Background: an optimization exercise with open tools, aiming at small area. Do not read the settings as production practice.
Where RTL was checked, it was by simulation tests only, not by an equivalence proof against the original.
Not every run is shown, and edits may drop behaviour that the tests do not exercise.
For runs 1, 2 and 12 to 14, only the layout was checked, not whether the RTL still works.

<file path="design.v">
`timescale 1ns/1ns
module FIR(
	input				clk,
	input				rst_n,
	input				clk_en,
	input  [15:0]	filter_in,
	output [15:0]	filter_out
);
reg [15:0] d0, d1, d2, d3, d4, d5, d6, d7, d8;
reg [34:0] R;
reg [15:0] out;
reg clr;    
always @(posedge clk or negedge rst_n) begin
	if (!rst_n) clr <= 1'b1;
	else        clr <= 1'b0;
end
wire ld   = clk_en & ~clr;
wire hold = ~clk_en & ~clr;
wire nld  = ~ld;
wire s1, c2; ha us1 (.a(d0[0]), .b(d8[0]), .s(s1), .co(c2));
wire s3, c4; ha us3 (.a(d0[1]), .b(d8[1]), .s(s3), .co(c4));
wire s5, c6; ha us5 (.a(d0[2]), .b(d8[2]), .s(s5), .co(c6));
wire s7, c8; ha us7 (.a(d0[3]), .b(d8[3]), .s(s7), .co(c8));
wire s9, c10; ha us9 (.a(d0[4]), .b(d8[4]), .s(s9), .co(c10));
wire s11, c12; ha us11 (.a(d0[5]), .b(d8[5]), .s(s11), .co(c12));
wire s13, c14; ha us13 (.a(d0[6]), .b(d8[6]), .s(s13), .co(c14));
wire s15, c16; ha us15 (.a(d0[7]), .b(d8[7]), .s(s15), .co(c16));
wire s17, c18; ha us17 (.a(d0[8]), .b(d8[8]), .s(s17), .co(c18));
wire s19, c20; ha us19 (.a(d0[9]), .b(d8[9]), .s(s19), .co(c20));
wire s21, c22; ha us21 (.a(d0[10]), .b(d8[10]), .s(s21), .co(c22));
wire s23, c24; ha us23 (.a(d0[11]), .b(d8[11]), .s(s23), .co(c24));
wire s25, c26; ha us25 (.a(d0[12]), .b(d8[12]), .s(s25), .co(c26));
wire s27, c28; ha us27 (.a(d0[13]), .b(d8[13]), .s(s27), .co(c28));
wire s29, c30; ha us29 (.a(d0[14]), .b(d8[14]), .s(s29), .co(c30));
wire s31, c32; ha us31 (.a(d0[15]), .b(d8[15]), .s(s31), .co(c32));
wire g33; ao21 ug33 (.a(c4), .b(s3), .c(c2), .y(g33));
wire g34; ao21 ug34 (.a(c8), .b(s7), .c(c6), .y(g34));
wire g35; and2 ug35 (.a(s7), .b(s5), .y(g35));
wire g36; ao21 ug36 (.a(c12), .b(s11), .c(c10), .y(g36));
wire g37; and2 ug37 (.a(s11), .b(s9), .y(g37));
wire g38; ao21 ug38 (.a(c16), .b(s15), .c(c14), .y(g38));
wire g39; and2 ug39 (.a(s15), .b(s13), .y(g39));
wire g40; ao21 ug40 (.a(c20), .b(s19), .c(c18), .y(g40));
wire g41; and2 ug41 (.a(s19), .b(s17), .y(g41));
wire g42; ao21 ug42 (.a(c24), .b(s23), .c(c22), .y(g42));
wire g43; and2 ug43 (.a(s23), .b(s21), .y(g43));
wire g44; ao21 ug44 (.a(c28), .b(s27), .c(c26), .y(g44));
wire g45; and2 ug45 (.a(s27), .b(s25), .y(g45));
wire g46; ao21 ug46 (.a(c32), .b(s31), .c(c30), .y(g46));
wire g47; and2 ug47 (.a(s31), .b(s29), .y(g47));
wire g48; ao21 ug48 (.a(c6), .b(s5), .c(g33), .y(g48));
wire g49; ao21 ug49 (.a(g34), .b(g35), .c(g33), .y(g49));
wire g50; ao21 ug50 (.a(c14), .b(s13), .c(g36), .y(g50));
wire g51; and2 ug51 (.a(s13), .b(g37), .y(g51));
wire g52; ao21 ug52 (.a(g38), .b(g39), .c(g36), .y(g52));
wire g53; and2 ug53 (.a(g39), .b(g37), .y(g53));
wire g54; ao21 ug54 (.a(c22), .b(s21), .c(g40), .y(g54));
wire g55; and2 ug55 (.a(s21), .b(g41), .y(g55));
wire g56; ao21 ug56 (.a(g42), .b(g43), .c(g40), .y(g56));
wire g57; and2 ug57 (.a(g43), .b(g41), .y(g57));
wire g58; ao21 ug58 (.a(c30), .b(s29), .c(g44), .y(g58));
wire g59; and2 ug59 (.a(s29), .b(g45), .y(g59));
wire g60; ao21 ug60 (.a(g46), .b(g47), .c(g44), .y(g60));
wire g61; and2 ug61 (.a(g47), .b(g45), .y(g61));
wire g62; ao21 ug62 (.a(c10), .b(s9), .c(g49), .y(g62));
wire g63; ao21 ug63 (.a(g36), .b(g37), .c(g49), .y(g63));
wire g64; ao21 ug64 (.a(g50), .b(g51), .c(g49), .y(g64));
wire g65; ao21 ug65 (.a(g52), .b(g53), .c(g49), .y(g65));
wire g66; ao21 ug66 (.a(c26), .b(s25), .c(g56), .y(g66));
wire g67; and2 ug67 (.a(s25), .b(g57), .y(g67));
wire g68; ao21 ug68 (.a(g44), .b(g45), .c(g56), .y(g68));
wire g69; and2 ug69 (.a(g45), .b(g57), .y(g69));
wire g70; ao21 ug70 (.a(g58), .b(g59), .c(g56), .y(g70));
wire g71; and2 ug71 (.a(g59), .b(g57), .y(g71));
wire g72; ao21 ug72 (.a(g60), .b(g61), .c(g56), .y(g72));
wire g73; and2 ug73 (.a(g61), .b(g57), .y(g73));
wire g74; ao21 ug74 (.a(c18), .b(s17), .c(g65), .y(g74));
wire g75; ao21 ug75 (.a(g40), .b(g41), .c(g65), .y(g75));
wire g76; ao21 ug76 (.a(g54), .b(g55), .c(g65), .y(g76));
wire g77; ao21 ug77 (.a(g56), .b(g57), .c(g65), .y(g77));
wire g78; ao21 ug78 (.a(g66), .b(g67), .c(g65), .y(g78));
wire g79; ao21 ug79 (.a(g68), .b(g69), .c(g65), .y(g79));
wire g80; ao21 ug80 (.a(g70), .b(g71), .c(g65), .y(g80));
wire g81; ao21 ug81 (.a(g72), .b(g73), .c(g65), .y(g81));
wire g82; and2 ug82 (.a(1'b0), .b(g81), .y(g82));
wire p0_x83 = s1;
wire p0_x84 = s3 ^ c2;
wire p0_x85 = s5 ^ g33;
wire p0_x86 = s7 ^ g48;
wire p0_x87 = s9 ^ g49;
wire p0_x88 = s11 ^ g62;
wire p0_x89 = s13 ^ g63;
wire p0_x90 = s15 ^ g64;
wire p0_x91 = s17 ^ g65;
wire p0_x92 = s19 ^ g74;
wire p0_x93 = s21 ^ g75;
wire p0_x94 = s23 ^ g76;
wire p0_x95 = s25 ^ g77;
wire p0_x96 = s27 ^ g78;
wire p0_x97 = s29 ^ g79;
wire p0_x98 = s31 ^ g80;
wire p0_x99 = 1'b0 ^ g81;
wire s100, c101; ha us100 (.a(d2[0]), .b(d4[0]), .s(s100), .co(c101));
wire s102, c103; fa us102 (.a(d2[1]), .b(d4[1]), .c(d6[1]), .s(s102), .co(c103));
wire s104, c105; fa us104 (.a(d2[2]), .b(d4[2]), .c(d6[2]), .s(s104), .co(c105));
wire s106, c107; fa us106 (.a(d2[3]), .b(d4[3]), .c(d6[3]), .s(s106), .co(c107));
wire s108, c109; fa us108 (.a(d2[4]), .b(d4[4]), .c(d6[4]), .s(s108), .co(c109));
wire s110, c111; fa us110 (.a(d2[5]), .b(d4[5]), .c(d6[5]), .s(s110), .co(c111));
wire s112, c113; fa us112 (.a(d2[6]), .b(d4[6]), .c(d6[6]), .s(s112), .co(c113));
wire s114, c115; fa us114 (.a(d2[7]), .b(d4[7]), .c(d6[7]), .s(s114), .co(c115));
wire s116, c117; fa us116 (.a(d2[8]), .b(d4[8]), .c(d6[8]), .s(s116), .co(c117));
wire s118, c119; fa us118 (.a(d2[9]), .b(d4[9]), .c(d6[9]), .s(s118), .co(c119));
wire s120, c121; fa us120 (.a(d2[10]), .b(d4[10]), .c(d6[10]), .s(s120), .co(c121));
wire s122, c123; fa us122 (.a(d2[11]), .b(d4[11]), .c(d6[11]), .s(s122), .co(c123));
wire s124, c125; fa us124 (.a(d2[12]), .b(d4[12]), .c(d6[12]), .s(s124), .co(c125));
wire s126, c127; fa us126 (.a(d2[13]), .b(d4[13]), .c(d6[13]), .s(s126), .co(c127));
wire s128, c129; fa us128 (.a(d2[14]), .b(d4[14]), .c(d6[14]), .s(s128), .co(c129));
wire s130, c131; fa us130 (.a(d2[15]), .b(d4[15]), .c(d6[15]), .s(s130), .co(c131));
wire s132, c133; ha us132 (.a(s100), .b(d6[0]), .s(s132), .co(c133));
wire s134, c135; ha us134 (.a(c101), .b(s102), .s(s134), .co(c135));
wire s136, c137; ha us136 (.a(c103), .b(s104), .s(s136), .co(c137));
wire s138, c139; ha us138 (.a(c105), .b(s106), .s(s138), .co(c139));
wire s140, c141; ha us140 (.a(c107), .b(s108), .s(s140), .co(c141));
wire s142, c143; ha us142 (.a(c109), .b(s110), .s(s142), .co(c143));
wire s144, c145; ha us144 (.a(c111), .b(s112), .s(s144), .co(c145));
wire s146, c147; ha us146 (.a(c113), .b(s114), .s(s146), .co(c147));
wire s148, c149; ha us148 (.a(c115), .b(s116), .s(s148), .co(c149));
wire s150, c151; ha us150 (.a(c117), .b(s118), .s(s150), .co(c151));
wire s152, c153; ha us152 (.a(c119), .b(s120), .s(s152), .co(c153));
wire s154, c155; ha us154 (.a(c121), .b(s122), .s(s154), .co(c155));
wire s156, c157; ha us156 (.a(c123), .b(s124), .s(s156), .co(c157));
wire s158, c159; ha us158 (.a(c125), .b(s126), .s(s158), .co(c159));
wire s160, c161; ha us160 (.a(c127), .b(s128), .s(s160), .co(c161));
wire s162, c163; ha us162 (.a(c129), .b(s130), .s(s162), .co(c163));
wire g164; ao21 ug164 (.a(c135), .b(s134), .c(c133), .y(g164));
wire g165; ao21 ug165 (.a(c139), .b(s138), .c(c137), .y(g165));
wire g166; and2 ug166 (.a(s138), .b(s136), .y(g166));
wire g167; ao21 ug167 (.a(c143), .b(s142), .c(c141), .y(g167));
wire g168; and2 ug168 (.a(s142), .b(s140), .y(g168));
wire g169; ao21 ug169 (.a(c147), .b(s146), .c(c145), .y(g169));
wire g170; and2 ug170 (.a(s146), .b(s144), .y(g170));
wire g171; ao21 ug171 (.a(c151), .b(s150), .c(c149), .y(g171));
wire g172; and2 ug172 (.a(s150), .b(s148), .y(g172));
wire g173; ao21 ug173 (.a(c155), .b(s154), .c(c153), .y(g173));
wire g174; and2 ug174 (.a(s154), .b(s152), .y(g174));
wire g175; ao21 ug175 (.a(c159), .b(s158), .c(c157), .y(g175));
wire g176; and2 ug176 (.a(s158), .b(s156), .y(g176));
wire g177; ao21 ug177 (.a(c163), .b(s162), .c(c161), .y(g177));
wire g178; and2 ug178 (.a(s162), .b(s160), .y(g178));
wire g179; ao21 ug179 (.a(c137), .b(s136), .c(g164), .y(g179));
wire g180; ao21 ug180 (.a(g165), .b(g166), .c(g164), .y(g180));
wire g181; ao21 ug181 (.a(c145), .b(s144), .c(g167), .y(g181));
wire g182; and2 ug182 (.a(s144), .b(g168), .y(g182));
wire g183; ao21 ug183 (.a(g169), .b(g170), .c(g167), .y(g183));
wire g184; and2 ug184 (.a(g170), .b(g168), .y(g184));
wire g185; ao21 ug185 (.a(c153), .b(s152), .c(g171), .y(g185));
wire g186; and2 ug186 (.a(s152), .b(g172), .y(g186));
wire g187; ao21 ug187 (.a(g173), .b(g174), .c(g171), .y(g187));
wire g188; and2 ug188 (.a(g174), .b(g172), .y(g188));
wire g189; ao21 ug189 (.a(c161), .b(s160), .c(g175), .y(g189));
wire g190; and2 ug190 (.a(s160), .b(g176), .y(g190));
wire g191; ao21 ug191 (.a(g177), .b(g178), .c(g175), .y(g191));
wire g192; and2 ug192 (.a(g178), .b(g176), .y(g192));
wire g193; ao21 ug193 (.a(c141), .b(s140), .c(g180), .y(g193));
wire g194; ao21 ug194 (.a(g167), .b(g168), .c(g180), .y(g194));
wire g195; ao21 ug195 (.a(g181), .b(g182), .c(g180), .y(g195));
wire g196; ao21 ug196 (.a(g183), .b(g184), .c(g180), .y(g196));
wire g197; ao21 ug197 (.a(c157), .b(s156), .c(g187), .y(g197));
wire g198; and2 ug198 (.a(s156), .b(g188), .y(g198));
wire g199; ao21 ug199 (.a(g175), .b(g176), .c(g187), .y(g199));
wire g200; and2 ug200 (.a(g176), .b(g188), .y(g200));
wire g201; ao21 ug201 (.a(g189), .b(g190), .c(g187), .y(g201));
wire g202; and2 ug202 (.a(g190), .b(g188), .y(g202));
wire g203; ao21 ug203 (.a(g191), .b(g192), .c(g187), .y(g203));
wire g204; and2 ug204 (.a(g192), .b(g188), .y(g204));
wire g205; ao21 ug205 (.a(c149), .b(s148), .c(g196), .y(g205));
wire g206; ao21 ug206 (.a(g171), .b(g172), .c(g196), .y(g206));
wire g207; ao21 ug207 (.a(g185), .b(g186), .c(g196), .y(g207));
wire g208; ao21 ug208 (.a(g187), .b(g188), .c(g196), .y(g208));
wire g209; ao21 ug209 (.a(g197), .b(g198), .c(g196), .y(g209));
wire g210; ao21 ug210 (.a(g199), .b(g200), .c(g196), .y(g210));
wire g211; ao21 ug211 (.a(g201), .b(g202), .c(g196), .y(g211));
wire g212; ao21 ug212 (.a(g203), .b(g204), .c(g196), .y(g212));
wire g213; and2 ug213 (.a(c131), .b(g212), .y(g213));
wire g214; and2 ug214 (.a(1'b0), .b(g212), .y(g214));
wire p1_x215 = s132;
wire p1_x216 = s134 ^ c133;
wire p1_x217 = s136 ^ g164;
wire p1_x218 = s138 ^ g179;
wire p1_x219 = s140 ^ g180;
wire p1_x220 = s142 ^ g193;
wire p1_x221 = s144 ^ g194;
wire p1_x222 = s146 ^ g195;
wire p1_x223 = s148 ^ g196;
wire p1_x224 = s150 ^ g205;
wire p1_x225 = s152 ^ g206;
wire p1_x226 = s154 ^ g207;
wire p1_x227 = s156 ^ g208;
wire p1_x228 = s158 ^ g209;
wire p1_x229 = s160 ^ g210;
wire p1_x230 = s162 ^ g211;
wire p1_x231 = c131 ^ g212;
wire p1_x232 = 1'b0 ^ g213;
wire s233, c234; ha us233 (.a(d3[0]), .b(d5[0]), .s(s233), .co(c234));
wire s235, c236; ha us235 (.a(d3[1]), .b(d5[1]), .s(s235), .co(c236));
wire s237, c238; ha us237 (.a(d3[2]), .b(d5[2]), .s(s237), .co(c238));
wire s239, c240; ha us239 (.a(d3[3]), .b(d5[3]), .s(s239), .co(c240));
wire s241, c242; ha us241 (.a(d3[4]), .b(d5[4]), .s(s241), .co(c242));
wire s243, c244; ha us243 (.a(d3[5]), .b(d5[5]), .s(s243), .co(c244));
wire s245, c246; ha us245 (.a(d3[6]), .b(d5[6]), .s(s245), .co(c246));
wire s247, c248; ha us247 (.a(d3[7]), .b(d5[7]), .s(s247), .co(c248));
wire s249, c250; ha us249 (.a(d3[8]), .b(d5[8]), .s(s249), .co(c250));
wire s251, c252; ha us251 (.a(d3[9]), .b(d5[9]), .s(s251), .co(c252));
wire s253, c254; ha us253 (.a(d3[10]), .b(d5[10]), .s(s253), .co(c254));
wire s255, c256; ha us255 (.a(d3[11]), .b(d5[11]), .s(s255), .co(c256));
wire s257, c258; ha us257 (.a(d3[12]), .b(d5[12]), .s(s257), .co(c258));
wire s259, c260; ha us259 (.a(d3[13]), .b(d5[13]), .s(s259), .co(c260));
wire s261, c262; ha us261 (.a(d3[14]), .b(d5[14]), .s(s261), .co(c262));
wire s263, c264; ha us263 (.a(d3[15]), .b(d5[15]), .s(s263), .co(c264));
wire g265; ao21 ug265 (.a(c236), .b(s235), .c(c234), .y(g265));
wire g266; ao21 ug266 (.a(c240), .b(s239), .c(c238), .y(g266));
wire g267; and2 ug267 (.a(s239), .b(s237), .y(g267));
wire g268; ao21 ug268 (.a(c244), .b(s243), .c(c242), .y(g268));
wire g269; and2 ug269 (.a(s243), .b(s241), .y(g269));
wire g270; ao21 ug270 (.a(c248), .b(s247), .c(c246), .y(g270));
wire g271; and2 ug271 (.a(s247), .b(s245), .y(g271));
wire g272; ao21 ug272 (.a(c252), .b(s251), .c(c250), .y(g272));
wire g273; and2 ug273 (.a(s251), .b(s249), .y(g273));
wire g274; ao21 ug274 (.a(c256), .b(s255), .c(c254), .y(g274));
wire g275; and2 ug275 (.a(s255), .b(s253), .y(g275));
wire g276; ao21 ug276 (.a(c260), .b(s259), .c(c258), .y(g276));
wire g277; and2 ug277 (.a(s259), .b(s257), .y(g277));
wire g278; ao21 ug278 (.a(c264), .b(s263), .c(c262), .y(g278));
wire g279; and2 ug279 (.a(s263), .b(s261), .y(g279));
wire g280; ao21 ug280 (.a(c238), .b(s237), .c(g265), .y(g280));
wire g281; ao21 ug281 (.a(g266), .b(g267), .c(g265), .y(g281));
wire g282; ao21 ug282 (.a(c246), .b(s245), .c(g268), .y(g282));
wire g283; and2 ug283 (.a(s245), .b(g269), .y(g283));
wire g284; ao21 ug284 (.a(g270), .b(g271), .c(g268), .y(g284));
wire g285; and2 ug285 (.a(g271), .b(g269), .y(g285));
wire g286; ao21 ug286 (.a(c254), .b(s253), .c(g272), .y(g286));
wire g287; and2 ug287 (.a(s253), .b(g273), .y(g287));
wire g288; ao21 ug288 (.a(g274), .b(g275), .c(g272), .y(g288));
wire g289; and2 ug289 (.a(g275), .b(g273), .y(g289));
wire g290; ao21 ug290 (.a(c262), .b(s261), .c(g276), .y(g290));
wire g291; and2 ug291 (.a(s261), .b(g277), .y(g291));
wire g292; ao21 ug292 (.a(g278), .b(g279), .c(g276), .y(g292));
wire g293; and2 ug293 (.a(g279), .b(g277), .y(g293));
wire g294; ao21 ug294 (.a(c242), .b(s241), .c(g281), .y(g294));
wire g295; ao21 ug295 (.a(g268), .b(g269), .c(g281), .y(g295));
wire g296; ao21 ug296 (.a(g282), .b(g283), .c(g281), .y(g296));
wire g297; ao21 ug297 (.a(g284), .b(g285), .c(g281), .y(g297));
wire g298; ao21 ug298 (.a(c258), .b(s257), .c(g288), .y(g298));
wire g299; and2 ug299 (.a(s257), .b(g289), .y(g299));
wire g300; ao21 ug300 (.a(g276), .b(g277), .c(g288), .y(g300));
wire g301; and2 ug301 (.a(g277), .b(g289), .y(g301));
wire g302; ao21 ug302 (.a(g290), .b(g291), .c(g288), .y(g302));
wire g303; and2 ug303 (.a(g291), .b(g289), .y(g303));
wire g304; ao21 ug304 (.a(g292), .b(g293), .c(g288), .y(g304));
wire g305; and2 ug305 (.a(g293), .b(g289), .y(g305));
wire g306; ao21 ug306 (.a(c250), .b(s249), .c(g297), .y(g306));
wire g307; ao21 ug307 (.a(g272), .b(g273), .c(g297), .y(g307));
wire g308; ao21 ug308 (.a(g286), .b(g287), .c(g297), .y(g308));
wire g309; ao21 ug309 (.a(g288), .b(g289), .c(g297), .y(g309));
wire g310; ao21 ug310 (.a(g298), .b(g299), .c(g297), .y(g310));
wire g311; ao21 ug311 (.a(g300), .b(g301), .c(g297), .y(g311));
wire g312; ao21 ug312 (.a(g302), .b(g303), .c(g297), .y(g312));
wire g313; ao21 ug313 (.a(g304), .b(g305), .c(g297), .y(g313));
wire g314; and2 ug314 (.a(1'b0), .b(g313), .y(g314));
wire p2_x315 = s233;
wire p2_x316 = s235 ^ c234;
wire p2_x317 = s237 ^ g265;
wire p2_x318 = s239 ^ g280;
wire p2_x319 = s241 ^ g281;
wire p2_x320 = s243 ^ g294;
wire p2_x321 = s245 ^ g295;
wire p2_x322 = s247 ^ g296;
wire p2_x323 = s249 ^ g297;
wire p2_x324 = s251 ^ g306;
wire p2_x325 = s253 ^ g307;
wire p2_x326 = s255 ^ g308;
wire p2_x327 = s257 ^ g309;
wire p2_x328 = s259 ^ g310;
wire p2_x329 = s261 ^ g311;
wire p2_x330 = s263 ^ g312;
wire p2_x331 = 1'b0 ^ g313;
wire n332 = ~p0_x83;
wire n333 = ~p0_x84;
wire n334 = ~p0_x85;
wire n335 = ~p0_x86;
wire n336 = ~p0_x87;
wire n337 = ~p0_x88;
wire n338 = ~p0_x89;
wire n339 = ~p0_x90;
wire n340 = ~p0_x91;
wire n341 = ~p0_x92;
wire n342 = ~p0_x93;
wire n343 = ~p0_x94;
wire n344 = ~p0_x95;
wire n345 = ~p0_x96;
wire n346 = ~p0_x97;
wire n347 = ~p0_x98;
wire n348 = ~p0_x99;
wire n349 = ~p2_x315;
wire n350 = ~p2_x316;
wire n351 = ~p2_x317;
wire n352 = ~p2_x318;
wire n353 = ~p2_x319;
wire n354 = ~p2_x320;
wire n355 = ~p2_x321;
wire n356 = ~p2_x322;
wire n357 = ~p2_x323;
wire n358 = ~p2_x324;
wire n359 = ~p2_x325;
wire n360 = ~p2_x326;
wire n361 = ~p2_x327;
wire n362 = ~p2_x328;
wire n363 = ~p2_x329;
wire n364 = ~p2_x330;
wire n365 = ~p2_x331;
wire s366, c367; ha us366 (.a(p0_x84), .b(p2_x316), .s(s366), .co(c367));
wire s368, c369; fa us368 (.a(p0_x85), .b(p2_x317), .c(p1_x215), .s(s368), .co(c369));
wire s370, c371; ha us370 (.a(p1_x216), .b(n337), .s(s370), .co(c371));
wire s372, c373; fa us372 (.a(p0_x86), .b(p2_x318), .c(p1_x216), .s(s372), .co(c373));
wire s374, c375; fa us374 (.a(n338), .b(n355), .c(p1_x217), .s(s374), .co(c375));
wire s376, c377; fa us376 (.a(p2_x315), .b(p0_x87), .c(p2_x319), .s(s376), .co(c377));
wire s378, c379; fa us378 (.a(n339), .b(n356), .c(p1_x217), .s(s378), .co(c379));
wire s380, c381; ha us380 (.a(p1_x218), .b(p1_x222), .s(s380), .co(c381));
wire s382, c383; fa us382 (.a(p2_x316), .b(p0_x88), .c(p2_x320), .s(s382), .co(c383));
wire s384, c385; fa us384 (.a(n340), .b(n357), .c(p1_x219), .s(s384), .co(c385));
wire s386, c387; fa us386 (.a(p1_x218), .b(p1_x223), .c(p1_x222), .s(s386), .co(c387));
wire s388, c389; fa us388 (.a(p2_x317), .b(p0_x89), .c(p2_x321), .s(s388), .co(c389));
wire s390, c391; fa us390 (.a(n341), .b(n358), .c(p1_x219), .s(s390), .co(c391));
wire s392, c393; fa us392 (.a(p1_x223), .b(p1_x220), .c(p1_x224), .s(s392), .co(c393));
wire s394, c395; fa us394 (.a(p2_x318), .b(p0_x90), .c(p2_x322), .s(s394), .co(c395));
wire s396, c397; fa us396 (.a(n342), .b(n359), .c(p1_x221), .s(s396), .co(c397));
wire s398, c399; fa us398 (.a(p1_x220), .b(p1_x225), .c(p1_x224), .s(s398), .co(c399));
wire s400, c401; fa us400 (.a(p2_x319), .b(p0_x91), .c(p2_x323), .s(s400), .co(c401));
wire s402, c403; fa us402 (.a(n343), .b(n360), .c(p1_x222), .s(s402), .co(c403));
wire s404, c405; fa us404 (.a(p1_x221), .b(p1_x226), .c(p1_x225), .s(s404), .co(c405));
wire s406, c407; fa us406 (.a(p2_x320), .b(p0_x92), .c(p2_x324), .s(s406), .co(c407));
wire s408, c409; fa us408 (.a(n344), .b(n361), .c(p1_x223), .s(s408), .co(c409));
wire s410, c411; fa us410 (.a(p1_x222), .b(p1_x227), .c(p1_x226), .s(s410), .co(c411));
wire s412, c413; fa us412 (.a(p2_x321), .b(p0_x93), .c(p2_x325), .s(s412), .co(c413));
wire s414, c415; fa us414 (.a(n345), .b(n362), .c(p1_x223), .s(s414), .co(c415));
wire s416, c417; fa us416 (.a(p1_x228), .b(p1_x227), .c(p1_x224), .s(s416), .co(c417));
wire s418, c419; fa us418 (.a(p2_x322), .b(p0_x94), .c(p2_x326), .s(s418), .co(c419));
wire s420, c421; fa us420 (.a(n346), .b(n363), .c(p1_x229), .s(s420), .co(c421));
wire s422, c423; fa us422 (.a(p1_x228), .b(p1_x225), .c(p1_x224), .s(s422), .co(c423));
wire s424, c425; fa us424 (.a(p2_x323), .b(p0_x95), .c(p2_x327), .s(s424), .co(c425));
wire s426, c427; fa us426 (.a(n347), .b(n364), .c(p1_x230), .s(s426), .co(c427));
wire s428, c429; fa us428 (.a(p1_x229), .b(p1_x226), .c(p1_x225), .s(s428), .co(c429));
wire s430, c431; fa us430 (.a(p0_x96), .b(p2_x328), .c(p2_x324), .s(s430), .co(c431));
wire s432, c433; fa us432 (.a(n348), .b(n365), .c(p1_x231), .s(s432), .co(c433));
wire s434, c435; fa us434 (.a(p1_x230), .b(p1_x227), .c(p1_x226), .s(s434), .co(c435));
wire s436, c437; fa us436 (.a(p0_x97), .b(p2_x329), .c(p2_x325), .s(s436), .co(c437));
wire s438, c439; fa us438 (.a(p1_x231), .b(p1_x228), .c(p1_x227), .s(s438), .co(c439));
wire s440, c441; fa us440 (.a(p0_x98), .b(p2_x330), .c(p2_x326), .s(s440), .co(c441));
wire s442, c443; fa us442 (.a(p0_x83), .b(p2_x315), .c(n335), .s(s442), .co(c443));
wire s444, c445; fa us444 (.a(s366), .b(p1_x215), .c(n336), .s(s444), .co(c445));
wire s446, c447; ha us446 (.a(n353), .b(p1_x219), .s(s446), .co(c447));
wire s448, c449; fa us448 (.a(c367), .b(n354), .c(s368), .s(s448), .co(c449));
wire s450, c451; fa us450 (.a(p1_x219), .b(s370), .c(p1_x220), .s(s450), .co(c451));
wire s452, c453; fa us452 (.a(c369), .b(c371), .c(p1_x221), .s(s452), .co(c453));
wire s454, c455; fa us454 (.a(p1_x220), .b(s372), .c(s374), .s(s454), .co(c455));
wire s456, c457; fa us456 (.a(s376), .b(c373), .c(p1_x221), .s(s456), .co(c457));
wire s458, c459; fa us458 (.a(c375), .b(s378), .c(s380), .s(s458), .co(c459));
wire s460, c461; fa us460 (.a(c377), .b(s382), .c(c379), .s(s460), .co(c461));
wire s462, c463; fa us462 (.a(c381), .b(s384), .c(s386), .s(s462), .co(c463));
wire s464, c465; fa us464 (.a(c383), .b(s388), .c(c385), .s(s464), .co(c465));
wire s466, c467; fa us466 (.a(s390), .b(c387), .c(s392), .s(s466), .co(c467));
wire s468, c469; fa us468 (.a(c389), .b(s394), .c(c391), .s(s468), .co(c469));
wire s470, c471; fa us470 (.a(s396), .b(c393), .c(s398), .s(s470), .co(c471));
wire s472, c473; fa us472 (.a(c395), .b(s400), .c(c397), .s(s472), .co(c473));
wire s474, c475; fa us474 (.a(s402), .b(c399), .c(s404), .s(s474), .co(c475));
wire s476, c477; fa us476 (.a(c401), .b(s406), .c(c403), .s(s476), .co(c477));
wire s478, c479; fa us478 (.a(s408), .b(c405), .c(s410), .s(s478), .co(c479));
wire s480, c481; fa us480 (.a(c407), .b(s412), .c(c409), .s(s480), .co(c481));
wire s482, c483; fa us482 (.a(s414), .b(c411), .c(s416), .s(s482), .co(c483));
wire s484, c485; fa us484 (.a(c413), .b(s418), .c(c415), .s(s484), .co(c485));
wire s486, c487; fa us486 (.a(c417), .b(s420), .c(s422), .s(s486), .co(c487));
wire s488, c489; fa us488 (.a(c419), .b(s424), .c(c421), .s(s488), .co(c489));
wire s490, c491; fa us490 (.a(c423), .b(s426), .c(s428), .s(s490), .co(c491));
wire s492, c493; fa us492 (.a(c425), .b(s430), .c(c427), .s(s492), .co(c493));
wire s494, c495; fa us494 (.a(c429), .b(s432), .c(s434), .s(s494), .co(c495));
wire s496, c497; fa us496 (.a(c431), .b(s436), .c(p1_x232), .s(s496), .co(c497));
wire s498, c499; fa us498 (.a(c433), .b(c435), .c(s438), .s(s498), .co(c499));
wire s500, c501; fa us500 (.a(c437), .b(p1_x229), .c(p1_x228), .s(s500), .co(c501));
wire s502, c503; fa us502 (.a(s440), .b(p1_x232), .c(c439), .s(s502), .co(c503));
wire s504, c505; fa us504 (.a(p0_x99), .b(p2_x331), .c(p2_x327), .s(s504), .co(c505));
wire s506, c507; fa us506 (.a(c441), .b(p1_x230), .c(p1_x229), .s(s506), .co(c507));
wire s508, c509; ha us508 (.a(p2_x328), .b(p1_x231), .s(s508), .co(c509));
wire s510, c511; ha us510 (.a(n333), .b(n350), .s(s510), .co(c511));
wire s512, c513; fa us512 (.a(n334), .b(n351), .c(p1_x216), .s(s512), .co(c513));
wire s514, c515; fa us514 (.a(n352), .b(p1_x217), .c(p1_x218), .s(s514), .co(c515));
wire s516, c517; fa us516 (.a(p1_x218), .b(c443), .c(s444), .s(s516), .co(c517));
wire s518, c519; fa us518 (.a(c445), .b(c447), .c(s448), .s(s518), .co(c519));
wire s520, c521; fa us520 (.a(c449), .b(c451), .c(s452), .s(s520), .co(c521));
wire s522, c523; fa us522 (.a(c453), .b(s456), .c(c455), .s(s522), .co(c523));
wire s524, c525; fa us524 (.a(c457), .b(s460), .c(c459), .s(s524), .co(c525));
wire s526, c527; fa us526 (.a(c461), .b(s464), .c(c463), .s(s526), .co(c527));
wire s528, c529; fa us528 (.a(c465), .b(s468), .c(c467), .s(s528), .co(c529));
wire s530, c531; fa us530 (.a(c469), .b(s472), .c(c471), .s(s530), .co(c531));
wire s532, c533; fa us532 (.a(c473), .b(s476), .c(c475), .s(s532), .co(c533));
wire s534, c535; fa us534 (.a(c477), .b(s480), .c(c479), .s(s534), .co(c535));
wire s536, c537; fa us536 (.a(c481), .b(s484), .c(c483), .s(s536), .co(c537));
wire s538, c539; fa us538 (.a(c485), .b(c487), .c(s488), .s(s538), .co(c539));
wire s540, c541; fa us540 (.a(c489), .b(c491), .c(s492), .s(s540), .co(c541));
wire s542, c543; fa us542 (.a(s496), .b(c493), .c(c495), .s(s542), .co(c543));
wire s544, c545; fa us544 (.a(s500), .b(c497), .c(c499), .s(s544), .co(c545));
wire s546, c547; fa us546 (.a(s504), .b(c501), .c(s506), .s(s546), .co(c547));
wire s548, c549; fa us548 (.a(c505), .b(p1_x230), .c(s508), .s(s548), .co(c549));
wire s550, c551; fa us550 (.a(p2_x329), .b(p1_x231), .c(p1_x232), .s(s550), .co(c551));
wire s552, c553; ha us552 (.a(n332), .b(n349), .s(s552), .co(c553));
wire s554, c555; fa us554 (.a(p1_x215), .b(s510), .c(p1_x216), .s(s554), .co(c555));
wire s556, c557; fa us556 (.a(c511), .b(p1_x217), .c(s512), .s(s556), .co(c557));
wire s558, c559; fa us558 (.a(s442), .b(c513), .c(s514), .s(s558), .co(c559));
wire s560, c561; fa us560 (.a(s446), .b(c515), .c(s516), .s(s560), .co(c561));
wire s562, c563; fa us562 (.a(c517), .b(s450), .c(s518), .s(s562), .co(c563));
wire s564, c565; fa us564 (.a(s454), .b(c519), .c(s520), .s(s564), .co(c565));
wire s566, c567; fa us566 (.a(s458), .b(c521), .c(s522), .s(s566), .co(c567));
wire s568, c569; fa us568 (.a(s462), .b(c523), .c(s524), .s(s568), .co(c569));
wire s570, c571; fa us570 (.a(s466), .b(c525), .c(s526), .s(s570), .co(c571));
wire s572, c573; fa us572 (.a(s470), .b(c527), .c(s528), .s(s572), .co(c573));
wire s574, c575; fa us574 (.a(s474), .b(c529), .c(s530), .s(s574), .co(c575));
wire s576, c577; fa us576 (.a(s478), .b(c531), .c(s532), .s(s576), .co(c577));
wire s578, c579; fa us578 (.a(s482), .b(c533), .c(s534), .s(s578), .co(c579));
wire s580, c581; fa us580 (.a(s486), .b(c535), .c(s536), .s(s580), .co(c581));
wire s582, c583; fa us582 (.a(s490), .b(c537), .c(s538), .s(s582), .co(c583));
wire s584, c585; fa us584 (.a(s494), .b(c539), .c(s540), .s(s584), .co(c585));
wire s586, c587; fa us586 (.a(s498), .b(c541), .c(s542), .s(s586), .co(c587));
wire s588, c589; fa us588 (.a(s502), .b(c543), .c(s544), .s(s588), .co(c589));
wire s590, c591; fa us590 (.a(c503), .b(s546), .c(c545), .s(s590), .co(c591));
wire s592, c593; fa us592 (.a(c507), .b(s548), .c(c547), .s(s592), .co(c593));
wire s594, c595; fa us594 (.a(c509), .b(s550), .c(c549), .s(s594), .co(c595));
wire s596, c597; fa us596 (.a(p2_x330), .b(p1_x232), .c(c551), .s(s596), .co(c597));
wire s598, c599; ha us598 (.a(s552), .b(p1_x215), .s(s598), .co(c599));
wire s600, c601; fa us600 (.a(c553), .b(s554), .c(c599), .s(s600), .co(c601));
wire s602, c603; fa us602 (.a(c555), .b(s556), .c(c601), .s(s602), .co(c603));
wire s604, c605; fa us604 (.a(c557), .b(s558), .c(c603), .s(s604), .co(c605));
wire s606, c607; fa us606 (.a(c559), .b(s560), .c(c605), .s(s606), .co(c607));
wire s608, c609; fa us608 (.a(c561), .b(s562), .c(c607), .s(s608), .co(c609));
wire s610, c611; fa us610 (.a(c563), .b(s564), .c(c609), .s(s610), .co(c611));
wire s612, c613; ha us612 (.a(c567), .b(s568), .s(s612), .co(c613));
wire s614, c615; fa us614 (.a(c569), .b(s570), .c(c613), .s(s614), .co(c615));
wire s616, c617; fa us616 (.a(c571), .b(s572), .c(c615), .s(s616), .co(c617));
wire s618, c619; ha us618 (.a(c575), .b(s576), .s(s618), .co(c619));
wire s620, c621; fa us620 (.a(c577), .b(s578), .c(c619), .s(s620), .co(c621));
wire s622, c623; ha us622 (.a(c581), .b(s582), .s(s622), .co(c623));
wire s624, c625; fa us624 (.a(c583), .b(s584), .c(c623), .s(s624), .co(c625));
wire s626, c627; ha us626 (.a(c587), .b(s588), .s(s626), .co(c627));
wire s628, c629; fa us628 (.a(c589), .b(s590), .c(c627), .s(s628), .co(c629));
wire s630, c631; ha us630 (.a(c593), .b(s594), .s(s630), .co(c631));
wire s632, c633; fa us632 (.a(c595), .b(s596), .c(c631), .s(s632), .co(c633));
wire s634, c635; fa us634 (.a(c597), .b(p2_x331), .c(c633), .s(s634), .co(c635));
wire s636, c637; fa us636 (.a(R[7]), .b(R[8]), .c(R[9]), .s(s636), .co(c637));
wire s638, c639; ha us638 (.a(R[10]), .b(d2[8]), .s(s638), .co(c639));
wire s640, c641; ha us640 (.a(R[11]), .b(d2[9]), .s(s640), .co(c641));
wire s642, c643; ha us642 (.a(R[12]), .b(d2[10]), .s(s642), .co(c643));
wire s644, c645; fa us644 (.a(R[13]), .b(R[14]), .c(R[15]), .s(s644), .co(c645));
wire s646, c647; ha us646 (.a(d2[11]), .b(d2[9]), .s(s646), .co(c647));
wire s648, c649; fa us648 (.a(R[16]), .b(d2[12]), .c(d2[10]), .s(s648), .co(c649));
wire s650, c651; ha us650 (.a(R[17]), .b(d2[13]), .s(s650), .co(c651));
wire s652, c653; fa us652 (.a(R[18]), .b(R[19]), .c(R[20]), .s(s652), .co(c653));
wire s654, c655; ha us654 (.a(d2[14]), .b(d2[12]), .s(s654), .co(c655));
wire s656, c657; fa us656 (.a(R[21]), .b(d2[15]), .c(d2[13]), .s(s656), .co(c657));
wire s658, c659; ha us658 (.a(R[2]), .b(d2[2]), .s(s658), .co(c659));
wire s660, c661; fa us660 (.a(R[3]), .b(d2[3]), .c(d2[1]), .s(s660), .co(c661));
wire s662, c663; fa us662 (.a(R[4]), .b(d2[4]), .c(d2[2]), .s(s662), .co(c663));
wire s664, c665; fa us664 (.a(R[5]), .b(d2[5]), .c(d2[3]), .s(s664), .co(c665));
wire s666, c667; fa us666 (.a(R[6]), .b(d2[6]), .c(d2[4]), .s(s666), .co(c667));
wire s668, c669; fa us668 (.a(d2[7]), .b(d2[5]), .c(d8[7]), .s(s668), .co(c669));
wire s670, c671; ha us670 (.a(d8[5]), .b(d5[0]), .s(s670), .co(c671));
wire s672, c673; fa us672 (.a(d2[6]), .b(d8[8]), .c(d8[6]), .s(s672), .co(c673));
wire s674, c675; fa us674 (.a(d5[1]), .b(s638), .c(c637), .s(s674), .co(c675));
wire s676, c677; fa us676 (.a(d2[7]), .b(d8[9]), .c(d8[7]), .s(s676), .co(c677));
wire s678, c679; fa us678 (.a(d5[2]), .b(c639), .c(s640), .s(s678), .co(c679));
wire s680, c681; fa us680 (.a(d2[8]), .b(d8[10]), .c(d8[8]), .s(s680), .co(c681));
wire s682, c683; fa us682 (.a(d5[3]), .b(c641), .c(s642), .s(s682), .co(c683));
wire s684, c685; fa us684 (.a(d8[11]), .b(d8[9]), .c(d5[4]), .s(s684), .co(c685));
wire s686, c687; fa us686 (.a(c643), .b(s646), .c(s644), .s(s686), .co(c687));
wire s688, c689; fa us688 (.a(d8[12]), .b(d8[10]), .c(d5[5]), .s(s688), .co(c689));
wire s690, c691; fa us690 (.a(c647), .b(c645), .c(s648), .s(s690), .co(c691));
wire s692, c693; fa us692 (.a(d2[11]), .b(d8[13]), .c(d8[11]), .s(s692), .co(c693));
wire s694, c695; fa us694 (.a(d5[6]), .b(s650), .c(c649), .s(s694), .co(c695));
wire s696, c697; fa us696 (.a(d8[14]), .b(d8[12]), .c(d5[7]), .s(s696), .co(c697));
wire s698, c699; fa us698 (.a(c651), .b(s654), .c(s652), .s(s698), .co(c699));
wire s700, c701; fa us700 (.a(d8[15]), .b(d8[13]), .c(d5[8]), .s(s700), .co(c701));
wire s702, c703; fa us702 (.a(c655), .b(c653), .c(s656), .s(s702), .co(c703));
wire s704, c705; fa us704 (.a(R[22]), .b(d2[14]), .c(d8[14]), .s(s704), .co(c705));
wire s706, c707; ha us706 (.a(d5[9]), .b(c657), .s(s706), .co(c707));
wire s708, c709; fa us708 (.a(R[23]), .b(R[24]), .c(R[25]), .s(s708), .co(c709));
wire s710, c711; fa us710 (.a(d2[15]), .b(d8[15]), .c(d5[10]), .s(s710), .co(c711));
wire s712 = ~R[26];
wire c713 = R[26];
wire s714 = ~R[28];
wire c715 = R[28];
wire s716 = ~R[1];
wire c717 = R[1];
wire s718, c719; fa us718 (.a(d2[0]), .b(d8[2]), .c(d8[0]), .s(s718), .co(c719));
wire s720, c721; fa us720 (.a(d8[3]), .b(d8[1]), .c(c659), .s(s720), .co(c721));
wire s722, c723; fa us722 (.a(d8[4]), .b(d8[2]), .c(c661), .s(s722), .co(c723));
wire s724, c725; fa us724 (.a(d8[5]), .b(d8[3]), .c(c663), .s(s724), .co(c725));
wire s726, c727; fa us726 (.a(d8[6]), .b(d8[4]), .c(c665), .s(s726), .co(c727));
wire s728, c729; fa us728 (.a(s670), .b(c667), .c(s668), .s(s728), .co(c729));
wire s730, c731; fa us730 (.a(c671), .b(c669), .c(s672), .s(s730), .co(c731));
wire s732, c733; fa us732 (.a(c673), .b(s676), .c(s678), .s(s732), .co(c733));
wire s734, c735; fa us734 (.a(c677), .b(s680), .c(c679), .s(s734), .co(c735));
wire s736, c737; fa us736 (.a(c681), .b(s684), .c(c683), .s(s736), .co(c737));
wire s738, c739; fa us738 (.a(c685), .b(s688), .c(c687), .s(s738), .co(c739));
wire s740, c741; fa us740 (.a(c689), .b(s692), .c(c691), .s(s740), .co(c741));
wire s742, c743; fa us742 (.a(c693), .b(s696), .c(c695), .s(s742), .co(c743));
wire s744, c745; fa us744 (.a(c697), .b(s700), .c(c699), .s(s744), .co(c745));
wire s746, c747; fa us746 (.a(c701), .b(s704), .c(s706), .s(s746), .co(c747));
wire s748, c749; fa us748 (.a(c705), .b(s708), .c(s710), .s(s748), .co(c749));
wire s750, c751; fa us750 (.a(d5[11]), .b(s712), .c(c709), .s(s750), .co(c751));
wire s752 = ~(R[27] ^ d5[12]);
wire c753 = R[27] | d5[12];
wire s754, c755; fa us754 (.a(R[29]), .b(R[30]), .c(d5[13]), .s(s754), .co(c755));
wire s756 = ~(R[31] ^ d5[14]);
wire c757 = R[31] | d5[14];
wire s758 = ~R[32];
wire c759 = R[32];
wire s760, c761; ha us760 (.a(R[0]), .b(d2[0]), .s(s760), .co(c761));
wire s762, c763; fa us762 (.a(d2[1]), .b(d8[1]), .c(s716), .s(s762), .co(c763));
wire s764, c765; fa us764 (.a(c717), .b(s658), .c(s718), .s(s764), .co(c765));
wire s766, c767; fa us766 (.a(c719), .b(s660), .c(s720), .s(s766), .co(c767));
wire s768, c769; fa us768 (.a(s662), .b(c721), .c(s722), .s(s768), .co(c769));
wire s770, c771; fa us770 (.a(s664), .b(c723), .c(s724), .s(s770), .co(c771));
wire s772, c773; fa us772 (.a(s666), .b(c725), .c(s726), .s(s772), .co(c773));
wire s774, c775; fa us774 (.a(s636), .b(c727), .c(s728), .s(s774), .co(c775));
wire s776, c777; fa us776 (.a(c729), .b(s674), .c(s730), .s(s776), .co(c777));
wire s778, c779; fa us778 (.a(c675), .b(c731), .c(s732), .s(s778), .co(c779));
wire s780, c781; fa us780 (.a(s682), .b(s734), .c(c733), .s(s780), .co(c781));
wire s782, c783; fa us782 (.a(s686), .b(c735), .c(s736), .s(s782), .co(c783));
wire s784, c785; fa us784 (.a(s690), .b(c737), .c(s738), .s(s784), .co(c785));
wire s786, c787; fa us786 (.a(s694), .b(c739), .c(s740), .s(s786), .co(c787));
wire s788, c789; fa us788 (.a(s698), .b(c741), .c(s742), .s(s788), .co(c789));
wire s790, c791; fa us790 (.a(s702), .b(c743), .c(s744), .s(s790), .co(c791));
wire s792, c793; fa us792 (.a(c703), .b(s746), .c(c745), .s(s792), .co(c793));
wire s794, c795; fa us794 (.a(c707), .b(s748), .c(c747), .s(s794), .co(c795));
wire s796, c797; fa us796 (.a(c711), .b(c749), .c(s750), .s(s796), .co(c797));
wire s798, c799; fa us798 (.a(c713), .b(s752), .c(c751), .s(s798), .co(c799));
wire s800, c801; fa us800 (.a(s714), .b(c753), .c(s754), .s(s800), .co(c801));
wire s802, c803; fa us802 (.a(c715), .b(c755), .c(s756), .s(s802), .co(c803));
wire s804, c805; fa us804 (.a(d5[15]), .b(s758), .c(c757), .s(s804), .co(c805));
wire s806 = ~(R[33] ^ c759);
wire c807 = R[33] | c759;
wire s808 = ~R[34];
wire c809 = R[34];
wire k810 = s760 & d8[0];
wire k811 = (c761 & s762) | (c761 & k810) | (s762 & k810);
wire k812 = (c763 & s764) | (c763 & k811) | (s764 & k811);
wire k813 = (c765 & s766) | (c765 & k812) | (s766 & k812);
wire k814 = (c767 & s768) | (c767 & k813) | (s768 & k813);
wire k815 = (c769 & s770) | (c769 & k814) | (s770 & k814);
wire k816 = (c771 & s772) | (c771 & k815) | (s772 & k815);
wire k817 = (c773 & s774) | (c773 & k816) | (s774 & k816);
wire k818 = (c775 & s776) | (c775 & k817) | (s776 & k817);
wire k819 = (c777 & s778) | (c777 & k818) | (s778 & k818);
wire k820 = (c779 & s780) | (c779 & k819) | (s780 & k819);
wire s821, c822; fa us821 (.a(c781), .b(s782), .c(k820), .s(s821), .co(c822));
wire s823, c824; fa us823 (.a(c783), .b(s784), .c(c822), .s(s823), .co(c824));
wire s825, c826; ha us825 (.a(c785), .b(s786), .s(s825), .co(c826));
wire s827, c828; ha us827 (.a(c787), .b(s788), .s(s827), .co(c828));
wire s829, c830; ha us829 (.a(c789), .b(s790), .s(s829), .co(c830));
wire s831, c832; ha us831 (.a(c791), .b(s792), .s(s831), .co(c832));
wire s833, c834; ha us833 (.a(c793), .b(s794), .s(s833), .co(c834));
wire s835, c836; ha us835 (.a(c795), .b(s796), .s(s835), .co(c836));
wire s837, c838; ha us837 (.a(c797), .b(s798), .s(s837), .co(c838));
wire s839, c840; ha us839 (.a(c799), .b(s800), .s(s839), .co(c840));
wire s841, c842; ha us841 (.a(c801), .b(s802), .s(s841), .co(c842));
wire s843, c844; ha us843 (.a(c803), .b(s804), .s(s843), .co(c844));
wire s845, c846; ha us845 (.a(c805), .b(s806), .s(s845), .co(c846));
wire s847, c848; ha us847 (.a(c807), .b(s808), .s(s847), .co(c848));
wire s849, c850; ha us849 (.a(c809), .b(1'b1), .s(s849), .co(c850));
wire g851; ao21 ug851 (.a(c826), .b(s825), .c(c824), .y(g851));
wire g852; ao21 ug852 (.a(c830), .b(s829), .c(c828), .y(g852));
wire g853; and2 ug853 (.a(s829), .b(s827), .y(g853));
wire g854; ao21 ug854 (.a(c834), .b(s833), .c(c832), .y(g854));
wire g855; and2 ug855 (.a(s833), .b(s831), .y(g855));
wire g856; ao21 ug856 (.a(c838), .b(s837), .c(c836), .y(g856));
wire g857; and2 ug857 (.a(s837), .b(s835), .y(g857));
wire g858; ao21 ug858 (.a(c842), .b(s841), .c(c840), .y(g858));
wire g859; and2 ug859 (.a(s841), .b(s839), .y(g859));
wire g860; ao21 ug860 (.a(c846), .b(s845), .c(c844), .y(g860));
wire g861; and2 ug861 (.a(s845), .b(s843), .y(g861));
wire g862; ao21 ug862 (.a(c850), .b(s849), .c(c848), .y(g862));
wire g863; and2 ug863 (.a(s849), .b(s847), .y(g863));
wire g864; ao21 ug864 (.a(c828), .b(s827), .c(g851), .y(g864));
wire g865; ao21 ug865 (.a(g852), .b(g853), .c(g851), .y(g865));
wire g866; ao21 ug866 (.a(c836), .b(s835), .c(g854), .y(g866));
wire g867; and2 ug867 (.a(s835), .b(g855), .y(g867));
wire g868; ao21 ug868 (.a(g856), .b(g857), .c(g854), .y(g868));
wire g869; and2 ug869 (.a(g857), .b(g855), .y(g869));
wire g870; ao21 ug870 (.a(c844), .b(s843), .c(g858), .y(g870));
wire g871; and2 ug871 (.a(s843), .b(g859), .y(g871));
wire g872; ao21 ug872 (.a(g860), .b(g861), .c(g858), .y(g872));
wire g873; and2 ug873 (.a(g861), .b(g859), .y(g873));
wire g874; and2 ug874 (.a(1'b1), .b(g862), .y(g874));
wire g875; and2 ug875 (.a(1'b1), .b(g863), .y(g875));
wire g876; ao21 ug876 (.a(c832), .b(s831), .c(g865), .y(g876));
wire g877; ao21 ug877 (.a(g854), .b(g855), .c(g865), .y(g877));
wire g878; ao21 ug878 (.a(g866), .b(g867), .c(g865), .y(g878));
wire g879; ao21 ug879 (.a(g868), .b(g869), .c(g865), .y(g879));
wire g880; ao21 ug880 (.a(c848), .b(s847), .c(g872), .y(g880));
wire g881; and2 ug881 (.a(s847), .b(g873), .y(g881));
wire g882; ao21 ug882 (.a(g862), .b(g863), .c(g872), .y(g882));
wire g883; and2 ug883 (.a(g863), .b(g873), .y(g883));
wire g884; ao21 ug884 (.a(g874), .b(g875), .c(g872), .y(g884));
wire g885; and2 ug885 (.a(g875), .b(g873), .y(g885));
wire g886; ao21 ug886 (.a(c840), .b(s839), .c(g879), .y(g886));
wire g887; ao21 ug887 (.a(g858), .b(g859), .c(g879), .y(g887));
wire g888; ao21 ug888 (.a(g870), .b(g871), .c(g879), .y(g888));
wire g889; ao21 ug889 (.a(g872), .b(g873), .c(g879), .y(g889));
wire g890; ao21 ug890 (.a(g880), .b(g881), .c(g879), .y(g890));
wire g891; ao21 ug891 (.a(g882), .b(g883), .c(g879), .y(g891));
wire g892; ao21 ug892 (.a(g884), .b(g885), .c(g879), .y(g892));
wire Sax893 = s825 ^ c824;
wire Sax894 = s827 ^ g851;
wire Sax895 = s829 ^ g864;
wire Sax896 = s831 ^ g865;
wire Sax897 = s833 ^ g876;
wire Sax898 = s835 ^ g877;
wire Sax899 = s837 ^ g878;
wire Sax900 = s839 ^ g879;
wire Sax901 = s841 ^ g886;
wire Sax902 = s843 ^ g887;
wire Sax903 = s845 ^ g888;
wire Sax904 = s847 ^ g889;
wire Sax905 = s849 ^ g890;
wire Sax906 = 1'b1 ^ g891;
wire [15:0] S = {Sax906, Sax905, Sax904, Sax903, Sax902, Sax901, Sax900, Sax899, Sax898, Sax897, Sax896, Sax895, Sax894, Sax893, s823, s821};
wire [34:0] R_in = {c635, s634, s632, s630, c629, s592, c591, s628, s626, c625, s586, c585, s624, s622, c621, s580, c579, s620, s618, c617, s574, c573, s616, s614, s612, c611, s566, c565, s610, s608, s606, s604, s602, s600, s598};
wire [15:0] d1_n;
mx md1_n0 (.s1(ld), .a(d0[0]), .s0(hold), .b(d1[0]), .y(d1_n[0]));
mx md1_n1 (.s1(ld), .a(d0[1]), .s0(hold), .b(d1[1]), .y(d1_n[1]));
mx md1_n2 (.s1(ld), .a(d0[2]), .s0(hold), .b(d1[2]), .y(d1_n[2]));
mx md1_n3 (.s1(ld), .a(d0[3]), .s0(hold), .b(d1[3]), .y(d1_n[3]));
mx md1_n4 (.s1(ld), .a(d0[4]), .s0(hold), .b(d1[4]), .y(d1_n[4]));
mx md1_n5 (.s1(ld), .a(d0[5]), .s0(hold), .b(d1[5]), .y(d1_n[5]));
mx md1_n6 (.s1(ld), .a(d0[6]), .s0(hold), .b(d1[6]), .y(d1_n[6]));
mx md1_n7 (.s1(ld), .a(d0[7]), .s0(hold), .b(d1[7]), .y(d1_n[7]));
mx md1_n8 (.s1(ld), .a(d0[8]), .s0(hold), .b(d1[8]), .y(d1_n[8]));
mx md1_n9 (.s1(ld), .a(d0[9]), .s0(hold), .b(d1[9]), .y(d1_n[9]));
mx md1_n10 (.s1(ld), .a(d0[10]), .s0(hold), .b(d1[10]), .y(d1_n[10]));
mx md1_n11 (.s1(ld), .a(d0[11]), .s0(hold), .b(d1[11]), .y(d1_n[11]));
mx md1_n12 (.s1(ld), .a(d0[12]), .s0(hold), .b(d1[12]), .y(d1_n[12]));
mx md1_n13 (.s1(ld), .a(d0[13]), .s0(hold), .b(d1[13]), .y(d1_n[13]));
mx md1_n14 (.s1(ld), .a(d0[14]), .s0(hold), .b(d1[14]), .y(d1_n[14]));
mx md1_n15 (.s1(ld), .a(d0[15]), .s0(hold), .b(d1[15]), .y(d1_n[15]));
wire [15:0] d2_n;
mx md2_n0 (.s1(ld), .a(d1[0]), .s0(hold), .b(d2[0]), .y(d2_n[0]));
mx md2_n1 (.s1(ld), .a(d1[1]), .s0(hold), .b(d2[1]), .y(d2_n[1]));
mx md2_n2 (.s1(ld), .a(d1[2]), .s0(hold), .b(d2[2]), .y(d2_n[2]));
mx md2_n3 (.s1(ld), .a(d1[3]), .s0(hold), .b(d2[3]), .y(d2_n[3]));
mx md2_n4 (.s1(ld), .a(d1[4]), .s0(hold), .b(d2[4]), .y(d2_n[4]));
mx md2_n5 (.s1(ld), .a(d1[5]), .s0(hold), .b(d2[5]), .y(d2_n[5]));
mx md2_n6 (.s1(ld), .a(d1[6]), .s0(hold), .b(d2[6]), .y(d2_n[6]));
mx md2_n7 (.s1(ld), .a(d1[7]), .s0(hold), .b(d2[7]), .y(d2_n[7]));
mx md2_n8 (.s1(ld), .a(d1[8]), .s0(hold), .b(d2[8]), .y(d2_n[8]));
mx md2_n9 (.s1(ld), .a(d1[9]), .s0(hold), .b(d2[9]), .y(d2_n[9]));
mx md2_n10 (.s1(ld), .a(d1[10]), .s0(hold), .b(d2[10]), .y(d2_n[10]));
mx md2_n11 (.s1(ld), .a(d1[11]), .s0(hold), .b(d2[11]), .y(d2_n[11]));
mx md2_n12 (.s1(ld), .a(d1[12]), .s0(hold), .b(d2[12]), .y(d2_n[12]));
mx md2_n13 (.s1(ld), .a(d1[13]), .s0(hold), .b(d2[13]), .y(d2_n[13]));
mx md2_n14 (.s1(ld), .a(d1[14]), .s0(hold), .b(d2[14]), .y(d2_n[14]));
mx md2_n15 (.s1(ld), .a(d1[15]), .s0(hold), .b(d2[15]), .y(d2_n[15]));
wire [15:0] d3_n;
mx md3_n0 (.s1(ld), .a(d2[0]), .s0(hold), .b(d3[0]), .y(d3_n[0]));
mx md3_n1 (.s1(ld), .a(d2[1]), .s0(hold), .b(d3[1]), .y(d3_n[1]));
mx md3_n2 (.s1(ld), .a(d2[2]), .s0(hold), .b(d3[2]), .y(d3_n[2]));
mx md3_n3 (.s1(ld), .a(d2[3]), .s0(hold), .b(d3[3]), .y(d3_n[3]));
mx md3_n4 (.s1(ld), .a(d2[4]), .s0(hold), .b(d3[4]), .y(d3_n[4]));
mx md3_n5 (.s1(ld), .a(d2[5]), .s0(hold), .b(d3[5]), .y(d3_n[5]));
mx md3_n6 (.s1(ld), .a(d2[6]), .s0(hold), .b(d3[6]), .y(d3_n[6]));
mx md3_n7 (.s1(ld), .a(d2[7]), .s0(hold), .b(d3[7]), .y(d3_n[7]));
mx md3_n8 (.s1(ld), .a(d2[8]), .s0(hold), .b(d3[8]), .y(d3_n[8]));
mx md3_n9 (.s1(ld), .a(d2[9]), .s0(hold), .b(d3[9]), .y(d3_n[9]));
mx md3_n10 (.s1(ld), .a(d2[10]), .s0(hold), .b(d3[10]), .y(d3_n[10]));
mx md3_n11 (.s1(ld), .a(d2[11]), .s0(hold), .b(d3[11]), .y(d3_n[11]));
mx md3_n12 (.s1(ld), .a(d2[12]), .s0(hold), .b(d3[12]), .y(d3_n[12]));
mx md3_n13 (.s1(ld), .a(d2[13]), .s0(hold), .b(d3[13]), .y(d3_n[13]));
mx md3_n14 (.s1(ld), .a(d2[14]), .s0(hold), .b(d3[14]), .y(d3_n[14]));
mx md3_n15 (.s1(ld), .a(d2[15]), .s0(hold), .b(d3[15]), .y(d3_n[15]));
wire [15:0] d4_n;
mx md4_n0 (.s1(ld), .a(d3[0]), .s0(hold), .b(d4[0]), .y(d4_n[0]));
mx md4_n1 (.s1(ld), .a(d3[1]), .s0(hold), .b(d4[1]), .y(d4_n[1]));
mx md4_n2 (.s1(ld), .a(d3[2]), .s0(hold), .b(d4[2]), .y(d4_n[2]));
mx md4_n3 (.s1(ld), .a(d3[3]), .s0(hold), .b(d4[3]), .y(d4_n[3]));
mx md4_n4 (.s1(ld), .a(d3[4]), .s0(hold), .b(d4[4]), .y(d4_n[4]));
mx md4_n5 (.s1(ld), .a(d3[5]), .s0(hold), .b(d4[5]), .y(d4_n[5]));
mx md4_n6 (.s1(ld), .a(d3[6]), .s0(hold), .b(d4[6]), .y(d4_n[6]));
mx md4_n7 (.s1(ld), .a(d3[7]), .s0(hold), .b(d4[7]), .y(d4_n[7]));
mx md4_n8 (.s1(ld), .a(d3[8]), .s0(hold), .b(d4[8]), .y(d4_n[8]));
mx md4_n9 (.s1(ld), .a(d3[9]), .s0(hold), .b(d4[9]), .y(d4_n[9]));
mx md4_n10 (.s1(ld), .a(d3[10]), .s0(hold), .b(d4[10]), .y(d4_n[10]));
mx md4_n11 (.s1(ld), .a(d3[11]), .s0(hold), .b(d4[11]), .y(d4_n[11]));
mx md4_n12 (.s1(ld), .a(d3[12]), .s0(hold), .b(d4[12]), .y(d4_n[12]));
mx md4_n13 (.s1(ld), .a(d3[13]), .s0(hold), .b(d4[13]), .y(d4_n[13]));
mx md4_n14 (.s1(ld), .a(d3[14]), .s0(hold), .b(d4[14]), .y(d4_n[14]));
mx md4_n15 (.s1(ld), .a(d3[15]), .s0(hold), .b(d4[15]), .y(d4_n[15]));
wire [15:0] d5_n;
mx md5_n0 (.s1(ld), .a(d4[0]), .s0(hold), .b(d5[0]), .y(d5_n[0]));
mx md5_n1 (.s1(ld), .a(d4[1]), .s0(hold), .b(d5[1]), .y(d5_n[1]));
mx md5_n2 (.s1(ld), .a(d4[2]), .s0(hold), .b(d5[2]), .y(d5_n[2]));
mx md5_n3 (.s1(ld), .a(d4[3]), .s0(hold), .b(d5[3]), .y(d5_n[3]));
mx md5_n4 (.s1(ld), .a(d4[4]), .s0(hold), .b(d5[4]), .y(d5_n[4]));
mx md5_n5 (.s1(ld), .a(d4[5]), .s0(hold), .b(d5[5]), .y(d5_n[5]));
mx md5_n6 (.s1(ld), .a(d4[6]), .s0(hold), .b(d5[6]), .y(d5_n[6]));
mx md5_n7 (.s1(ld), .a(d4[7]), .s0(hold), .b(d5[7]), .y(d5_n[7]));
mx md5_n8 (.s1(ld), .a(d4[8]), .s0(hold), .b(d5[8]), .y(d5_n[8]));
mx md5_n9 (.s1(ld), .a(d4[9]), .s0(hold), .b(d5[9]), .y(d5_n[9]));
mx md5_n10 (.s1(ld), .a(d4[10]), .s0(hold), .b(d5[10]), .y(d5_n[10]));
mx md5_n11 (.s1(ld), .a(d4[11]), .s0(hold), .b(d5[11]), .y(d5_n[11]));
mx md5_n12 (.s1(ld), .a(d4[12]), .s0(hold), .b(d5[12]), .y(d5_n[12]));
mx md5_n13 (.s1(ld), .a(d4[13]), .s0(hold), .b(d5[13]), .y(d5_n[13]));
mx md5_n14 (.s1(ld), .a(d4[14]), .s0(hold), .b(d5[14]), .y(d5_n[14]));
mx md5_n15 (.s1(ld), .a(d4[15]), .s0(hold), .b(d5[15]), .y(d5_n[15]));
wire [15:0] d6_n;
mx md6_n0 (.s1(ld), .a(d5[0]), .s0(hold), .b(d6[0]), .y(d6_n[0]));
mx md6_n1 (.s1(ld), .a(d5[1]), .s0(hold), .b(d6[1]), .y(d6_n[1]));
mx md6_n2 (.s1(ld), .a(d5[2]), .s0(hold), .b(d6[2]), .y(d6_n[2]));
mx md6_n3 (.s1(ld), .a(d5[3]), .s0(hold), .b(d6[3]), .y(d6_n[3]));
mx md6_n4 (.s1(ld), .a(d5[4]), .s0(hold), .b(d6[4]), .y(d6_n[4]));
mx md6_n5 (.s1(ld), .a(d5[5]), .s0(hold), .b(d6[5]), .y(d6_n[5]));
mx md6_n6 (.s1(ld), .a(d5[6]), .s0(hold), .b(d6[6]), .y(d6_n[6]));
mx md6_n7 (.s1(ld), .a(d5[7]), .s0(hold), .b(d6[7]), .y(d6_n[7]));
mx md6_n8 (.s1(ld), .a(d5[8]), .s0(hold), .b(d6[8]), .y(d6_n[8]));
mx md6_n9 (.s1(ld), .a(d5[9]), .s0(hold), .b(d6[9]), .y(d6_n[9]));
mx md6_n10 (.s1(ld), .a(d5[10]), .s0(hold), .b(d6[10]), .y(d6_n[10]));
mx md6_n11 (.s1(ld), .a(d5[11]), .s0(hold), .b(d6[11]), .y(d6_n[11]));
mx md6_n12 (.s1(ld), .a(d5[12]), .s0(hold), .b(d6[12]), .y(d6_n[12]));
mx md6_n13 (.s1(ld), .a(d5[13]), .s0(hold), .b(d6[13]), .y(d6_n[13]));
mx md6_n14 (.s1(ld), .a(d5[14]), .s0(hold), .b(d6[14]), .y(d6_n[14]));
mx md6_n15 (.s1(ld), .a(d5[15]), .s0(hold), .b(d6[15]), .y(d6_n[15]));
wire [15:0] d7_n;
mx md7_n0 (.s1(ld), .a(d6[0]), .s0(hold), .b(d7[0]), .y(d7_n[0]));
mx md7_n1 (.s1(ld), .a(d6[1]), .s0(hold), .b(d7[1]), .y(d7_n[1]));
mx md7_n2 (.s1(ld), .a(d6[2]), .s0(hold), .b(d7[2]), .y(d7_n[2]));
mx md7_n3 (.s1(ld), .a(d6[3]), .s0(hold), .b(d7[3]), .y(d7_n[3]));
mx md7_n4 (.s1(ld), .a(d6[4]), .s0(hold), .b(d7[4]), .y(d7_n[4]));
mx md7_n5 (.s1(ld), .a(d6[5]), .s0(hold), .b(d7[5]), .y(d7_n[5]));
mx md7_n6 (.s1(ld), .a(d6[6]), .s0(hold), .b(d7[6]), .y(d7_n[6]));
mx md7_n7 (.s1(ld), .a(d6[7]), .s0(hold), .b(d7[7]), .y(d7_n[7]));
mx md7_n8 (.s1(ld), .a(d6[8]), .s0(hold), .b(d7[8]), .y(d7_n[8]));
mx md7_n9 (.s1(ld), .a(d6[9]), .s0(hold), .b(d7[9]), .y(d7_n[9]));
mx md7_n10 (.s1(ld), .a(d6[10]), .s0(hold), .b(d7[10]), .y(d7_n[10]));
mx md7_n11 (.s1(ld), .a(d6[11]), .s0(hold), .b(d7[11]), .y(d7_n[11]));
mx md7_n12 (.s1(ld), .a(d6[12]), .s0(hold), .b(d7[12]), .y(d7_n[12]));
mx md7_n13 (.s1(ld), .a(d6[13]), .s0(hold), .b(d7[13]), .y(d7_n[13]));
mx md7_n14 (.s1(ld), .a(d6[14]), .s0(hold), .b(d7[14]), .y(d7_n[14]));
mx md7_n15 (.s1(ld), .a(d6[15]), .s0(hold), .b(d7[15]), .y(d7_n[15]));
wire [15:0] d8_n;
mx md8_n0 (.s1(ld), .a(d7[0]), .s0(hold), .b(d8[0]), .y(d8_n[0]));
mx md8_n1 (.s1(ld), .a(d7[1]), .s0(hold), .b(d8[1]), .y(d8_n[1]));
mx md8_n2 (.s1(ld), .a(d7[2]), .s0(hold), .b(d8[2]), .y(d8_n[2]));
mx md8_n3 (.s1(ld), .a(d7[3]), .s0(hold), .b(d8[3]), .y(d8_n[3]));
mx md8_n4 (.s1(ld), .a(d7[4]), .s0(hold), .b(d8[4]), .y(d8_n[4]));
mx md8_n5 (.s1(ld), .a(d7[5]), .s0(hold), .b(d8[5]), .y(d8_n[5]));
mx md8_n6 (.s1(ld), .a(d7[6]), .s0(hold), .b(d8[6]), .y(d8_n[6]));
mx md8_n7 (.s1(ld), .a(d7[7]), .s0(hold), .b(d8[7]), .y(d8_n[7]));
mx md8_n8 (.s1(ld), .a(d7[8]), .s0(hold), .b(d8[8]), .y(d8_n[8]));
mx md8_n9 (.s1(ld), .a(d7[9]), .s0(hold), .b(d8[9]), .y(d8_n[9]));
mx md8_n10 (.s1(ld), .a(d7[10]), .s0(hold), .b(d8[10]), .y(d8_n[10]));
mx md8_n11 (.s1(ld), .a(d7[11]), .s0(hold), .b(d8[11]), .y(d8_n[11]));
mx md8_n12 (.s1(ld), .a(d7[12]), .s0(hold), .b(d8[12]), .y(d8_n[12]));
mx md8_n13 (.s1(ld), .a(d7[13]), .s0(hold), .b(d8[13]), .y(d8_n[13]));
mx md8_n14 (.s1(ld), .a(d7[14]), .s0(hold), .b(d8[14]), .y(d8_n[14]));
mx md8_n15 (.s1(ld), .a(d7[15]), .s0(hold), .b(d8[15]), .y(d8_n[15]));
wire [15:0] d0_n;
mx md0_n0 (.s1(clk_en), .a(filter_in[0]), .s0(hold), .b(d0[0]), .y(d0_n[0]));
mx md0_n1 (.s1(clk_en), .a(filter_in[1]), .s0(hold), .b(d0[1]), .y(d0_n[1]));
mx md0_n2 (.s1(clk_en), .a(filter_in[2]), .s0(hold), .b(d0[2]), .y(d0_n[2]));
mx md0_n3 (.s1(clk_en), .a(filter_in[3]), .s0(hold), .b(d0[3]), .y(d0_n[3]));
mx md0_n4 (.s1(clk_en), .a(filter_in[4]), .s0(hold), .b(d0[4]), .y(d0_n[4]));
mx md0_n5 (.s1(clk_en), .a(filter_in[5]), .s0(hold), .b(d0[5]), .y(d0_n[5]));
mx md0_n6 (.s1(clk_en), .a(filter_in[6]), .s0(hold), .b(d0[6]), .y(d0_n[6]));
mx md0_n7 (.s1(clk_en), .a(filter_in[7]), .s0(hold), .b(d0[7]), .y(d0_n[7]));
mx md0_n8 (.s1(clk_en), .a(filter_in[8]), .s0(hold), .b(d0[8]), .y(d0_n[8]));
mx md0_n9 (.s1(clk_en), .a(filter_in[9]), .s0(hold), .b(d0[9]), .y(d0_n[9]));
mx md0_n10 (.s1(clk_en), .a(filter_in[10]), .s0(hold), .b(d0[10]), .y(d0_n[10]));
mx md0_n11 (.s1(clk_en), .a(filter_in[11]), .s0(hold), .b(d0[11]), .y(d0_n[11]));
mx md0_n12 (.s1(clk_en), .a(filter_in[12]), .s0(hold), .b(d0[12]), .y(d0_n[12]));
mx md0_n13 (.s1(clk_en), .a(filter_in[13]), .s0(hold), .b(d0[13]), .y(d0_n[13]));
mx md0_n14 (.s1(clk_en), .a(filter_in[14]), .s0(hold), .b(d0[14]), .y(d0_n[14]));
mx md0_n15 (.s1(clk_en), .a(filter_in[15]), .s0(hold), .b(d0[15]), .y(d0_n[15]));
wire [34:0] R_n;
mx mR_n0 (.s1(ld), .a(R_in[0]), .s0(hold), .b(R[0]), .y(R_n[0]));
mx1 mR_n1 (.s1(ld), .a(R_in[1]), .s0(hold), .b(R[1]), .c(clr), .y(R_n[1]));
mx1 mR_n2 (.s1(ld), .a(R_in[2]), .s0(hold), .b(R[2]), .c(clr), .y(R_n[2]));
mx1 mR_n3 (.s1(ld), .a(R_in[3]), .s0(hold), .b(R[3]), .c(clr), .y(R_n[3]));
mx1 mR_n4 (.s1(ld), .a(R_in[4]), .s0(hold), .b(R[4]), .c(clr), .y(R_n[4]));
mx1 mR_n5 (.s1(ld), .a(R_in[5]), .s0(hold), .b(R[5]), .c(clr), .y(R_n[5]));
mx1 mR_n6 (.s1(ld), .a(R_in[6]), .s0(hold), .b(R[6]), .c(clr), .y(R_n[6]));
mx mR_n7 (.s1(ld), .a(R_in[7]), .s0(hold), .b(R[7]), .y(R_n[7]));
mx1 mR_n8 (.s1(ld), .a(R_in[8]), .s0(hold), .b(R[8]), .c(clr), .y(R_n[8]));
mx mR_n9 (.s1(ld), .a(R_in[9]), .s0(hold), .b(R[9]), .y(R_n[9]));
mx1 mR_n10 (.s1(ld), .a(R_in[10]), .s0(hold), .b(R[10]), .c(clr), .y(R_n[10]));
mx1 mR_n11 (.s1(ld), .a(R_in[11]), .s0(hold), .b(R[11]), .c(clr), .y(R_n[11]));
mx1 mR_n12 (.s1(ld), .a(R_in[12]), .s0(hold), .b(R[12]), .c(clr), .y(R_n[12]));
mx mR_n13 (.s1(ld), .a(R_in[13]), .s0(hold), .b(R[13]), .y(R_n[13]));
mx1 mR_n14 (.s1(ld), .a(R_in[14]), .s0(hold), .b(R[14]), .c(clr), .y(R_n[14]));
mx mR_n15 (.s1(ld), .a(R_in[15]), .s0(hold), .b(R[15]), .y(R_n[15]));
mx1 mR_n16 (.s1(ld), .a(R_in[16]), .s0(hold), .b(R[16]), .c(clr), .y(R_n[16]));
mx1 mR_n17 (.s1(ld), .a(R_in[17]), .s0(hold), .b(R[17]), .c(clr), .y(R_n[17]));
mx mR_n18 (.s1(ld), .a(R_in[18]), .s0(hold), .b(R[18]), .y(R_n[18]));
mx1 mR_n19 (.s1(ld), .a(R_in[19]), .s0(hold), .b(R[19]), .c(clr), .y(R_n[19]));
mx mR_n20 (.s1(ld), .a(R_in[20]), .s0(hold), .b(R[20]), .y(R_n[20]));
mx1 mR_n21 (.s1(ld), .a(R_in[21]), .s0(hold), .b(R[21]), .c(clr), .y(R_n[21]));
mx1 mR_n22 (.s1(ld), .a(R_in[22]), .s0(hold), .b(R[22]), .c(clr), .y(R_n[22]));
mx mR_n23 (.s1(ld), .a(R_in[23]), .s0(hold), .b(R[23]), .y(R_n[23]));
mx1 mR_n24 (.s1(ld), .a(R_in[24]), .s0(hold), .b(R[24]), .c(clr), .y(R_n[24]));
mx mR_n25 (.s1(ld), .a(R_in[25]), .s0(hold), .b(R[25]), .y(R_n[25]));
mx mR_n26 (.s1(ld), .a(R_in[26]), .s0(hold), .b(R[26]), .y(R_n[26]));
mx mR_n27 (.s1(ld), .a(R_in[27]), .s0(hold), .b(R[27]), .y(R_n[27]));
mx mR_n28 (.s1(ld), .a(R_in[28]), .s0(hold), .b(R[28]), .y(R_n[28]));
mx mR_n29 (.s1(ld), .a(R_in[29]), .s0(hold), .b(R[29]), .y(R_n[29]));
mx mR_n30 (.s1(ld), .a(R_in[30]), .s0(hold), .b(R[30]), .y(R_n[30]));
mx mR_n31 (.s1(ld), .a(R_in[31]), .s0(hold), .b(R[31]), .y(R_n[31]));
mx mR_n32 (.s1(ld), .a(R_in[32]), .s0(hold), .b(R[32]), .y(R_n[32]));
mx mR_n33 (.s1(ld), .a(R_in[33]), .s0(hold), .b(R[33]), .y(R_n[33]));
mx mR_n34 (.s1(ld), .a(R_in[34]), .s0(hold), .b(R[34]), .y(R_n[34]));
wire [15:0] out_n;
mx mout_n0 (.s1(ld), .a(S[0]), .s0(nld), .b(out[0]), .y(out_n[0]));
mx mout_n1 (.s1(ld), .a(S[1]), .s0(nld), .b(out[1]), .y(out_n[1]));
mx mout_n2 (.s1(ld), .a(S[2]), .s0(nld), .b(out[2]), .y(out_n[2]));
mx mout_n3 (.s1(ld), .a(S[3]), .s0(nld), .b(out[3]), .y(out_n[3]));
mx mout_n4 (.s1(ld), .a(S[4]), .s0(nld), .b(out[4]), .y(out_n[4]));
mx mout_n5 (.s1(ld), .a(S[5]), .s0(nld), .b(out[5]), .y(out_n[5]));
mx mout_n6 (.s1(ld), .a(S[6]), .s0(nld), .b(out[6]), .y(out_n[6]));
mx mout_n7 (.s1(ld), .a(S[7]), .s0(nld), .b(out[7]), .y(out_n[7]));
mx mout_n8 (.s1(ld), .a(S[8]), .s0(nld), .b(out[8]), .y(out_n[8]));
mx mout_n9 (.s1(ld), .a(S[9]), .s0(nld), .b(out[9]), .y(out_n[9]));
mx mout_n10 (.s1(ld), .a(S[10]), .s0(nld), .b(out[10]), .y(out_n[10]));
mx mout_n11 (.s1(ld), .a(S[11]), .s0(nld), .b(out[11]), .y(out_n[11]));
mx mout_n12 (.s1(ld), .a(S[12]), .s0(nld), .b(out[12]), .y(out_n[12]));
mx mout_n13 (.s1(ld), .a(S[13]), .s0(nld), .b(out[13]), .y(out_n[13]));
mx mout_n14 (.s1(ld), .a(S[14]), .s0(nld), .b(out[14]), .y(out_n[14]));
mx mout_n15 (.s1(ld), .a(S[15]), .s0(nld), .b(out[15]), .y(out_n[15]));
always @(posedge clk or negedge rst_n) begin
	if (!rst_n) out <= 16'd0;
	else        out <= out_n;
end
always @(posedge clk) begin
	d0 <= d0_n;
	d1 <= d1_n;
	d2 <= d2_n;
	d3 <= d3_n;
	d4 <= d4_n;
	d5 <= d5_n;
	d6 <= d6_n;
	d7 <= d7_n;
	d8 <= d8_n;
	R <= R_n;
end
assign filter_out = out;
endmodule
module fa(input a, input b, input c, output s, output co);
assign s = a ^ b ^ c;
assign co = (a & b) | (a & c) | (b & c);
endmodule
module mx(input s1, input a, input s0, input b, output y);
assign y = (s1 & a) | (s0 & b);
endmodule
module mx1(input s1, input a, input s0, input b, input c, output y);
assign y = (s1 & a) | (s0 & b) | c;
endmodule
module aoi21(input a, input b, input c, output y);
assign y = ~(a | (b & c));
endmodule
module oai21(input a, input b, input c, output y);
assign y = ~((a | b) & c);
endmodule
module ao21(input a, input b, input c, output y);
assign y = a | (b & c);
endmodule
module and2(input a, input b, output y);
assign y = a & b;
endmodule
module nand2(input a, input b, output y);
assign y = ~(a & b);
endmodule
module nor2(input a, input b, output y);
assign y = ~(a | b);
endmodule
module ha(input a, input b, output s, output co);
assign s = a ^ b;
assign co = a & b;
endmodule
</file>
<file path="constraint.sdc">
create_clock -name core_clock -period 6.0 [get_ports {clk}]
set_input_delay 1.2000 -clock core_clock [delete_from_list [all_inputs] [get_ports {clk}]]
set_output_delay 1.2000 -clock core_clock [all_outputs]
set_load 0.01 [all_outputs]
</file>
<file path="run.sh">
#!/bin/bash
# synth_recipe.tcl (not shown) runs the flow's synth.tcl, then flattens the netlist and writes it again
# the make line also repeats each setting of config.mk as NAME=value (left out here)
make -C /OpenROAD-flow-scripts/flow DESIGN_CONFIG=/design/flow/config.mk WORK_HOME=/design/flow/orfs CLKGATE_MAP_FILE= SYNTH_SCRIPT=/design/flow/synth_recipe.tcl finish
</file>
<file path="config.mk">
export PLATFORM = sky130hd
export DESIGN_NAME = FIR
export DESIGN_NICKNAME = FIR
export VERILOG_FILES = /design/flow/design.v
export SDC_FILE = /design/flow/constraint.sdc
export NUM_CORES = 4
export LEC_CHECK = 0
export CAP_MARGIN = 20
export CORE_MARGIN = 2
export CORE_UTILIZATION = 40
export CTS_BUF_LIST = sky130_fd_sc_hd__clkbuf_8
export SLEW_MARGIN = 20
export SYNTH_HIERARCHICAL = 1
</file>
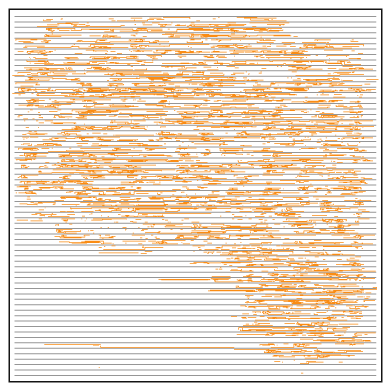
(run_1/layer_met1.png)
(2 px per um) Supply wires on this layer in gray.
wire length on this layer = 14000 um
main direction = horizontal
WL final: 31.2 mm
Via Count: 8084
met1 track demand over resource: 26.0%

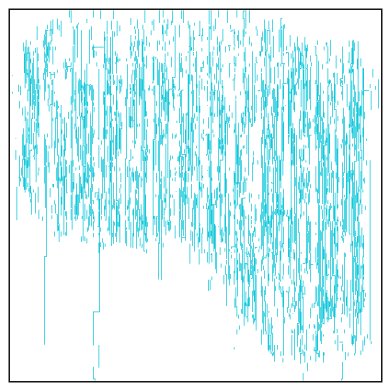
(run_1/layer_met2.png)
(2 px per um)
share of all routed wire = 51%
nets with wire on the layer = 1219
longest straight run = 90.8 um
wire length on this layer = 15800 um
main direction = vertical

==> results_dict.tcl, run 1 <==
set metrics [dict create \
    root_buffer "clkbuf_8" \
    yosysSeqAreaShare_pct 30.4 \
    wl_per_cell_um 20.3 \
    startpoint "d2[1]" \
    clk_latency_ns 0.51 \
    stdcell_count 1538 \
    synthArstFlopShare_pct 8.67 \
    synth_top_family_by_area "adder cells" \
    track_usage_pct 19.7 \
    rsz0062_at_grt "false" \
    cts_tree "built" \
    yosys_warnings 7 \
    hold_viol 0 \
    clk_path_buf_depth 2 \
    multi_input_area_share_pct 61.2 \
    core_area_um2 32500 \
    pin_count 35 \
    grt_pass1_wl_mm 50.4 \
    cp_top_family "adder cells" \
    fin_skew_ns 0.0192 \
    muxShareOfSynthArea_pct 0 \
    clockBufferCount 17 \
    status "complete, no violations" \
    cp-endpoint "R[22]" \
    synthXorXnorAreaFrac_pct 3.92 \
    largest_reg_flops 35 \
    top_register "R" \
    seq_share_pct 27.3 \
    drt_pass1_iterations 5 \
    portBuffers 34 \
    drive_above_1_share_pct 5.29 \
    synth_flop_cell "dfxtp_1" \
    clk_share_pct 2.78 \
    min_to "R[32]" \
    grtUsageMet3_pct 3.54 \
    slew_headroom_pct 33.0 \
    synth_enable_flop_cells 0 \
    nNonClkBuffers 56 \
    synthAdderAreaFrac_pct 40.1 \
    startpoint_type "flop" \
    final_common_cell "fa_1" \
    synth-simple-area-share_pct 3.29 \
    hpwl_mm 24.0 \
    nNetsFinal 1398 \
    postRouteAntennaNets 0 \
    place_area_um2 14300 \
    nFlopsAndLatches 196 \
    synth.net_count 1323 \
    diodes 0 \
    timing.rr.end "R[22]" \
    hold_depth 1 \
    cts_buffers 17 \
    fin_crit_sh_pct 95.0 \
]
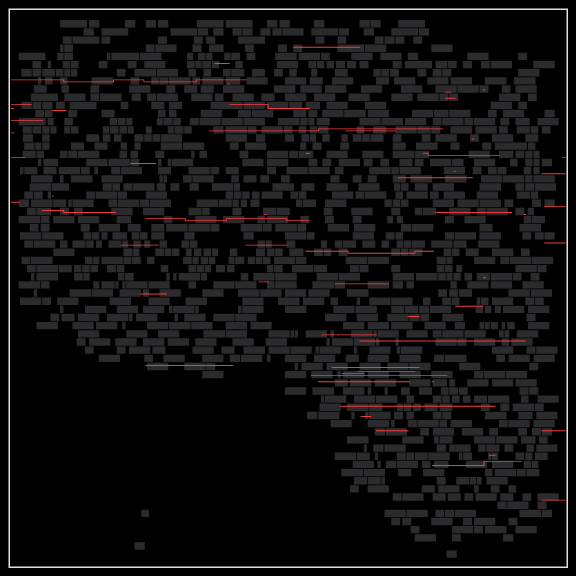
(run_1/layer_met3.png)
(3 px per um)
nets with wire on the layer = 36
main direction = horizontal
wire length on this layer = 916 um
longest straight run = 55.0 um
share of all routed wire = 2.9%

## Run 2: files that changed since run 1, shown whole
==> design.v <==
`timescale 1ns/1ns
module FIR(
	input				clk,
	input				rst_n,
	input				clk_en,
	input  [15:0]	filter_in,
	output [15:0]	filter_out
);
reg [15:0] d0, d1, d2, d3, d4, d5, d6, d7, d8;
reg [35:0] R;
reg [15:0] out;
reg clr;    
always @(posedge clk or negedge rst_n) begin
	if (!rst_n) clr <= 1'b1;
	else        clr <= 1'b0;
end
wire ld   = clk_en & ~clr;
wire hold = ~clk_en & ~clr;
wire nld  = ~ld;
wire s1, c2; ha us1 (.a(d0[0]), .b(d8[0]), .s(s1), .co(c2));
wire s3, c4; ha us3 (.a(d0[1]), .b(d8[1]), .s(s3), .co(c4));
wire s5, c6; ha us5 (.a(d0[2]), .b(d8[2]), .s(s5), .co(c6));
wire s7, c8; ha us7 (.a(d0[3]), .b(d8[3]), .s(s7), .co(c8));
wire s9, c10; ha us9 (.a(d0[4]), .b(d8[4]), .s(s9), .co(c10));
wire s11, c12; ha us11 (.a(d0[5]), .b(d8[5]), .s(s11), .co(c12));
wire s13, c14; ha us13 (.a(d0[6]), .b(d8[6]), .s(s13), .co(c14));
wire s15, c16; ha us15 (.a(d0[7]), .b(d8[7]), .s(s15), .co(c16));
wire s17, c18; ha us17 (.a(d0[8]), .b(d8[8]), .s(s17), .co(c18));
wire s19, c20; ha us19 (.a(d0[9]), .b(d8[9]), .s(s19), .co(c20));
wire s21, c22; ha us21 (.a(d0[10]), .b(d8[10]), .s(s21), .co(c22));
wire s23, c24; ha us23 (.a(d0[11]), .b(d8[11]), .s(s23), .co(c24));
wire s25, c26; ha us25 (.a(d0[12]), .b(d8[12]), .s(s25), .co(c26));
wire s27, c28; ha us27 (.a(d0[13]), .b(d8[13]), .s(s27), .co(c28));
wire s29, c30; ha us29 (.a(d0[14]), .b(d8[14]), .s(s29), .co(c30));
wire s31, c32; ha us31 (.a(d0[15]), .b(d8[15]), .s(s31), .co(c32));
wire p0_g33 = c4 | (s3 & c2);
wire p0_g34 = c8 | (s7 & c6);
wire p0_p35 = s7 & s5;
wire p0_g36 = c12 | (s11 & c10);
wire p0_p37 = s11 & s9;
wire p0_g38 = c16 | (s15 & c14);
wire p0_p39 = s15 & s13;
wire p0_g40 = c20 | (s19 & c18);
wire p0_p41 = s19 & s17;
wire p0_g42 = c24 | (s23 & c22);
wire p0_p43 = s23 & s21;
wire p0_g44 = c28 | (s27 & c26);
wire p0_p45 = s27 & s25;
wire p0_g46 = c32 | (s31 & c30);
wire p0_p47 = s31 & s29;
wire p0_g48 = c6 | (s5 & p0_g33);
wire p0_g49 = p0_g34 | (p0_p35 & p0_g33);
wire p0_g50 = c14 | (s13 & p0_g36);
wire p0_p51 = s13 & p0_p37;
wire p0_g52 = p0_g38 | (p0_p39 & p0_g36);
wire p0_p53 = p0_p39 & p0_p37;
wire p0_g54 = c22 | (s21 & p0_g40);
wire p0_p55 = s21 & p0_p41;
wire p0_g56 = p0_g42 | (p0_p43 & p0_g40);
wire p0_p57 = p0_p43 & p0_p41;
wire p0_g58 = c30 | (s29 & p0_g44);
wire p0_p59 = s29 & p0_p45;
wire p0_g60 = p0_g46 | (p0_p47 & p0_g44);
wire p0_p61 = p0_p47 & p0_p45;
wire p0_g62 = c10 | (s9 & p0_g49);
wire p0_g63 = p0_g36 | (p0_p37 & p0_g49);
wire p0_g64 = p0_g50 | (p0_p51 & p0_g49);
wire p0_g65 = p0_g52 | (p0_p53 & p0_g49);
wire p0_g66 = c26 | (s25 & p0_g56);
wire p0_p67 = s25 & p0_p57;
wire p0_g68 = p0_g44 | (p0_p45 & p0_g56);
wire p0_p69 = p0_p45 & p0_p57;
wire p0_g70 = p0_g58 | (p0_p59 & p0_g56);
wire p0_p71 = p0_p59 & p0_p57;
wire p0_g72 = p0_g60 | (p0_p61 & p0_g56);
wire p0_p73 = p0_p61 & p0_p57;
wire p0_g74 = c18 | (s17 & p0_g65);
wire p0_g75 = p0_g40 | (p0_p41 & p0_g65);
wire p0_g76 = p0_g54 | (p0_p55 & p0_g65);
wire p0_g77 = p0_g56 | (p0_p57 & p0_g65);
wire p0_g78 = p0_g66 | (p0_p67 & p0_g65);
wire p0_g79 = p0_g68 | (p0_p69 & p0_g65);
wire p0_g80 = p0_g70 | (p0_p71 & p0_g65);
wire p0_g81 = p0_g72 | (p0_p73 & p0_g65);
wire p0_g82 = 1'b0 | (1'b0 & p0_g81);
wire p0_x83 = s1;
wire p0_x84 = s3 ^ c2;
wire p0_x85 = s5 ^ p0_g33;
wire p0_x86 = s7 ^ p0_g48;
wire p0_x87 = s9 ^ p0_g49;
wire p0_x88 = s11 ^ p0_g62;
wire p0_x89 = s13 ^ p0_g63;
wire p0_x90 = s15 ^ p0_g64;
wire p0_x91 = s17 ^ p0_g65;
wire p0_x92 = s19 ^ p0_g74;
wire p0_x93 = s21 ^ p0_g75;
wire p0_x94 = s23 ^ p0_g76;
wire p0_x95 = s25 ^ p0_g77;
wire p0_x96 = s27 ^ p0_g78;
wire p0_x97 = s29 ^ p0_g79;
wire p0_x98 = s31 ^ p0_g80;
wire p0_x99 = 1'b0 ^ p0_g81;
wire s100, c101; ha us100 (.a(d1[0]), .b(d7[0]), .s(s100), .co(c101));
wire s102, c103; ha us102 (.a(d1[1]), .b(d7[1]), .s(s102), .co(c103));
wire s104, c105; ha us104 (.a(d1[2]), .b(d7[2]), .s(s104), .co(c105));
wire s106, c107; ha us106 (.a(d1[3]), .b(d7[3]), .s(s106), .co(c107));
wire s108, c109; ha us108 (.a(d1[4]), .b(d7[4]), .s(s108), .co(c109));
wire s110, c111; ha us110 (.a(d1[5]), .b(d7[5]), .s(s110), .co(c111));
wire s112, c113; ha us112 (.a(d1[6]), .b(d7[6]), .s(s112), .co(c113));
wire s114, c115; ha us114 (.a(d1[7]), .b(d7[7]), .s(s114), .co(c115));
wire s116, c117; ha us116 (.a(d1[8]), .b(d7[8]), .s(s116), .co(c117));
wire s118, c119; ha us118 (.a(d1[9]), .b(d7[9]), .s(s118), .co(c119));
wire s120, c121; ha us120 (.a(d1[10]), .b(d7[10]), .s(s120), .co(c121));
wire s122, c123; ha us122 (.a(d1[11]), .b(d7[11]), .s(s122), .co(c123));
wire s124, c125; ha us124 (.a(d1[12]), .b(d7[12]), .s(s124), .co(c125));
wire s126, c127; ha us126 (.a(d1[13]), .b(d7[13]), .s(s126), .co(c127));
wire s128, c129; ha us128 (.a(d1[14]), .b(d7[14]), .s(s128), .co(c129));
wire s130, c131; ha us130 (.a(d1[15]), .b(d7[15]), .s(s130), .co(c131));
wire p1_g132 = c103 | (s102 & c101);
wire p1_g133 = c107 | (s106 & c105);
wire p1_p134 = s106 & s104;
wire p1_g135 = c111 | (s110 & c109);
wire p1_p136 = s110 & s108;
wire p1_g137 = c115 | (s114 & c113);
wire p1_p138 = s114 & s112;
wire p1_g139 = c119 | (s118 & c117);
wire p1_p140 = s118 & s116;
wire p1_g141 = c123 | (s122 & c121);
wire p1_p142 = s122 & s120;
wire p1_g143 = c127 | (s126 & c125);
wire p1_p144 = s126 & s124;
wire p1_g145 = c131 | (s130 & c129);
wire p1_p146 = s130 & s128;
wire p1_g147 = c105 | (s104 & p1_g132);
wire p1_g148 = p1_g133 | (p1_p134 & p1_g132);
wire p1_g149 = c113 | (s112 & p1_g135);
wire p1_p150 = s112 & p1_p136;
wire p1_g151 = p1_g137 | (p1_p138 & p1_g135);
wire p1_p152 = p1_p138 & p1_p136;
wire p1_g153 = c121 | (s120 & p1_g139);
wire p1_p154 = s120 & p1_p140;
wire p1_g155 = p1_g141 | (p1_p142 & p1_g139);
wire p1_p156 = p1_p142 & p1_p140;
wire p1_g157 = c129 | (s128 & p1_g143);
wire p1_p158 = s128 & p1_p144;
wire p1_g159 = p1_g145 | (p1_p146 & p1_g143);
wire p1_p160 = p1_p146 & p1_p144;
wire p1_g161 = c109 | (s108 & p1_g148);
wire p1_g162 = p1_g135 | (p1_p136 & p1_g148);
wire p1_g163 = p1_g149 | (p1_p150 & p1_g148);
wire p1_g164 = p1_g151 | (p1_p152 & p1_g148);
wire p1_g165 = c125 | (s124 & p1_g155);
wire p1_p166 = s124 & p1_p156;
wire p1_g167 = p1_g143 | (p1_p144 & p1_g155);
wire p1_p168 = p1_p144 & p1_p156;
wire p1_g169 = p1_g157 | (p1_p158 & p1_g155);
wire p1_p170 = p1_p158 & p1_p156;
wire p1_g171 = p1_g159 | (p1_p160 & p1_g155);
wire p1_p172 = p1_p160 & p1_p156;
wire p1_g173 = c117 | (s116 & p1_g164);
wire p1_g174 = p1_g139 | (p1_p140 & p1_g164);
wire p1_g175 = p1_g153 | (p1_p154 & p1_g164);
wire p1_g176 = p1_g155 | (p1_p156 & p1_g164);
wire p1_g177 = p1_g165 | (p1_p166 & p1_g164);
wire p1_g178 = p1_g167 | (p1_p168 & p1_g164);
wire p1_g179 = p1_g169 | (p1_p170 & p1_g164);
wire p1_g180 = p1_g171 | (p1_p172 & p1_g164);
wire p1_g181 = 1'b0 | (1'b0 & p1_g180);
wire p1_x182 = s100;
wire p1_x183 = s102 ^ c101;
wire p1_x184 = s104 ^ p1_g132;
wire p1_x185 = s106 ^ p1_g147;
wire p1_x186 = s108 ^ p1_g148;
wire p1_x187 = s110 ^ p1_g161;
wire p1_x188 = s112 ^ p1_g162;
wire p1_x189 = s114 ^ p1_g163;
wire p1_x190 = s116 ^ p1_g164;
wire p1_x191 = s118 ^ p1_g173;
wire p1_x192 = s120 ^ p1_g174;
wire p1_x193 = s122 ^ p1_g175;
wire p1_x194 = s124 ^ p1_g176;
wire p1_x195 = s126 ^ p1_g177;
wire p1_x196 = s128 ^ p1_g178;
wire p1_x197 = s130 ^ p1_g179;
wire p1_x198 = 1'b0 ^ p1_g180;
wire s199, c200; ha us199 (.a(d2[0]), .b(d4[0]), .s(s199), .co(c200));
wire s201, c202; fa us201 (.a(d2[1]), .b(d4[1]), .c(d6[1]), .s(s201), .co(c202));
wire s203, c204; fa us203 (.a(d2[2]), .b(d4[2]), .c(d6[2]), .s(s203), .co(c204));
wire s205, c206; fa us205 (.a(d2[3]), .b(d4[3]), .c(d6[3]), .s(s205), .co(c206));
wire s207, c208; fa us207 (.a(d2[4]), .b(d4[4]), .c(d6[4]), .s(s207), .co(c208));
wire s209, c210; fa us209 (.a(d2[5]), .b(d4[5]), .c(d6[5]), .s(s209), .co(c210));
wire s211, c212; fa us211 (.a(d2[6]), .b(d4[6]), .c(d6[6]), .s(s211), .co(c212));
wire s213, c214; fa us213 (.a(d2[7]), .b(d4[7]), .c(d6[7]), .s(s213), .co(c214));
wire s215, c216; fa us215 (.a(d2[8]), .b(d4[8]), .c(d6[8]), .s(s215), .co(c216));
wire s217, c218; fa us217 (.a(d2[9]), .b(d4[9]), .c(d6[9]), .s(s217), .co(c218));
wire s219, c220; fa us219 (.a(d2[10]), .b(d4[10]), .c(d6[10]), .s(s219), .co(c220));
wire s221, c222; fa us221 (.a(d2[11]), .b(d4[11]), .c(d6[11]), .s(s221), .co(c222));
wire s223, c224; fa us223 (.a(d2[12]), .b(d4[12]), .c(d6[12]), .s(s223), .co(c224));
wire s225, c226; fa us225 (.a(d2[13]), .b(d4[13]), .c(d6[13]), .s(s225), .co(c226));
wire s227, c228; fa us227 (.a(d2[14]), .b(d4[14]), .c(d6[14]), .s(s227), .co(c228));
wire s229, c230; fa us229 (.a(d2[15]), .b(d4[15]), .c(d6[15]), .s(s229), .co(c230));
wire s231, c232; ha us231 (.a(s199), .b(d6[0]), .s(s231), .co(c232));
wire s233, c234; ha us233 (.a(c200), .b(s201), .s(s233), .co(c234));
wire s235, c236; ha us235 (.a(c202), .b(s203), .s(s235), .co(c236));
wire s237, c238; ha us237 (.a(c204), .b(s205), .s(s237), .co(c238));
wire s239, c240; ha us239 (.a(c206), .b(s207), .s(s239), .co(c240));
wire s241, c242; ha us241 (.a(c208), .b(s209), .s(s241), .co(c242));
wire s243, c244; ha us243 (.a(c210), .b(s211), .s(s243), .co(c244));
wire s245, c246; ha us245 (.a(c212), .b(s213), .s(s245), .co(c246));
wire s247, c248; ha us247 (.a(c214), .b(s215), .s(s247), .co(c248));
wire s249, c250; ha us249 (.a(c216), .b(s217), .s(s249), .co(c250));
wire s251, c252; ha us251 (.a(c218), .b(s219), .s(s251), .co(c252));
wire s253, c254; ha us253 (.a(c220), .b(s221), .s(s253), .co(c254));
wire s255, c256; ha us255 (.a(c222), .b(s223), .s(s255), .co(c256));
wire s257, c258; ha us257 (.a(c224), .b(s225), .s(s257), .co(c258));
wire s259, c260; ha us259 (.a(c226), .b(s227), .s(s259), .co(c260));
wire s261, c262; ha us261 (.a(c228), .b(s229), .s(s261), .co(c262));
wire p2_g263 = c234 | (s233 & c232);
wire p2_g264 = c238 | (s237 & c236);
wire p2_p265 = s237 & s235;
wire p2_g266 = c242 | (s241 & c240);
wire p2_p267 = s241 & s239;
wire p2_g268 = c246 | (s245 & c244);
wire p2_p269 = s245 & s243;
wire p2_g270 = c250 | (s249 & c248);
wire p2_p271 = s249 & s247;
wire p2_g272 = c254 | (s253 & c252);
wire p2_p273 = s253 & s251;
wire p2_g274 = c258 | (s257 & c256);
wire p2_p275 = s257 & s255;
wire p2_g276 = c262 | (s261 & c260);
wire p2_p277 = s261 & s259;
wire p2_g278 = 1'b0 | (1'b0 & 1'b0);
wire p2_p279 = 1'b0 & c230;
wire p2_g280 = c236 | (s235 & p2_g263);
wire p2_g281 = p2_g264 | (p2_p265 & p2_g263);
wire p2_g282 = c244 | (s243 & p2_g266);
wire p2_p283 = s243 & p2_p267;
wire p2_g284 = p2_g268 | (p2_p269 & p2_g266);
wire p2_p285 = p2_p269 & p2_p267;
wire p2_g286 = c252 | (s251 & p2_g270);
wire p2_p287 = s251 & p2_p271;
wire p2_g288 = p2_g272 | (p2_p273 & p2_g270);
wire p2_p289 = p2_p273 & p2_p271;
wire p2_g290 = c260 | (s259 & p2_g274);
wire p2_p291 = s259 & p2_p275;
wire p2_g292 = p2_g276 | (p2_p277 & p2_g274);
wire p2_p293 = p2_p277 & p2_p275;
wire p2_g294 = c240 | (s239 & p2_g281);
wire p2_g295 = p2_g266 | (p2_p267 & p2_g281);
wire p2_g296 = p2_g282 | (p2_p283 & p2_g281);
wire p2_g297 = p2_g284 | (p2_p285 & p2_g281);
wire p2_g298 = c256 | (s255 & p2_g288);
wire p2_p299 = s255 & p2_p289;
wire p2_g300 = p2_g274 | (p2_p275 & p2_g288);
wire p2_p301 = p2_p275 & p2_p289;
wire p2_g302 = p2_g290 | (p2_p291 & p2_g288);
wire p2_p303 = p2_p291 & p2_p289;
wire p2_g304 = p2_g292 | (p2_p293 & p2_g288);
wire p2_p305 = p2_p293 & p2_p289;
wire p2_g306 = c248 | (s247 & p2_g297);
wire p2_g307 = p2_g270 | (p2_p271 & p2_g297);
wire p2_g308 = p2_g286 | (p2_p287 & p2_g297);
wire p2_g309 = p2_g288 | (p2_p289 & p2_g297);
wire p2_g310 = p2_g298 | (p2_p299 & p2_g297);
wire p2_g311 = p2_g300 | (p2_p301 & p2_g297);
wire p2_g312 = p2_g302 | (p2_p303 & p2_g297);
wire p2_g313 = p2_g304 | (p2_p305 & p2_g297);
wire p2_g314 = 1'b0 | (c230 & p2_g313);
wire p2_g315 = p2_g278 | (p2_p279 & p2_g313);
wire p2_x316 = s231;
wire p2_x317 = s233 ^ c232;
wire p2_x318 = s235 ^ p2_g263;
wire p2_x319 = s237 ^ p2_g280;
wire p2_x320 = s239 ^ p2_g281;
wire p2_x321 = s241 ^ p2_g294;
wire p2_x322 = s243 ^ p2_g295;
wire p2_x323 = s245 ^ p2_g296;
wire p2_x324 = s247 ^ p2_g297;
wire p2_x325 = s249 ^ p2_g306;
wire p2_x326 = s251 ^ p2_g307;
wire p2_x327 = s253 ^ p2_g308;
wire p2_x328 = s255 ^ p2_g309;
wire p2_x329 = s257 ^ p2_g310;
wire p2_x330 = s259 ^ p2_g311;
wire p2_x331 = s261 ^ p2_g312;
wire p2_x332 = c230 ^ p2_g313;
wire p2_x333 = 1'b0 ^ p2_g314;
wire s334, c335; ha us334 (.a(d3[0]), .b(d5[0]), .s(s334), .co(c335));
wire s336, c337; ha us336 (.a(d3[1]), .b(d5[1]), .s(s336), .co(c337));
wire s338, c339; ha us338 (.a(d3[2]), .b(d5[2]), .s(s338), .co(c339));
wire s340, c341; ha us340 (.a(d3[3]), .b(d5[3]), .s(s340), .co(c341));
wire s342, c343; ha us342 (.a(d3[4]), .b(d5[4]), .s(s342), .co(c343));
wire s344, c345; ha us344 (.a(d3[5]), .b(d5[5]), .s(s344), .co(c345));
wire s346, c347; ha us346 (.a(d3[6]), .b(d5[6]), .s(s346), .co(c347));
wire s348, c349; ha us348 (.a(d3[7]), .b(d5[7]), .s(s348), .co(c349));
wire s350, c351; ha us350 (.a(d3[8]), .b(d5[8]), .s(s350), .co(c351));
wire s352, c353; ha us352 (.a(d3[9]), .b(d5[9]), .s(s352), .co(c353));
wire s354, c355; ha us354 (.a(d3[10]), .b(d5[10]), .s(s354), .co(c355));
wire s356, c357; ha us356 (.a(d3[11]), .b(d5[11]), .s(s356), .co(c357));
wire s358, c359; ha us358 (.a(d3[12]), .b(d5[12]), .s(s358), .co(c359));
wire s360, c361; ha us360 (.a(d3[13]), .b(d5[13]), .s(s360), .co(c361));
wire s362, c363; ha us362 (.a(d3[14]), .b(d5[14]), .s(s362), .co(c363));
wire s364, c365; ha us364 (.a(d3[15]), .b(d5[15]), .s(s364), .co(c365));
wire p3_g366 = c337 | (s336 & c335);
wire p3_g367 = c341 | (s340 & c339);
wire p3_p368 = s340 & s338;
wire p3_g369 = c345 | (s344 & c343);
wire p3_p370 = s344 & s342;
wire p3_g371 = c349 | (s348 & c347);
wire p3_p372 = s348 & s346;
wire p3_g373 = c353 | (s352 & c351);
wire p3_p374 = s352 & s350;
wire p3_g375 = c357 | (s356 & c355);
wire p3_p376 = s356 & s354;
wire p3_g377 = c361 | (s360 & c359);
wire p3_p378 = s360 & s358;
wire p3_g379 = c365 | (s364 & c363);
wire p3_p380 = s364 & s362;
wire p3_g381 = c339 | (s338 & p3_g366);
wire p3_g382 = p3_g367 | (p3_p368 & p3_g366);
wire p3_g383 = c347 | (s346 & p3_g369);
wire p3_p384 = s346 & p3_p370;
wire p3_g385 = p3_g371 | (p3_p372 & p3_g369);
wire p3_p386 = p3_p372 & p3_p370;
wire p3_g387 = c355 | (s354 & p3_g373);
wire p3_p388 = s354 & p3_p374;
wire p3_g389 = p3_g375 | (p3_p376 & p3_g373);
wire p3_p390 = p3_p376 & p3_p374;
wire p3_g391 = c363 | (s362 & p3_g377);
wire p3_p392 = s362 & p3_p378;
wire p3_g393 = p3_g379 | (p3_p380 & p3_g377);
wire p3_p394 = p3_p380 & p3_p378;
wire p3_g395 = c343 | (s342 & p3_g382);
wire p3_g396 = p3_g369 | (p3_p370 & p3_g382);
wire p3_g397 = p3_g383 | (p3_p384 & p3_g382);
wire p3_g398 = p3_g385 | (p3_p386 & p3_g382);
wire p3_g399 = c359 | (s358 & p3_g389);
wire p3_p400 = s358 & p3_p390;
wire p3_g401 = p3_g377 | (p3_p378 & p3_g389);
wire p3_p402 = p3_p378 & p3_p390;
wire p3_g403 = p3_g391 | (p3_p392 & p3_g389);
wire p3_p404 = p3_p392 & p3_p390;
wire p3_g405 = p3_g393 | (p3_p394 & p3_g389);
wire p3_p406 = p3_p394 & p3_p390;
wire p3_g407 = c351 | (s350 & p3_g398);
wire p3_g408 = p3_g373 | (p3_p374 & p3_g398);
wire p3_g409 = p3_g387 | (p3_p388 & p3_g398);
wire p3_g410 = p3_g389 | (p3_p390 & p3_g398);
wire p3_g411 = p3_g399 | (p3_p400 & p3_g398);
wire p3_g412 = p3_g401 | (p3_p402 & p3_g398);
wire p3_g413 = p3_g403 | (p3_p404 & p3_g398);
wire p3_g414 = p3_g405 | (p3_p406 & p3_g398);
wire p3_g415 = 1'b0 | (1'b0 & p3_g414);
wire p3_x416 = s334;
wire p3_x417 = s336 ^ c335;
wire p3_x418 = s338 ^ p3_g366;
wire p3_x419 = s340 ^ p3_g381;
wire p3_x420 = s342 ^ p3_g382;
wire p3_x421 = s344 ^ p3_g395;
wire p3_x422 = s346 ^ p3_g396;
wire p3_x423 = s348 ^ p3_g397;
wire p3_x424 = s350 ^ p3_g398;
wire p3_x425 = s352 ^ p3_g407;
wire p3_x426 = s354 ^ p3_g408;
wire p3_x427 = s356 ^ p3_g409;
wire p3_x428 = s358 ^ p3_g410;
wire p3_x429 = s360 ^ p3_g411;
wire p3_x430 = s362 ^ p3_g412;
wire p3_x431 = s364 ^ p3_g413;
wire p3_x432 = 1'b0 ^ p3_g414;
wire n433 = ~p0_x83;
wire n434 = ~p0_x84;
wire n435 = ~p0_x85;
wire n436 = ~p0_x86;
wire n437 = ~p0_x87;
wire n438 = ~p0_x88;
wire n439 = ~p0_x89;
wire n440 = ~p0_x90;
wire n441 = ~p0_x91;
wire n442 = ~p0_x92;
wire n443 = ~p0_x93;
wire n444 = ~p0_x94;
wire n445 = ~p0_x95;
wire n446 = ~p0_x96;
wire n447 = ~p0_x97;
wire n448 = ~p0_x98;
wire n449 = ~p0_x99;
wire n450 = ~p3_x416;
wire n451 = ~p3_x417;
wire n452 = ~p3_x418;
wire n453 = ~p3_x419;
wire n454 = ~p3_x420;
wire n455 = ~p3_x421;
wire n456 = ~p3_x422;
wire n457 = ~p3_x423;
wire n458 = ~p3_x424;
wire n459 = ~p3_x425;
wire n460 = ~p3_x426;
wire n461 = ~p3_x427;
wire n462 = ~p3_x428;
wire n463 = ~p3_x429;
wire n464 = ~p3_x430;
wire n465 = ~p3_x431;
wire n466 = ~p3_x432;
wire s467, c468; ha us467 (.a(p0_x85), .b(p3_x418), .s(s467), .co(c468));
wire s469, c470; fa us469 (.a(p0_x86), .b(p1_x186), .c(p3_x419), .s(s469), .co(c470));
wire s471, c472; fa us471 (.a(d4[0]), .b(p3_x416), .c(p0_x87), .s(s471), .co(c472));
wire s473, c474; fa us473 (.a(p3_x420), .b(p1_x189), .c(p1_x187), .s(s473), .co(c474));
wire s475, c476; fa us475 (.a(d4[1]), .b(p3_x417), .c(p0_x88), .s(s475), .co(c476));
wire s477, c478; fa us477 (.a(p1_x190), .b(p1_x188), .c(p3_x421), .s(s477), .co(c478));
wire s479, c480; ha us479 (.a(n441), .b(n458), .s(s479), .co(c480));
wire s481, c482; fa us481 (.a(d4[2]), .b(p3_x418), .c(p0_x89), .s(s481), .co(c482));
wire s483, c484; fa us483 (.a(p1_x189), .b(p3_x422), .c(p1_x191), .s(s483), .co(c484));
wire s485, c486; fa us485 (.a(n442), .b(n459), .c(p2_x320), .s(s485), .co(c486));
wire s487, c488; fa us487 (.a(d4[3]), .b(p3_x419), .c(p0_x90), .s(s487), .co(c488));
wire s489, c490; fa us489 (.a(p1_x190), .b(p3_x423), .c(p1_x192), .s(s489), .co(c490));
wire s491, c492; fa us491 (.a(n443), .b(n460), .c(p2_x322), .s(s491), .co(c492));
wire s493, c494; fa us493 (.a(d4[4]), .b(p3_x420), .c(p0_x91), .s(s493), .co(c494));
wire s495, c496; fa us495 (.a(p3_x424), .b(p1_x193), .c(p1_x191), .s(s495), .co(c496));
wire s497, c498; fa us497 (.a(n444), .b(n461), .c(p2_x323), .s(s497), .co(c498));
wire s499, c500; fa us499 (.a(d4[5]), .b(p3_x421), .c(p0_x92), .s(s499), .co(c500));
wire s501, c502; fa us501 (.a(p1_x194), .b(p1_x192), .c(p3_x425), .s(s501), .co(c502));
wire s503, c504; fa us503 (.a(n445), .b(n462), .c(p2_x324), .s(s503), .co(c504));
wire s505, c506; fa us505 (.a(d4[6]), .b(p3_x422), .c(p0_x93), .s(s505), .co(c506));
wire s507, c508; fa us507 (.a(p1_x195), .b(p1_x193), .c(p3_x426), .s(s507), .co(c508));
wire s509, c510; fa us509 (.a(n446), .b(n463), .c(p2_x324), .s(s509), .co(c510));
wire s511, c512; fa us511 (.a(d4[7]), .b(p3_x423), .c(p0_x94), .s(s511), .co(c512));
wire s513, c514; fa us513 (.a(p1_x196), .b(p1_x194), .c(p3_x427), .s(s513), .co(c514));
wire s515, c516; fa us515 (.a(n447), .b(n464), .c(p2_x330), .s(s515), .co(c516));
wire s517, c518; fa us517 (.a(d4[8]), .b(p3_x424), .c(p0_x95), .s(s517), .co(c518));
wire s519, c520; fa us519 (.a(p1_x197), .b(p1_x195), .c(p3_x428), .s(s519), .co(c520));
wire s521, c522; fa us521 (.a(n448), .b(n465), .c(p2_x331), .s(s521), .co(c522));
wire s523, c524; fa us523 (.a(d4[9]), .b(p0_x96), .c(p1_x198), .s(s523), .co(c524));
wire s525, c526; fa us525 (.a(p1_x196), .b(p3_x429), .c(p3_x425), .s(s525), .co(c526));
wire s527, c528; fa us527 (.a(n449), .b(n466), .c(p2_x332), .s(s527), .co(c528));
wire s529, c530; fa us529 (.a(d4[10]), .b(p0_x97), .c(p1_x197), .s(s529), .co(c530));
wire s531, c532; ha us531 (.a(p3_x430), .b(p3_x426), .s(s531), .co(c532));
wire s533, c534; ha us533 (.a(d4[11]), .b(p0_x98), .s(s533), .co(c534));
wire s535, c536; fa us535 (.a(p0_x83), .b(p1_x183), .c(p3_x416), .s(s535), .co(c536));
wire s537, c538; fa us537 (.a(p0_x84), .b(p3_x417), .c(p1_x184), .s(s537), .co(c538));
wire s539, c540; fa us539 (.a(p2_x316), .b(p1_x186), .c(n437), .s(s539), .co(c540));
wire s541, c542; fa us541 (.a(p2_x316), .b(p1_x185), .c(s467), .s(s541), .co(c542));
wire s543, c544; fa us543 (.a(p1_x187), .b(p2_x317), .c(n438), .s(s543), .co(c544));
wire s545, c546; ha us545 (.a(n455), .b(p2_x320), .s(s545), .co(c546));
wire s547, c548; fa us547 (.a(c468), .b(p1_x188), .c(p2_x317), .s(s547), .co(c548));
wire s549, c550; fa us549 (.a(n439), .b(n456), .c(p2_x318), .s(s549), .co(c550));
wire s551, c552; fa us551 (.a(s469), .b(p2_x322), .c(p2_x321), .s(s551), .co(c552));
wire s553, c554; fa us553 (.a(n440), .b(n457), .c(p2_x318), .s(s553), .co(c554));
wire s555, c556; fa us555 (.a(c470), .b(p2_x319), .c(s471), .s(s555), .co(c556));
wire s557, c558; fa us557 (.a(p2_x323), .b(p2_x322), .c(s473), .s(s557), .co(c558));
wire s559, c560; fa us559 (.a(c472), .b(p2_x320), .c(p2_x319), .s(s559), .co(c560));
wire s561, c562; fa us561 (.a(s479), .b(c474), .c(p2_x324), .s(s561), .co(c562));
wire s563, c564; fa us563 (.a(p2_x323), .b(s475), .c(s477), .s(s563), .co(c564));
wire s565, c566; fa us565 (.a(c480), .b(c476), .c(c478), .s(s565), .co(c566));
wire s567, c568; fa us567 (.a(p2_x324), .b(p2_x321), .c(s481), .s(s567), .co(c568));
wire s569, c570; fa us569 (.a(p2_x325), .b(s483), .c(s485), .s(s569), .co(c570));
wire s571, c572; fa us571 (.a(c482), .b(p2_x321), .c(s487), .s(s571), .co(c572));
wire s573, c574; fa us573 (.a(c484), .b(p2_x326), .c(p2_x325), .s(s573), .co(c574));
wire s575, c576; fa us575 (.a(s489), .b(c486), .c(s491), .s(s575), .co(c576));
wire s577, c578; fa us577 (.a(c488), .b(p2_x322), .c(s493), .s(s577), .co(c578));
wire s579, c580; fa us579 (.a(c490), .b(p2_x327), .c(p2_x326), .s(s579), .co(c580));
wire s581, c582; fa us581 (.a(s495), .b(c492), .c(s497), .s(s581), .co(c582));
wire s583, c584; fa us583 (.a(c494), .b(p2_x323), .c(c496), .s(s583), .co(c584));
wire s585, c586; fa us585 (.a(p2_x328), .b(p2_x327), .c(s499), .s(s585), .co(c586));
wire s587, c588; fa us587 (.a(s501), .b(c498), .c(s503), .s(s587), .co(c588));
wire s589, c590; fa us589 (.a(c500), .b(c502), .c(p2_x329), .s(s589), .co(c590));
wire s591, c592; fa us591 (.a(p2_x328), .b(p2_x325), .c(s505), .s(s591), .co(c592));
wire s593, c594; fa us593 (.a(s507), .b(c504), .c(s509), .s(s593), .co(c594));
wire s595, c596; fa us595 (.a(c506), .b(c508), .c(p2_x329), .s(s595), .co(c596));
wire s597, c598; fa us597 (.a(p2_x326), .b(p2_x325), .c(s511), .s(s597), .co(c598));
wire s599, c600; fa us599 (.a(s513), .b(c510), .c(s515), .s(s599), .co(c600));
wire s601, c602; fa us601 (.a(c512), .b(c514), .c(p2_x330), .s(s601), .co(c602));
wire s603, c604; fa us603 (.a(p2_x327), .b(p2_x326), .c(s517), .s(s603), .co(c604));
wire s605, c606; fa us605 (.a(s519), .b(c516), .c(s521), .s(s605), .co(c606));
wire s607, c608; fa us607 (.a(c518), .b(c520), .c(p2_x331), .s(s607), .co(c608));
wire s609, c610; fa us609 (.a(p2_x328), .b(p2_x327), .c(s523), .s(s609), .co(c610));
wire s611, c612; fa us611 (.a(s525), .b(c522), .c(s527), .s(s611), .co(c612));
wire s613, c614; fa us613 (.a(s531), .b(c524), .c(c526), .s(s613), .co(c614));
wire s615, c616; fa us615 (.a(p2_x332), .b(p2_x329), .c(p2_x328), .s(s615), .co(c616));
wire s617, c618; fa us617 (.a(s529), .b(p2_x333), .c(c528), .s(s617), .co(c618));
wire s619, c620; fa us619 (.a(p1_x198), .b(p3_x431), .c(p3_x427), .s(s619), .co(c620));
wire s621, c622; fa us621 (.a(c532), .b(s533), .c(c530), .s(s621), .co(c622));
wire s623, c624; fa us623 (.a(p2_x330), .b(p2_x329), .c(p2_x333), .s(s623), .co(c624));
wire s625, c626; fa us625 (.a(d4[12]), .b(p0_x99), .c(p3_x432), .s(s625), .co(c626));
wire s627, c628; fa us627 (.a(p3_x428), .b(c534), .c(p2_x331), .s(s627), .co(c628));
wire s629, c630; ha us629 (.a(p1_x183), .b(n434), .s(s629), .co(c630));
wire s631, c632; fa us631 (.a(p1_x182), .b(p1_x184), .c(n435), .s(s631), .co(c632));
wire s633, c634; ha us633 (.a(n452), .b(p2_x317), .s(s633), .co(c634));
wire s635, c636; fa us635 (.a(p1_x185), .b(n436), .c(n453), .s(s635), .co(c636));
wire s637, c638; fa us637 (.a(s535), .b(p2_x318), .c(p2_x319), .s(s637), .co(c638));
wire s639, c640; fa us639 (.a(n454), .b(c536), .c(s537), .s(s639), .co(c640));
wire s641, c642; fa us641 (.a(p2_x320), .b(p2_x319), .c(s539), .s(s641), .co(c642));
wire s643, c644; fa us643 (.a(c538), .b(c540), .c(s541), .s(s643), .co(c644));
wire s645, c646; fa us645 (.a(p2_x321), .b(s543), .c(s545), .s(s645), .co(c646));
wire s647, c648; fa us647 (.a(c542), .b(s547), .c(c544), .s(s647), .co(c648));
wire s649, c650; fa us649 (.a(c546), .b(s549), .c(s551), .s(s649), .co(c650));
wire s651, c652; fa us651 (.a(c548), .b(c550), .c(s553), .s(s651), .co(c652));
wire s653, c654; fa us653 (.a(s555), .b(c552), .c(s557), .s(s653), .co(c654));
wire s655, c656; fa us655 (.a(c554), .b(c556), .c(s559), .s(s655), .co(c656));
wire s657, c658; fa us657 (.a(c558), .b(s561), .c(s563), .s(s657), .co(c658));
wire s659, c660; fa us659 (.a(c560), .b(c562), .c(c564), .s(s659), .co(c660));
wire s661, c662; fa us661 (.a(s565), .b(s567), .c(s569), .s(s661), .co(c662));
wire s663, c664; fa us663 (.a(c566), .b(c568), .c(s571), .s(s663), .co(c664));
wire s665, c666; fa us665 (.a(s573), .b(c570), .c(s575), .s(s665), .co(c666));
wire s667, c668; fa us667 (.a(c572), .b(s577), .c(c574), .s(s667), .co(c668));
wire s669, c670; fa us669 (.a(s579), .b(c576), .c(s581), .s(s669), .co(c670));
wire s671, c672; fa us671 (.a(c578), .b(c580), .c(s583), .s(s671), .co(c672));
wire s673, c674; fa us673 (.a(s585), .b(c582), .c(s587), .s(s673), .co(c674));
wire s675, c676; fa us675 (.a(c584), .b(c586), .c(s589), .s(s675), .co(c676));
wire s677, c678; fa us677 (.a(s591), .b(c588), .c(s593), .s(s677), .co(c678));
wire s679, c680; fa us679 (.a(c590), .b(c592), .c(s595), .s(s679), .co(c680));
wire s681, c682; fa us681 (.a(s597), .b(c594), .c(s599), .s(s681), .co(c682));
wire s683, c684; fa us683 (.a(c596), .b(c598), .c(s601), .s(s683), .co(c684));
wire s685, c686; fa us685 (.a(s603), .b(c600), .c(s605), .s(s685), .co(c686));
wire s687, c688; fa us687 (.a(c602), .b(c604), .c(s607), .s(s687), .co(c688));
wire s689, c690; fa us689 (.a(s609), .b(c606), .c(s611), .s(s689), .co(c690));
wire s691, c692; fa us691 (.a(c608), .b(c610), .c(s613), .s(s691), .co(c692));
wire s693, c694; fa us693 (.a(s615), .b(c612), .c(s617), .s(s693), .co(c694));
wire s695, c696; fa us695 (.a(s619), .b(c614), .c(c616), .s(s695), .co(c696));
wire s697, c698; fa us697 (.a(s621), .b(s623), .c(c618), .s(s697), .co(c698));
wire s699, c700; fa us699 (.a(c620), .b(p2_x330), .c(s625), .s(s699), .co(c700));
wire s701, c702; fa us701 (.a(c622), .b(s627), .c(c624), .s(s701), .co(c702));
wire s703, c704; fa us703 (.a(d4[13]), .b(p3_x429), .c(c626), .s(s703), .co(c704));
wire s705, c706; fa us705 (.a(p2_x332), .b(p2_x331), .c(c628), .s(s705), .co(c706));
wire s707, c708; fa us707 (.a(d4[14]), .b(p3_x430), .c(p2_x332), .s(s707), .co(c708));
wire s709, c710; ha us709 (.a(p1_x182), .b(n433), .s(s709), .co(c710));
wire s711, c712; fa us711 (.a(n451), .b(p2_x316), .c(s629), .s(s711), .co(c712));
wire s713, c714; fa us713 (.a(c630), .b(p2_x318), .c(s631), .s(s713), .co(c714));
wire s715, c716; fa us715 (.a(c632), .b(c634), .c(s635), .s(s715), .co(c716));
wire s717, c718; fa us717 (.a(c636), .b(s639), .c(c638), .s(s717), .co(c718));
wire s719, c720; fa us719 (.a(c640), .b(c642), .c(s643), .s(s719), .co(c720));
wire s721, c722; fa us721 (.a(c644), .b(s647), .c(c646), .s(s721), .co(c722));
wire s723, c724; fa us723 (.a(c648), .b(s651), .c(c650), .s(s723), .co(c724));
wire s725, c726; fa us725 (.a(c652), .b(s655), .c(c654), .s(s725), .co(c726));
wire s727, c728; fa us727 (.a(c656), .b(c658), .c(s659), .s(s727), .co(c728));
wire s729, c730; fa us729 (.a(c660), .b(s663), .c(c662), .s(s729), .co(c730));
wire s731, c732; fa us731 (.a(c664), .b(s667), .c(c666), .s(s731), .co(c732));
wire s733, c734; fa us733 (.a(c668), .b(s671), .c(c670), .s(s733), .co(c734));
wire s735, c736; fa us735 (.a(c672), .b(s675), .c(c674), .s(s735), .co(c736));
wire s737, c738; fa us737 (.a(c676), .b(s679), .c(c678), .s(s737), .co(c738));
wire s739, c740; fa us739 (.a(c680), .b(s683), .c(c682), .s(s739), .co(c740));
wire s741, c742; fa us741 (.a(c684), .b(s687), .c(c686), .s(s741), .co(c742));
wire s743, c744; fa us743 (.a(c688), .b(s691), .c(c690), .s(s743), .co(c744));
wire s745, c746; fa us745 (.a(c692), .b(s695), .c(c694), .s(s745), .co(c746));
wire s747, c748; fa us747 (.a(s699), .b(c696), .c(s701), .s(s747), .co(c748));
wire s749, c750; fa us749 (.a(c700), .b(s703), .c(s705), .s(s749), .co(c750));
wire s751, c752; fa us751 (.a(p2_x333), .b(c704), .c(s707), .s(s751), .co(c752));
wire s753, c754; fa us753 (.a(d4[15]), .b(p3_x431), .c(p2_x333), .s(s753), .co(c754));
wire s755, c756; ha us755 (.a(n450), .b(p2_x316), .s(s755), .co(c756));
wire s757, c758; fa us757 (.a(c710), .b(p2_x317), .c(s711), .s(s757), .co(c758));
wire s759, c760; fa us759 (.a(s633), .b(c712), .c(s713), .s(s759), .co(c760));
wire s761, c762; fa us761 (.a(c714), .b(s637), .c(s715), .s(s761), .co(c762));
wire s763, c764; fa us763 (.a(c716), .b(s641), .c(s717), .s(s763), .co(c764));
wire s765, c766; fa us765 (.a(s645), .b(c718), .c(s719), .s(s765), .co(c766));
wire s767, c768; fa us767 (.a(c720), .b(s649), .c(s721), .s(s767), .co(c768));
wire s769, c770; fa us769 (.a(s653), .b(c722), .c(s723), .s(s769), .co(c770));
wire s771, c772; fa us771 (.a(s657), .b(c724), .c(s725), .s(s771), .co(c772));
wire s773, c774; fa us773 (.a(s661), .b(c726), .c(s727), .s(s773), .co(c774));
wire s775, c776; fa us775 (.a(c728), .b(s665), .c(s729), .s(s775), .co(c776));
wire s777, c778; fa us777 (.a(s669), .b(c730), .c(s731), .s(s777), .co(c778));
wire s779, c780; fa us779 (.a(s673), .b(c732), .c(s733), .s(s779), .co(c780));
wire s781, c782; fa us781 (.a(s677), .b(c734), .c(s735), .s(s781), .co(c782));
wire s783, c784; fa us783 (.a(s681), .b(c736), .c(s737), .s(s783), .co(c784));
wire s785, c786; fa us785 (.a(s685), .b(c738), .c(s739), .s(s785), .co(c786));
wire s787, c788; fa us787 (.a(s689), .b(c740), .c(s741), .s(s787), .co(c788));
wire s789, c790; fa us789 (.a(s693), .b(c742), .c(s743), .s(s789), .co(c790));
wire s791, c792; fa us791 (.a(s697), .b(c744), .c(s745), .s(s791), .co(c792));
wire s793, c794; fa us793 (.a(c698), .b(s747), .c(c746), .s(s793), .co(c794));
wire s795, c796; fa us795 (.a(c702), .b(s749), .c(c748), .s(s795), .co(c796));
wire s797, c798; fa us797 (.a(c706), .b(s751), .c(c750), .s(s797), .co(c798));
wire s799, c800; fa us799 (.a(c708), .b(s753), .c(c752), .s(s799), .co(c800));
wire s801, c802; ha us801 (.a(p3_x432), .b(c754), .s(s801), .co(c802));
wire s803, c804; ha us803 (.a(s755), .b(s709), .s(s803), .co(c804));
wire s805, c806; fa us805 (.a(c756), .b(s757), .c(c804), .s(s805), .co(c806));
wire s807, c808; fa us807 (.a(c758), .b(s759), .c(c806), .s(s807), .co(c808));
wire s809, c810; fa us809 (.a(c760), .b(s761), .c(c808), .s(s809), .co(c810));
wire s811, c812; fa us811 (.a(c762), .b(s763), .c(c810), .s(s811), .co(c812));
wire s813, c814; fa us813 (.a(c764), .b(s765), .c(c812), .s(s813), .co(c814));
wire s815, c816; fa us815 (.a(c766), .b(s767), .c(c814), .s(s815), .co(c816));
wire s817, c818; fa us817 (.a(c768), .b(s769), .c(c816), .s(s817), .co(c818));
wire s819, c820; ha us819 (.a(c772), .b(s773), .s(s819), .co(c820));
wire s821, c822; fa us821 (.a(c774), .b(s775), .c(c820), .s(s821), .co(c822));
wire s823, c824; fa us823 (.a(c776), .b(s777), .c(c822), .s(s823), .co(c824));
wire s825, c826; ha us825 (.a(c780), .b(s781), .s(s825), .co(c826));
wire s827, c828; fa us827 (.a(c782), .b(s783), .c(c826), .s(s827), .co(c828));
wire s829, c830; ha us829 (.a(c786), .b(s787), .s(s829), .co(c830));
wire s831, c832; fa us831 (.a(c788), .b(s789), .c(c830), .s(s831), .co(c832));
wire s833, c834; ha us833 (.a(c792), .b(s793), .s(s833), .co(c834));
wire s835, c836; fa us835 (.a(c794), .b(s795), .c(c834), .s(s835), .co(c836));
wire s837, c838; ha us837 (.a(c798), .b(s799), .s(s837), .co(c838));
wire s839, c840; fa us839 (.a(c800), .b(s801), .c(c838), .s(s839), .co(c840));
wire s841, c842; ha us841 (.a(c802), .b(c840), .s(s841), .co(c842));
wire s843 = ~R[24];
wire c844 = R[24];
wire s845 = ~R[29];
wire c846 = R[29];
wire s847, c848; ha us847 (.a(R[8]), .b(R[9]), .s(s847), .co(c848));
wire s849, c850; ha us849 (.a(R[14]), .b(R[15]), .s(s849), .co(c850));
wire s851, c852; ha us851 (.a(R[19]), .b(R[20]), .s(s851), .co(c852));
wire s853, c854; ha us853 (.a(R[25]), .b(R[26]), .s(s853), .co(c854));
wire s855 = ~(R[27] ^ c844);
wire c856 = R[27] | c844;
wire s857 = ~R[28];
wire c858 = R[28];
wire s859, c860; fa us859 (.a(R[30]), .b(R[31]), .c(s845), .s(s859), .co(c860));
wire s861 = ~(R[32] ^ c846);
wire c862 = R[32] | c846;
wire s863 = ~R[33];
wire c864 = R[33];
wire s865 = ~R[34];
wire c866 = R[34];
wire s867 = ~R[35];
wire c868 = R[35];
wire k869 = 1'b1 & R[1];
wire k870 = R[2] & k869;
wire k871 = R[3] & k870;
wire k872 = R[4] & k871;
wire k873 = R[5] & k872;
wire k874 = R[6] & k873;
wire k875 = R[7] & k874;
wire k876 = (s847 & R[10]) | (s847 & k875) | (R[10] & k875);
wire k877 = (c848 & R[11]) | (c848 & k876) | (R[11] & k876);
wire k878 = R[12] & k877;
wire s879, c880; ha us879 (.a(s849), .b(R[16]), .s(s879), .co(c880));
wire s881, c882; ha us881 (.a(c850), .b(R[17]), .s(s881), .co(c882));
wire s883, c884; ha us883 (.a(s851), .b(R[21]), .s(s883), .co(c884));
wire s885, c886; ha us885 (.a(c852), .b(R[22]), .s(s885), .co(c886));
wire s887, c888; ha us887 (.a(s853), .b(s843), .s(s887), .co(c888));
wire s889, c890; ha us889 (.a(c854), .b(s855), .s(s889), .co(c890));
wire s891, c892; ha us891 (.a(c856), .b(s857), .s(s891), .co(c892));
wire s893, c894; ha us893 (.a(c858), .b(s859), .s(s893), .co(c894));
wire s895, c896; ha us895 (.a(c860), .b(s861), .s(s895), .co(c896));
wire s897, c898; ha us897 (.a(c862), .b(s863), .s(s897), .co(c898));
wire s899, c900; ha us899 (.a(c864), .b(s865), .s(s899), .co(c900));
wire s901, c902; ha us901 (.a(c866), .b(s867), .s(s901), .co(c902));
wire s903, c904; ha us903 (.a(c868), .b(1'b1), .s(s903), .co(c904));
wire Sag905 = 1'b0 | (R[13] & k878);
wire Sag906 = c880 | (s879 & Sag905);
wire Sag907 = 1'b0 | (R[18] & c882);
wire Sap908 = R[18] & s881;
wire Sag909 = c886 | (s885 & c884);
wire Sap910 = s885 & s883;
wire Sag911 = c888 | (s887 & 1'b0);
wire Sap912 = s887 & R[23];
wire Sag913 = c892 | (s891 & c890);
wire Sap914 = s891 & s889;
wire Sag915 = c896 | (s895 & c894);
wire Sap916 = s895 & s893;
wire Sag917 = c900 | (s899 & c898);
wire Sap918 = s899 & s897;
wire Sag919 = c904 | (s903 & c902);
wire Sap920 = s903 & s901;
wire Sag921 = c882 | (s881 & Sag906);
wire Sag922 = Sag907 | (Sap908 & Sag906);
wire Sag923 = 1'b0 | (R[23] & Sag909);
wire Sap924 = R[23] & Sap910;
wire Sag925 = Sag911 | (Sap912 & Sag909);
wire Sap926 = Sap912 & Sap910;
wire Sag927 = c894 | (s893 & Sag913);
wire Sap928 = s893 & Sap914;
wire Sag929 = Sag915 | (Sap916 & Sag913);
wire Sap930 = Sap916 & Sap914;
wire Sag931 = c902 | (s901 & Sag917);
wire Sap932 = s901 & Sap918;
wire Sag933 = Sag919 | (Sap920 & Sag917);
wire Sap934 = Sap920 & Sap918;
wire Sag935 = c884 | (s883 & Sag922);
wire Sag936 = Sag909 | (Sap910 & Sag922);
wire Sag937 = Sag923 | (Sap924 & Sag922);
wire Sag938 = Sag925 | (Sap926 & Sag922);
wire Sag939 = c898 | (s897 & Sag929);
wire Sap940 = s897 & Sap930;
wire Sag941 = Sag917 | (Sap918 & Sag929);
wire Sap942 = Sap918 & Sap930;
wire Sag943 = Sag931 | (Sap932 & Sag929);
wire Sap944 = Sap932 & Sap930;
wire Sag945 = Sag933 | (Sap934 & Sag929);
wire Sap946 = Sap934 & Sap930;
wire Sag947 = c890 | (s889 & Sag938);
wire Sag948 = Sag913 | (Sap914 & Sag938);
wire Sag949 = Sag927 | (Sap928 & Sag938);
wire Sag950 = Sag929 | (Sap930 & Sag938);
wire Sag951 = Sag939 | (Sap940 & Sag938);
wire Sag952 = Sag941 | (Sap942 & Sag938);
wire Sag953 = Sag943 | (Sap944 & Sag938);
wire Sag954 = Sag945 | (Sap946 & Sag938);
wire Sax955 = R[13] ^ k878;
wire Sax956 = s879 ^ Sag905;
wire Sax957 = s881 ^ Sag906;
wire Sax958 = R[18] ^ Sag921;
wire Sax959 = s883 ^ Sag922;
wire Sax960 = s885 ^ Sag935;
wire Sax961 = R[23] ^ Sag936;
wire Sax962 = s887 ^ Sag937;
wire Sax963 = s889 ^ Sag938;
wire Sax964 = s891 ^ Sag947;
wire Sax965 = s893 ^ Sag948;
wire Sax966 = s895 ^ Sag949;
wire Sax967 = s897 ^ Sag950;
wire Sax968 = s899 ^ Sag951;
wire Sax969 = s901 ^ Sag952;
wire Sax970 = s903 ^ Sag953;
wire [15:0] S = {Sax970, Sax969, Sax968, Sax967, Sax966, Sax965, Sax964, Sax963, Sax962, Sax961, Sax960, Sax959, Sax958, Sax957, Sax956, Sax955};
wire [35:0] R_in = {c842, s841, s839, s837, c836, s797, c796, s835, s833, c832, s791, c790, s831, s829, c828, s785, c784, s827, s825, c824, s779, c778, s823, s821, s819, c818, s771, c770, s817, s815, s813, s811, s809, s807, s805, s803};
wire [15:0] d1_n;
mx md1_n0 (.s1(ld), .a(d0[0]), .s0(hold), .b(d1[0]), .y(d1_n[0]));
mx md1_n1 (.s1(ld), .a(d0[1]), .s0(hold), .b(d1[1]), .y(d1_n[1]));
mx md1_n2 (.s1(ld), .a(d0[2]), .s0(hold), .b(d1[2]), .y(d1_n[2]));
mx md1_n3 (.s1(ld), .a(d0[3]), .s0(hold), .b(d1[3]), .y(d1_n[3]));
mx md1_n4 (.s1(ld), .a(d0[4]), .s0(hold), .b(d1[4]), .y(d1_n[4]));
mx md1_n5 (.s1(ld), .a(d0[5]), .s0(hold), .b(d1[5]), .y(d1_n[5]));
mx md1_n6 (.s1(ld), .a(d0[6]), .s0(hold), .b(d1[6]), .y(d1_n[6]));
mx md1_n7 (.s1(ld), .a(d0[7]), .s0(hold), .b(d1[7]), .y(d1_n[7]));
mx md1_n8 (.s1(ld), .a(d0[8]), .s0(hold), .b(d1[8]), .y(d1_n[8]));
mx md1_n9 (.s1(ld), .a(d0[9]), .s0(hold), .b(d1[9]), .y(d1_n[9]));
mx md1_n10 (.s1(ld), .a(d0[10]), .s0(hold), .b(d1[10]), .y(d1_n[10]));
mx md1_n11 (.s1(ld), .a(d0[11]), .s0(hold), .b(d1[11]), .y(d1_n[11]));
mx md1_n12 (.s1(ld), .a(d0[12]), .s0(hold), .b(d1[12]), .y(d1_n[12]));
mx md1_n13 (.s1(ld), .a(d0[13]), .s0(hold), .b(d1[13]), .y(d1_n[13]));
mx md1_n14 (.s1(ld), .a(d0[14]), .s0(hold), .b(d1[14]), .y(d1_n[14]));
mx md1_n15 (.s1(ld), .a(d0[15]), .s0(hold), .b(d1[15]), .y(d1_n[15]));
wire [15:0] d2_n;
mx md2_n0 (.s1(ld), .a(d1[0]), .s0(hold), .b(d2[0]), .y(d2_n[0]));
mx md2_n1 (.s1(ld), .a(d1[1]), .s0(hold), .b(d2[1]), .y(d2_n[1]));
mx md2_n2 (.s1(ld), .a(d1[2]), .s0(hold), .b(d2[2]), .y(d2_n[2]));
mx md2_n3 (.s1(ld), .a(d1[3]), .s0(hold), .b(d2[3]), .y(d2_n[3]));
mx md2_n4 (.s1(ld), .a(d1[4]), .s0(hold), .b(d2[4]), .y(d2_n[4]));
mx md2_n5 (.s1(ld), .a(d1[5]), .s0(hold), .b(d2[5]), .y(d2_n[5]));
mx md2_n6 (.s1(ld), .a(d1[6]), .s0(hold), .b(d2[6]), .y(d2_n[6]));
mx md2_n7 (.s1(ld), .a(d1[7]), .s0(hold), .b(d2[7]), .y(d2_n[7]));
mx md2_n8 (.s1(ld), .a(d1[8]), .s0(hold), .b(d2[8]), .y(d2_n[8]));
mx md2_n9 (.s1(ld), .a(d1[9]), .s0(hold), .b(d2[9]), .y(d2_n[9]));
mx md2_n10 (.s1(ld), .a(d1[10]), .s0(hold), .b(d2[10]), .y(d2_n[10]));
mx md2_n11 (.s1(ld), .a(d1[11]), .s0(hold), .b(d2[11]), .y(d2_n[11]));
mx md2_n12 (.s1(ld), .a(d1[12]), .s0(hold), .b(d2[12]), .y(d2_n[12]));
mx md2_n13 (.s1(ld), .a(d1[13]), .s0(hold), .b(d2[13]), .y(d2_n[13]));
mx md2_n14 (.s1(ld), .a(d1[14]), .s0(hold), .b(d2[14]), .y(d2_n[14]));
mx md2_n15 (.s1(ld), .a(d1[15]), .s0(hold), .b(d2[15]), .y(d2_n[15]));
wire [15:0] d3_n;
mx md3_n0 (.s1(ld), .a(d2[0]), .s0(hold), .b(d3[0]), .y(d3_n[0]));
mx md3_n1 (.s1(ld), .a(d2[1]), .s0(hold), .b(d3[1]), .y(d3_n[1]));
mx md3_n2 (.s1(ld), .a(d2[2]), .s0(hold), .b(d3[2]), .y(d3_n[2]));
mx md3_n3 (.s1(ld), .a(d2[3]), .s0(hold), .b(d3[3]), .y(d3_n[3]));
mx md3_n4 (.s1(ld), .a(d2[4]), .s0(hold), .b(d3[4]), .y(d3_n[4]));
mx md3_n5 (.s1(ld), .a(d2[5]), .s0(hold), .b(d3[5]), .y(d3_n[5]));
mx md3_n6 (.s1(ld), .a(d2[6]), .s0(hold), .b(d3[6]), .y(d3_n[6]));
mx md3_n7 (.s1(ld), .a(d2[7]), .s0(hold), .b(d3[7]), .y(d3_n[7]));
mx md3_n8 (.s1(ld), .a(d2[8]), .s0(hold), .b(d3[8]), .y(d3_n[8]));
mx md3_n9 (.s1(ld), .a(d2[9]), .s0(hold), .b(d3[9]), .y(d3_n[9]));
mx md3_n10 (.s1(ld), .a(d2[10]), .s0(hold), .b(d3[10]), .y(d3_n[10]));
mx md3_n11 (.s1(ld), .a(d2[11]), .s0(hold), .b(d3[11]), .y(d3_n[11]));
mx md3_n12 (.s1(ld), .a(d2[12]), .s0(hold), .b(d3[12]), .y(d3_n[12]));
mx md3_n13 (.s1(ld), .a(d2[13]), .s0(hold), .b(d3[13]), .y(d3_n[13]));
mx md3_n14 (.s1(ld), .a(d2[14]), .s0(hold), .b(d3[14]), .y(d3_n[14]));
mx md3_n15 (.s1(ld), .a(d2[15]), .s0(hold), .b(d3[15]), .y(d3_n[15]));
wire [15:0] d4_n;
mx md4_n0 (.s1(ld), .a(d3[0]), .s0(hold), .b(d4[0]), .y(d4_n[0]));
mx md4_n1 (.s1(ld), .a(d3[1]), .s0(hold), .b(d4[1]), .y(d4_n[1]));
mx md4_n2 (.s1(ld), .a(d3[2]), .s0(hold), .b(d4[2]), .y(d4_n[2]));
mx md4_n3 (.s1(ld), .a(d3[3]), .s0(hold), .b(d4[3]), .y(d4_n[3]));
mx md4_n4 (.s1(ld), .a(d3[4]), .s0(hold), .b(d4[4]), .y(d4_n[4]));
mx md4_n5 (.s1(ld), .a(d3[5]), .s0(hold), .b(d4[5]), .y(d4_n[5]));
mx md4_n6 (.s1(ld), .a(d3[6]), .s0(hold), .b(d4[6]), .y(d4_n[6]));
mx md4_n7 (.s1(ld), .a(d3[7]), .s0(hold), .b(d4[7]), .y(d4_n[7]));
mx md4_n8 (.s1(ld), .a(d3[8]), .s0(hold), .b(d4[8]), .y(d4_n[8]));
mx md4_n9 (.s1(ld), .a(d3[9]), .s0(hold), .b(d4[9]), .y(d4_n[9]));
mx md4_n10 (.s1(ld), .a(d3[10]), .s0(hold), .b(d4[10]), .y(d4_n[10]));
mx md4_n11 (.s1(ld), .a(d3[11]), .s0(hold), .b(d4[11]), .y(d4_n[11]));
mx md4_n12 (.s1(ld), .a(d3[12]), .s0(hold), .b(d4[12]), .y(d4_n[12]));
mx md4_n13 (.s1(ld), .a(d3[13]), .s0(hold), .b(d4[13]), .y(d4_n[13]));
mx md4_n14 (.s1(ld), .a(d3[14]), .s0(hold), .b(d4[14]), .y(d4_n[14]));
mx md4_n15 (.s1(ld), .a(d3[15]), .s0(hold), .b(d4[15]), .y(d4_n[15]));
wire [15:0] d5_n;
mx md5_n0 (.s1(ld), .a(d4[0]), .s0(hold), .b(d5[0]), .y(d5_n[0]));
mx md5_n1 (.s1(ld), .a(d4[1]), .s0(hold), .b(d5[1]), .y(d5_n[1]));
mx md5_n2 (.s1(ld), .a(d4[2]), .s0(hold), .b(d5[2]), .y(d5_n[2]));
mx md5_n3 (.s1(ld), .a(d4[3]), .s0(hold), .b(d5[3]), .y(d5_n[3]));
mx md5_n4 (.s1(ld), .a(d4[4]), .s0(hold), .b(d5[4]), .y(d5_n[4]));
mx md5_n5 (.s1(ld), .a(d4[5]), .s0(hold), .b(d5[5]), .y(d5_n[5]));
mx md5_n6 (.s1(ld), .a(d4[6]), .s0(hold), .b(d5[6]), .y(d5_n[6]));
mx md5_n7 (.s1(ld), .a(d4[7]), .s0(hold), .b(d5[7]), .y(d5_n[7]));
mx md5_n8 (.s1(ld), .a(d4[8]), .s0(hold), .b(d5[8]), .y(d5_n[8]));
mx md5_n9 (.s1(ld), .a(d4[9]), .s0(hold), .b(d5[9]), .y(d5_n[9]));
mx md5_n10 (.s1(ld), .a(d4[10]), .s0(hold), .b(d5[10]), .y(d5_n[10]));
mx md5_n11 (.s1(ld), .a(d4[11]), .s0(hold), .b(d5[11]), .y(d5_n[11]));
mx md5_n12 (.s1(ld), .a(d4[12]), .s0(hold), .b(d5[12]), .y(d5_n[12]));
mx md5_n13 (.s1(ld), .a(d4[13]), .s0(hold), .b(d5[13]), .y(d5_n[13]));
mx md5_n14 (.s1(ld), .a(d4[14]), .s0(hold), .b(d5[14]), .y(d5_n[14]));
mx md5_n15 (.s1(ld), .a(d4[15]), .s0(hold), .b(d5[15]), .y(d5_n[15]));
wire [15:0] d6_n;
mx md6_n0 (.s1(ld), .a(d5[0]), .s0(hold), .b(d6[0]), .y(d6_n[0]));
mx md6_n1 (.s1(ld), .a(d5[1]), .s0(hold), .b(d6[1]), .y(d6_n[1]));
mx md6_n2 (.s1(ld), .a(d5[2]), .s0(hold), .b(d6[2]), .y(d6_n[2]));
mx md6_n3 (.s1(ld), .a(d5[3]), .s0(hold), .b(d6[3]), .y(d6_n[3]));
mx md6_n4 (.s1(ld), .a(d5[4]), .s0(hold), .b(d6[4]), .y(d6_n[4]));
mx md6_n5 (.s1(ld), .a(d5[5]), .s0(hold), .b(d6[5]), .y(d6_n[5]));
mx md6_n6 (.s1(ld), .a(d5[6]), .s0(hold), .b(d6[6]), .y(d6_n[6]));
mx md6_n7 (.s1(ld), .a(d5[7]), .s0(hold), .b(d6[7]), .y(d6_n[7]));
mx md6_n8 (.s1(ld), .a(d5[8]), .s0(hold), .b(d6[8]), .y(d6_n[8]));
mx md6_n9 (.s1(ld), .a(d5[9]), .s0(hold), .b(d6[9]), .y(d6_n[9]));
mx md6_n10 (.s1(ld), .a(d5[10]), .s0(hold), .b(d6[10]), .y(d6_n[10]));
mx md6_n11 (.s1(ld), .a(d5[11]), .s0(hold), .b(d6[11]), .y(d6_n[11]));
mx md6_n12 (.s1(ld), .a(d5[12]), .s0(hold), .b(d6[12]), .y(d6_n[12]));
mx md6_n13 (.s1(ld), .a(d5[13]), .s0(hold), .b(d6[13]), .y(d6_n[13]));
mx md6_n14 (.s1(ld), .a(d5[14]), .s0(hold), .b(d6[14]), .y(d6_n[14]));
mx md6_n15 (.s1(ld), .a(d5[15]), .s0(hold), .b(d6[15]), .y(d6_n[15]));
wire [15:0] d7_n;
mx md7_n0 (.s1(ld), .a(d6[0]), .s0(hold), .b(d7[0]), .y(d7_n[0]));
mx md7_n1 (.s1(ld), .a(d6[1]), .s0(hold), .b(d7[1]), .y(d7_n[1]));
mx md7_n2 (.s1(ld), .a(d6[2]), .s0(hold), .b(d7[2]), .y(d7_n[2]));
mx md7_n3 (.s1(ld), .a(d6[3]), .s0(hold), .b(d7[3]), .y(d7_n[3]));
mx md7_n4 (.s1(ld), .a(d6[4]), .s0(hold), .b(d7[4]), .y(d7_n[4]));
mx md7_n5 (.s1(ld), .a(d6[5]), .s0(hold), .b(d7[5]), .y(d7_n[5]));
mx md7_n6 (.s1(ld), .a(d6[6]), .s0(hold), .b(d7[6]), .y(d7_n[6]));
mx md7_n7 (.s1(ld), .a(d6[7]), .s0(hold), .b(d7[7]), .y(d7_n[7]));
mx md7_n8 (.s1(ld), .a(d6[8]), .s0(hold), .b(d7[8]), .y(d7_n[8]));
mx md7_n9 (.s1(ld), .a(d6[9]), .s0(hold), .b(d7[9]), .y(d7_n[9]));
mx md7_n10 (.s1(ld), .a(d6[10]), .s0(hold), .b(d7[10]), .y(d7_n[10]));
mx md7_n11 (.s1(ld), .a(d6[11]), .s0(hold), .b(d7[11]), .y(d7_n[11]));
mx md7_n12 (.s1(ld), .a(d6[12]), .s0(hold), .b(d7[12]), .y(d7_n[12]));
mx md7_n13 (.s1(ld), .a(d6[13]), .s0(hold), .b(d7[13]), .y(d7_n[13]));
mx md7_n14 (.s1(ld), .a(d6[14]), .s0(hold), .b(d7[14]), .y(d7_n[14]));
mx md7_n15 (.s1(ld), .a(d6[15]), .s0(hold), .b(d7[15]), .y(d7_n[15]));
wire [15:0] d8_n;
mx md8_n0 (.s1(ld), .a(d7[0]), .s0(hold), .b(d8[0]), .y(d8_n[0]));
mx md8_n1 (.s1(ld), .a(d7[1]), .s0(hold), .b(d8[1]), .y(d8_n[1]));
mx md8_n2 (.s1(ld), .a(d7[2]), .s0(hold), .b(d8[2]), .y(d8_n[2]));
mx md8_n3 (.s1(ld), .a(d7[3]), .s0(hold), .b(d8[3]), .y(d8_n[3]));
mx md8_n4 (.s1(ld), .a(d7[4]), .s0(hold), .b(d8[4]), .y(d8_n[4]));
mx md8_n5 (.s1(ld), .a(d7[5]), .s0(hold), .b(d8[5]), .y(d8_n[5]));
mx md8_n6 (.s1(ld), .a(d7[6]), .s0(hold), .b(d8[6]), .y(d8_n[6]));
mx md8_n7 (.s1(ld), .a(d7[7]), .s0(hold), .b(d8[7]), .y(d8_n[7]));
mx md8_n8 (.s1(ld), .a(d7[8]), .s0(hold), .b(d8[8]), .y(d8_n[8]));
mx md8_n9 (.s1(ld), .a(d7[9]), .s0(hold), .b(d8[9]), .y(d8_n[9]));
mx md8_n10 (.s1(ld), .a(d7[10]), .s0(hold), .b(d8[10]), .y(d8_n[10]));
mx md8_n11 (.s1(ld), .a(d7[11]), .s0(hold), .b(d8[11]), .y(d8_n[11]));
mx md8_n12 (.s1(ld), .a(d7[12]), .s0(hold), .b(d8[12]), .y(d8_n[12]));
mx md8_n13 (.s1(ld), .a(d7[13]), .s0(hold), .b(d8[13]), .y(d8_n[13]));
mx md8_n14 (.s1(ld), .a(d7[14]), .s0(hold), .b(d8[14]), .y(d8_n[14]));
mx md8_n15 (.s1(ld), .a(d7[15]), .s0(hold), .b(d8[15]), .y(d8_n[15]));
wire [15:0] d0_n;
mx md0_n0 (.s1(clk_en), .a(filter_in[0]), .s0(hold), .b(d0[0]), .y(d0_n[0]));
mx md0_n1 (.s1(clk_en), .a(filter_in[1]), .s0(hold), .b(d0[1]), .y(d0_n[1]));
mx md0_n2 (.s1(clk_en), .a(filter_in[2]), .s0(hold), .b(d0[2]), .y(d0_n[2]));
mx md0_n3 (.s1(clk_en), .a(filter_in[3]), .s0(hold), .b(d0[3]), .y(d0_n[3]));
mx md0_n4 (.s1(clk_en), .a(filter_in[4]), .s0(hold), .b(d0[4]), .y(d0_n[4]));
mx md0_n5 (.s1(clk_en), .a(filter_in[5]), .s0(hold), .b(d0[5]), .y(d0_n[5]));
mx md0_n6 (.s1(clk_en), .a(filter_in[6]), .s0(hold), .b(d0[6]), .y(d0_n[6]));
mx md0_n7 (.s1(clk_en), .a(filter_in[7]), .s0(hold), .b(d0[7]), .y(d0_n[7]));
mx md0_n8 (.s1(clk_en), .a(filter_in[8]), .s0(hold), .b(d0[8]), .y(d0_n[8]));
mx md0_n9 (.s1(clk_en), .a(filter_in[9]), .s0(hold), .b(d0[9]), .y(d0_n[9]));
mx md0_n10 (.s1(clk_en), .a(filter_in[10]), .s0(hold), .b(d0[10]), .y(d0_n[10]));
mx md0_n11 (.s1(clk_en), .a(filter_in[11]), .s0(hold), .b(d0[11]), .y(d0_n[11]));
mx md0_n12 (.s1(clk_en), .a(filter_in[12]), .s0(hold), .b(d0[12]), .y(d0_n[12]));
mx md0_n13 (.s1(clk_en), .a(filter_in[13]), .s0(hold), .b(d0[13]), .y(d0_n[13]));
mx md0_n14 (.s1(clk_en), .a(filter_in[14]), .s0(hold), .b(d0[14]), .y(d0_n[14]));
mx md0_n15 (.s1(clk_en), .a(filter_in[15]), .s0(hold), .b(d0[15]), .y(d0_n[15]));
wire [35:0] R_n;
mx mR_n0 (.s1(ld), .a(R_in[0]), .s0(hold), .b(R[0]), .y(R_n[0]));
mx1 mR_n1 (.s1(ld), .a(R_in[1]), .s0(hold), .b(R[1]), .c(clr), .y(R_n[1]));
mx1 mR_n2 (.s1(ld), .a(R_in[2]), .s0(hold), .b(R[2]), .c(clr), .y(R_n[2]));
mx1 mR_n3 (.s1(ld), .a(R_in[3]), .s0(hold), .b(R[3]), .c(clr), .y(R_n[3]));
mx1 mR_n4 (.s1(ld), .a(R_in[4]), .s0(hold), .b(R[4]), .c(clr), .y(R_n[4]));
mx1 mR_n5 (.s1(ld), .a(R_in[5]), .s0(hold), .b(R[5]), .c(clr), .y(R_n[5]));
mx1 mR_n6 (.s1(ld), .a(R_in[6]), .s0(hold), .b(R[6]), .c(clr), .y(R_n[6]));
mx1 mR_n7 (.s1(ld), .a(R_in[7]), .s0(hold), .b(R[7]), .c(clr), .y(R_n[7]));
mx mR_n8 (.s1(ld), .a(R_in[8]), .s0(hold), .b(R[8]), .y(R_n[8]));
mx1 mR_n9 (.s1(ld), .a(R_in[9]), .s0(hold), .b(R[9]), .c(clr), .y(R_n[9]));
mx mR_n10 (.s1(ld), .a(R_in[10]), .s0(hold), .b(R[10]), .y(R_n[10]));
mx1 mR_n11 (.s1(ld), .a(R_in[11]), .s0(hold), .b(R[11]), .c(clr), .y(R_n[11]));
mx1 mR_n12 (.s1(ld), .a(R_in[12]), .s0(hold), .b(R[12]), .c(clr), .y(R_n[12]));
mx1 mR_n13 (.s1(ld), .a(R_in[13]), .s0(hold), .b(R[13]), .c(clr), .y(R_n[13]));
mx mR_n14 (.s1(ld), .a(R_in[14]), .s0(hold), .b(R[14]), .y(R_n[14]));
mx1 mR_n15 (.s1(ld), .a(R_in[15]), .s0(hold), .b(R[15]), .c(clr), .y(R_n[15]));
mx mR_n16 (.s1(ld), .a(R_in[16]), .s0(hold), .b(R[16]), .y(R_n[16]));
mx1 mR_n17 (.s1(ld), .a(R_in[17]), .s0(hold), .b(R[17]), .c(clr), .y(R_n[17]));
mx1 mR_n18 (.s1(ld), .a(R_in[18]), .s0(hold), .b(R[18]), .c(clr), .y(R_n[18]));
mx mR_n19 (.s1(ld), .a(R_in[19]), .s0(hold), .b(R[19]), .y(R_n[19]));
mx1 mR_n20 (.s1(ld), .a(R_in[20]), .s0(hold), .b(R[20]), .c(clr), .y(R_n[20]));
mx mR_n21 (.s1(ld), .a(R_in[21]), .s0(hold), .b(R[21]), .y(R_n[21]));
mx1 mR_n22 (.s1(ld), .a(R_in[22]), .s0(hold), .b(R[22]), .c(clr), .y(R_n[22]));
mx1 mR_n23 (.s1(ld), .a(R_in[23]), .s0(hold), .b(R[23]), .c(clr), .y(R_n[23]));
mx mR_n24 (.s1(ld), .a(R_in[24]), .s0(hold), .b(R[24]), .y(R_n[24]));
mx mR_n25 (.s1(ld), .a(R_in[25]), .s0(hold), .b(R[25]), .y(R_n[25]));
mx mR_n26 (.s1(ld), .a(R_in[26]), .s0(hold), .b(R[26]), .y(R_n[26]));
mx mR_n27 (.s1(ld), .a(R_in[27]), .s0(hold), .b(R[27]), .y(R_n[27]));
mx mR_n28 (.s1(ld), .a(R_in[28]), .s0(hold), .b(R[28]), .y(R_n[28]));
mx mR_n29 (.s1(ld), .a(R_in[29]), .s0(hold), .b(R[29]), .y(R_n[29]));
mx mR_n30 (.s1(ld), .a(R_in[30]), .s0(hold), .b(R[30]), .y(R_n[30]));
mx mR_n31 (.s1(ld), .a(R_in[31]), .s0(hold), .b(R[31]), .y(R_n[31]));
mx mR_n32 (.s1(ld), .a(R_in[32]), .s0(hold), .b(R[32]), .y(R_n[32]));
mx mR_n33 (.s1(ld), .a(R_in[33]), .s0(hold), .b(R[33]), .y(R_n[33]));
mx mR_n34 (.s1(ld), .a(R_in[34]), .s0(hold), .b(R[34]), .y(R_n[34]));
mx mR_n35 (.s1(ld), .a(R_in[35]), .s0(hold), .b(R[35]), .y(R_n[35]));
wire [15:0] out_n;
mx mout_n0 (.s1(ld), .a(S[0]), .s0(nld), .b(out[0]), .y(out_n[0]));
mx mout_n1 (.s1(ld), .a(S[1]), .s0(nld), .b(out[1]), .y(out_n[1]));
mx mout_n2 (.s1(ld), .a(S[2]), .s0(nld), .b(out[2]), .y(out_n[2]));
mx mout_n3 (.s1(ld), .a(S[3]), .s0(nld), .b(out[3]), .y(out_n[3]));
mx mout_n4 (.s1(ld), .a(S[4]), .s0(nld), .b(out[4]), .y(out_n[4]));
mx mout_n5 (.s1(ld), .a(S[5]), .s0(nld), .b(out[5]), .y(out_n[5]));
mx mout_n6 (.s1(ld), .a(S[6]), .s0(nld), .b(out[6]), .y(out_n[6]));
mx mout_n7 (.s1(ld), .a(S[7]), .s0(nld), .b(out[7]), .y(out_n[7]));
mx mout_n8 (.s1(ld), .a(S[8]), .s0(nld), .b(out[8]), .y(out_n[8]));
mx mout_n9 (.s1(ld), .a(S[9]), .s0(nld), .b(out[9]), .y(out_n[9]));
mx mout_n10 (.s1(ld), .a(S[10]), .s0(nld), .b(out[10]), .y(out_n[10]));
mx mout_n11 (.s1(ld), .a(S[11]), .s0(nld), .b(out[11]), .y(out_n[11]));
mx mout_n12 (.s1(ld), .a(S[12]), .s0(nld), .b(out[12]), .y(out_n[12]));
mx mout_n13 (.s1(ld), .a(S[13]), .s0(nld), .b(out[13]), .y(out_n[13]));
mx mout_n14 (.s1(ld), .a(S[14]), .s0(nld), .b(out[14]), .y(out_n[14]));
mx mout_n15 (.s1(ld), .a(S[15]), .s0(nld), .b(out[15]), .y(out_n[15]));
always @(posedge clk or negedge rst_n) begin
	if (!rst_n) out <= 16'd0;
	else        out <= out_n;
end
always @(posedge clk) begin
	d0 <= d0_n;
	d1 <= d1_n;
	d2 <= d2_n;
	d3 <= d3_n;
	d4 <= d4_n;
	d5 <= d5_n;
	d6 <= d6_n;
	d7 <= d7_n;
	d8 <= d8_n;
	R <= R_n;
end
assign filter_out = out;
endmodule
module fa(input a, input b, input c, output s, output co);
assign s = a ^ b ^ c;
assign co = (a & b) | (a & c) | (b & c);
endmodule
module mx(input s1, input a, input s0, input b, output y);
assign y = (s1 & a) | (s0 & b);
endmodule
module mx1(input s1, input a, input s0, input b, input c, output y);
assign y = (s1 & a) | (s0 & b) | c;
endmodule
module ha(input a, input b, output s, output co);
assign s = a ^ b;
assign co = a & b;
endmodule
==> config.mk <==
export PLATFORM = sky130hd
export DESIGN_NAME = FIR
export DESIGN_NICKNAME = FIR
export VERILOG_FILES = /design/flow/design.v
export SDC_FILE = /design/flow/constraint.sdc
export NUM_CORES = 4
export LEC_CHECK = 0
export CAP_MARGIN = 20
export CORE_MARGIN = 2
export CORE_UTILIZATION = 40
export CTS_CLUSTER_DIAMETER = 100
export CTS_CLUSTER_SIZE = 30
export SLEW_MARGIN = 20
export SYNTH_HIERARCHICAL = 1
==> run 2 against run 1 <==
Compared with the run above:
- synthesized cell count is 1.1% lower
- sequential cell count stayed put
- critical endpoint is now R[23]
- area after synthesis is 2.4% lower
- global-route usage is 2.1 points lower
- still clean on timing, DRC and antenna
- first-iteration DRC count is 24% lower
- clock skew is 0.0044 ns lower
- fmax is 3.3% lower
- setup slack worse by 0.19 ns
- via count is 3.5% higher
- die area is 2.4% lower
- critical path type unchanged
==> results_dict.tcl, run 2 <==
set metrics [dict create \
    status "complete, no violations" \
    final_common_cell "fa_1" \
    synth_top_family_by_area "adder cells" \
    clk_latency_ns 0.45 \
    min_to "R[27]" \
    fin_skew_ns 0.0149 \
    cp-endpoint "R[23]" \
    clk_share_pct 3.95 \
    portBuffers 34 \
    drt_pass1_iterations 4 \
    timing.rr.end "R[23]" \
    yosys_warnings 7 \
    diodes 0 \
    drive_above_1_share_pct 13.7 \
    place_area_um2 14200 \
    hpwl_mm 21.7 \
    hold_viol 0 \
    yosysSeqAreaShare_pct 31.2 \
    largest_reg_flops 35 \
    stdcell_count 1534 \
    cts_buffers 17 \
    cts_tree "built" \
    fin_crit_sh_pct 98.2 \
    multi_input_area_share_pct 59.0 \
    nNetsFinal 1448 \
    clk_path_buf_depth 2 \
    slew_headroom_pct 39.5 \
    top_register "R" \
]
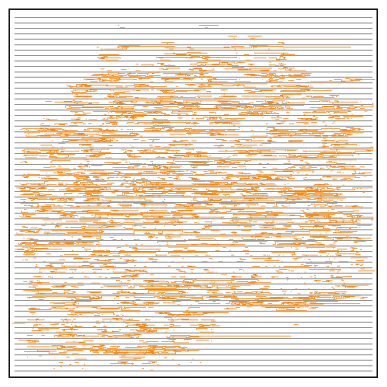
(run_2/layer_met1.png)
(2 px per um) Supply wires on this layer in gray.
share of all routed wire = 45%
main direction = horizontal
nets with wire on the layer = 1345
longest straight run = 50.6 um

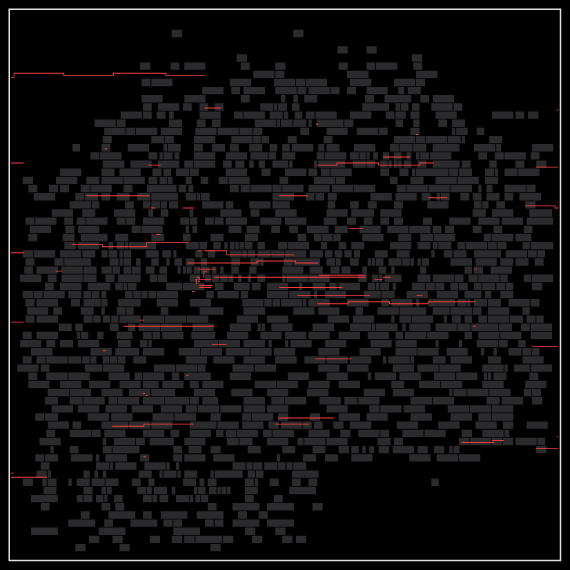
(run_2/layer_met3.png)
(3 px per um)
wire length on this layer = 664 um
main direction = horizontal
nets with wire on the layer = 42
longest straight run = 50.1 um
share of all routed wire = 2.4%
WL final: 28.0 mm
Via Count: 8368
Global Route met3 Usage: 2.98%

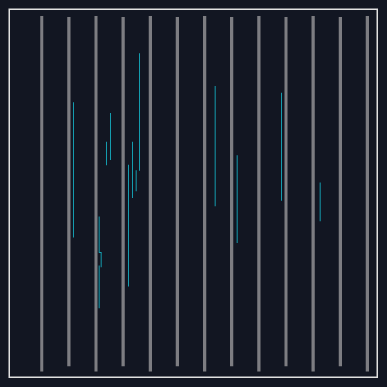
(run_2/layer_met4.png)
(2 px per um) Supply wires on this layer in gray.
nets with wire on the layer = 10
longest straight run = 67.3 um

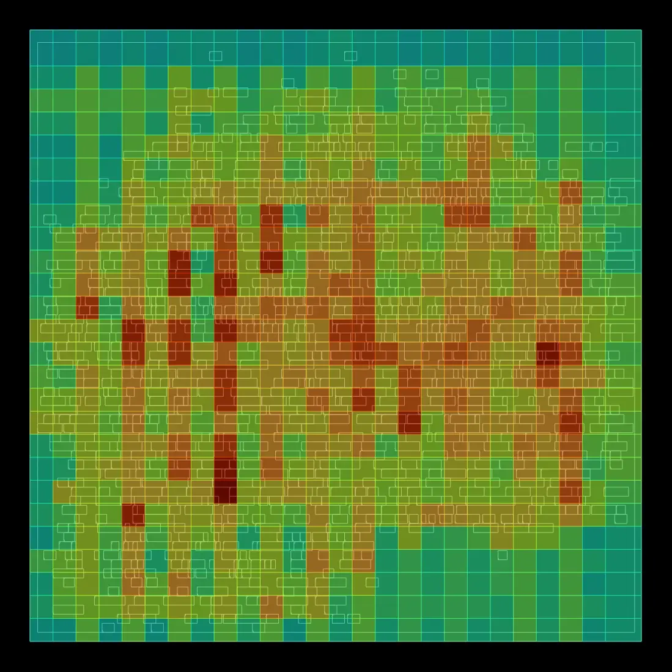
(run_2/congestion.png)
most used routing layer in global routing: met2
overall routing resource usage: 17.6%
average wire per standard cell: 18.2 um
fin util: 47.6%

## Run 3: what changed since run 2
--- a/design.v
+++ b/design.v
@@ -9,3 +9,3 @@
 reg [15:0] d0, d1, d2, d3, d4, d5, d6, d7, d8;
-reg [35:0] R;
+reg [41:0] R;
 reg [15:0] out;
@@ -579,128 +579,124 @@
 wire s813, c814; fa us813 (.a(c764), .b(s765), .c(c812), .s(s813), .co(c814));
-wire s815, c816; fa us815 (.a(c766), .b(s767), .c(c814), .s(s815), .co(c816));
-wire s817, c818; fa us817 (.a(c768), .b(s769), .c(c816), .s(s817), .co(c818));
-wire s819, c820; ha us819 (.a(c772), .b(s773), .s(s819), .co(c820));
-wire s821, c822; fa us821 (.a(c774), .b(s775), .c(c820), .s(s821), .co(c822));
-wire s823, c824; fa us823 (.a(c776), .b(s777), .c(c822), .s(s823), .co(c824));
-wire s825, c826; ha us825 (.a(c780), .b(s781), .s(s825), .co(c826));
-wire s827, c828; fa us827 (.a(c782), .b(s783), .c(c826), .s(s827), .co(c828));
-wire s829, c830; ha us829 (.a(c786), .b(s787), .s(s829), .co(c830));
-wire s831, c832; fa us831 (.a(c788), .b(s789), .c(c830), .s(s831), .co(c832));
-wire s833, c834; ha us833 (.a(c792), .b(s793), .s(s833), .co(c834));
-wire s835, c836; fa us835 (.a(c794), .b(s795), .c(c834), .s(s835), .co(c836));
-wire s837, c838; ha us837 (.a(c798), .b(s799), .s(s837), .co(c838));
-wire s839, c840; fa us839 (.a(c800), .b(s801), .c(c838), .s(s839), .co(c840));
-wire s841, c842; ha us841 (.a(c802), .b(c840), .s(s841), .co(c842));
-wire s843 = ~R[24];
-wire c844 = R[24];
-wire s845 = ~R[29];
-wire c846 = R[29];
-wire s847, c848; ha us847 (.a(R[8]), .b(R[9]), .s(s847), .co(c848));
-wire s849, c850; ha us849 (.a(R[14]), .b(R[15]), .s(s849), .co(c850));
-wire s851, c852; ha us851 (.a(R[19]), .b(R[20]), .s(s851), .co(c852));
-wire s853, c854; ha us853 (.a(R[25]), .b(R[26]), .s(s853), .co(c854));
-wire s855 = ~(R[27] ^ c844);
-wire c856 = R[27] | c844;
-wire s857 = ~R[28];
-wire c858 = R[28];
-wire s859, c860; fa us859 (.a(R[30]), .b(R[31]), .c(s845), .s(s859), .co(c860));
-wire s861 = ~(R[32] ^ c846);
-wire c862 = R[32] | c846;
-wire s863 = ~R[33];
-wire c864 = R[33];
-wire s865 = ~R[34];
-wire c866 = R[34];
-wire s867 = ~R[35];
-wire c868 = R[35];
-wire k869 = 1'b1 & R[1];
-wire k870 = R[2] & k869;
-wire k871 = R[3] & k870;
-wire k872 = R[4] & k871;
-wire k873 = R[5] & k872;
-wire k874 = R[6] & k873;
-wire k875 = R[7] & k874;
-wire k876 = (s847 & R[10]) | (s847 & k875) | (R[10] & k875);
-wire k877 = (c848 & R[11]) | (c848 & k876) | (R[11] & k876);
-wire k878 = R[12] & k877;
-wire s879, c880; ha us879 (.a(s849), .b(R[16]), .s(s879), .co(c880));
-wire s881, c882; ha us881 (.a(c850), .b(R[17]), .s(s881), .co(c882));
-wire s883, c884; ha us883 (.a(s851), .b(R[21]), .s(s883), .co(c884));
-wire s885, c886; ha us885 (.a(c852), .b(R[22]), .s(s885), .co(c886));
-wire s887, c888; ha us887 (.a(s853), .b(s843), .s(s887), .co(c888));
-wire s889, c890; ha us889 (.a(c854), .b(s855), .s(s889), .co(c890));
-wire s891, c892; ha us891 (.a(c856), .b(s857), .s(s891), .co(c892));
-wire s893, c894; ha us893 (.a(c858), .b(s859), .s(s893), .co(c894));
-wire s895, c896; ha us895 (.a(c860), .b(s861), .s(s895), .co(c896));
-wire s897, c898; ha us897 (.a(c862), .b(s863), .s(s897), .co(c898));
-wire s899, c900; ha us899 (.a(c864), .b(s865), .s(s899), .co(c900));
-wire s901, c902; ha us901 (.a(c866), .b(s867), .s(s901), .co(c902));
-wire s903, c904; ha us903 (.a(c868), .b(1'b1), .s(s903), .co(c904));
-wire Sag905 = 1'b0 | (R[13] & k878);
-wire Sag906 = c880 | (s879 & Sag905);
-wire Sag907 = 1'b0 | (R[18] & c882);
-wire Sap908 = R[18] & s881;
-wire Sag909 = c886 | (s885 & c884);
-wire Sap910 = s885 & s883;
-wire Sag911 = c888 | (s887 & 1'b0);
-wire Sap912 = s887 & R[23];
-wire Sag913 = c892 | (s891 & c890);
-wire Sap914 = s891 & s889;
-wire Sag915 = c896 | (s895 & c894);
-wire Sap916 = s895 & s893;
-wire Sag917 = c900 | (s899 & c898);
-wire Sap918 = s899 & s897;
-wire Sag919 = c904 | (s903 & c902);
-wire Sap920 = s903 & s901;
-wire Sag921 = c882 | (s881 & Sag906);
-wire Sag922 = Sag907 | (Sap908 & Sag906);
-wire Sag923 = 1'b0 | (R[23] & Sag909);
-wire Sap924 = R[23] & Sap910;
-wire Sag925 = Sag911 | (Sap912 & Sag909);
-wire Sap926 = Sap912 & Sap910;
-wire Sag927 = c894 | (s893 & Sag913);
-wire Sap928 = s893 & Sap914;
-wire Sag929 = Sag915 | (Sap916 & Sag913);
-wire Sap930 = Sap916 & Sap914;
-wire Sag931 = c902 | (s901 & Sag917);
-wire Sap932 = s901 & Sap918;
-wire Sag933 = Sag919 | (Sap920 & Sag917);
-wire Sap934 = Sap920 & Sap918;
-wire Sag935 = c884 | (s883 & Sag922);
-wire Sag936 = Sag909 | (Sap910 & Sag922);
-wire Sag937 = Sag923 | (Sap924 & Sag922);
-wire Sag938 = Sag925 | (Sap926 & Sag922);
-wire Sag939 = c898 | (s897 & Sag929);
-wire Sap940 = s897 & Sap930;
-wire Sag941 = Sag917 | (Sap918 & Sag929);
-wire Sap942 = Sap918 & Sap930;
-wire Sag943 = Sag931 | (Sap932 & Sag929);
-wire Sap944 = Sap932 & Sap930;
-wire Sag945 = Sag933 | (Sap934 & Sag929);
-wire Sap946 = Sap934 & Sap930;
-wire Sag947 = c890 | (s889 & Sag938);
-wire Sag948 = Sag913 | (Sap914 & Sag938);
-wire Sag949 = Sag927 | (Sap928 & Sag938);
-wire Sag950 = Sag929 | (Sap930 & Sag938);
-wire Sag951 = Sag939 | (Sap940 & Sag938);
-wire Sag952 = Sag941 | (Sap942 & Sag938);
-wire Sag953 = Sag943 | (Sap944 & Sag938);
-wire Sag954 = Sag945 | (Sap946 & Sag938);
-wire Sax955 = R[13] ^ k878;
-wire Sax956 = s879 ^ Sag905;
-wire Sax957 = s881 ^ Sag906;
-wire Sax958 = R[18] ^ Sag921;
-wire Sax959 = s883 ^ Sag922;
-wire Sax960 = s885 ^ Sag935;
-wire Sax961 = R[23] ^ Sag936;
-wire Sax962 = s887 ^ Sag937;
-wire Sax963 = s889 ^ Sag938;
-wire Sax964 = s891 ^ Sag947;
-wire Sax965 = s893 ^ Sag948;
-wire Sax966 = s895 ^ Sag949;
-wire Sax967 = s897 ^ Sag950;
-wire Sax968 = s899 ^ Sag951;
-wire Sax969 = s901 ^ Sag952;
-wire Sax970 = s903 ^ Sag953;
-wire [15:0] S = {Sax970, Sax969, Sax968, Sax967, Sax966, Sax965, Sax964, Sax963, Sax962, Sax961, Sax960, Sax959, Sax958, Sax957, Sax956, Sax955};
-wire [35:0] R_in = {c842, s841, s839, s837, c836, s797, c796, s835, s833, c832, s791, c790, s831, s829, c828, s785, c784, s827, s825, c824, s779, c778, s823, s821, s819, c818, s771, c770, s817, s815, s813, s811, s809, s807, s805, s803};
+wire s815, c816; ha us815 (.a(c768), .b(s769), .s(s815), .co(c816));
+wire s817, c818; fa us817 (.a(c770), .b(s771), .c(c816), .s(s817), .co(c818));
+wire s819, c820; ha us819 (.a(c796), .b(s797), .s(s819), .co(c820));
+wire s821, c822; fa us821 (.a(c798), .b(s799), .c(c820), .s(s821), .co(c822));
+wire s823 = ~R[38];
+wire c824 = R[38];
+wire s825, c826; ha us825 (.a(R[6]), .b(R[7]), .s(s825), .co(c826));
+wire s827, c828; ha us827 (.a(R[11]), .b(R[12]), .s(s827), .co(c828));
+wire s829, c830; ha us829 (.a(R[14]), .b(R[15]), .s(s829), .co(c830));
+wire s831, c832; ha us831 (.a(R[16]), .b(R[17]), .s(s831), .co(c832));
+wire s833, c834; ha us833 (.a(R[18]), .b(R[19]), .s(s833), .co(c834));
+wire s835, c836; ha us835 (.a(R[20]), .b(R[21]), .s(s835), .co(c836));
+wire s837, c838; ha us837 (.a(R[22]), .b(R[23]), .s(s837), .co(c838));
+wire s839, c840; ha us839 (.a(R[24]), .b(R[25]), .s(s839), .co(c840));
+wire s841, c842; ha us841 (.a(R[26]), .b(R[27]), .s(s841), .co(c842));
+wire s843, c844; ha us843 (.a(R[28]), .b(R[29]), .s(s843), .co(c844));
+wire s845 = ~(R[30] ^ R[31]);
+wire c846 = R[30] | R[31];
+wire s847 = ~(R[32] ^ R[33]);
+wire c848 = R[32] | R[33];
+wire s849 = ~(R[34] ^ R[35]);
+wire c850 = R[34] | R[35];
+wire s851 = ~R[36];
+wire c852 = R[36];
+wire s853 = ~R[37];
+wire c854 = R[37];
+wire s855, c856; fa us855 (.a(R[39]), .b(R[40]), .c(s823), .s(s855), .co(c856));
+wire s857 = ~(R[41] ^ c824);
+wire c858 = R[41] | c824;
+wire k859 = 1'b1 & R[1];
+wire k860 = R[2] & k859;
+wire k861 = R[3] & k860;
+wire k862 = R[4] & k861;
+wire k863 = R[5] & k862;
+wire k864 = (s825 & R[8]) | (s825 & k863) | (R[8] & k863);
+wire k865 = (c826 & R[9]) | (c826 & k864) | (R[9] & k864);
+wire k866 = R[10] & k865;
+wire k867 = (s827 & R[13]) | (s827 & k866) | (R[13] & k866);
+wire k868 = (c828 & s829) | (c828 & k867) | (s829 & k867);
+wire s869, c870; ha us869 (.a(c830), .b(s831), .s(s869), .co(c870));
+wire s871, c872; ha us871 (.a(c832), .b(s833), .s(s871), .co(c872));
+wire s873, c874; ha us873 (.a(c834), .b(s835), .s(s873), .co(c874));
+wire s875, c876; ha us875 (.a(c836), .b(s837), .s(s875), .co(c876));
+wire s877, c878; ha us877 (.a(c838), .b(s839), .s(s877), .co(c878));
+wire s879, c880; ha us879 (.a(c840), .b(s841), .s(s879), .co(c880));
+wire s881, c882; ha us881 (.a(c842), .b(s843), .s(s881), .co(c882));
+wire s883, c884; ha us883 (.a(c844), .b(s845), .s(s883), .co(c884));
+wire s885, c886; ha us885 (.a(c846), .b(s847), .s(s885), .co(c886));
+wire s887, c888; ha us887 (.a(c848), .b(s849), .s(s887), .co(c888));
+wire s889, c890; ha us889 (.a(c850), .b(s851), .s(s889), .co(c890));
+wire s891, c892; ha us891 (.a(c852), .b(s853), .s(s891), .co(c892));
+wire s893, c894; ha us893 (.a(c854), .b(s855), .s(s893), .co(c894));
+wire s895, c896; ha us895 (.a(c856), .b(s857), .s(s895), .co(c896));
+wire s897, c898; ha us897 (.a(c858), .b(1'b1), .s(s897), .co(c898));
+wire Sag899 = c870 | (s869 & k868);
+wire Sag900 = c872 | (s871 & Sag899);
+wire Sag901 = c876 | (s875 & c874);
+wire Sap902 = s875 & s873;
+wire Sag903 = c880 | (s879 & c878);
+wire Sap904 = s879 & s877;
+wire Sag905 = c884 | (s883 & c882);
+wire Sap906 = s883 & s881;
+wire Sag907 = c888 | (s887 & c886);
+wire Sap908 = s887 & s885;
+wire Sag909 = c892 | (s891 & c890);
+wire Sap910 = s891 & s889;
+wire Sag911 = c896 | (s895 & c894);
+wire Sap912 = s895 & s893;
+wire Sag913 = 1'b0 | (1'b1 & c898);
+wire Sap914 = 1'b1 & s897;
+wire Sag915 = c874 | (s873 & Sag900);
+wire Sag916 = Sag901 | (Sap902 & Sag900);
+wire Sag917 = c882 | (s881 & Sag903);
+wire Sap918 = s881 & Sap904;
+wire Sag919 = Sag905 | (Sap906 & Sag903);
+wire Sap920 = Sap906 & Sap904;
+wire Sag921 = c890 | (s889 & Sag907);
+wire Sap922 = s889 & Sap908;
+wire Sag923 = Sag909 | (Sap910 & Sag907);
+wire Sap924 = Sap910 & Sap908;
+wire Sag925 = c898 | (s897 & Sag911);
+wire Sap926 = s897 & Sap912;
+wire Sag927 = Sag913 | (Sap914 & Sag911);
+wire Sap928 = Sap914 & Sap912;
+wire Sag929 = c878 | (s877 & Sag916);
+wire Sag930 = Sag903 | (Sap904 & Sag916);
+wire Sag931 = Sag917 | (Sap918 & Sag916);
+wire Sag932 = Sag919 | (Sap920 & Sag916);
+wire Sag933 = c894 | (s893 & Sag923);
+wire Sap934 = s893 & Sap924;
+wire Sag935 = Sag911 | (Sap912 & Sag923);
+wire Sap936 = Sap912 & Sap924;
+wire Sag937 = Sag925 | (Sap926 & Sag923);
+wire Sap938 = Sap926 & Sap924;
+wire Sag939 = Sag927 | (Sap928 & Sag923);
+wire Sap940 = Sap928 & Sap924;
+wire Sag941 = c886 | (s885 & Sag932);
+wire Sag942 = Sag907 | (Sap908 & Sag932);
+wire Sag943 = Sag921 | (Sap922 & Sag932);
+wire Sag944 = Sag923 | (Sap924 & Sag932);
+wire Sag945 = Sag933 | (Sap934 & Sag932);
+wire Sag946 = Sag935 | (Sap936 & Sag932);
+wire Sag947 = Sag937 | (Sap938 & Sag932);
+wire Sag948 = Sag939 | (Sap940 & Sag932);
+wire Sax949 = s869 ^ k868;
+wire Sax950 = s871 ^ Sag899;
+wire Sax951 = s873 ^ Sag900;
+wire Sax952 = s875 ^ Sag915;
+wire Sax953 = s877 ^ Sag916;
+wire Sax954 = s879 ^ Sag929;
+wire Sax955 = s881 ^ Sag930;
+wire Sax956 = s883 ^ Sag931;
+wire Sax957 = s885 ^ Sag932;
+wire Sax958 = s887 ^ Sag941;
+wire Sax959 = s889 ^ Sag942;
+wire Sax960 = s891 ^ Sag943;
+wire Sax961 = s893 ^ Sag944;
+wire Sax962 = s895 ^ Sag945;
+wire Sax963 = s897 ^ Sag946;
+wire Sax964 = 1'b1 ^ Sag947;
+wire [15:0] S = {Sax964, Sax963, Sax962, Sax961, Sax960, Sax959, Sax958, Sax957, Sax956, Sax955, Sax954, Sax953, Sax952, Sax951, Sax950, Sax949};
+wire [41:0] R_in = {c802, c822, s801, c800, s821, s819, s795, c794, s793, c792, s791, c790, s789, c788, s787, c786, s785, c784, s783, c782, s781, c780, s779, c778, s777, c776, s775, c774, c818, s773, c772, s817, s815, c814, s767, c766, s813, s811, s809, s807, s805, s803};
 wire [15:0] d1_n;
@@ -858,3 +854,3 @@
 mx md0_n15 (.s1(clk_en), .a(filter_in[15]), .s0(hold), .b(d0[15]), .y(d0_n[15]));
-wire [35:0] R_n;
+wire [41:0] R_n;
 mx mR_n0 (.s1(ld), .a(R_in[0]), .s0(hold), .b(R[0]), .y(R_n[0]));
@@ -865,3 +861,3 @@
 mx1 mR_n5 (.s1(ld), .a(R_in[5]), .s0(hold), .b(R[5]), .c(clr), .y(R_n[5]));
-mx1 mR_n6 (.s1(ld), .a(R_in[6]), .s0(hold), .b(R[6]), .c(clr), .y(R_n[6]));
+mx mR_n6 (.s1(ld), .a(R_in[6]), .s0(hold), .b(R[6]), .y(R_n[6]));
 mx1 mR_n7 (.s1(ld), .a(R_in[7]), .s0(hold), .b(R[7]), .c(clr), .y(R_n[7]));
@@ -869,6 +865,6 @@
 mx1 mR_n9 (.s1(ld), .a(R_in[9]), .s0(hold), .b(R[9]), .c(clr), .y(R_n[9]));
-mx mR_n10 (.s1(ld), .a(R_in[10]), .s0(hold), .b(R[10]), .y(R_n[10]));
-mx1 mR_n11 (.s1(ld), .a(R_in[11]), .s0(hold), .b(R[11]), .c(clr), .y(R_n[11]));
+mx1 mR_n10 (.s1(ld), .a(R_in[10]), .s0(hold), .b(R[10]), .c(clr), .y(R_n[10]));
+mx mR_n11 (.s1(ld), .a(R_in[11]), .s0(hold), .b(R[11]), .y(R_n[11]));
 mx1 mR_n12 (.s1(ld), .a(R_in[12]), .s0(hold), .b(R[12]), .c(clr), .y(R_n[12]));
-mx1 mR_n13 (.s1(ld), .a(R_in[13]), .s0(hold), .b(R[13]), .c(clr), .y(R_n[13]));
+mx mR_n13 (.s1(ld), .a(R_in[13]), .s0(hold), .b(R[13]), .y(R_n[13]));
 mx mR_n14 (.s1(ld), .a(R_in[14]), .s0(hold), .b(R[14]), .y(R_n[14]));
@@ -877,14 +873,14 @@
 mx1 mR_n17 (.s1(ld), .a(R_in[17]), .s0(hold), .b(R[17]), .c(clr), .y(R_n[17]));
-mx1 mR_n18 (.s1(ld), .a(R_in[18]), .s0(hold), .b(R[18]), .c(clr), .y(R_n[18]));
-mx mR_n19 (.s1(ld), .a(R_in[19]), .s0(hold), .b(R[19]), .y(R_n[19]));
-mx1 mR_n20 (.s1(ld), .a(R_in[20]), .s0(hold), .b(R[20]), .c(clr), .y(R_n[20]));
-mx mR_n21 (.s1(ld), .a(R_in[21]), .s0(hold), .b(R[21]), .y(R_n[21]));
-mx1 mR_n22 (.s1(ld), .a(R_in[22]), .s0(hold), .b(R[22]), .c(clr), .y(R_n[22]));
+mx mR_n18 (.s1(ld), .a(R_in[18]), .s0(hold), .b(R[18]), .y(R_n[18]));
+mx1 mR_n19 (.s1(ld), .a(R_in[19]), .s0(hold), .b(R[19]), .c(clr), .y(R_n[19]));
+mx mR_n20 (.s1(ld), .a(R_in[20]), .s0(hold), .b(R[20]), .y(R_n[20]));
+mx1 mR_n21 (.s1(ld), .a(R_in[21]), .s0(hold), .b(R[21]), .c(clr), .y(R_n[21]));
+mx mR_n22 (.s1(ld), .a(R_in[22]), .s0(hold), .b(R[22]), .y(R_n[22]));
 mx1 mR_n23 (.s1(ld), .a(R_in[23]), .s0(hold), .b(R[23]), .c(clr), .y(R_n[23]));
 mx mR_n24 (.s1(ld), .a(R_in[24]), .s0(hold), .b(R[24]), .y(R_n[24]));
-mx mR_n25 (.s1(ld), .a(R_in[25]), .s0(hold), .b(R[25]), .y(R_n[25]));
+mx1 mR_n25 (.s1(ld), .a(R_in[25]), .s0(hold), .b(R[25]), .c(clr), .y(R_n[25]));
 mx mR_n26 (.s1(ld), .a(R_in[26]), .s0(hold), .b(R[26]), .y(R_n[26]));
-mx mR_n27 (.s1(ld), .a(R_in[27]), .s0(hold), .b(R[27]), .y(R_n[27]));
+mx1 mR_n27 (.s1(ld), .a(R_in[27]), .s0(hold), .b(R[27]), .c(clr), .y(R_n[27]));
 mx mR_n28 (.s1(ld), .a(R_in[28]), .s0(hold), .b(R[28]), .y(R_n[28]));
-mx mR_n29 (.s1(ld), .a(R_in[29]), .s0(hold), .b(R[29]), .y(R_n[29]));
+mx1 mR_n29 (.s1(ld), .a(R_in[29]), .s0(hold), .b(R[29]), .c(clr), .y(R_n[29]));
 mx mR_n30 (.s1(ld), .a(R_in[30]), .s0(hold), .b(R[30]), .y(R_n[30]));
@@ -895,2 +891,8 @@
 mx mR_n35 (.s1(ld), .a(R_in[35]), .s0(hold), .b(R[35]), .y(R_n[35]));
+mx mR_n36 (.s1(ld), .a(R_in[36]), .s0(hold), .b(R[36]), .y(R_n[36]));
+mx mR_n37 (.s1(ld), .a(R_in[37]), .s0(hold), .b(R[37]), .y(R_n[37]));
+mx mR_n38 (.s1(ld), .a(R_in[38]), .s0(hold), .b(R[38]), .y(R_n[38]));
+mx mR_n39 (.s1(ld), .a(R_in[39]), .s0(hold), .b(R[39]), .y(R_n[39]));
+mx mR_n40 (.s1(ld), .a(R_in[40]), .s0(hold), .b(R[40]), .y(R_n[40]));
+mx mR_n41 (.s1(ld), .a(R_in[41]), .s0(hold), .b(R[41]), .y(R_n[41]));
 wire [15:0] out_n;
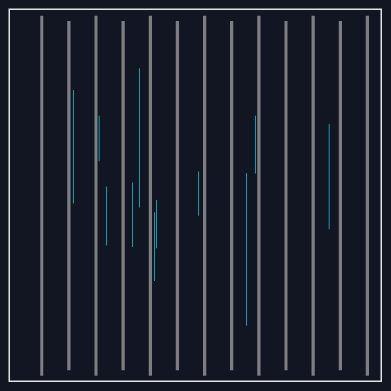
(run_3/layer_met4.png)
(2 px per um) Supply wires on this layer in gray.
nets with wire on the layer = 8
main direction = vertical
wire length on this layer = 446 um

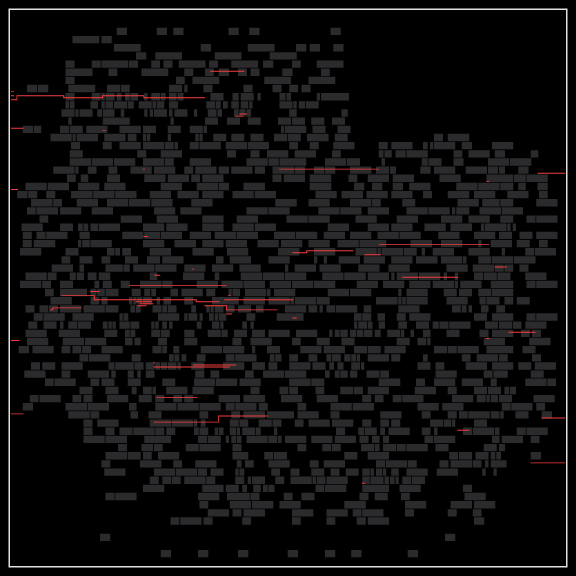
(run_3/layer_met3.png)
(3 px per um)
main direction = horizontal
share of all routed wire = 1.8%
wire length on this layer = 516 um
longest straight run = 36.6 um
WL final: 28.2 mm
Via Count: 8318
Global Route met3 Usage: 2.01%

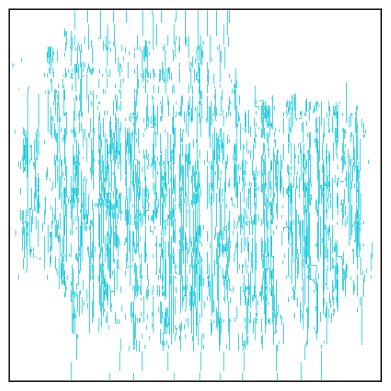
(run_3/layer_met2.png)
(2 px per um)
wire length on this layer = 14300 um
main direction = vertical
longest straight run = 71.4 um
nets with wire on the layer = 1282
share of all routed wire = 51%

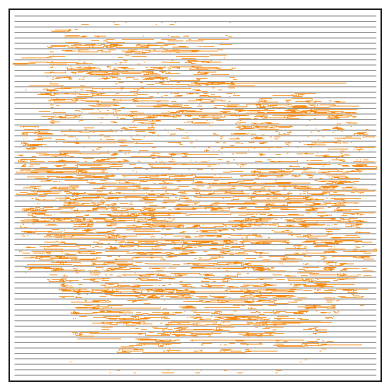
(run_3/layer_met1.png)
(2 px per um) Supply wires on this layer in gray.
share of all routed wire = 46%
longest straight run = 77.7 um
wire length on this layer = 12900 um
main direction = horizontal

==> run 3 against run 2 <==
Compared with the run above:
- clock skew increased by 0.0052 ns
- die area increased by 2.2%
- hold slack improved by 0.0056 ns
- via count decreased by 0.60%
- setup slack improved by 0.24 ns
- register-to-register slack improved by 0.24 ns
- critical path depth decreased by 2
- global-route usage about the same
- final cell count increased by 0.52%
- largest cell class unchanged
- highest routed layer unchanged
==> results_dict.tcl, run 3 <==
set metrics [dict create \
    clk_path_buf_depth 3 \
    largest_reg_flops 41 \
    fin_skew_ns 0.0201 \
    fin_crit_sh_pct 94.1 \
    status "complete, no violations" \
    clk_share_pct 2.31 \
    multi_input_area_share_pct 60.9 \
    top_register "R" \
    track_usage_pct 17.6 \
    portBuffers 34 \
    yosysSeqAreaShare_pct 31.4 \
    wl_per_cell_um 18.3 \
    cp-endpoint "R[29]" \
    clk_latency_ns 0.49 \
    slew_headroom_pct 31.4 \
    fin_util_pct 44.6 \
    drive_above_1_share_pct 5.00 \
    grt-busiest-layer "met2" \
    synth_top_family_by_area "adder cells" \
    place_area_um2 14100 \
    timing.rr.end "R[29]" \
    nNetsFinal 1425 \
    cts_tree "built" \
]
## Run 4: large edit since run 3, in outline
design.v: 946 -> 888 lines; modules unchanged: 4
  FIR: edited, 931 -> 873 lines
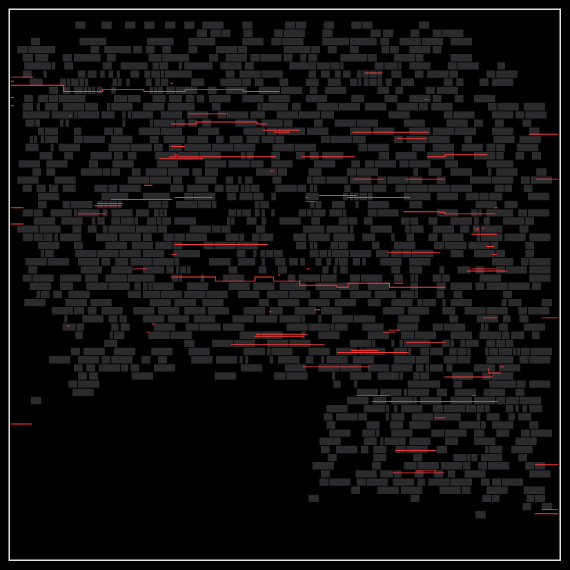
(run_4/layer_met3.png)
(3 px per um)
nets with wire on the layer = 56
share of all routed wire = 3.1%

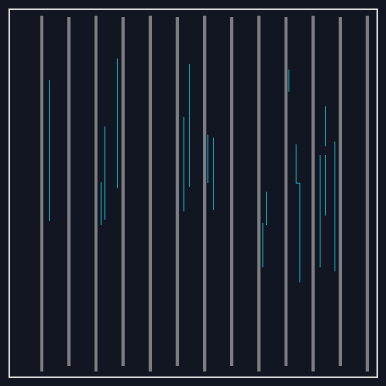
(run_4/layer_met4.png)
(2 px per um) Supply wires on this layer in gray.
wire length on this layer = 659 um
longest straight run = 70.0 um
share of all routed wire = 2.1%
WL final: 31.0 mm
Via Count: 8226

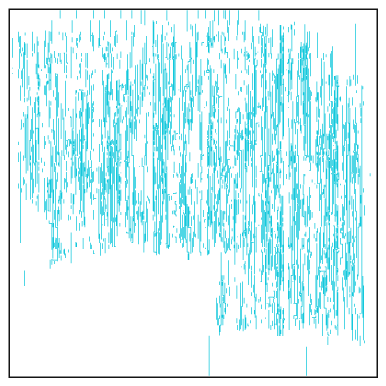
(run_4/layer_met2.png)
(2 px per um)
share of all routed wire = 50%
wire length on this layer = 15400 um
main direction = vertical
nets with wire on the layer = 1238
longest straight run = 114 um
GR Layer Usage met2: 34.2%

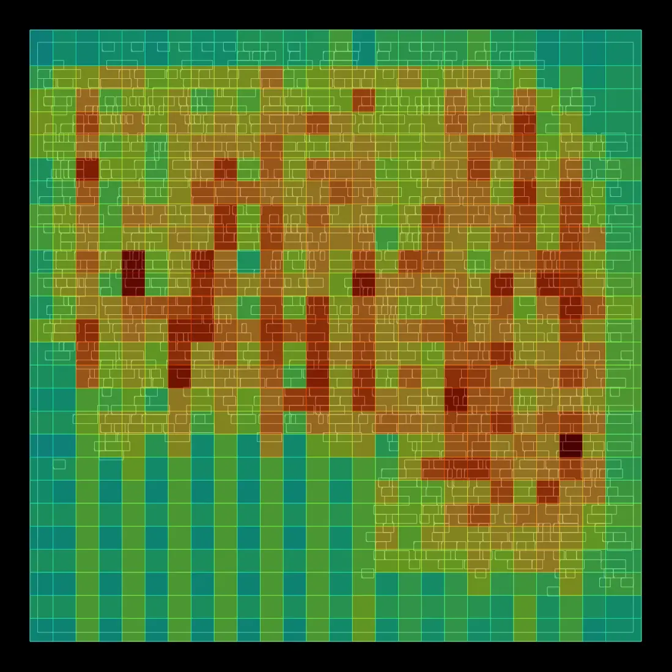
(run_4/congestion.png)
Global Route met3 Usage: 3.34%
overall routing resource usage: 19.9%

==> run 4 against run 3 <==
Compared with the run above:
- setup slack lost 0.062 ns
- critical endpoint is now R[22]
- first-iteration DRC count grew 4.9%
- critical path type unchanged
- routed wire length grew 10%
- register-to-register slack lost 0.06 ns
==> results_dict.tcl, run 4 <==
set metrics [dict create \
    fin_crit_sh_pct 95.2 \
    nNetsFinal 1404 \
    grt-busiest-layer "met2" \
    status "complete, no violations" \
    clk_path_buf_depth 2 \
    place_area_um2 14000 \
    reg2reg_slack_ns 0.29 \
    wl_per_cell_um 20.9 \
    worst_slew_pin_slew_ns 1.06 \
    yosysSeqAreaShare_pct 31.2 \
    portBuffers 34 \
    top_register "R" \
    multi_input_area_share_pct 59.7 \
    cp-endpoint "R[22]" \
    path_cells "fa_1 > ha_1 > ha_1 > o211ai_1 > a21boi_1 > o31a_1 > o21ai_2 > nand2_1 > a211oi_1 > nor2_2 > fa_1 > fa_1 > fa_1 > fa_1 > ha_1 > fa_1 > a221o_1" \
    syn_to_final_growth_pct 13.5 \
    slew_headroom_pct 29.2 \
    cpPeakStageDelay_ns 0.53 \
    timing.rr.end "R[22]" \
    top_layer "met4" \
    largest_reg_flops 35 \
    fin_skew_ns 0.0189 \
    synth_top_family_by_area "adder cells" \
    cts_setup_buffers 0 \
    hold_buffers 0 \
]
## Run 5: what changed since run 4
--- a/config.mk
+++ b/config.mk
@@ -9,5 +9,6 @@
 export CORE_MARGIN = 2
-export CORE_UTILIZATION = 40
-export CTS_CLUSTER_DIAMETER = 100
+export CORE_UTILIZATION = 55
+export CTS_CLUSTER_DIAMETER = 80
 export CTS_CLUSTER_SIZE = 30
+export GPL_TIMING_DRIVEN = 0
 export SLEW_MARGIN = 20
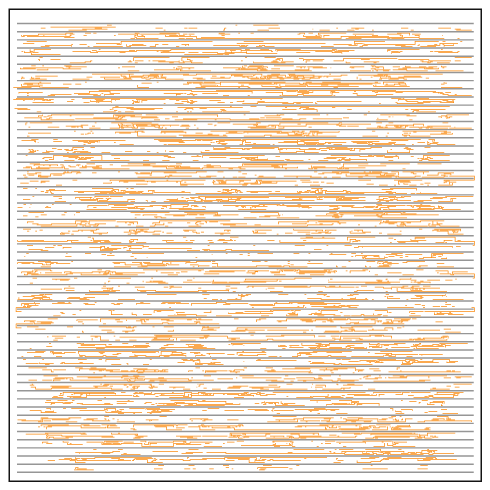
(run_5/layer_met1.png)
(3 px per um) Supply wires on this layer in gray.
wire length on this layer = 12700 um
nets with wire on the layer = 1302
share of all routed wire = 43%
main direction = horizontal
longest straight run = 66.7 um

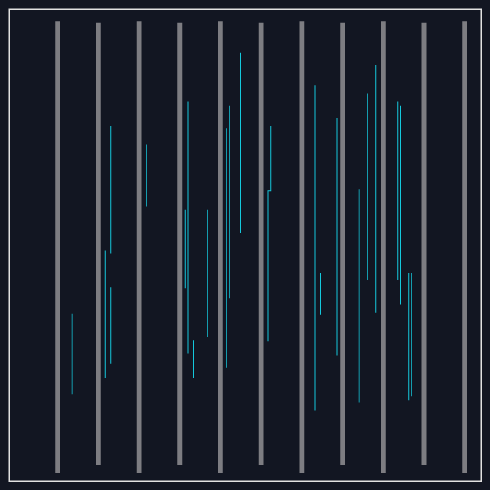
(run_5/layer_met4.png)
(3 px per um) Supply wires on this layer in gray.
nets with wire on the layer = 22
longest straight run = 108 um

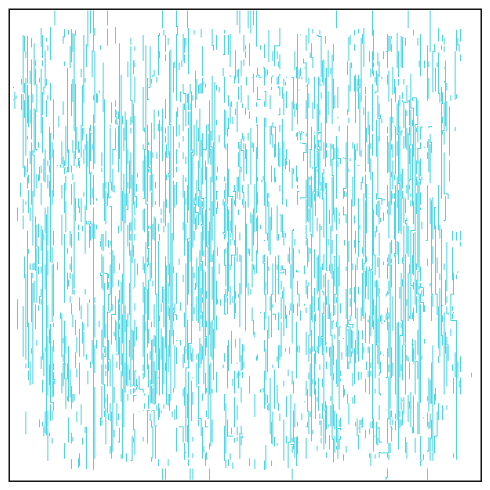
(run_5/layer_met2.png)
(3 px per um)
wire length on this layer = 14400 um
main direction = vertical
share of all routed wire = 49%
nets with wire on the layer = 1207
longest straight run = 92.0 um
GR Layer Usage met2: 44.0%
WL final: 29.4 mm
Via Count: 8077

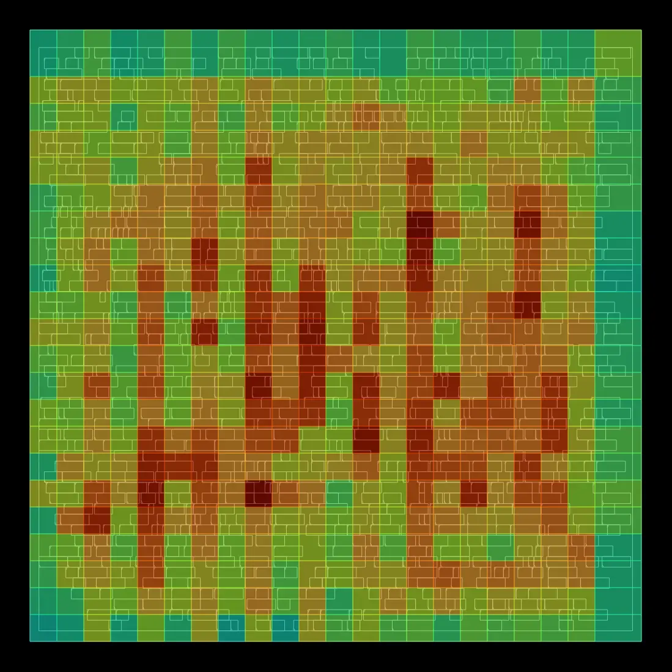
(run_5/congestion.png)
met1 track demand over resource: 34.8%
fin util: 64.2%
average wire per standard cell: 21.4 um
Global Route met3 Usage: 4.65%

==> run 5 against run 4 <==
Compared with the run above:
- sequential cell count unchanged
- final cell count fell by 7.5%
- first-iteration DRC count is 23% higher
- final area increased by 0.30%
- fmax fell by 3.2%
- count of clock-buffer cells in the layout is 5 lower
- register-to-register slack worse by 0.19 ns
- critical endpoint unchanged
==> results_dict.tcl, run 5 <==
set metrics [dict create \
    clkTransAtPathRegs_ns 0.08 \
    reg2reg_slack_ns 0.10 \
    timing.rr.end "R[22]" \
    syn_to_final_growth_pct 13.8 \
    crit-reg2reg-launch "d2[1]" \
    crit_top_cell "fa_1" \
    grt_pass1_wl_mm 48.8 \
    largest_reg_flops 35 \
    slew_headroom_pct 41.7 \
    fin_crit_sh_pct 98.3 \
    grt-busiest-layer "met2" \
    stdcell_count 1374 \
    final_cell_mix "fa_1, a22o_1, dfxtp_1" \
    startpoint "d2[1]" \
    synth_top_family_by_area "adder cells" \
    top_layer "met4" \
    clockBufferCount 18 \
    pin_count 35 \
    htree_levels 4 \
    synth-simple-area-share_pct 3.36 \
    multi_input_area_share_pct 60.4 \
    portBuffers 34 \
    track_usage_pct 26.6 \
    nNetsFinal 1382 \
    grt_pass1_vias 8940 \
    cp-endpoint "R[22]" \
    synth_enable_flop_cells 0 \
    synth_cell_type_count 45 \
    worst_slew_pin_slew_ns 0.874 \
    cpPeakStageDelay_ns 0.54 \
    cp_top_family "adder cells" \
    path_cells "fa_1 > ha_1 > ha_1 > o211ai_1 > a21boi_1 > o31a_2 > o211a_1 > o21a_1 > nor2_4 > xnor2_4 > fa_1 > fa_1 > fa_1 > fa_1 > ha_1 > fa_1 > a221o_1" \
    place_area_um2 13800 \
    fin_setup_tns_ns 0 \
    die-area_um2 24600 \
    crit_required_ns 6.34 \
    cts_setup_buffers 2 \
    synthCells 985 \
    top_register "R" \
    multi_input_cells 737 \
    yosys_warnings 7 \
    synthTopCellsByArea "fa_1, dfxtp_1, a22o_1" \
    diodes 0 \
    hold_buffers 0 \
    synthAdderAreaFrac_pct 42.7 \
    clk_path_buf_depth 2 \
    critPathBufInv 0 \
    fill_cells 1787 \
    fin_skew_ns 0.0154 \
    yosysSeqAreaShare_pct 31.2 \
    clk_share_pct 4.30 \
    drc 0 \
    status "complete, no violations" \
    cp_max_fo 6 \
    synthArstFlopShare_pct 8.67 \
]
## Run 6: what changed since run 5
--- a/config.mk
+++ b/config.mk
@@ -9,6 +9,4 @@
 export CORE_MARGIN = 2
-export CORE_UTILIZATION = 55
-export CTS_CLUSTER_DIAMETER = 80
-export CTS_CLUSTER_SIZE = 30
-export GPL_TIMING_DRIVEN = 0
+export CORE_UTILIZATION = 40
+export CTS_BUF_LIST = sky130_fd_sc_hd__clkbuf_4 sky130_fd_sc_hd__clkbuf_8
 export SLEW_MARGIN = 20
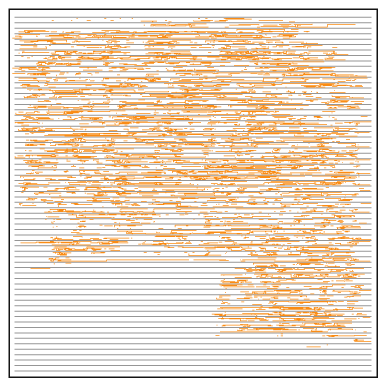
(run_6/layer_met1.png)
(2 px per um) Supply wires on this layer in gray.
main direction = horizontal
share of all routed wire = 46%

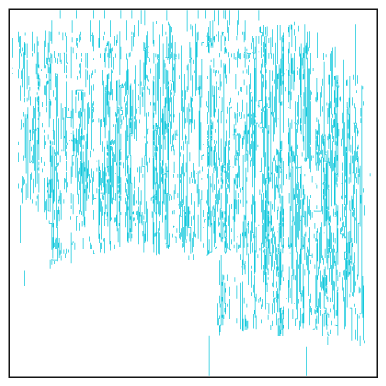
(run_6/layer_met2.png)
(2 px per um)
longest straight run = 114 um
wire length on this layer = 15300 um

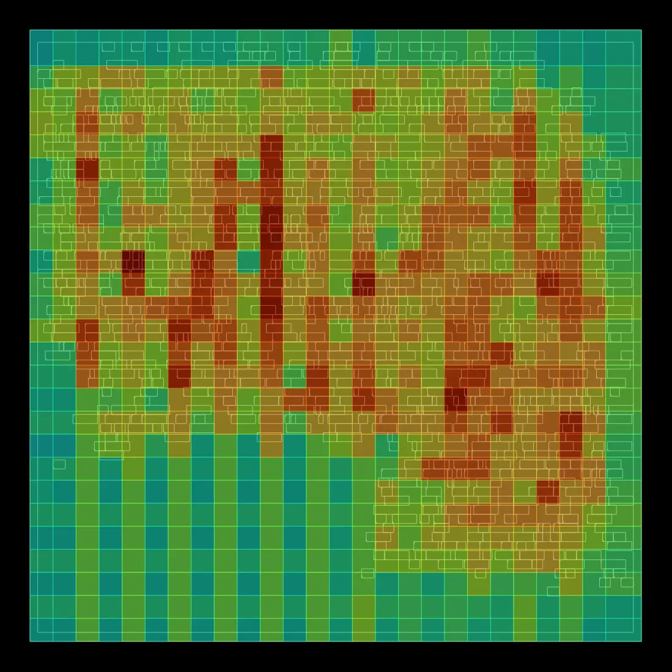
(run_6/congestion.png)
average wire per standard cell: 20.7 um
Global Route met3 Usage: 3.04%
overall routing resource usage: 19.7%
fin util: 45.7%
GR Layer Usage met2: 33.9%

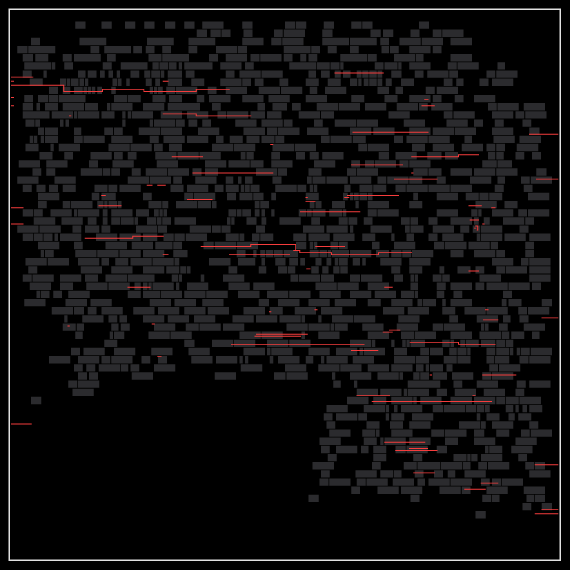
(run_6/layer_met3.png)
(3 px per um)
main direction = horizontal
wire length on this layer = 777 um
longest straight run = 44.2 um

==> run 6 against run 5 <==
Compared with the run above:
- critical path type unchanged
- still clean
- critical endpoint unchanged
- utilization fell by 18 points
- routed wire length rose by 4.8%
- fmax rose by 2.8%
==> results_dict.tcl, run 6 <==
set metrics [dict create \
    status "complete, no violations" \
    largest_reg_flops 35 \
    hold_buffers 0 \
    crit-reg2reg-launch "d6[1]" \
    slew_headroom_pct 27.3 \
    stdcell_count 1487 \
    nNetsFinal 1406 \
    multi_input_area_share_pct 60.3 \
    synth-simple-area-share_pct 3.36 \
    cts_setup_buffers 0 \
    drc 0 \
    fin_crit_sh_pct 95.6 \
    crit_required_ns 6.37 \
    timing.rr.end "R[22]" \
    clkTransAtPathRegs_ns 0.11 \
    yosysSeqAreaShare_pct 31.2 \
    clk_path_buf_depth 2 \
    synth_enable_flop_cells 0 \
    cp-endpoint "R[22]" \
    cp_top_family "adder cells" \
    die-area_um2 33600 \
    synthCells 985 \
    fin_skew_ns 0.0227 \
    reg2reg_slack_ns 0.26 \
    clockBufferCount 22 \
]
## Run 7: what changed since run 6
--- a/config.mk
+++ b/config.mk
@@ -10,3 +10,3 @@
 export CORE_UTILIZATION = 40
-export CTS_BUF_LIST = sky130_fd_sc_hd__clkbuf_4 sky130_fd_sc_hd__clkbuf_8
+export CTS_BUF_LIST = sky130_fd_sc_hd__clkbuf_8
 export SLEW_MARGIN = 20
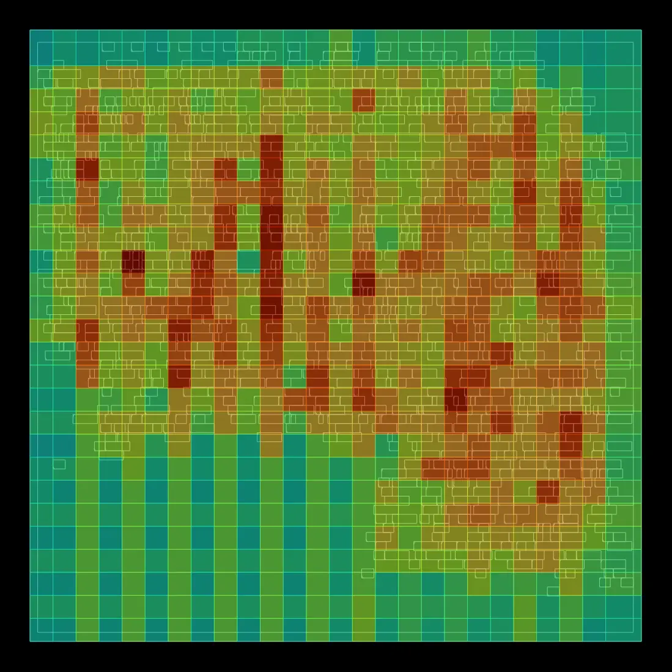
(run_7/congestion.png)
GR Layer Usage met2: 34.0%
overall routing resource usage: 19.7%
fin util: 45.7%

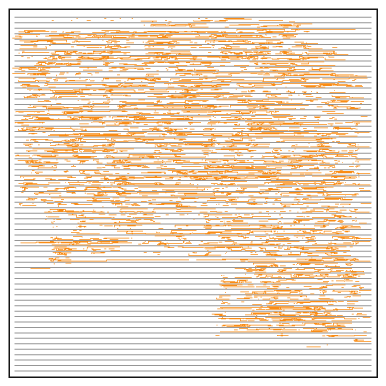
(run_7/layer_met1.png)
(2 px per um) Supply wires on this layer in gray.
longest straight run = 58.4 um
share of all routed wire = 45%

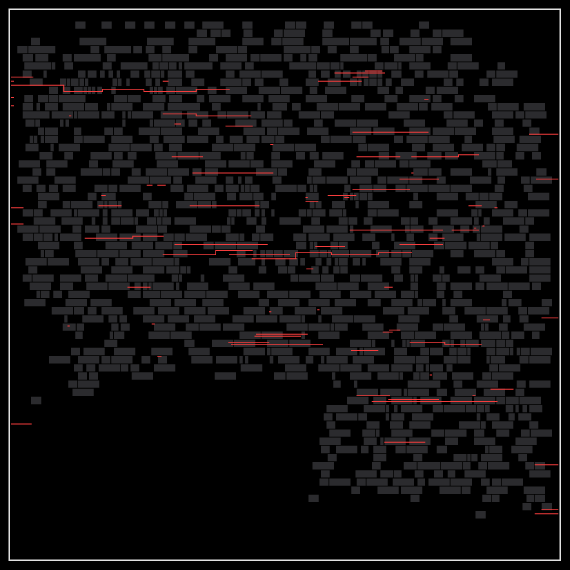
(run_7/layer_met3.png)
(3 px per um)
wire length on this layer = 871 um
longest straight run = 41.6 um
share of all routed wire = 2.8%
nets with wire on the layer = 52
WL final: 30.8 mm
Via Count: 8187

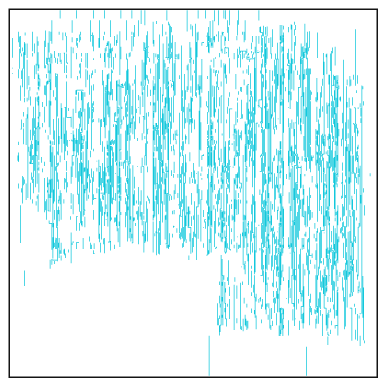
(run_7/layer_met2.png)
(2 px per um)
main direction = vertical
wire length on this layer = 15300 um
longest straight run = 114 um

==> run 7 against run 6 <==
Compared with the run above:
- utilization is essentially flat
- critical path depth is the same
- global-route usage is essentially flat
- critical path type unchanged
- highest routed layer unchanged
==> results_dict.tcl, run 7 <==
set metrics [dict create \
    path_cells "fa_1 > ha_1 > ha_1 > o211ai_1 > a21boi_1 > o31a_1 > o211a_1 > o21a_1 > nor2_1 > xnor2_2 > fa_1 > fa_1 > fa_1 > fa_1 > ha_1 > fa_1 > a221o_1" \
    stdcell_count 1487 \
    fin_crit_sh_pct 95.6 \
    status "complete, no violations" \
    synth_enable_flop_cells 0 \
    synth-simple-area-share_pct 3.36 \
    largest_reg_flops 35 \
    crit_required_ns 6.37 \
    crit-reg2reg-launch "d6[1]" \
    cp-endpoint "R[22]" \
    timing.rr.end "R[22]" \
    hpwl_mm 24.6 \
    clk_path_buf_depth 2 \
    clockBufferCount 18 \
    grtUsageMet3_pct 3.04 \
    wl_per_cell_um 20.7 \
    drc 0 \
    clkTransAtPathRegs_ns 0.11 \
    cts_tree "built" \
    fin_skew_ns 0.0233 \
    reg2reg_slack_ns 0.27 \
    cp_top_family "adder cells" \
    ctsResizeCount 0 \
    hold_buffers 0 \
    slew_headroom_pct 27.7 \
    die-area_um2 33600 \
    synthCells 985 \
    nNetsFinal 1406 \
    multi_input_area_share_pct 60.4 \
    cts_setup_buffers 0 \
]
## Run 8: what changed since run 7
==> flow/run.sh (new file) <==
#!/bin/bash
# Layout: the standard ORFS flow (standard.sh), with two changes passed to ORFS
# through its own variables:
#  - the ports are buffered with the smallest buffer (buf_1) instead of the flow's default;
#  - clock tree synthesis uses clkbuf_8 buffers and inserts no dummy loads.
# The full output of the flow goes to flow.log in this folder; ORFS keeps each step's log
# under orfs/logs/.
set -euo pipefail
export BUFFER_PORTS_ARGS="-buffer_cell sky130_fd_sc_hd__buf_1"
export CTS_ARGS="-sink_clustering_enable -repair_clock_nets -buf_list sky130_fd_sc_hd__clkbuf_8 -dont_use_dummy_load"
export RECOVER_POWER=100
bash standard.sh > flow.log 2>&1
==> standard.sh (new file) <==
#!/bin/bash
# synth_recipe.tcl (not shown) runs the flow's synth.tcl, then flattens the netlist and writes it again
# the make line also repeats each setting of config.mk as NAME=value (left out here)
make -C /OpenROAD-flow-scripts/flow DESIGN_CONFIG=/design/flow/config.mk WORK_HOME=/design/flow/orfs CLKGATE_MAP_FILE= SYNTH_SCRIPT=/design/flow/synth_recipe.tcl "${@:-finish}"
--- a/config.mk
+++ b/config.mk
@@ -10,3 +10,2 @@
 export CORE_UTILIZATION = 40
-export CTS_BUF_LIST = sky130_fd_sc_hd__clkbuf_8
 export SLEW_MARGIN = 20
removed: run.sh
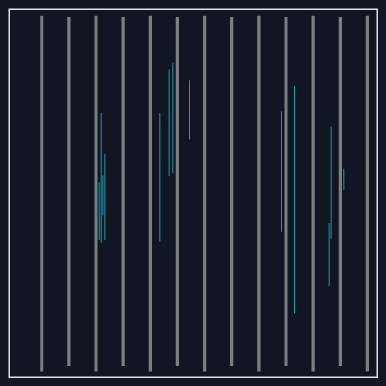
(run_8/layer_met4.png)
(2 px per um) Supply wires on this layer in gray.
share of all routed wire = 2.1%
main direction = vertical
nets with wire on the layer = 12
longest straight run = 114 um
wire length on this layer = 628 um

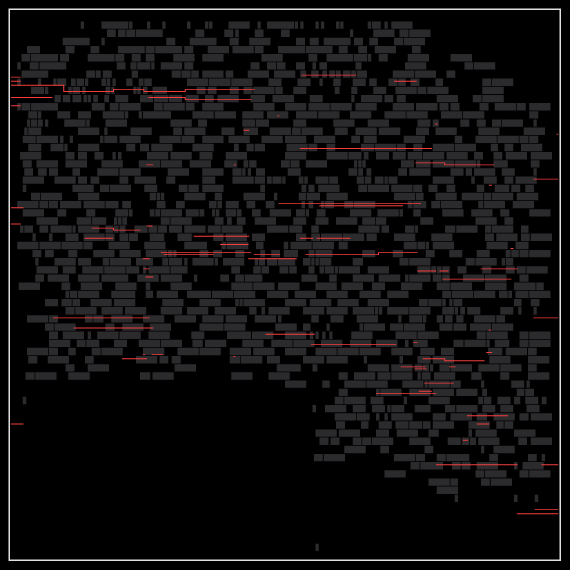
(run_8/layer_met3.png)
(3 px per um)
share of all routed wire = 2.7%
wire length on this layer = 831 um
main direction = horizontal
longest straight run = 47.2 um

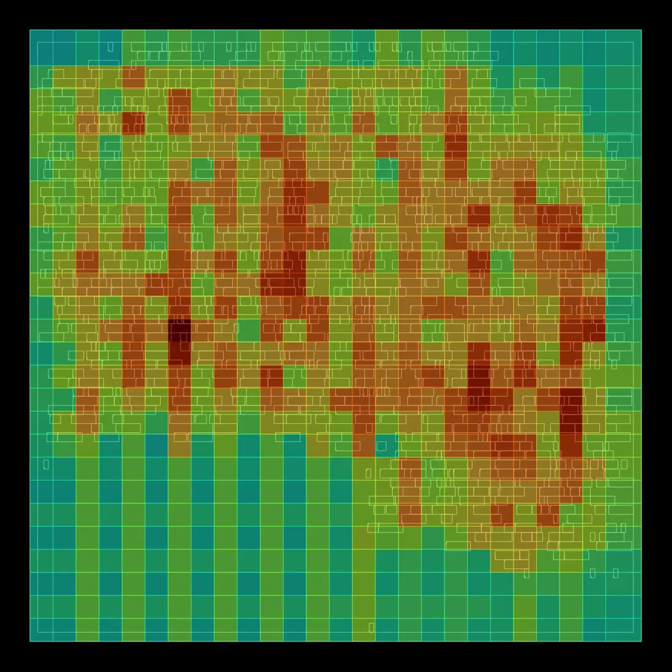
(run_8/congestion.png)
overall routing resource usage: 19.3%
average wire per standard cell: 20.7 um
fin util: 44.5%
met1 track demand over resource: 25.5%
GR Layer Usage met2: 33.1%

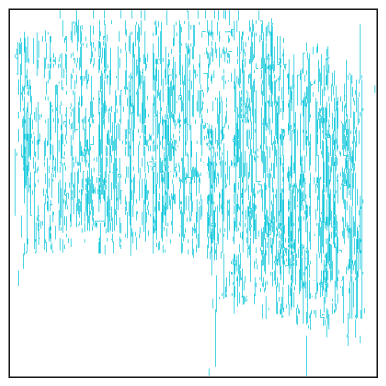
(run_8/layer_met2.png)
(2 px per um)
wire length on this layer = 15300 um
share of all routed wire = 50%
nets with wire on the layer = 1239
longest straight run = 120 um
main direction = vertical
WL final: 30.4 mm
Via Count: 8163

==> run 8 against run 7 <==
Compared with the run above:
- now fails the layout checks on max-capacitance violations, max-slew violations
- non-clock buffer count down 3
- largest cell class unchanged
- highest routed layer unchanged
- global-route usage down 0.40 points
- die area unchanged
- hold slack worse by 0.0068 ns
- final cell count down 1.2%
- routed wire length down 1.0%
- setup slack worse by 0.0029 ns
- sequential cell count unchanged
- critical path type unchanged
- clock skew up 0.0041 ns
- area after synthesis unchanged
==> results_dict.tcl, run 8 <==
set metrics [dict create \
    status "complete, but fails checks" \
    violations "max-capacitance violations, max-slew violations" \
    stdcell_count 1469 \
    cp-endpoint "R[27]" \
    worstHoldStart "d1[12]" \
    reg2reg_slack_ns 0.26 \
    synth-simple-area-share_pct 3.36 \
    hold_buffers 0 \
    clkTransAtPathRegs_ns 0.09 \
    fmax_ghz 0.174 \
    clockBufferCount 17 \
    die-area_um2 33600 \
    yosys_warnings 7 \
    cts_tree "built" \
    grtUsageMet3_pct 3.06 \
    synth_area_per_cell_um2 13.0 \
    crit_required_ns 6.36 \
    htree_levels 4 \
    cts_setup_buffers 0 \
    hpwl_mm 23.7 \
    fin_crit_sh_pct 95.6 \
    nFlopsAndLatches 196 \
    critPathBufInv 0 \
    clock_sinks 196 \
    cap_violations 1 \
    slew_headroom_pct -59.7 \
    clk_path_buf_depth 2 \
    multi_input_area_share_pct 62.3 \
    drc 0 \
    fin_skew_ns 0.0274 \
    path_cells "fa_1 > ha_1 > ha_2 > o211ai_1 > a21boi_2 > o31a_1 > o21ai_4 > a31oi_4 > o21ai_1 > nand2b_1 > ha_4 > fa_1 > fa_1 > fa_1 > fa_1 > ha_1 > fa_1 > a22o_1" \
    slew_violations 38 \
    timing.rr.end "R[27]" \
    crit-reg2reg-launch "d4[1]" \
    seq_share_pct 28.6 \
    synth_enable_flop_cells 0 \
    synth_compound_area_share_pct 18.3 \
    setup_slack_ns 0.264 \
    cp_top_family "adder cells" \
    ctsResizeCount 1 \
    synthCells 985 \
]
## Run 9: what changed since run 8
--- a/flow/run.sh
+++ b/flow/run.sh
@@ -10,3 +10,3 @@
 export CTS_ARGS="-sink_clustering_enable -repair_clock_nets -buf_list sky130_fd_sc_hd__clkbuf_8 -dont_use_dummy_load"
-export RECOVER_POWER=100
+export SETUP_MOVE_SEQUENCE=unbuffer,sizeup,swap
 bash standard.sh > flow.log 2>&1
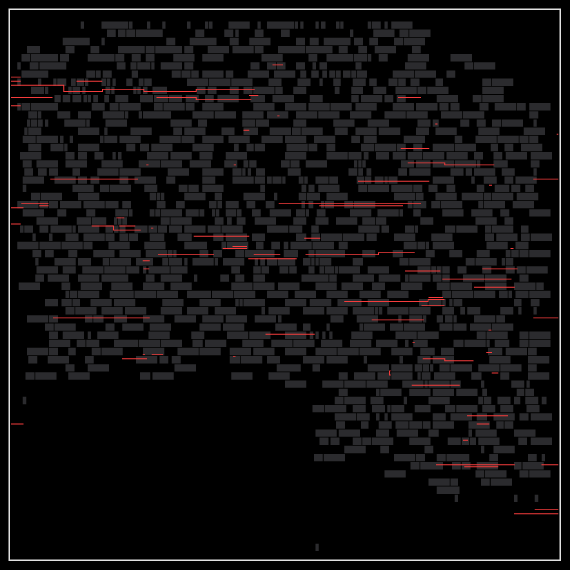
(run_9/layer_met3.png)
(3 px per um)
share of all routed wire = 2.7%
longest straight run = 47.2 um

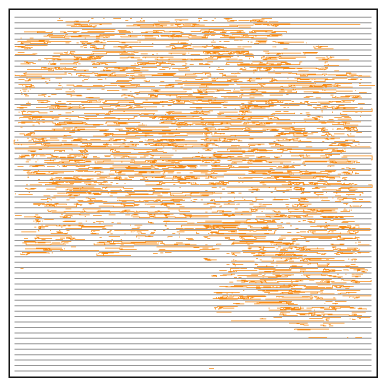
(run_9/layer_met1.png)
(2 px per um) Supply wires on this layer in gray.
main direction = horizontal
wire length on this layer = 13700 um

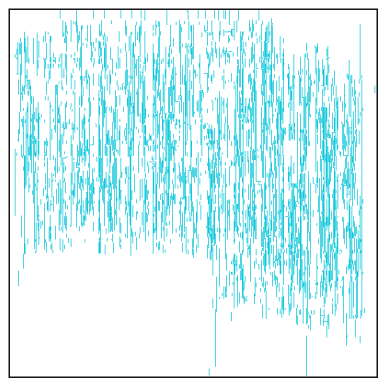
(run_9/layer_met2.png)
(2 px per um)
wire length on this layer = 15100 um
longest straight run = 118 um
Via Count: 8157
WL final: 30.3 mm

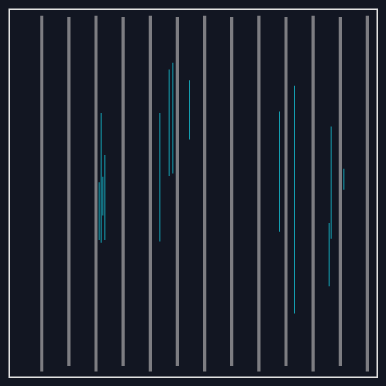
(run_9/layer_met4.png)
(2 px per um) Supply wires on this layer in gray.
wire length on this layer = 626 um
share of all routed wire = 2.1%
nets with wire on the layer = 12
main direction = vertical
longest straight run = 114 um

==> run 9 against run 8 <==
Compared with the run above:
- now clean on timing, DRC and antenna
- final area grew 0.35%
- non-clock buffer count fell by 4
- die area stayed put
- final cell count fell by 0.27%
- critical path depth stayed put
- routed wire length down 0.51%
- fmax grew 0.53%
- first-iteration DRC count is 4.3% lower
==> results_dict.tcl, run 9 <==
set metrics [dict create \
    nFlopsAndLatches 196 \
    synth_enable_flop_cells 0 \
    ctsResizeCount 1 \
    slew_violations 0 \
    fin_skew_ns 0.0278 \
    cts_setup_buffers 0 \
    timing.rr.end "R[22]" \
    fin_crit_sh_pct 95.1 \
    synth_area_per_cell_um2 13.0 \
    seq_share_pct 28.5 \
    synth-simple-area-share_pct 3.36 \
    hpwl_mm 23.7 \
    critPathBufInv 0 \
    clockBufferCount 17 \
    cp-endpoint "R[22]" \
    grtUsageMet2_pct 33.1 \
    status "complete, no violations" \
    worstHoldStart "d1[12]" \
    fin_util_pct 44.7 \
    grt_use_met1_pct 25.5 \
    setup_slack_ns 0.294 \
    fmax_ghz 0.175 \
    synthCells 985 \
    grtUsageMet3_pct 3.06 \
    cap_violations 0 \
    synth_compound_area_share_pct 18.3 \
    die-area_um2 33600 \
]
## Run 10: what changed since run 9
--- a/flow/run.sh
+++ b/flow/run.sh
@@ -10,3 +10,2 @@
 export CTS_ARGS="-sink_clustering_enable -repair_clock_nets -buf_list sky130_fd_sc_hd__clkbuf_8 -dont_use_dummy_load"
-export SETUP_MOVE_SEQUENCE=unbuffer,sizeup,swap
 bash standard.sh > flow.log 2>&1
--- a/config.mk
+++ b/config.mk
@@ -10,2 +10,3 @@
 export CORE_UTILIZATION = 40
+export GPL_TIMING_DRIVEN = 0
 export SLEW_MARGIN = 20
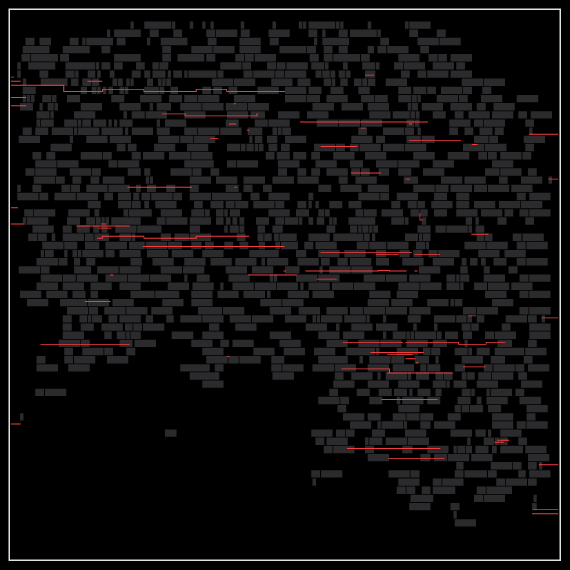
(run_10/layer_met3.png)
(3 px per um)
main direction = horizontal
wire length on this layer = 789 um
WL final: 28.8 mm
Global Route met3 Usage: 2.68%

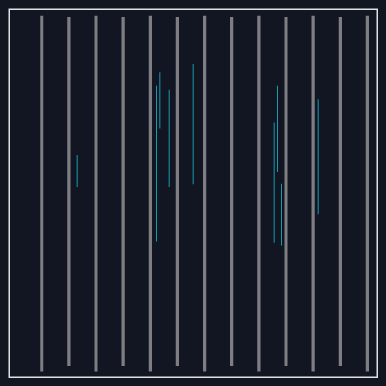
(run_10/layer_met4.png)
(2 px per um) Supply wires on this layer in gray.
share of all routed wire = 1.5%
main direction = vertical
longest straight run = 77.5 um
Via Count: 8024

==> run 10 against run 9 <==
Compared with the run above:
- hold slack got worse by 0.010 ns
- global-route usage decreased by 0.71 points
- routed wire length decreased by 4.8%
- utilization increased by 0.34 points
- fmax decreased by 2.0%
- final area increased by 0.76%
- sequential share of layout area decreased by 0.18 points
- area after synthesis unchanged
- critical path depth decreased by 1
==> results_dict.tcl, run 10 <==
set metrics [dict create \
    cts_setup_buffers 0 \
    synth_enable_flop_cells 0 \
    yosys_warnings 7 \
    worstHoldStart "d7[0]" \
    timing.rr.end "R[22]" \
    synthDominantCellAreaShare_pct 32.1 \
    ctsResizeCount 14 \
    nonClkBufAreaFrac_pct 2.78 \
    crit_top_cell "fa_1" \
    nNonClkBuffers 48 \
    status "complete, no violations" \
    cp-endpoint "R[22]" \
    grt_pass1_vias 8624 \
    seq_share_pct 28.3 \
    muxShareOfSynthArea_pct 0 \
    fmax_ghz 0.172 \
    rsz0062_at_grt "true" \
    setup_slack_ns 0.177 \
    postRouteAntennaNets 0 \
    slew_violations 0 \
    seq_area_um2 4020 \
    nFlopsAndLatches 196 \
    synth_compound_area_share_pct 18.3 \
    critPathBufInv 0 \
    grt_start_max_net_pins 92 \
    synth-simple-area-share_pct 3.36 \
    fin_skew_ns 0.0311 \
    die-area_um2 33600 \
    fin_crit_sh_pct 97.1 \
    cap_violations 0 \
    core_area_um2 31600 \
    drive_above_1_share_pct 6.57 \
    synth_area_per_cell_um2 13.0 \
    clockBufferCount 17 \
    hpwl_mm 23.2 \
]
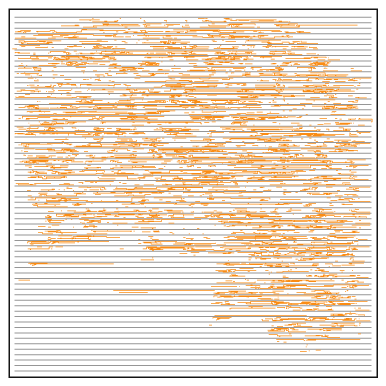
(run_10/layer_met1.png)
(2 px per um) Supply wires on this layer in gray.
main direction = horizontal
nets with wire on the layer = 1277
longest straight run = 59.3 um

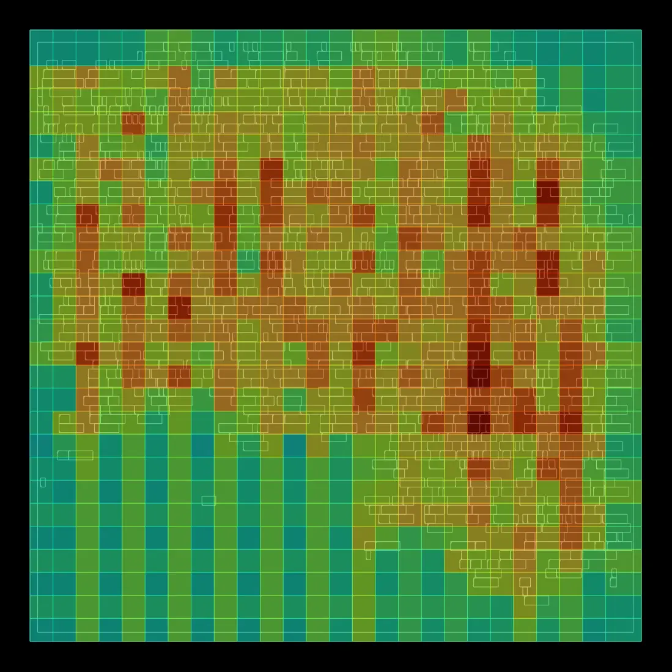
(run_10/congestion.png)
met1 track demand over resource: 24.7%
overall routing resource usage: 18.6%
fin util: 45.0%
GR Layer Usage met2: 32.1%

## Run 11: what changed since run 10
--- a/config.mk
+++ b/config.mk
@@ -10,3 +10,2 @@
 export CORE_UTILIZATION = 40
-export GPL_TIMING_DRIVEN = 0
 export SLEW_MARGIN = 20
==> run 11 against run 10 <==
Compared with the run above:
- critical path type unchanged
- sequential share of layout area is 0.16 points higher
- final cell count is 1.2% higher
- die area stayed put
- fmax is 1.6% higher
- utilization is 0.31 points lower
- hold slack better by 0.012 ns
- via count is 1.8% higher
- global-route usage is 0.71 points higher
==> results_dict.tcl, run 11 <==
set metrics [dict create \
    cp-endpoint "R[27]" \
    yosysSeqAreaShare_pct 31.2 \
    core_area_um2 31600 \
    setup.worst_path.end_class "flop" \
    seq_share_pct 28.5 \
    htree_levels 4 \
    synth_area_per_cell_um2 13.0 \
    grt_start_max_net_pins 138 \
    ctsResizeCount 1 \
    seq_area_um2 4010 \
    min_to "d2[12]" \
    clkTransAtPathRegs_ns 0.09 \
    drive_above_1_share_pct 7.31 \
    slew_violations 0 \
    postRouteAntennaNets 0 \
    worstHoldStart "d1[12]" \
    stdcell_count 1469 \
    fin_skew_ns 0.0274 \
    crit_required_ns 6.36 \
    min_period_ns 5.73 \
    wl_met1_mm 13.7 \
    final_area_um2 14100 \
    nFlopsAndLatches 196 \
    nonClkBufAreaFrac_pct 2.65 \
    r2r_cells 18 \
    setup-violations-final 0 \
    synthTopCellsByArea "fa_1, dfxtp_1, a22o_1" \
    status "complete, no violations" \
    hpwl_mm 23.7 \
    clockBufferCount 17 \
    synthCells 985 \
    synthDominantCellAreaShare_pct 32.1 \
    antenna_found_initial 0 \
    clk_latency_ns 0.48 \
    cap_violations 0 \
    synth-simple-area-share_pct 3.36 \
    top_register "R" \
    muxShareOfSynthArea_pct 0 \
    fin_crit_sh_pct 95.5 \
    ys_seq_elements 196 \
    yosys_warnings 7 \
    crit_top_cell "fa_1" \
    synth_compound_area_share_pct 18.3 \
    synth_most_common_cell "fa_1" \
    critPathBufInv 0 \
    cts_setup_buffers 0 \
    synth_enable_flop_cells 0 \
    nNetsFinal 1403 \
    setup_slack_ns 0.268 \
    timing.rr.end "R[27]" \
    grt_pass1_vias 8823 \
    fmax_ghz 0.174 \
    nNonClkBuffers 65 \
    die_w_um 183 \
    die-area_um2 33600 \
    rsz0062_at_grt "false" \
]
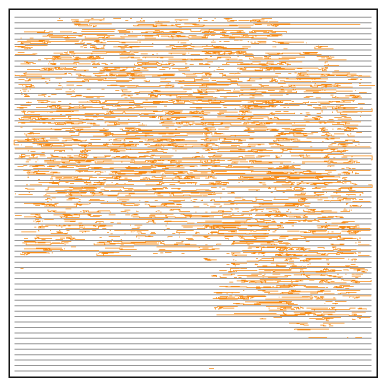
(run_11/layer_met1.png)
(2 px per um) Supply wires on this layer in gray.
wire length on this layer = 13700 um
nets with wire on the layer = 1318
main direction = horizontal
Via Count: 8171
WL final: 30.4 mm
met1 track demand over resource: 25.5%

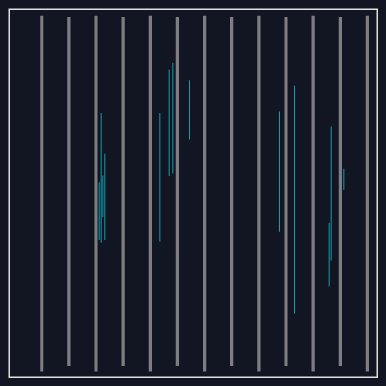
(run_11/layer_met4.png)
(2 px per um) Supply wires on this layer in gray.
longest straight run = 114 um
main direction = vertical
wire length on this layer = 639 um
nets with wire on the layer = 12

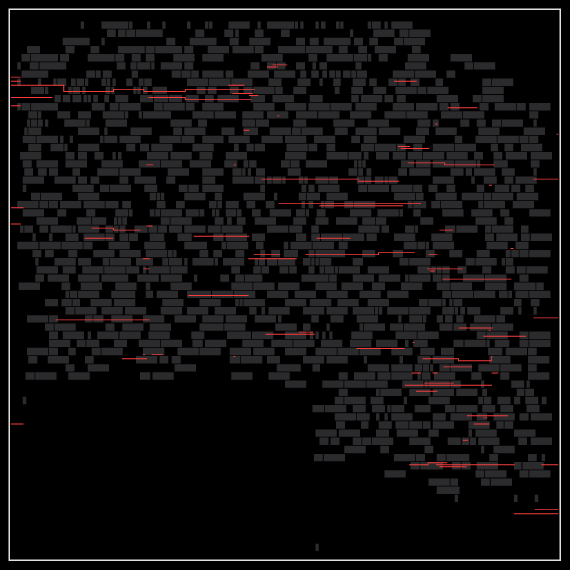
(run_11/layer_met3.png)
(3 px per um)
longest straight run = 47.2 um
main direction = horizontal
nets with wire on the layer = 51

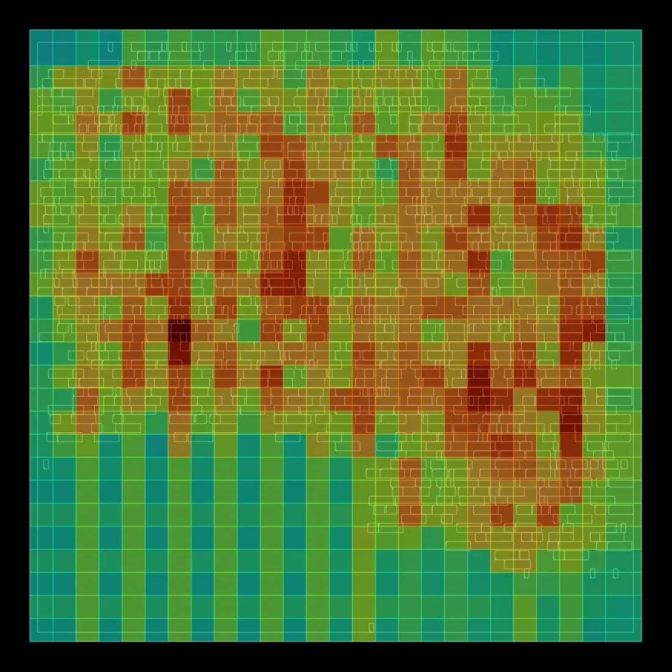
(run_11/congestion.png)
Global Route met3 Usage: 3.06%
average wire per standard cell: 20.7 um
overall routing resource usage: 19.3%
GR Layer Usage met2: 33.1%
fin util: 44.7%

==> run_11/layer_met2.png <==
(2 px per um)
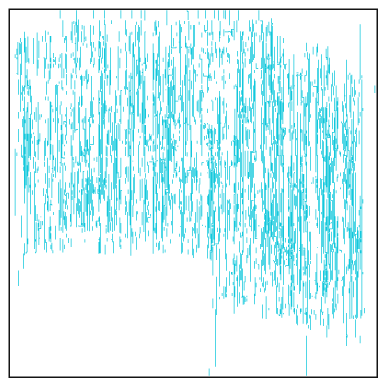

==> run 12: too many edits to list; what changed since run 11 <==
design.v: 888 -> 895 lines; modules unchanged: 4
  FIR: edited, 873 -> 880 lines
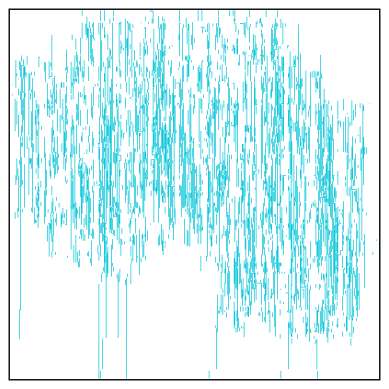
(run_12/layer_met2.png)
(2 px per um)
longest straight run = 86.7 um
share of all routed wire = 49%
GR Layer Usage met2: 34.1%
Via Count: 8249
WL final: 31.3 mm

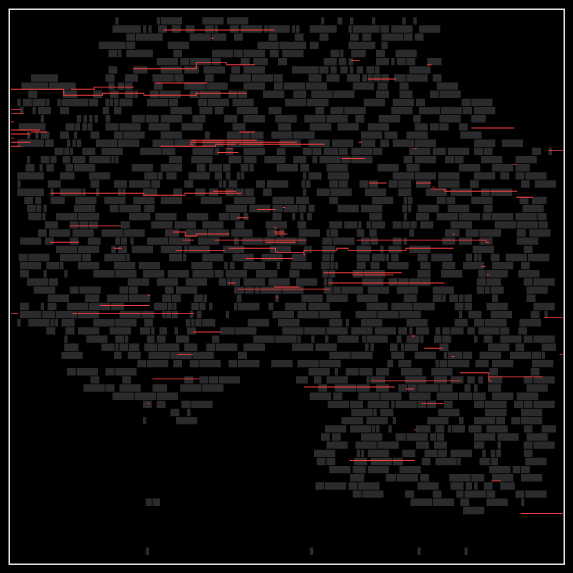
(run_12/layer_met3.png)
(3 px per um)
wire length on this layer = 1150 um
longest straight run = 43.0 um
nets with wire on the layer = 45
main direction = horizontal

==> run 12 against run 11 <==
Compared with the run above:
- area after synthesis rose by 1.4%
- count of clock-buffer cells in the layout rose by 19
- utilization fell by 0.38 points
- die area rose by 1.4%
- routed wire length rose by 3.0%
- critical path type unchanged
- critical endpoint is now R[29]
- highest routed layer unchanged
==> results_dict.tcl, run 12 <==
set metrics [dict create \
    worstHoldStart "d7[13]" \
    postRouteAntennaNets 0 \
    synth_most_common_cell "fa_1" \
    nNetsFinal 1415 \
    timing.rr.end "R[29]" \
    clkTransAtPathRegs_ns 0.06 \
    crit_required_ns 6.41 \
    htree_levels 2 \
    nFlopsAndLatches 202 \
    drive_above_1_share_pct 5.01 \
    cap_violations 0 \
    cts_setup_buffers 0 \
    seq_area_um2 4130 \
    wl_met1_mm 14.0 \
    clk_latency_ns 0.54 \
    setup.worst_path.end_class "flop" \
    min_period_ns 5.40 \
    antenna_found_initial 0 \
    rsz0062_at_grt "false" \
    grt_use_met1_pct 26.3 \
    status "complete, no violations" \
    synthCells 998 \
    slew_violations 0 \
    seq_share_pct 28.9 \
    cp-endpoint "R[29]" \
    critPathBufInv 0 \
    yosys_warnings 7 \
    fin_skew_ns 0.0439 \
    wl_per_cell_um 20.6 \
    core_area_um2 32300 \
]
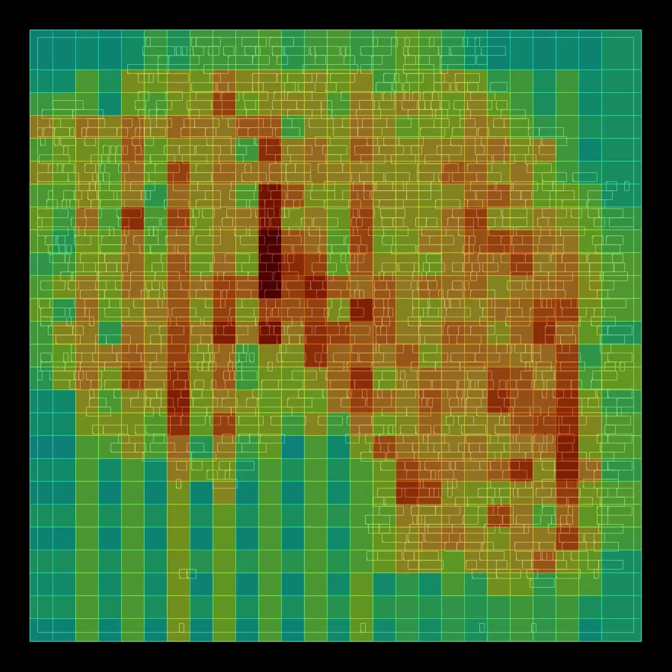
(run_12/congestion.png)
Global Route met3 Usage: 3.04%
overall routing resource usage: 19.9%
fin util: 44.3%

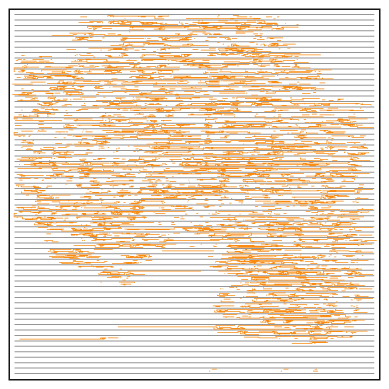
(run_12/layer_met1.png)
(2 px per um) Supply wires on this layer in gray.
longest straight run = 56.1 um
nets with wire on the layer = 1333

==> run_12/layer_met4.png <==
(2 px per um) Supply wires on this layer in gray.
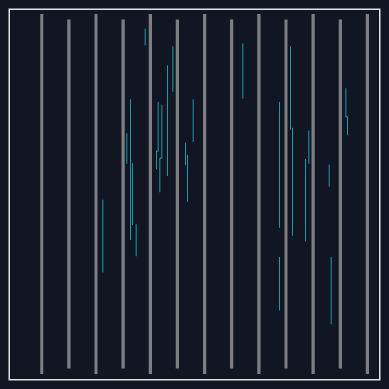

==> run 13: too many edits to list; what changed since run 12 <==
design.v: 895 -> 910 lines; modules unchanged: 4
  FIR: edited, 880 -> 883 lines
  aoi21: new, 3 lines
  nand2: new, 3 lines
  nor2: new, 3 lines
  oai21: new, 3 lines
==> module aoi21 as of run 13 <==
module aoi21(input a, input b, input c, output y);
assign y = ~(a | (b & c));
endmodule
==> module nand2 as of run 13 <==
module nand2(input a, input b, output y);
assign y = ~(a & b);
endmodule
==> module oai21 as of run 13 <==
module oai21(input a, input b, input c, output y);
assign y = ~((a | b) & c);
endmodule
==> module nor2 as of run 13 <==
module nor2(input a, input b, output y);
assign y = ~(a | b);
endmodule
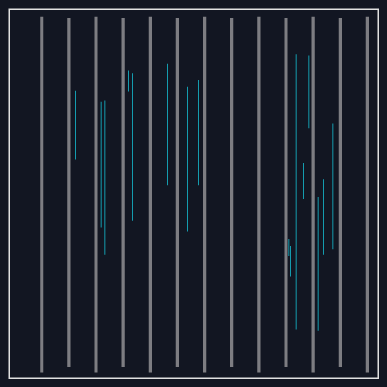
(run_13/layer_met4.png)
(2 px per um) Supply wires on this layer in gray.
longest straight run = 137 um
nets with wire on the layer = 13
main direction = vertical
WL final: 31.0 mm
Via Count: 8304

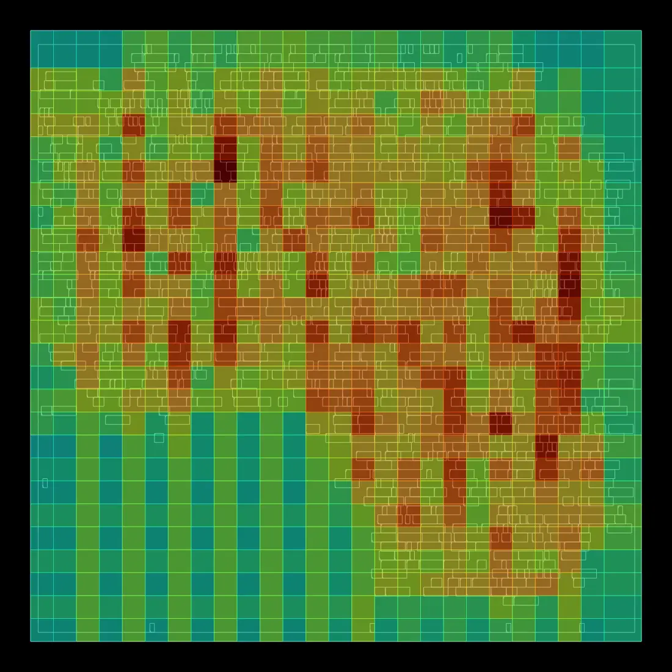
(run_13/congestion.png)
average wire per standard cell: 20.5 um
fin util: 45.1%
Global Route met3 Usage: 2.71%
GR Layer Usage met2: 32.8%

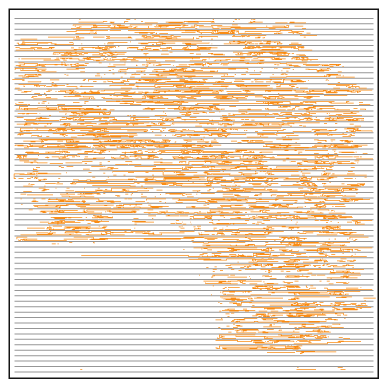
(run_13/layer_met1.png)
(2 px per um) Supply wires on this layer in gray.
share of all routed wire = 46%
longest straight run = 62.6 um
wire length on this layer = 14200 um
met1 track demand over resource: 26.9%

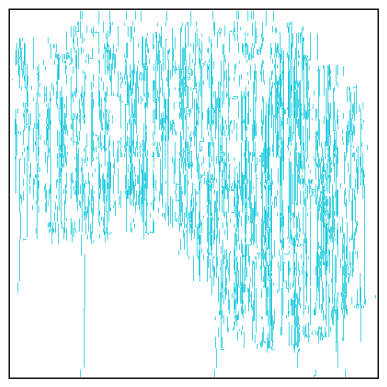
(run_13/layer_met2.png)
(2 px per um)
longest straight run = 64.9 um
nets with wire on the layer = 1254
main direction = vertical

==> run 13 against run 12 <==
Compared with the run above:
- register-to-register slack lost 0.37 ns
- die area shrank 0.84%
- first-iteration DRC count shrank 16%
- fmax shrank 6.5%
==> results_dict.tcl, run 13 <==
set metrics [dict create \
    status "complete, no violations" \
    setup.worst_path.end_class "flop" \
    cap_violations 0 \
    core_area_um2 31700 \
    crit_required_ns 6.34 \
    top_register "R" \
    rsz0062_at_grt "false" \
    cts_setup_buffers 0 \
    worst_slew_pin_slew_ns 0.795 \
    critPathBufInv 1 \
    htree_levels 4 \
    timing.rr.end "R[19]" \
    clock_sinks 194 \
    clkTransAtPathRegs_ns 0.10 \
    cp-endpoint "R[19]" \
    yosys_warnings 7 \
    clk_share_pct 1.64 \
    wl_met1_mm 14.2 \
    nNetsFinal 1440 \
    grt_remaining_overflow 0 \
    worstHoldStart "d1[12]" \
    fin_skew_ns 0.0338 \
    seq_share_pct 27.8 \
    antenna_found_initial 0 \
    seq_area_um2 3980 \
    crit-reg2reg-launch "d8[1]" \
    diodes 0 \
    hold_buffers 0 \
    synth_most_common_cell "fa_1" \
    min_to "d2[12]" \
    gp_congestion 0.895 \
    cts_tree "built" \
    postRouteAntennaNets 0 \
    slew_violations 0 \
    min_period_ns 5.77 \
    muxShareOfSynthArea_pct 0 \
    hold_depth 1 \
    yosysTopAreaCell "fa_1" \
    synth_top_family_by_area "adder cells" \
    synthCells 1008 \
    fin_crit_sh_pct 96.1 \
    inv_count 65 \
    nFlopsAndLatches 194 \
    clk_latency_ns 0.48 \
]
==> run 14: too many edits to list; what changed since run 13 <==
design.v: 910 -> 912 lines; modules unchanged: 8
  FIR: edited, 883 -> 885 lines
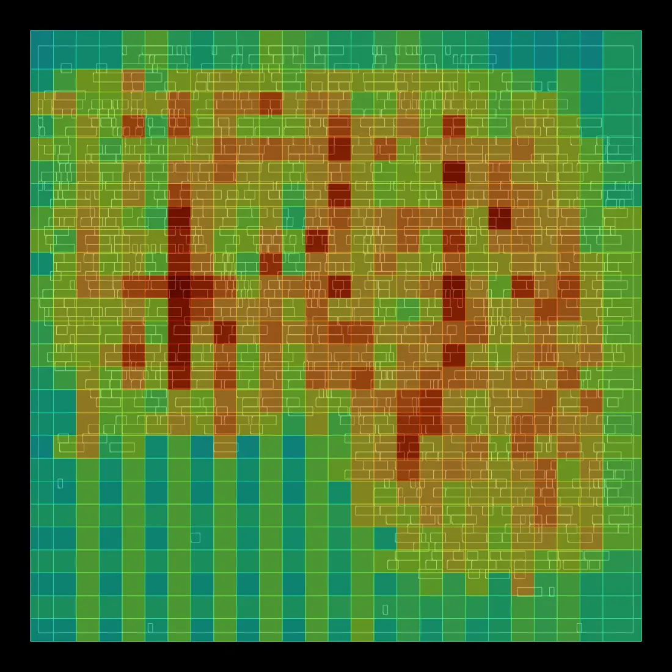
(run_14/congestion.png)
Global Route met3 Usage: 2.94%
overall routing resource usage: 19.5%

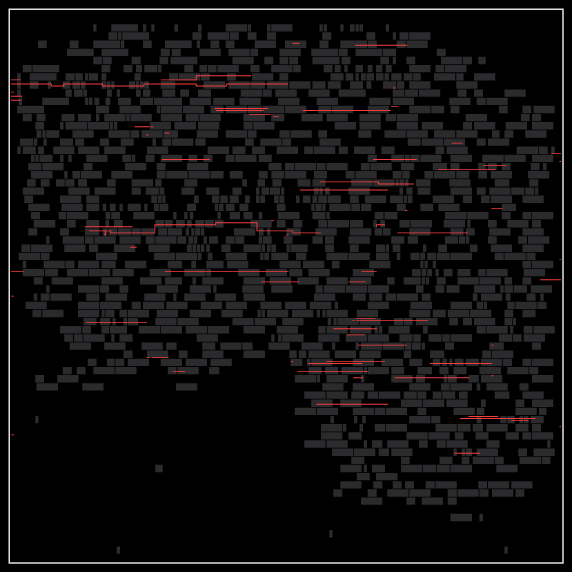
(run_14/layer_met3.png)
(3 px per um)
share of all routed wire = 2.8%
wire length on this layer = 846 um
main direction = horizontal
nets with wire on the layer = 47

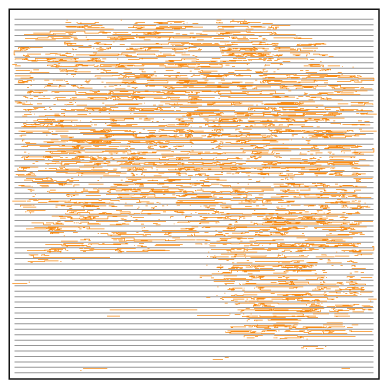
(run_14/layer_met1.png)
(2 px per um) Supply wires on this layer in gray.
nets with wire on the layer = 1320
main direction = horizontal
share of all routed wire = 46%
wire length on this layer = 13900 um
Via Count: 8227
met1 track demand over resource: 26.2%
WL final: 30.5 mm

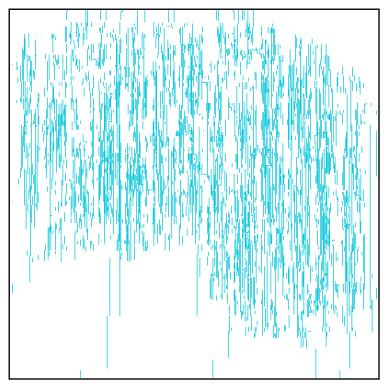
(run_14/layer_met2.png)
(2 px per um)
share of all routed wire = 49%
longest straight run = 95.5 um
main direction = vertical
wire length on this layer = 14900 um
nets with wire on the layer = 1240
GR Layer Usage met2: 32.7%

==> run 14 against run 13 <==
Compared with the run above:
- fmax increased by 0.81%
- area after synthesis increased by 0.45%
- clock skew increased by 0.0062 ns
- sequential share of layout area increased by 0.64 points
- non-clock buffer count decreased by 26
- routed wire length decreased by 1.6%
- setup slack improved by 0.046 ns
- first-iteration DRC count increased by 16%
- synthesized cell count increased by 0.40%
==> results_dict.tcl, run 14 <==
set metrics [dict create \
    worstHoldStart "d7[4]" \
    slew_violations 0 \
    antenna_found_initial 0 \
    min_to "d7[4]" \
    grt_remaining_overflow 0 \
    seq_share_pct 28.5 \
    cts_tree "built" \
    fin_util_pct 44.4 \
    hold_depth 1 \
    fin_skew_ns 0.0399 \
    clk_share_pct 1.66 \
    muxShareOfSynthArea_pct 0 \
    wl_met1_mm 13.9 \
    critPathBufInv 0 \
    synth_top_family_by_area "adder cells" \
    gp_congestion 0.851 \
    rsz0062_at_grt "false" \
    status "complete, no violations" \
    clk_latency_ns 0.49 \
    inv_count 65 \
    diodes 0 \
    core_area_um2 31700 \
    yosysTopAreaCell "fa_1" \
    wl_per_cell_um 20.5 \
    fin_crit_sh_pct 95.4 \
    crit-reg2reg-launch "d8[1]" \
    clkTransAtPathRegs_ns 0.09 \
    timing.rr.end "R[33]" \
    htree_levels 4 \
    nFlopsAndLatches 196 \
    worst_slew_pin_slew_ns 1.02 \
    postRouteAntennaNets 0 \
    clock_sinks 196 \
    seq_area_um2 4010 \
    cts_setup_buffers 0 \
    hold_buffers 0 \
    crit_required_ns 6.37 \
    synth_most_common_cell "fa_1" \
]
## Run 15: what changed since run 14
--- a/design.v
+++ b/design.v
@@ -573,90 +573,86 @@
 wire k832 = (c789 & s790) | (c789 & k831) | (s790 & k831);
-wire s833, c834; ha us833 (.a(c791), .b(s792), .s(s833), .co(c834));
-wire s835, c836; ha us835 (.a(c793), .b(s794), .s(s835), .co(c836));
-wire s837, c838; ha us837 (.a(c795), .b(s796), .s(s837), .co(c838));
-wire s839, c840; ha us839 (.a(c797), .b(s798), .s(s839), .co(c840));
-wire s841, c842; ha us841 (.a(c799), .b(s800), .s(s841), .co(c842));
-wire s843, c844; ha us843 (.a(c801), .b(s802), .s(s843), .co(c844));
-wire s845, c846; ha us845 (.a(c803), .b(s804), .s(s845), .co(c846));
-wire s847, c848; ha us847 (.a(c805), .b(s806), .s(s847), .co(c848));
-wire s849, c850; ha us849 (.a(c807), .b(s808), .s(s849), .co(c850));
-wire s851, c852; ha us851 (.a(c809), .b(s810), .s(s851), .co(c852));
-wire s853, c854; ha us853 (.a(c811), .b(s812), .s(s853), .co(c854));
-wire s855, c856; ha us855 (.a(c813), .b(s814), .s(s855), .co(c856));
-wire s857, c858; ha us857 (.a(c815), .b(s816), .s(s857), .co(c858));
-wire s859, c860; ha us859 (.a(c817), .b(s818), .s(s859), .co(c860));
-wire s861, c862; ha us861 (.a(c819), .b(s820), .s(s861), .co(c862));
-wire s863, c864; ha us863 (.a(c821), .b(s822), .s(s863), .co(c864));
-wire s865, c866; ha us865 (.a(c823), .b(1'b1), .s(s865), .co(c866));
-wire Sag867 = c834 | (s833 & k832);
-wire Sag868 = c836 | (s835 & Sag867);
-wire Sag869 = c840 | (s839 & c838);
-wire Sap870 = s839 & s837;
-wire Sag871 = c844 | (s843 & c842);
-wire Sap872 = s843 & s841;
-wire Sag873 = c848 | (s847 & c846);
-wire Sap874 = s847 & s845;
-wire Sag875 = c852 | (s851 & c850);
-wire Sap876 = s851 & s849;
-wire Sag877 = c856 | (s855 & c854);
-wire Sap878 = s855 & s853;
-wire Sag879 = c860 | (s859 & c858);
-wire Sap880 = s859 & s857;
-wire Sag881 = c864 | (s863 & c862);
-wire Sap882 = s863 & s861;
-wire Sag883 = 1'b0 | (1'b1 & c866);
-wire Sap884 = 1'b1 & s865;
-wire Sag885 = c838 | (s837 & Sag868);
-wire Sag886 = Sag869 | (Sap870 & Sag868);
-wire Sag887 = c846 | (s845 & Sag871);
-wire Sap888 = s845 & Sap872;
-wire Sag889 = Sag873 | (Sap874 & Sag871);
-wire Sap890 = Sap874 & Sap872;
-wire Sag891 = c854 | (s853 & Sag875);
-wire Sap892 = s853 & Sap876;
-wire Sag893 = Sag877 | (Sap878 & Sag875);
-wire Sap894 = Sap878 & Sap876;
-wire Sag895 = c862 | (s861 & Sag879);
-wire Sap896 = s861 & Sap880;
-wire Sag897 = Sag881 | (Sap882 & Sag879);
-wire Sap898 = Sap882 & Sap880;
-wire Sag899 = c842 | (s841 & Sag886);
-wire Sag900 = Sag871 | (Sap872 & Sag886);
-wire Sag901 = Sag887 | (Sap888 & Sag886);
-wire Sag902 = Sag889 | (Sap890 & Sag886);
-wire Sag903 = c858 | (s857 & Sag893);
-wire Sap904 = s857 & Sap894;
-wire Sag905 = Sag879 | (Sap880 & Sag893);
-wire Sap906 = Sap880 & Sap894;
-wire Sag907 = Sag895 | (Sap896 & Sag893);
-wire Sap908 = Sap896 & Sap894;
-wire Sag909 = Sag897 | (Sap898 & Sag893);
-wire Sap910 = Sap898 & Sap894;
-wire Sag911 = c850 | (s849 & Sag902);
-wire Sag912 = Sag875 | (Sap876 & Sag902);
-wire Sag913 = Sag891 | (Sap892 & Sag902);
-wire Sag914 = Sag893 | (Sap894 & Sag902);
-wire Sag915 = Sag903 | (Sap904 & Sag902);
-wire Sag916 = Sag905 | (Sap906 & Sag902);
-wire Sag917 = Sag907 | (Sap908 & Sag902);
-wire Sag918 = Sag909 | (Sap910 & Sag902);
-wire Sag919 = c866 | (s865 & Sag918);
-wire Sag920 = Sag883 | (Sap884 & Sag918);
-wire Sax921 = s837 ^ Sag868;
-wire Sax922 = s839 ^ Sag885;
-wire Sax923 = s841 ^ Sag886;
-wire Sax924 = s843 ^ Sag899;
-wire Sax925 = s845 ^ Sag900;
-wire Sax926 = s847 ^ Sag901;
-wire Sax927 = s849 ^ Sag902;
-wire Sax928 = s851 ^ Sag911;
-wire Sax929 = s853 ^ Sag912;
-wire Sax930 = s855 ^ Sag913;
-wire Sax931 = s857 ^ Sag914;
-wire Sax932 = s859 ^ Sag915;
-wire Sax933 = s861 ^ Sag916;
-wire Sax934 = s863 ^ Sag917;
-wire Sax935 = s865 ^ Sag918;
-wire Sax936 = 1'b1 ^ Sag919;
-wire [15:0] S = {Sax936, Sax935, Sax934, Sax933, Sax932, Sax931, Sax930, Sax929, Sax928, Sax927, Sax926, Sax925, Sax924, Sax923, Sax922, Sax921};
+wire k833 = (c791 & s792) | (c791 & k832) | (s792 & k832);
+wire k834 = (c793 & s794) | (c793 & k833) | (s794 & k833);
+wire s835, c836; ha us835 (.a(c795), .b(s796), .s(s835), .co(c836));
+wire s837, c838; ha us837 (.a(c797), .b(s798), .s(s837), .co(c838));
+wire s839, c840; ha us839 (.a(c799), .b(s800), .s(s839), .co(c840));
+wire s841, c842; ha us841 (.a(c801), .b(s802), .s(s841), .co(c842));
+wire s843, c844; ha us843 (.a(c803), .b(s804), .s(s843), .co(c844));
+wire s845, c846; ha us845 (.a(c805), .b(s806), .s(s845), .co(c846));
+wire s847, c848; ha us847 (.a(c807), .b(s808), .s(s847), .co(c848));
+wire s849, c850; ha us849 (.a(c809), .b(s810), .s(s849), .co(c850));
+wire s851, c852; ha us851 (.a(c811), .b(s812), .s(s851), .co(c852));
+wire s853, c854; ha us853 (.a(c813), .b(s814), .s(s853), .co(c854));
+wire s855, c856; ha us855 (.a(c815), .b(s816), .s(s855), .co(c856));
+wire s857, c858; ha us857 (.a(c817), .b(s818), .s(s857), .co(c858));
+wire s859, c860; ha us859 (.a(c819), .b(s820), .s(s859), .co(c860));
+wire s861, c862; ha us861 (.a(c821), .b(s822), .s(s861), .co(c862));
+wire s863, c864; ha us863 (.a(c823), .b(1'b1), .s(s863), .co(c864));
+wire Sag865 = c836 | (s835 & k834);
+wire Sag866 = c838 | (s837 & Sag865);
+wire Sag867 = c842 | (s841 & c840);
+wire Sap868 = s841 & s839;
+wire Sag869 = c846 | (s845 & c844);
+wire Sap870 = s845 & s843;
+wire Sag871 = c850 | (s849 & c848);
+wire Sap872 = s849 & s847;
+wire Sag873 = c854 | (s853 & c852);
+wire Sap874 = s853 & s851;
+wire Sag875 = c858 | (s857 & c856);
+wire Sap876 = s857 & s855;
+wire Sag877 = c862 | (s861 & c860);
+wire Sap878 = s861 & s859;
+wire Sag879 = 1'b0 | (1'b1 & c864);
+wire Sap880 = 1'b1 & s863;
+wire Sag881 = c840 | (s839 & Sag866);
+wire Sag882 = Sag867 | (Sap868 & Sag866);
+wire Sag883 = c848 | (s847 & Sag869);
+wire Sap884 = s847 & Sap870;
+wire Sag885 = Sag871 | (Sap872 & Sag869);
+wire Sap886 = Sap872 & Sap870;
+wire Sag887 = c856 | (s855 & Sag873);
+wire Sap888 = s855 & Sap874;
+wire Sag889 = Sag875 | (Sap876 & Sag873);
+wire Sap890 = Sap876 & Sap874;
+wire Sag891 = c864 | (s863 & Sag877);
+wire Sap892 = s863 & Sap878;
+wire Sag893 = Sag879 | (Sap880 & Sag877);
+wire Sap894 = Sap880 & Sap878;
+wire Sag895 = c844 | (s843 & Sag882);
+wire Sag896 = Sag869 | (Sap870 & Sag882);
+wire Sag897 = Sag883 | (Sap884 & Sag882);
+wire Sag898 = Sag885 | (Sap886 & Sag882);
+wire Sag899 = c860 | (s859 & Sag889);
+wire Sap900 = s859 & Sap890;
+wire Sag901 = Sag877 | (Sap878 & Sag889);
+wire Sap902 = Sap878 & Sap890;
+wire Sag903 = Sag891 | (Sap892 & Sag889);
+wire Sap904 = Sap892 & Sap890;
+wire Sag905 = Sag893 | (Sap894 & Sag889);
+wire Sap906 = Sap894 & Sap890;
+wire Sag907 = c852 | (s851 & Sag898);
+wire Sag908 = Sag873 | (Sap874 & Sag898);
+wire Sag909 = Sag887 | (Sap888 & Sag898);
+wire Sag910 = Sag889 | (Sap890 & Sag898);
+wire Sag911 = Sag899 | (Sap900 & Sag898);
+wire Sag912 = Sag901 | (Sap902 & Sag898);
+wire Sag913 = Sag903 | (Sap904 & Sag898);
+wire Sag914 = Sag905 | (Sap906 & Sag898);
+wire Sax915 = s835 ^ k834;
+wire Sax916 = s837 ^ Sag865;
+wire Sax917 = s839 ^ Sag866;
+wire Sax918 = s841 ^ Sag881;
+wire Sax919 = s843 ^ Sag882;
+wire Sax920 = s845 ^ Sag895;
+wire Sax921 = s847 ^ Sag896;
+wire Sax922 = s849 ^ Sag897;
+wire Sax923 = s851 ^ Sag898;
+wire Sax924 = s853 ^ Sag907;
+wire Sax925 = s855 ^ Sag908;
+wire Sax926 = s857 ^ Sag909;
+wire Sax927 = s859 ^ Sag910;
+wire Sax928 = s861 ^ Sag911;
+wire Sax929 = s863 ^ Sag912;
+wire Sax930 = 1'b1 ^ Sag913;
+wire [15:0] S = {Sax930, Sax929, Sax928, Sax927, Sax926, Sax925, Sax924, Sax923, Sax922, Sax921, Sax920, Sax919, Sax918, Sax917, Sax916, Sax915};
 wire [34:0] R_in = {c649, s648, s646, s644, c643, s606, c605, s642, s640, c639, s600, c599, s638, s636, c635, s594, c593, s634, s632, c631, s588, c587, s630, s628, s626, c625, s580, c579, s624, s622, s620, s618, s616, s614, s612};
--- a/config.mk
+++ b/config.mk
@@ -9,3 +9,3 @@
 export CORE_MARGIN = 2
-export CORE_UTILIZATION = 40
+export CORE_UTILIZATION = 50
 export SLEW_MARGIN = 20
==> run 15 against run 14 <==
Compared with the run above:
- still clean
- via count fell by 2.0%
- global-route usage rose by 4.4 points
- setup slack improved by 0.059 ns
- die area fell by 20%
- sequential cell count did not move
- sequential share of layout area rose by 0.33 points
==> results_dict.tcl, run 15 <==
set metrics [dict create \
    setup-violations-final 0 \
    yosysTopAreaCell "fa_1" \
    fin_skew_ns 0.0514 \
    synth_compound_area_share_pct 18.7 \
    crit_cells 19 \
    synth_common_cells "fa_1, dfxtp_1, a22o_1" \
    met3_length_um 821 \
    wl_met1_mm 13.3 \
    worstHoldStart "d1[0]" \
    seq_share_pct 28.8 \
    fin_crit_sh_pct 94.4 \
    clk_latency_ns 0.49 \
    dominant_cells "multi-input combinational cells" \
    cts_setup_buffers 0 \
    status "complete, no violations" \
    pre_cts_ws_ns 0.180 \
    rsz0062_at_grt "false" \
    clkTransAtPathRegs_ns 0.08 \
    grtUsageMet3_pct 3.42 \
    hold_buffers 0 \
    gp_congestion 0.891 \
    postRouteAntennaNets 0 \
    clk_share_pct 1.68 \
    timing.rr.end "R[17]" \
    final_cell_mix "fa_1, dfxtp_1, a22o_1" \
    antenna_found_initial 0 \
    critPathBufInv 0 \
    synth_most_common_cell "fa_1" \
    clock_sinks 196 \
    htree_levels 4 \
    crit-reg2reg-launch "d5[1]" \
    crit_required_ns 6.34 \
    synth_top_family_by_area "adder cells" \
    seq_area_um2 4010 \
    grt_remaining_overflow 0 \
    slew_violations 0 \
    core_area_um2 25300 \
    cts_tree "built" \
    hold_depth 1 \
    r2r_cells 19 \
    nFlopsAndLatches 196 \
    muxShareOfSynthArea_pct 0 \
    inv_count 61 \
    diodes 0 \
]
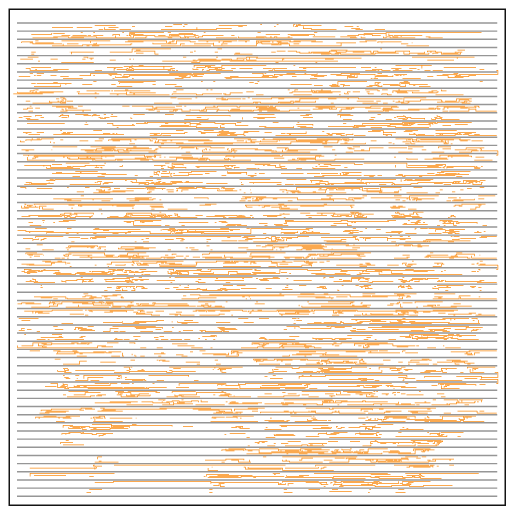
(run_15/layer_met1.png)
(3 px per um) Supply wires on this layer in gray.
main direction = horizontal
share of all routed wire = 44%

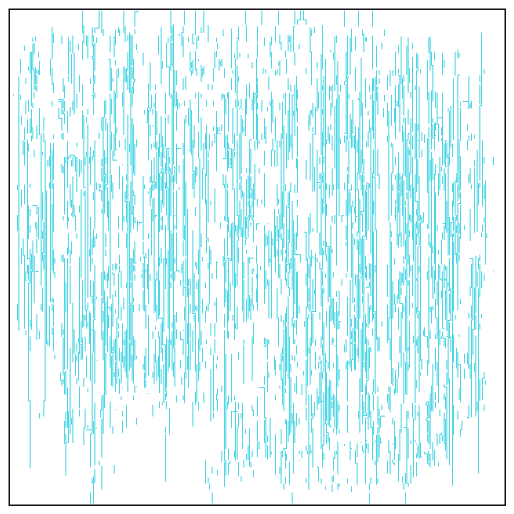
(run_15/layer_met2.png)
(3 px per um)
nets with wire on the layer = 1227
main direction = vertical
Via Count: 8065
GR Layer Usage met2: 41.1%
WL final: 30.0 mm

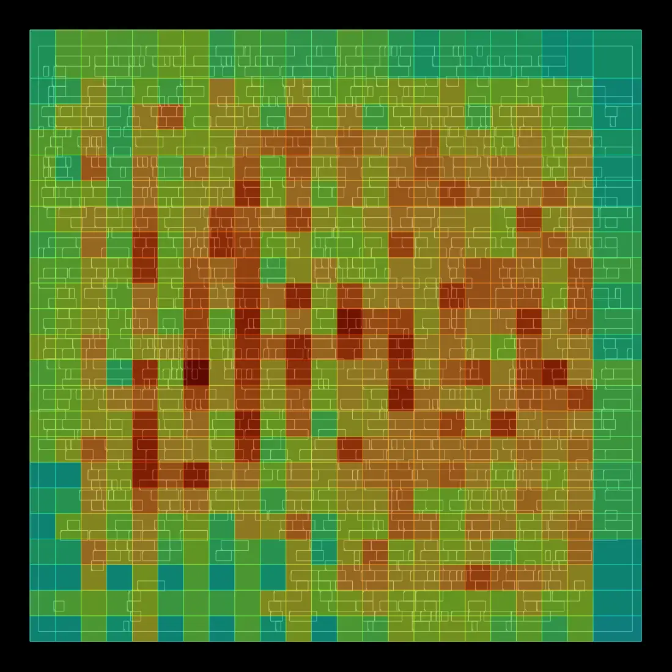
(run_15/congestion.png)
met1 track demand over resource: 31.7%
average wire per standard cell: 21.4 um
overall routing resource usage: 23.9%
fin util: 55.2%

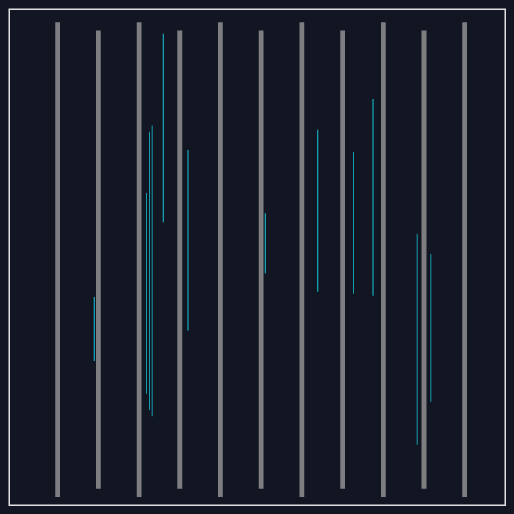
(run_15/layer_met4.png)
(3 px per um) Supply wires on this layer in gray.
main direction = vertical
longest straight run = 96.6 um
share of all routed wire = 2.4%
nets with wire on the layer = 11


==> notes/layouts.md <==
Pictures saved along the way, in no particular order.

Routing congestion.
(a)
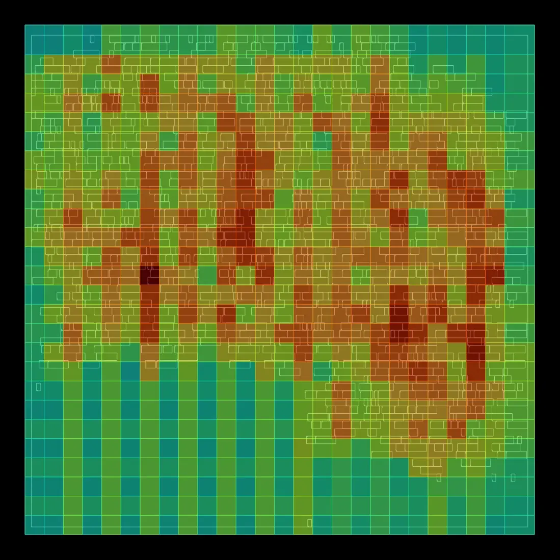
(b)
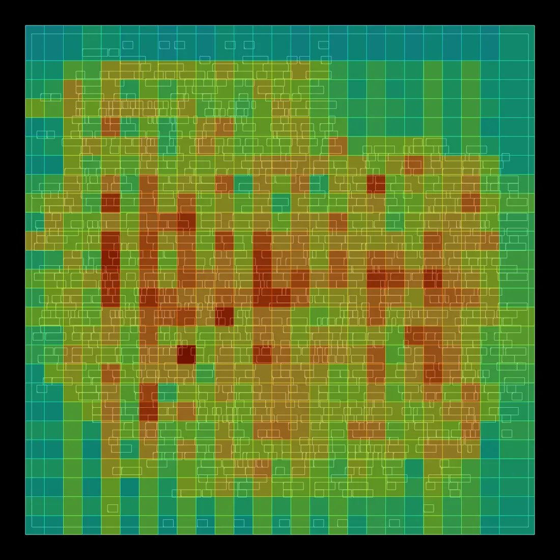
- run 9 = (a)
- run 3 = (b)

==> separate check: timing with driven ports <==
The results above use ideal ports. As a check the final layouts listed here were re-extracted and re-timed, cells and wires unchanged.
Step 1: set_driving_cell puts a clkbuf_16 on clk and a buf_2 on each other input, an assumption about the parent block.
Step 2 moves the port delays by t, midway between the first and last clock arrival at a register: inputs arrive t later, outputs are due t later. That takes back most of the time a late clock gives input paths.
Three values: ideal, step 1, step 2; two values: the first two.
| run | t, ns | setup slack, ns | worst setup path at the end |
|---|---|---|---|
| run 1 | 0.548 | 0.303 / 0.303 / 0.303 | register to register |
| run 2 | 0.489 | 0.109 / 0.109 / 0.109 | register to register |
| run 3 | 0.530 | 0.352 / 0.352 / 0.352 | register to register |
| run 4 | 0.502 | 0.290 / 0.290 / 0.290 | register to register |
| run 5 | 0.485 | 0.101 / 0.101 / 0.101 | register to register |
| run 6 | 0.524 | 0.263 / 0.263 / 0.263 | register to register |
| run 7 | 0.526 | 0.267 / 0.267 / 0.267 | register to register |
| run 8 | 0.506 | 0.264 / 0.264 / 0.264 | register to register |
| run 9 | 0.505 | 0.294 / 0.294 / 0.294 | register to register |
| run 10 | 0.504 | 0.177 / 0.177 / 0.177 | register to register |
| run 11 | 0.508 | 0.268 / 0.268 / 0.268 | register to register |
| run 12 | 0.569 | 0.604 / 0.604 / 0.604 | register to register |
| run 13 | 0.508 | 0.232 / 0.232 / 0.232 | register to register |
| run 14 | 0.514 | 0.278 / 0.278 / 0.278 | register to register |
| run 15 | 0.506 | 0.337 / 0.337 / 0.337 | register to register |
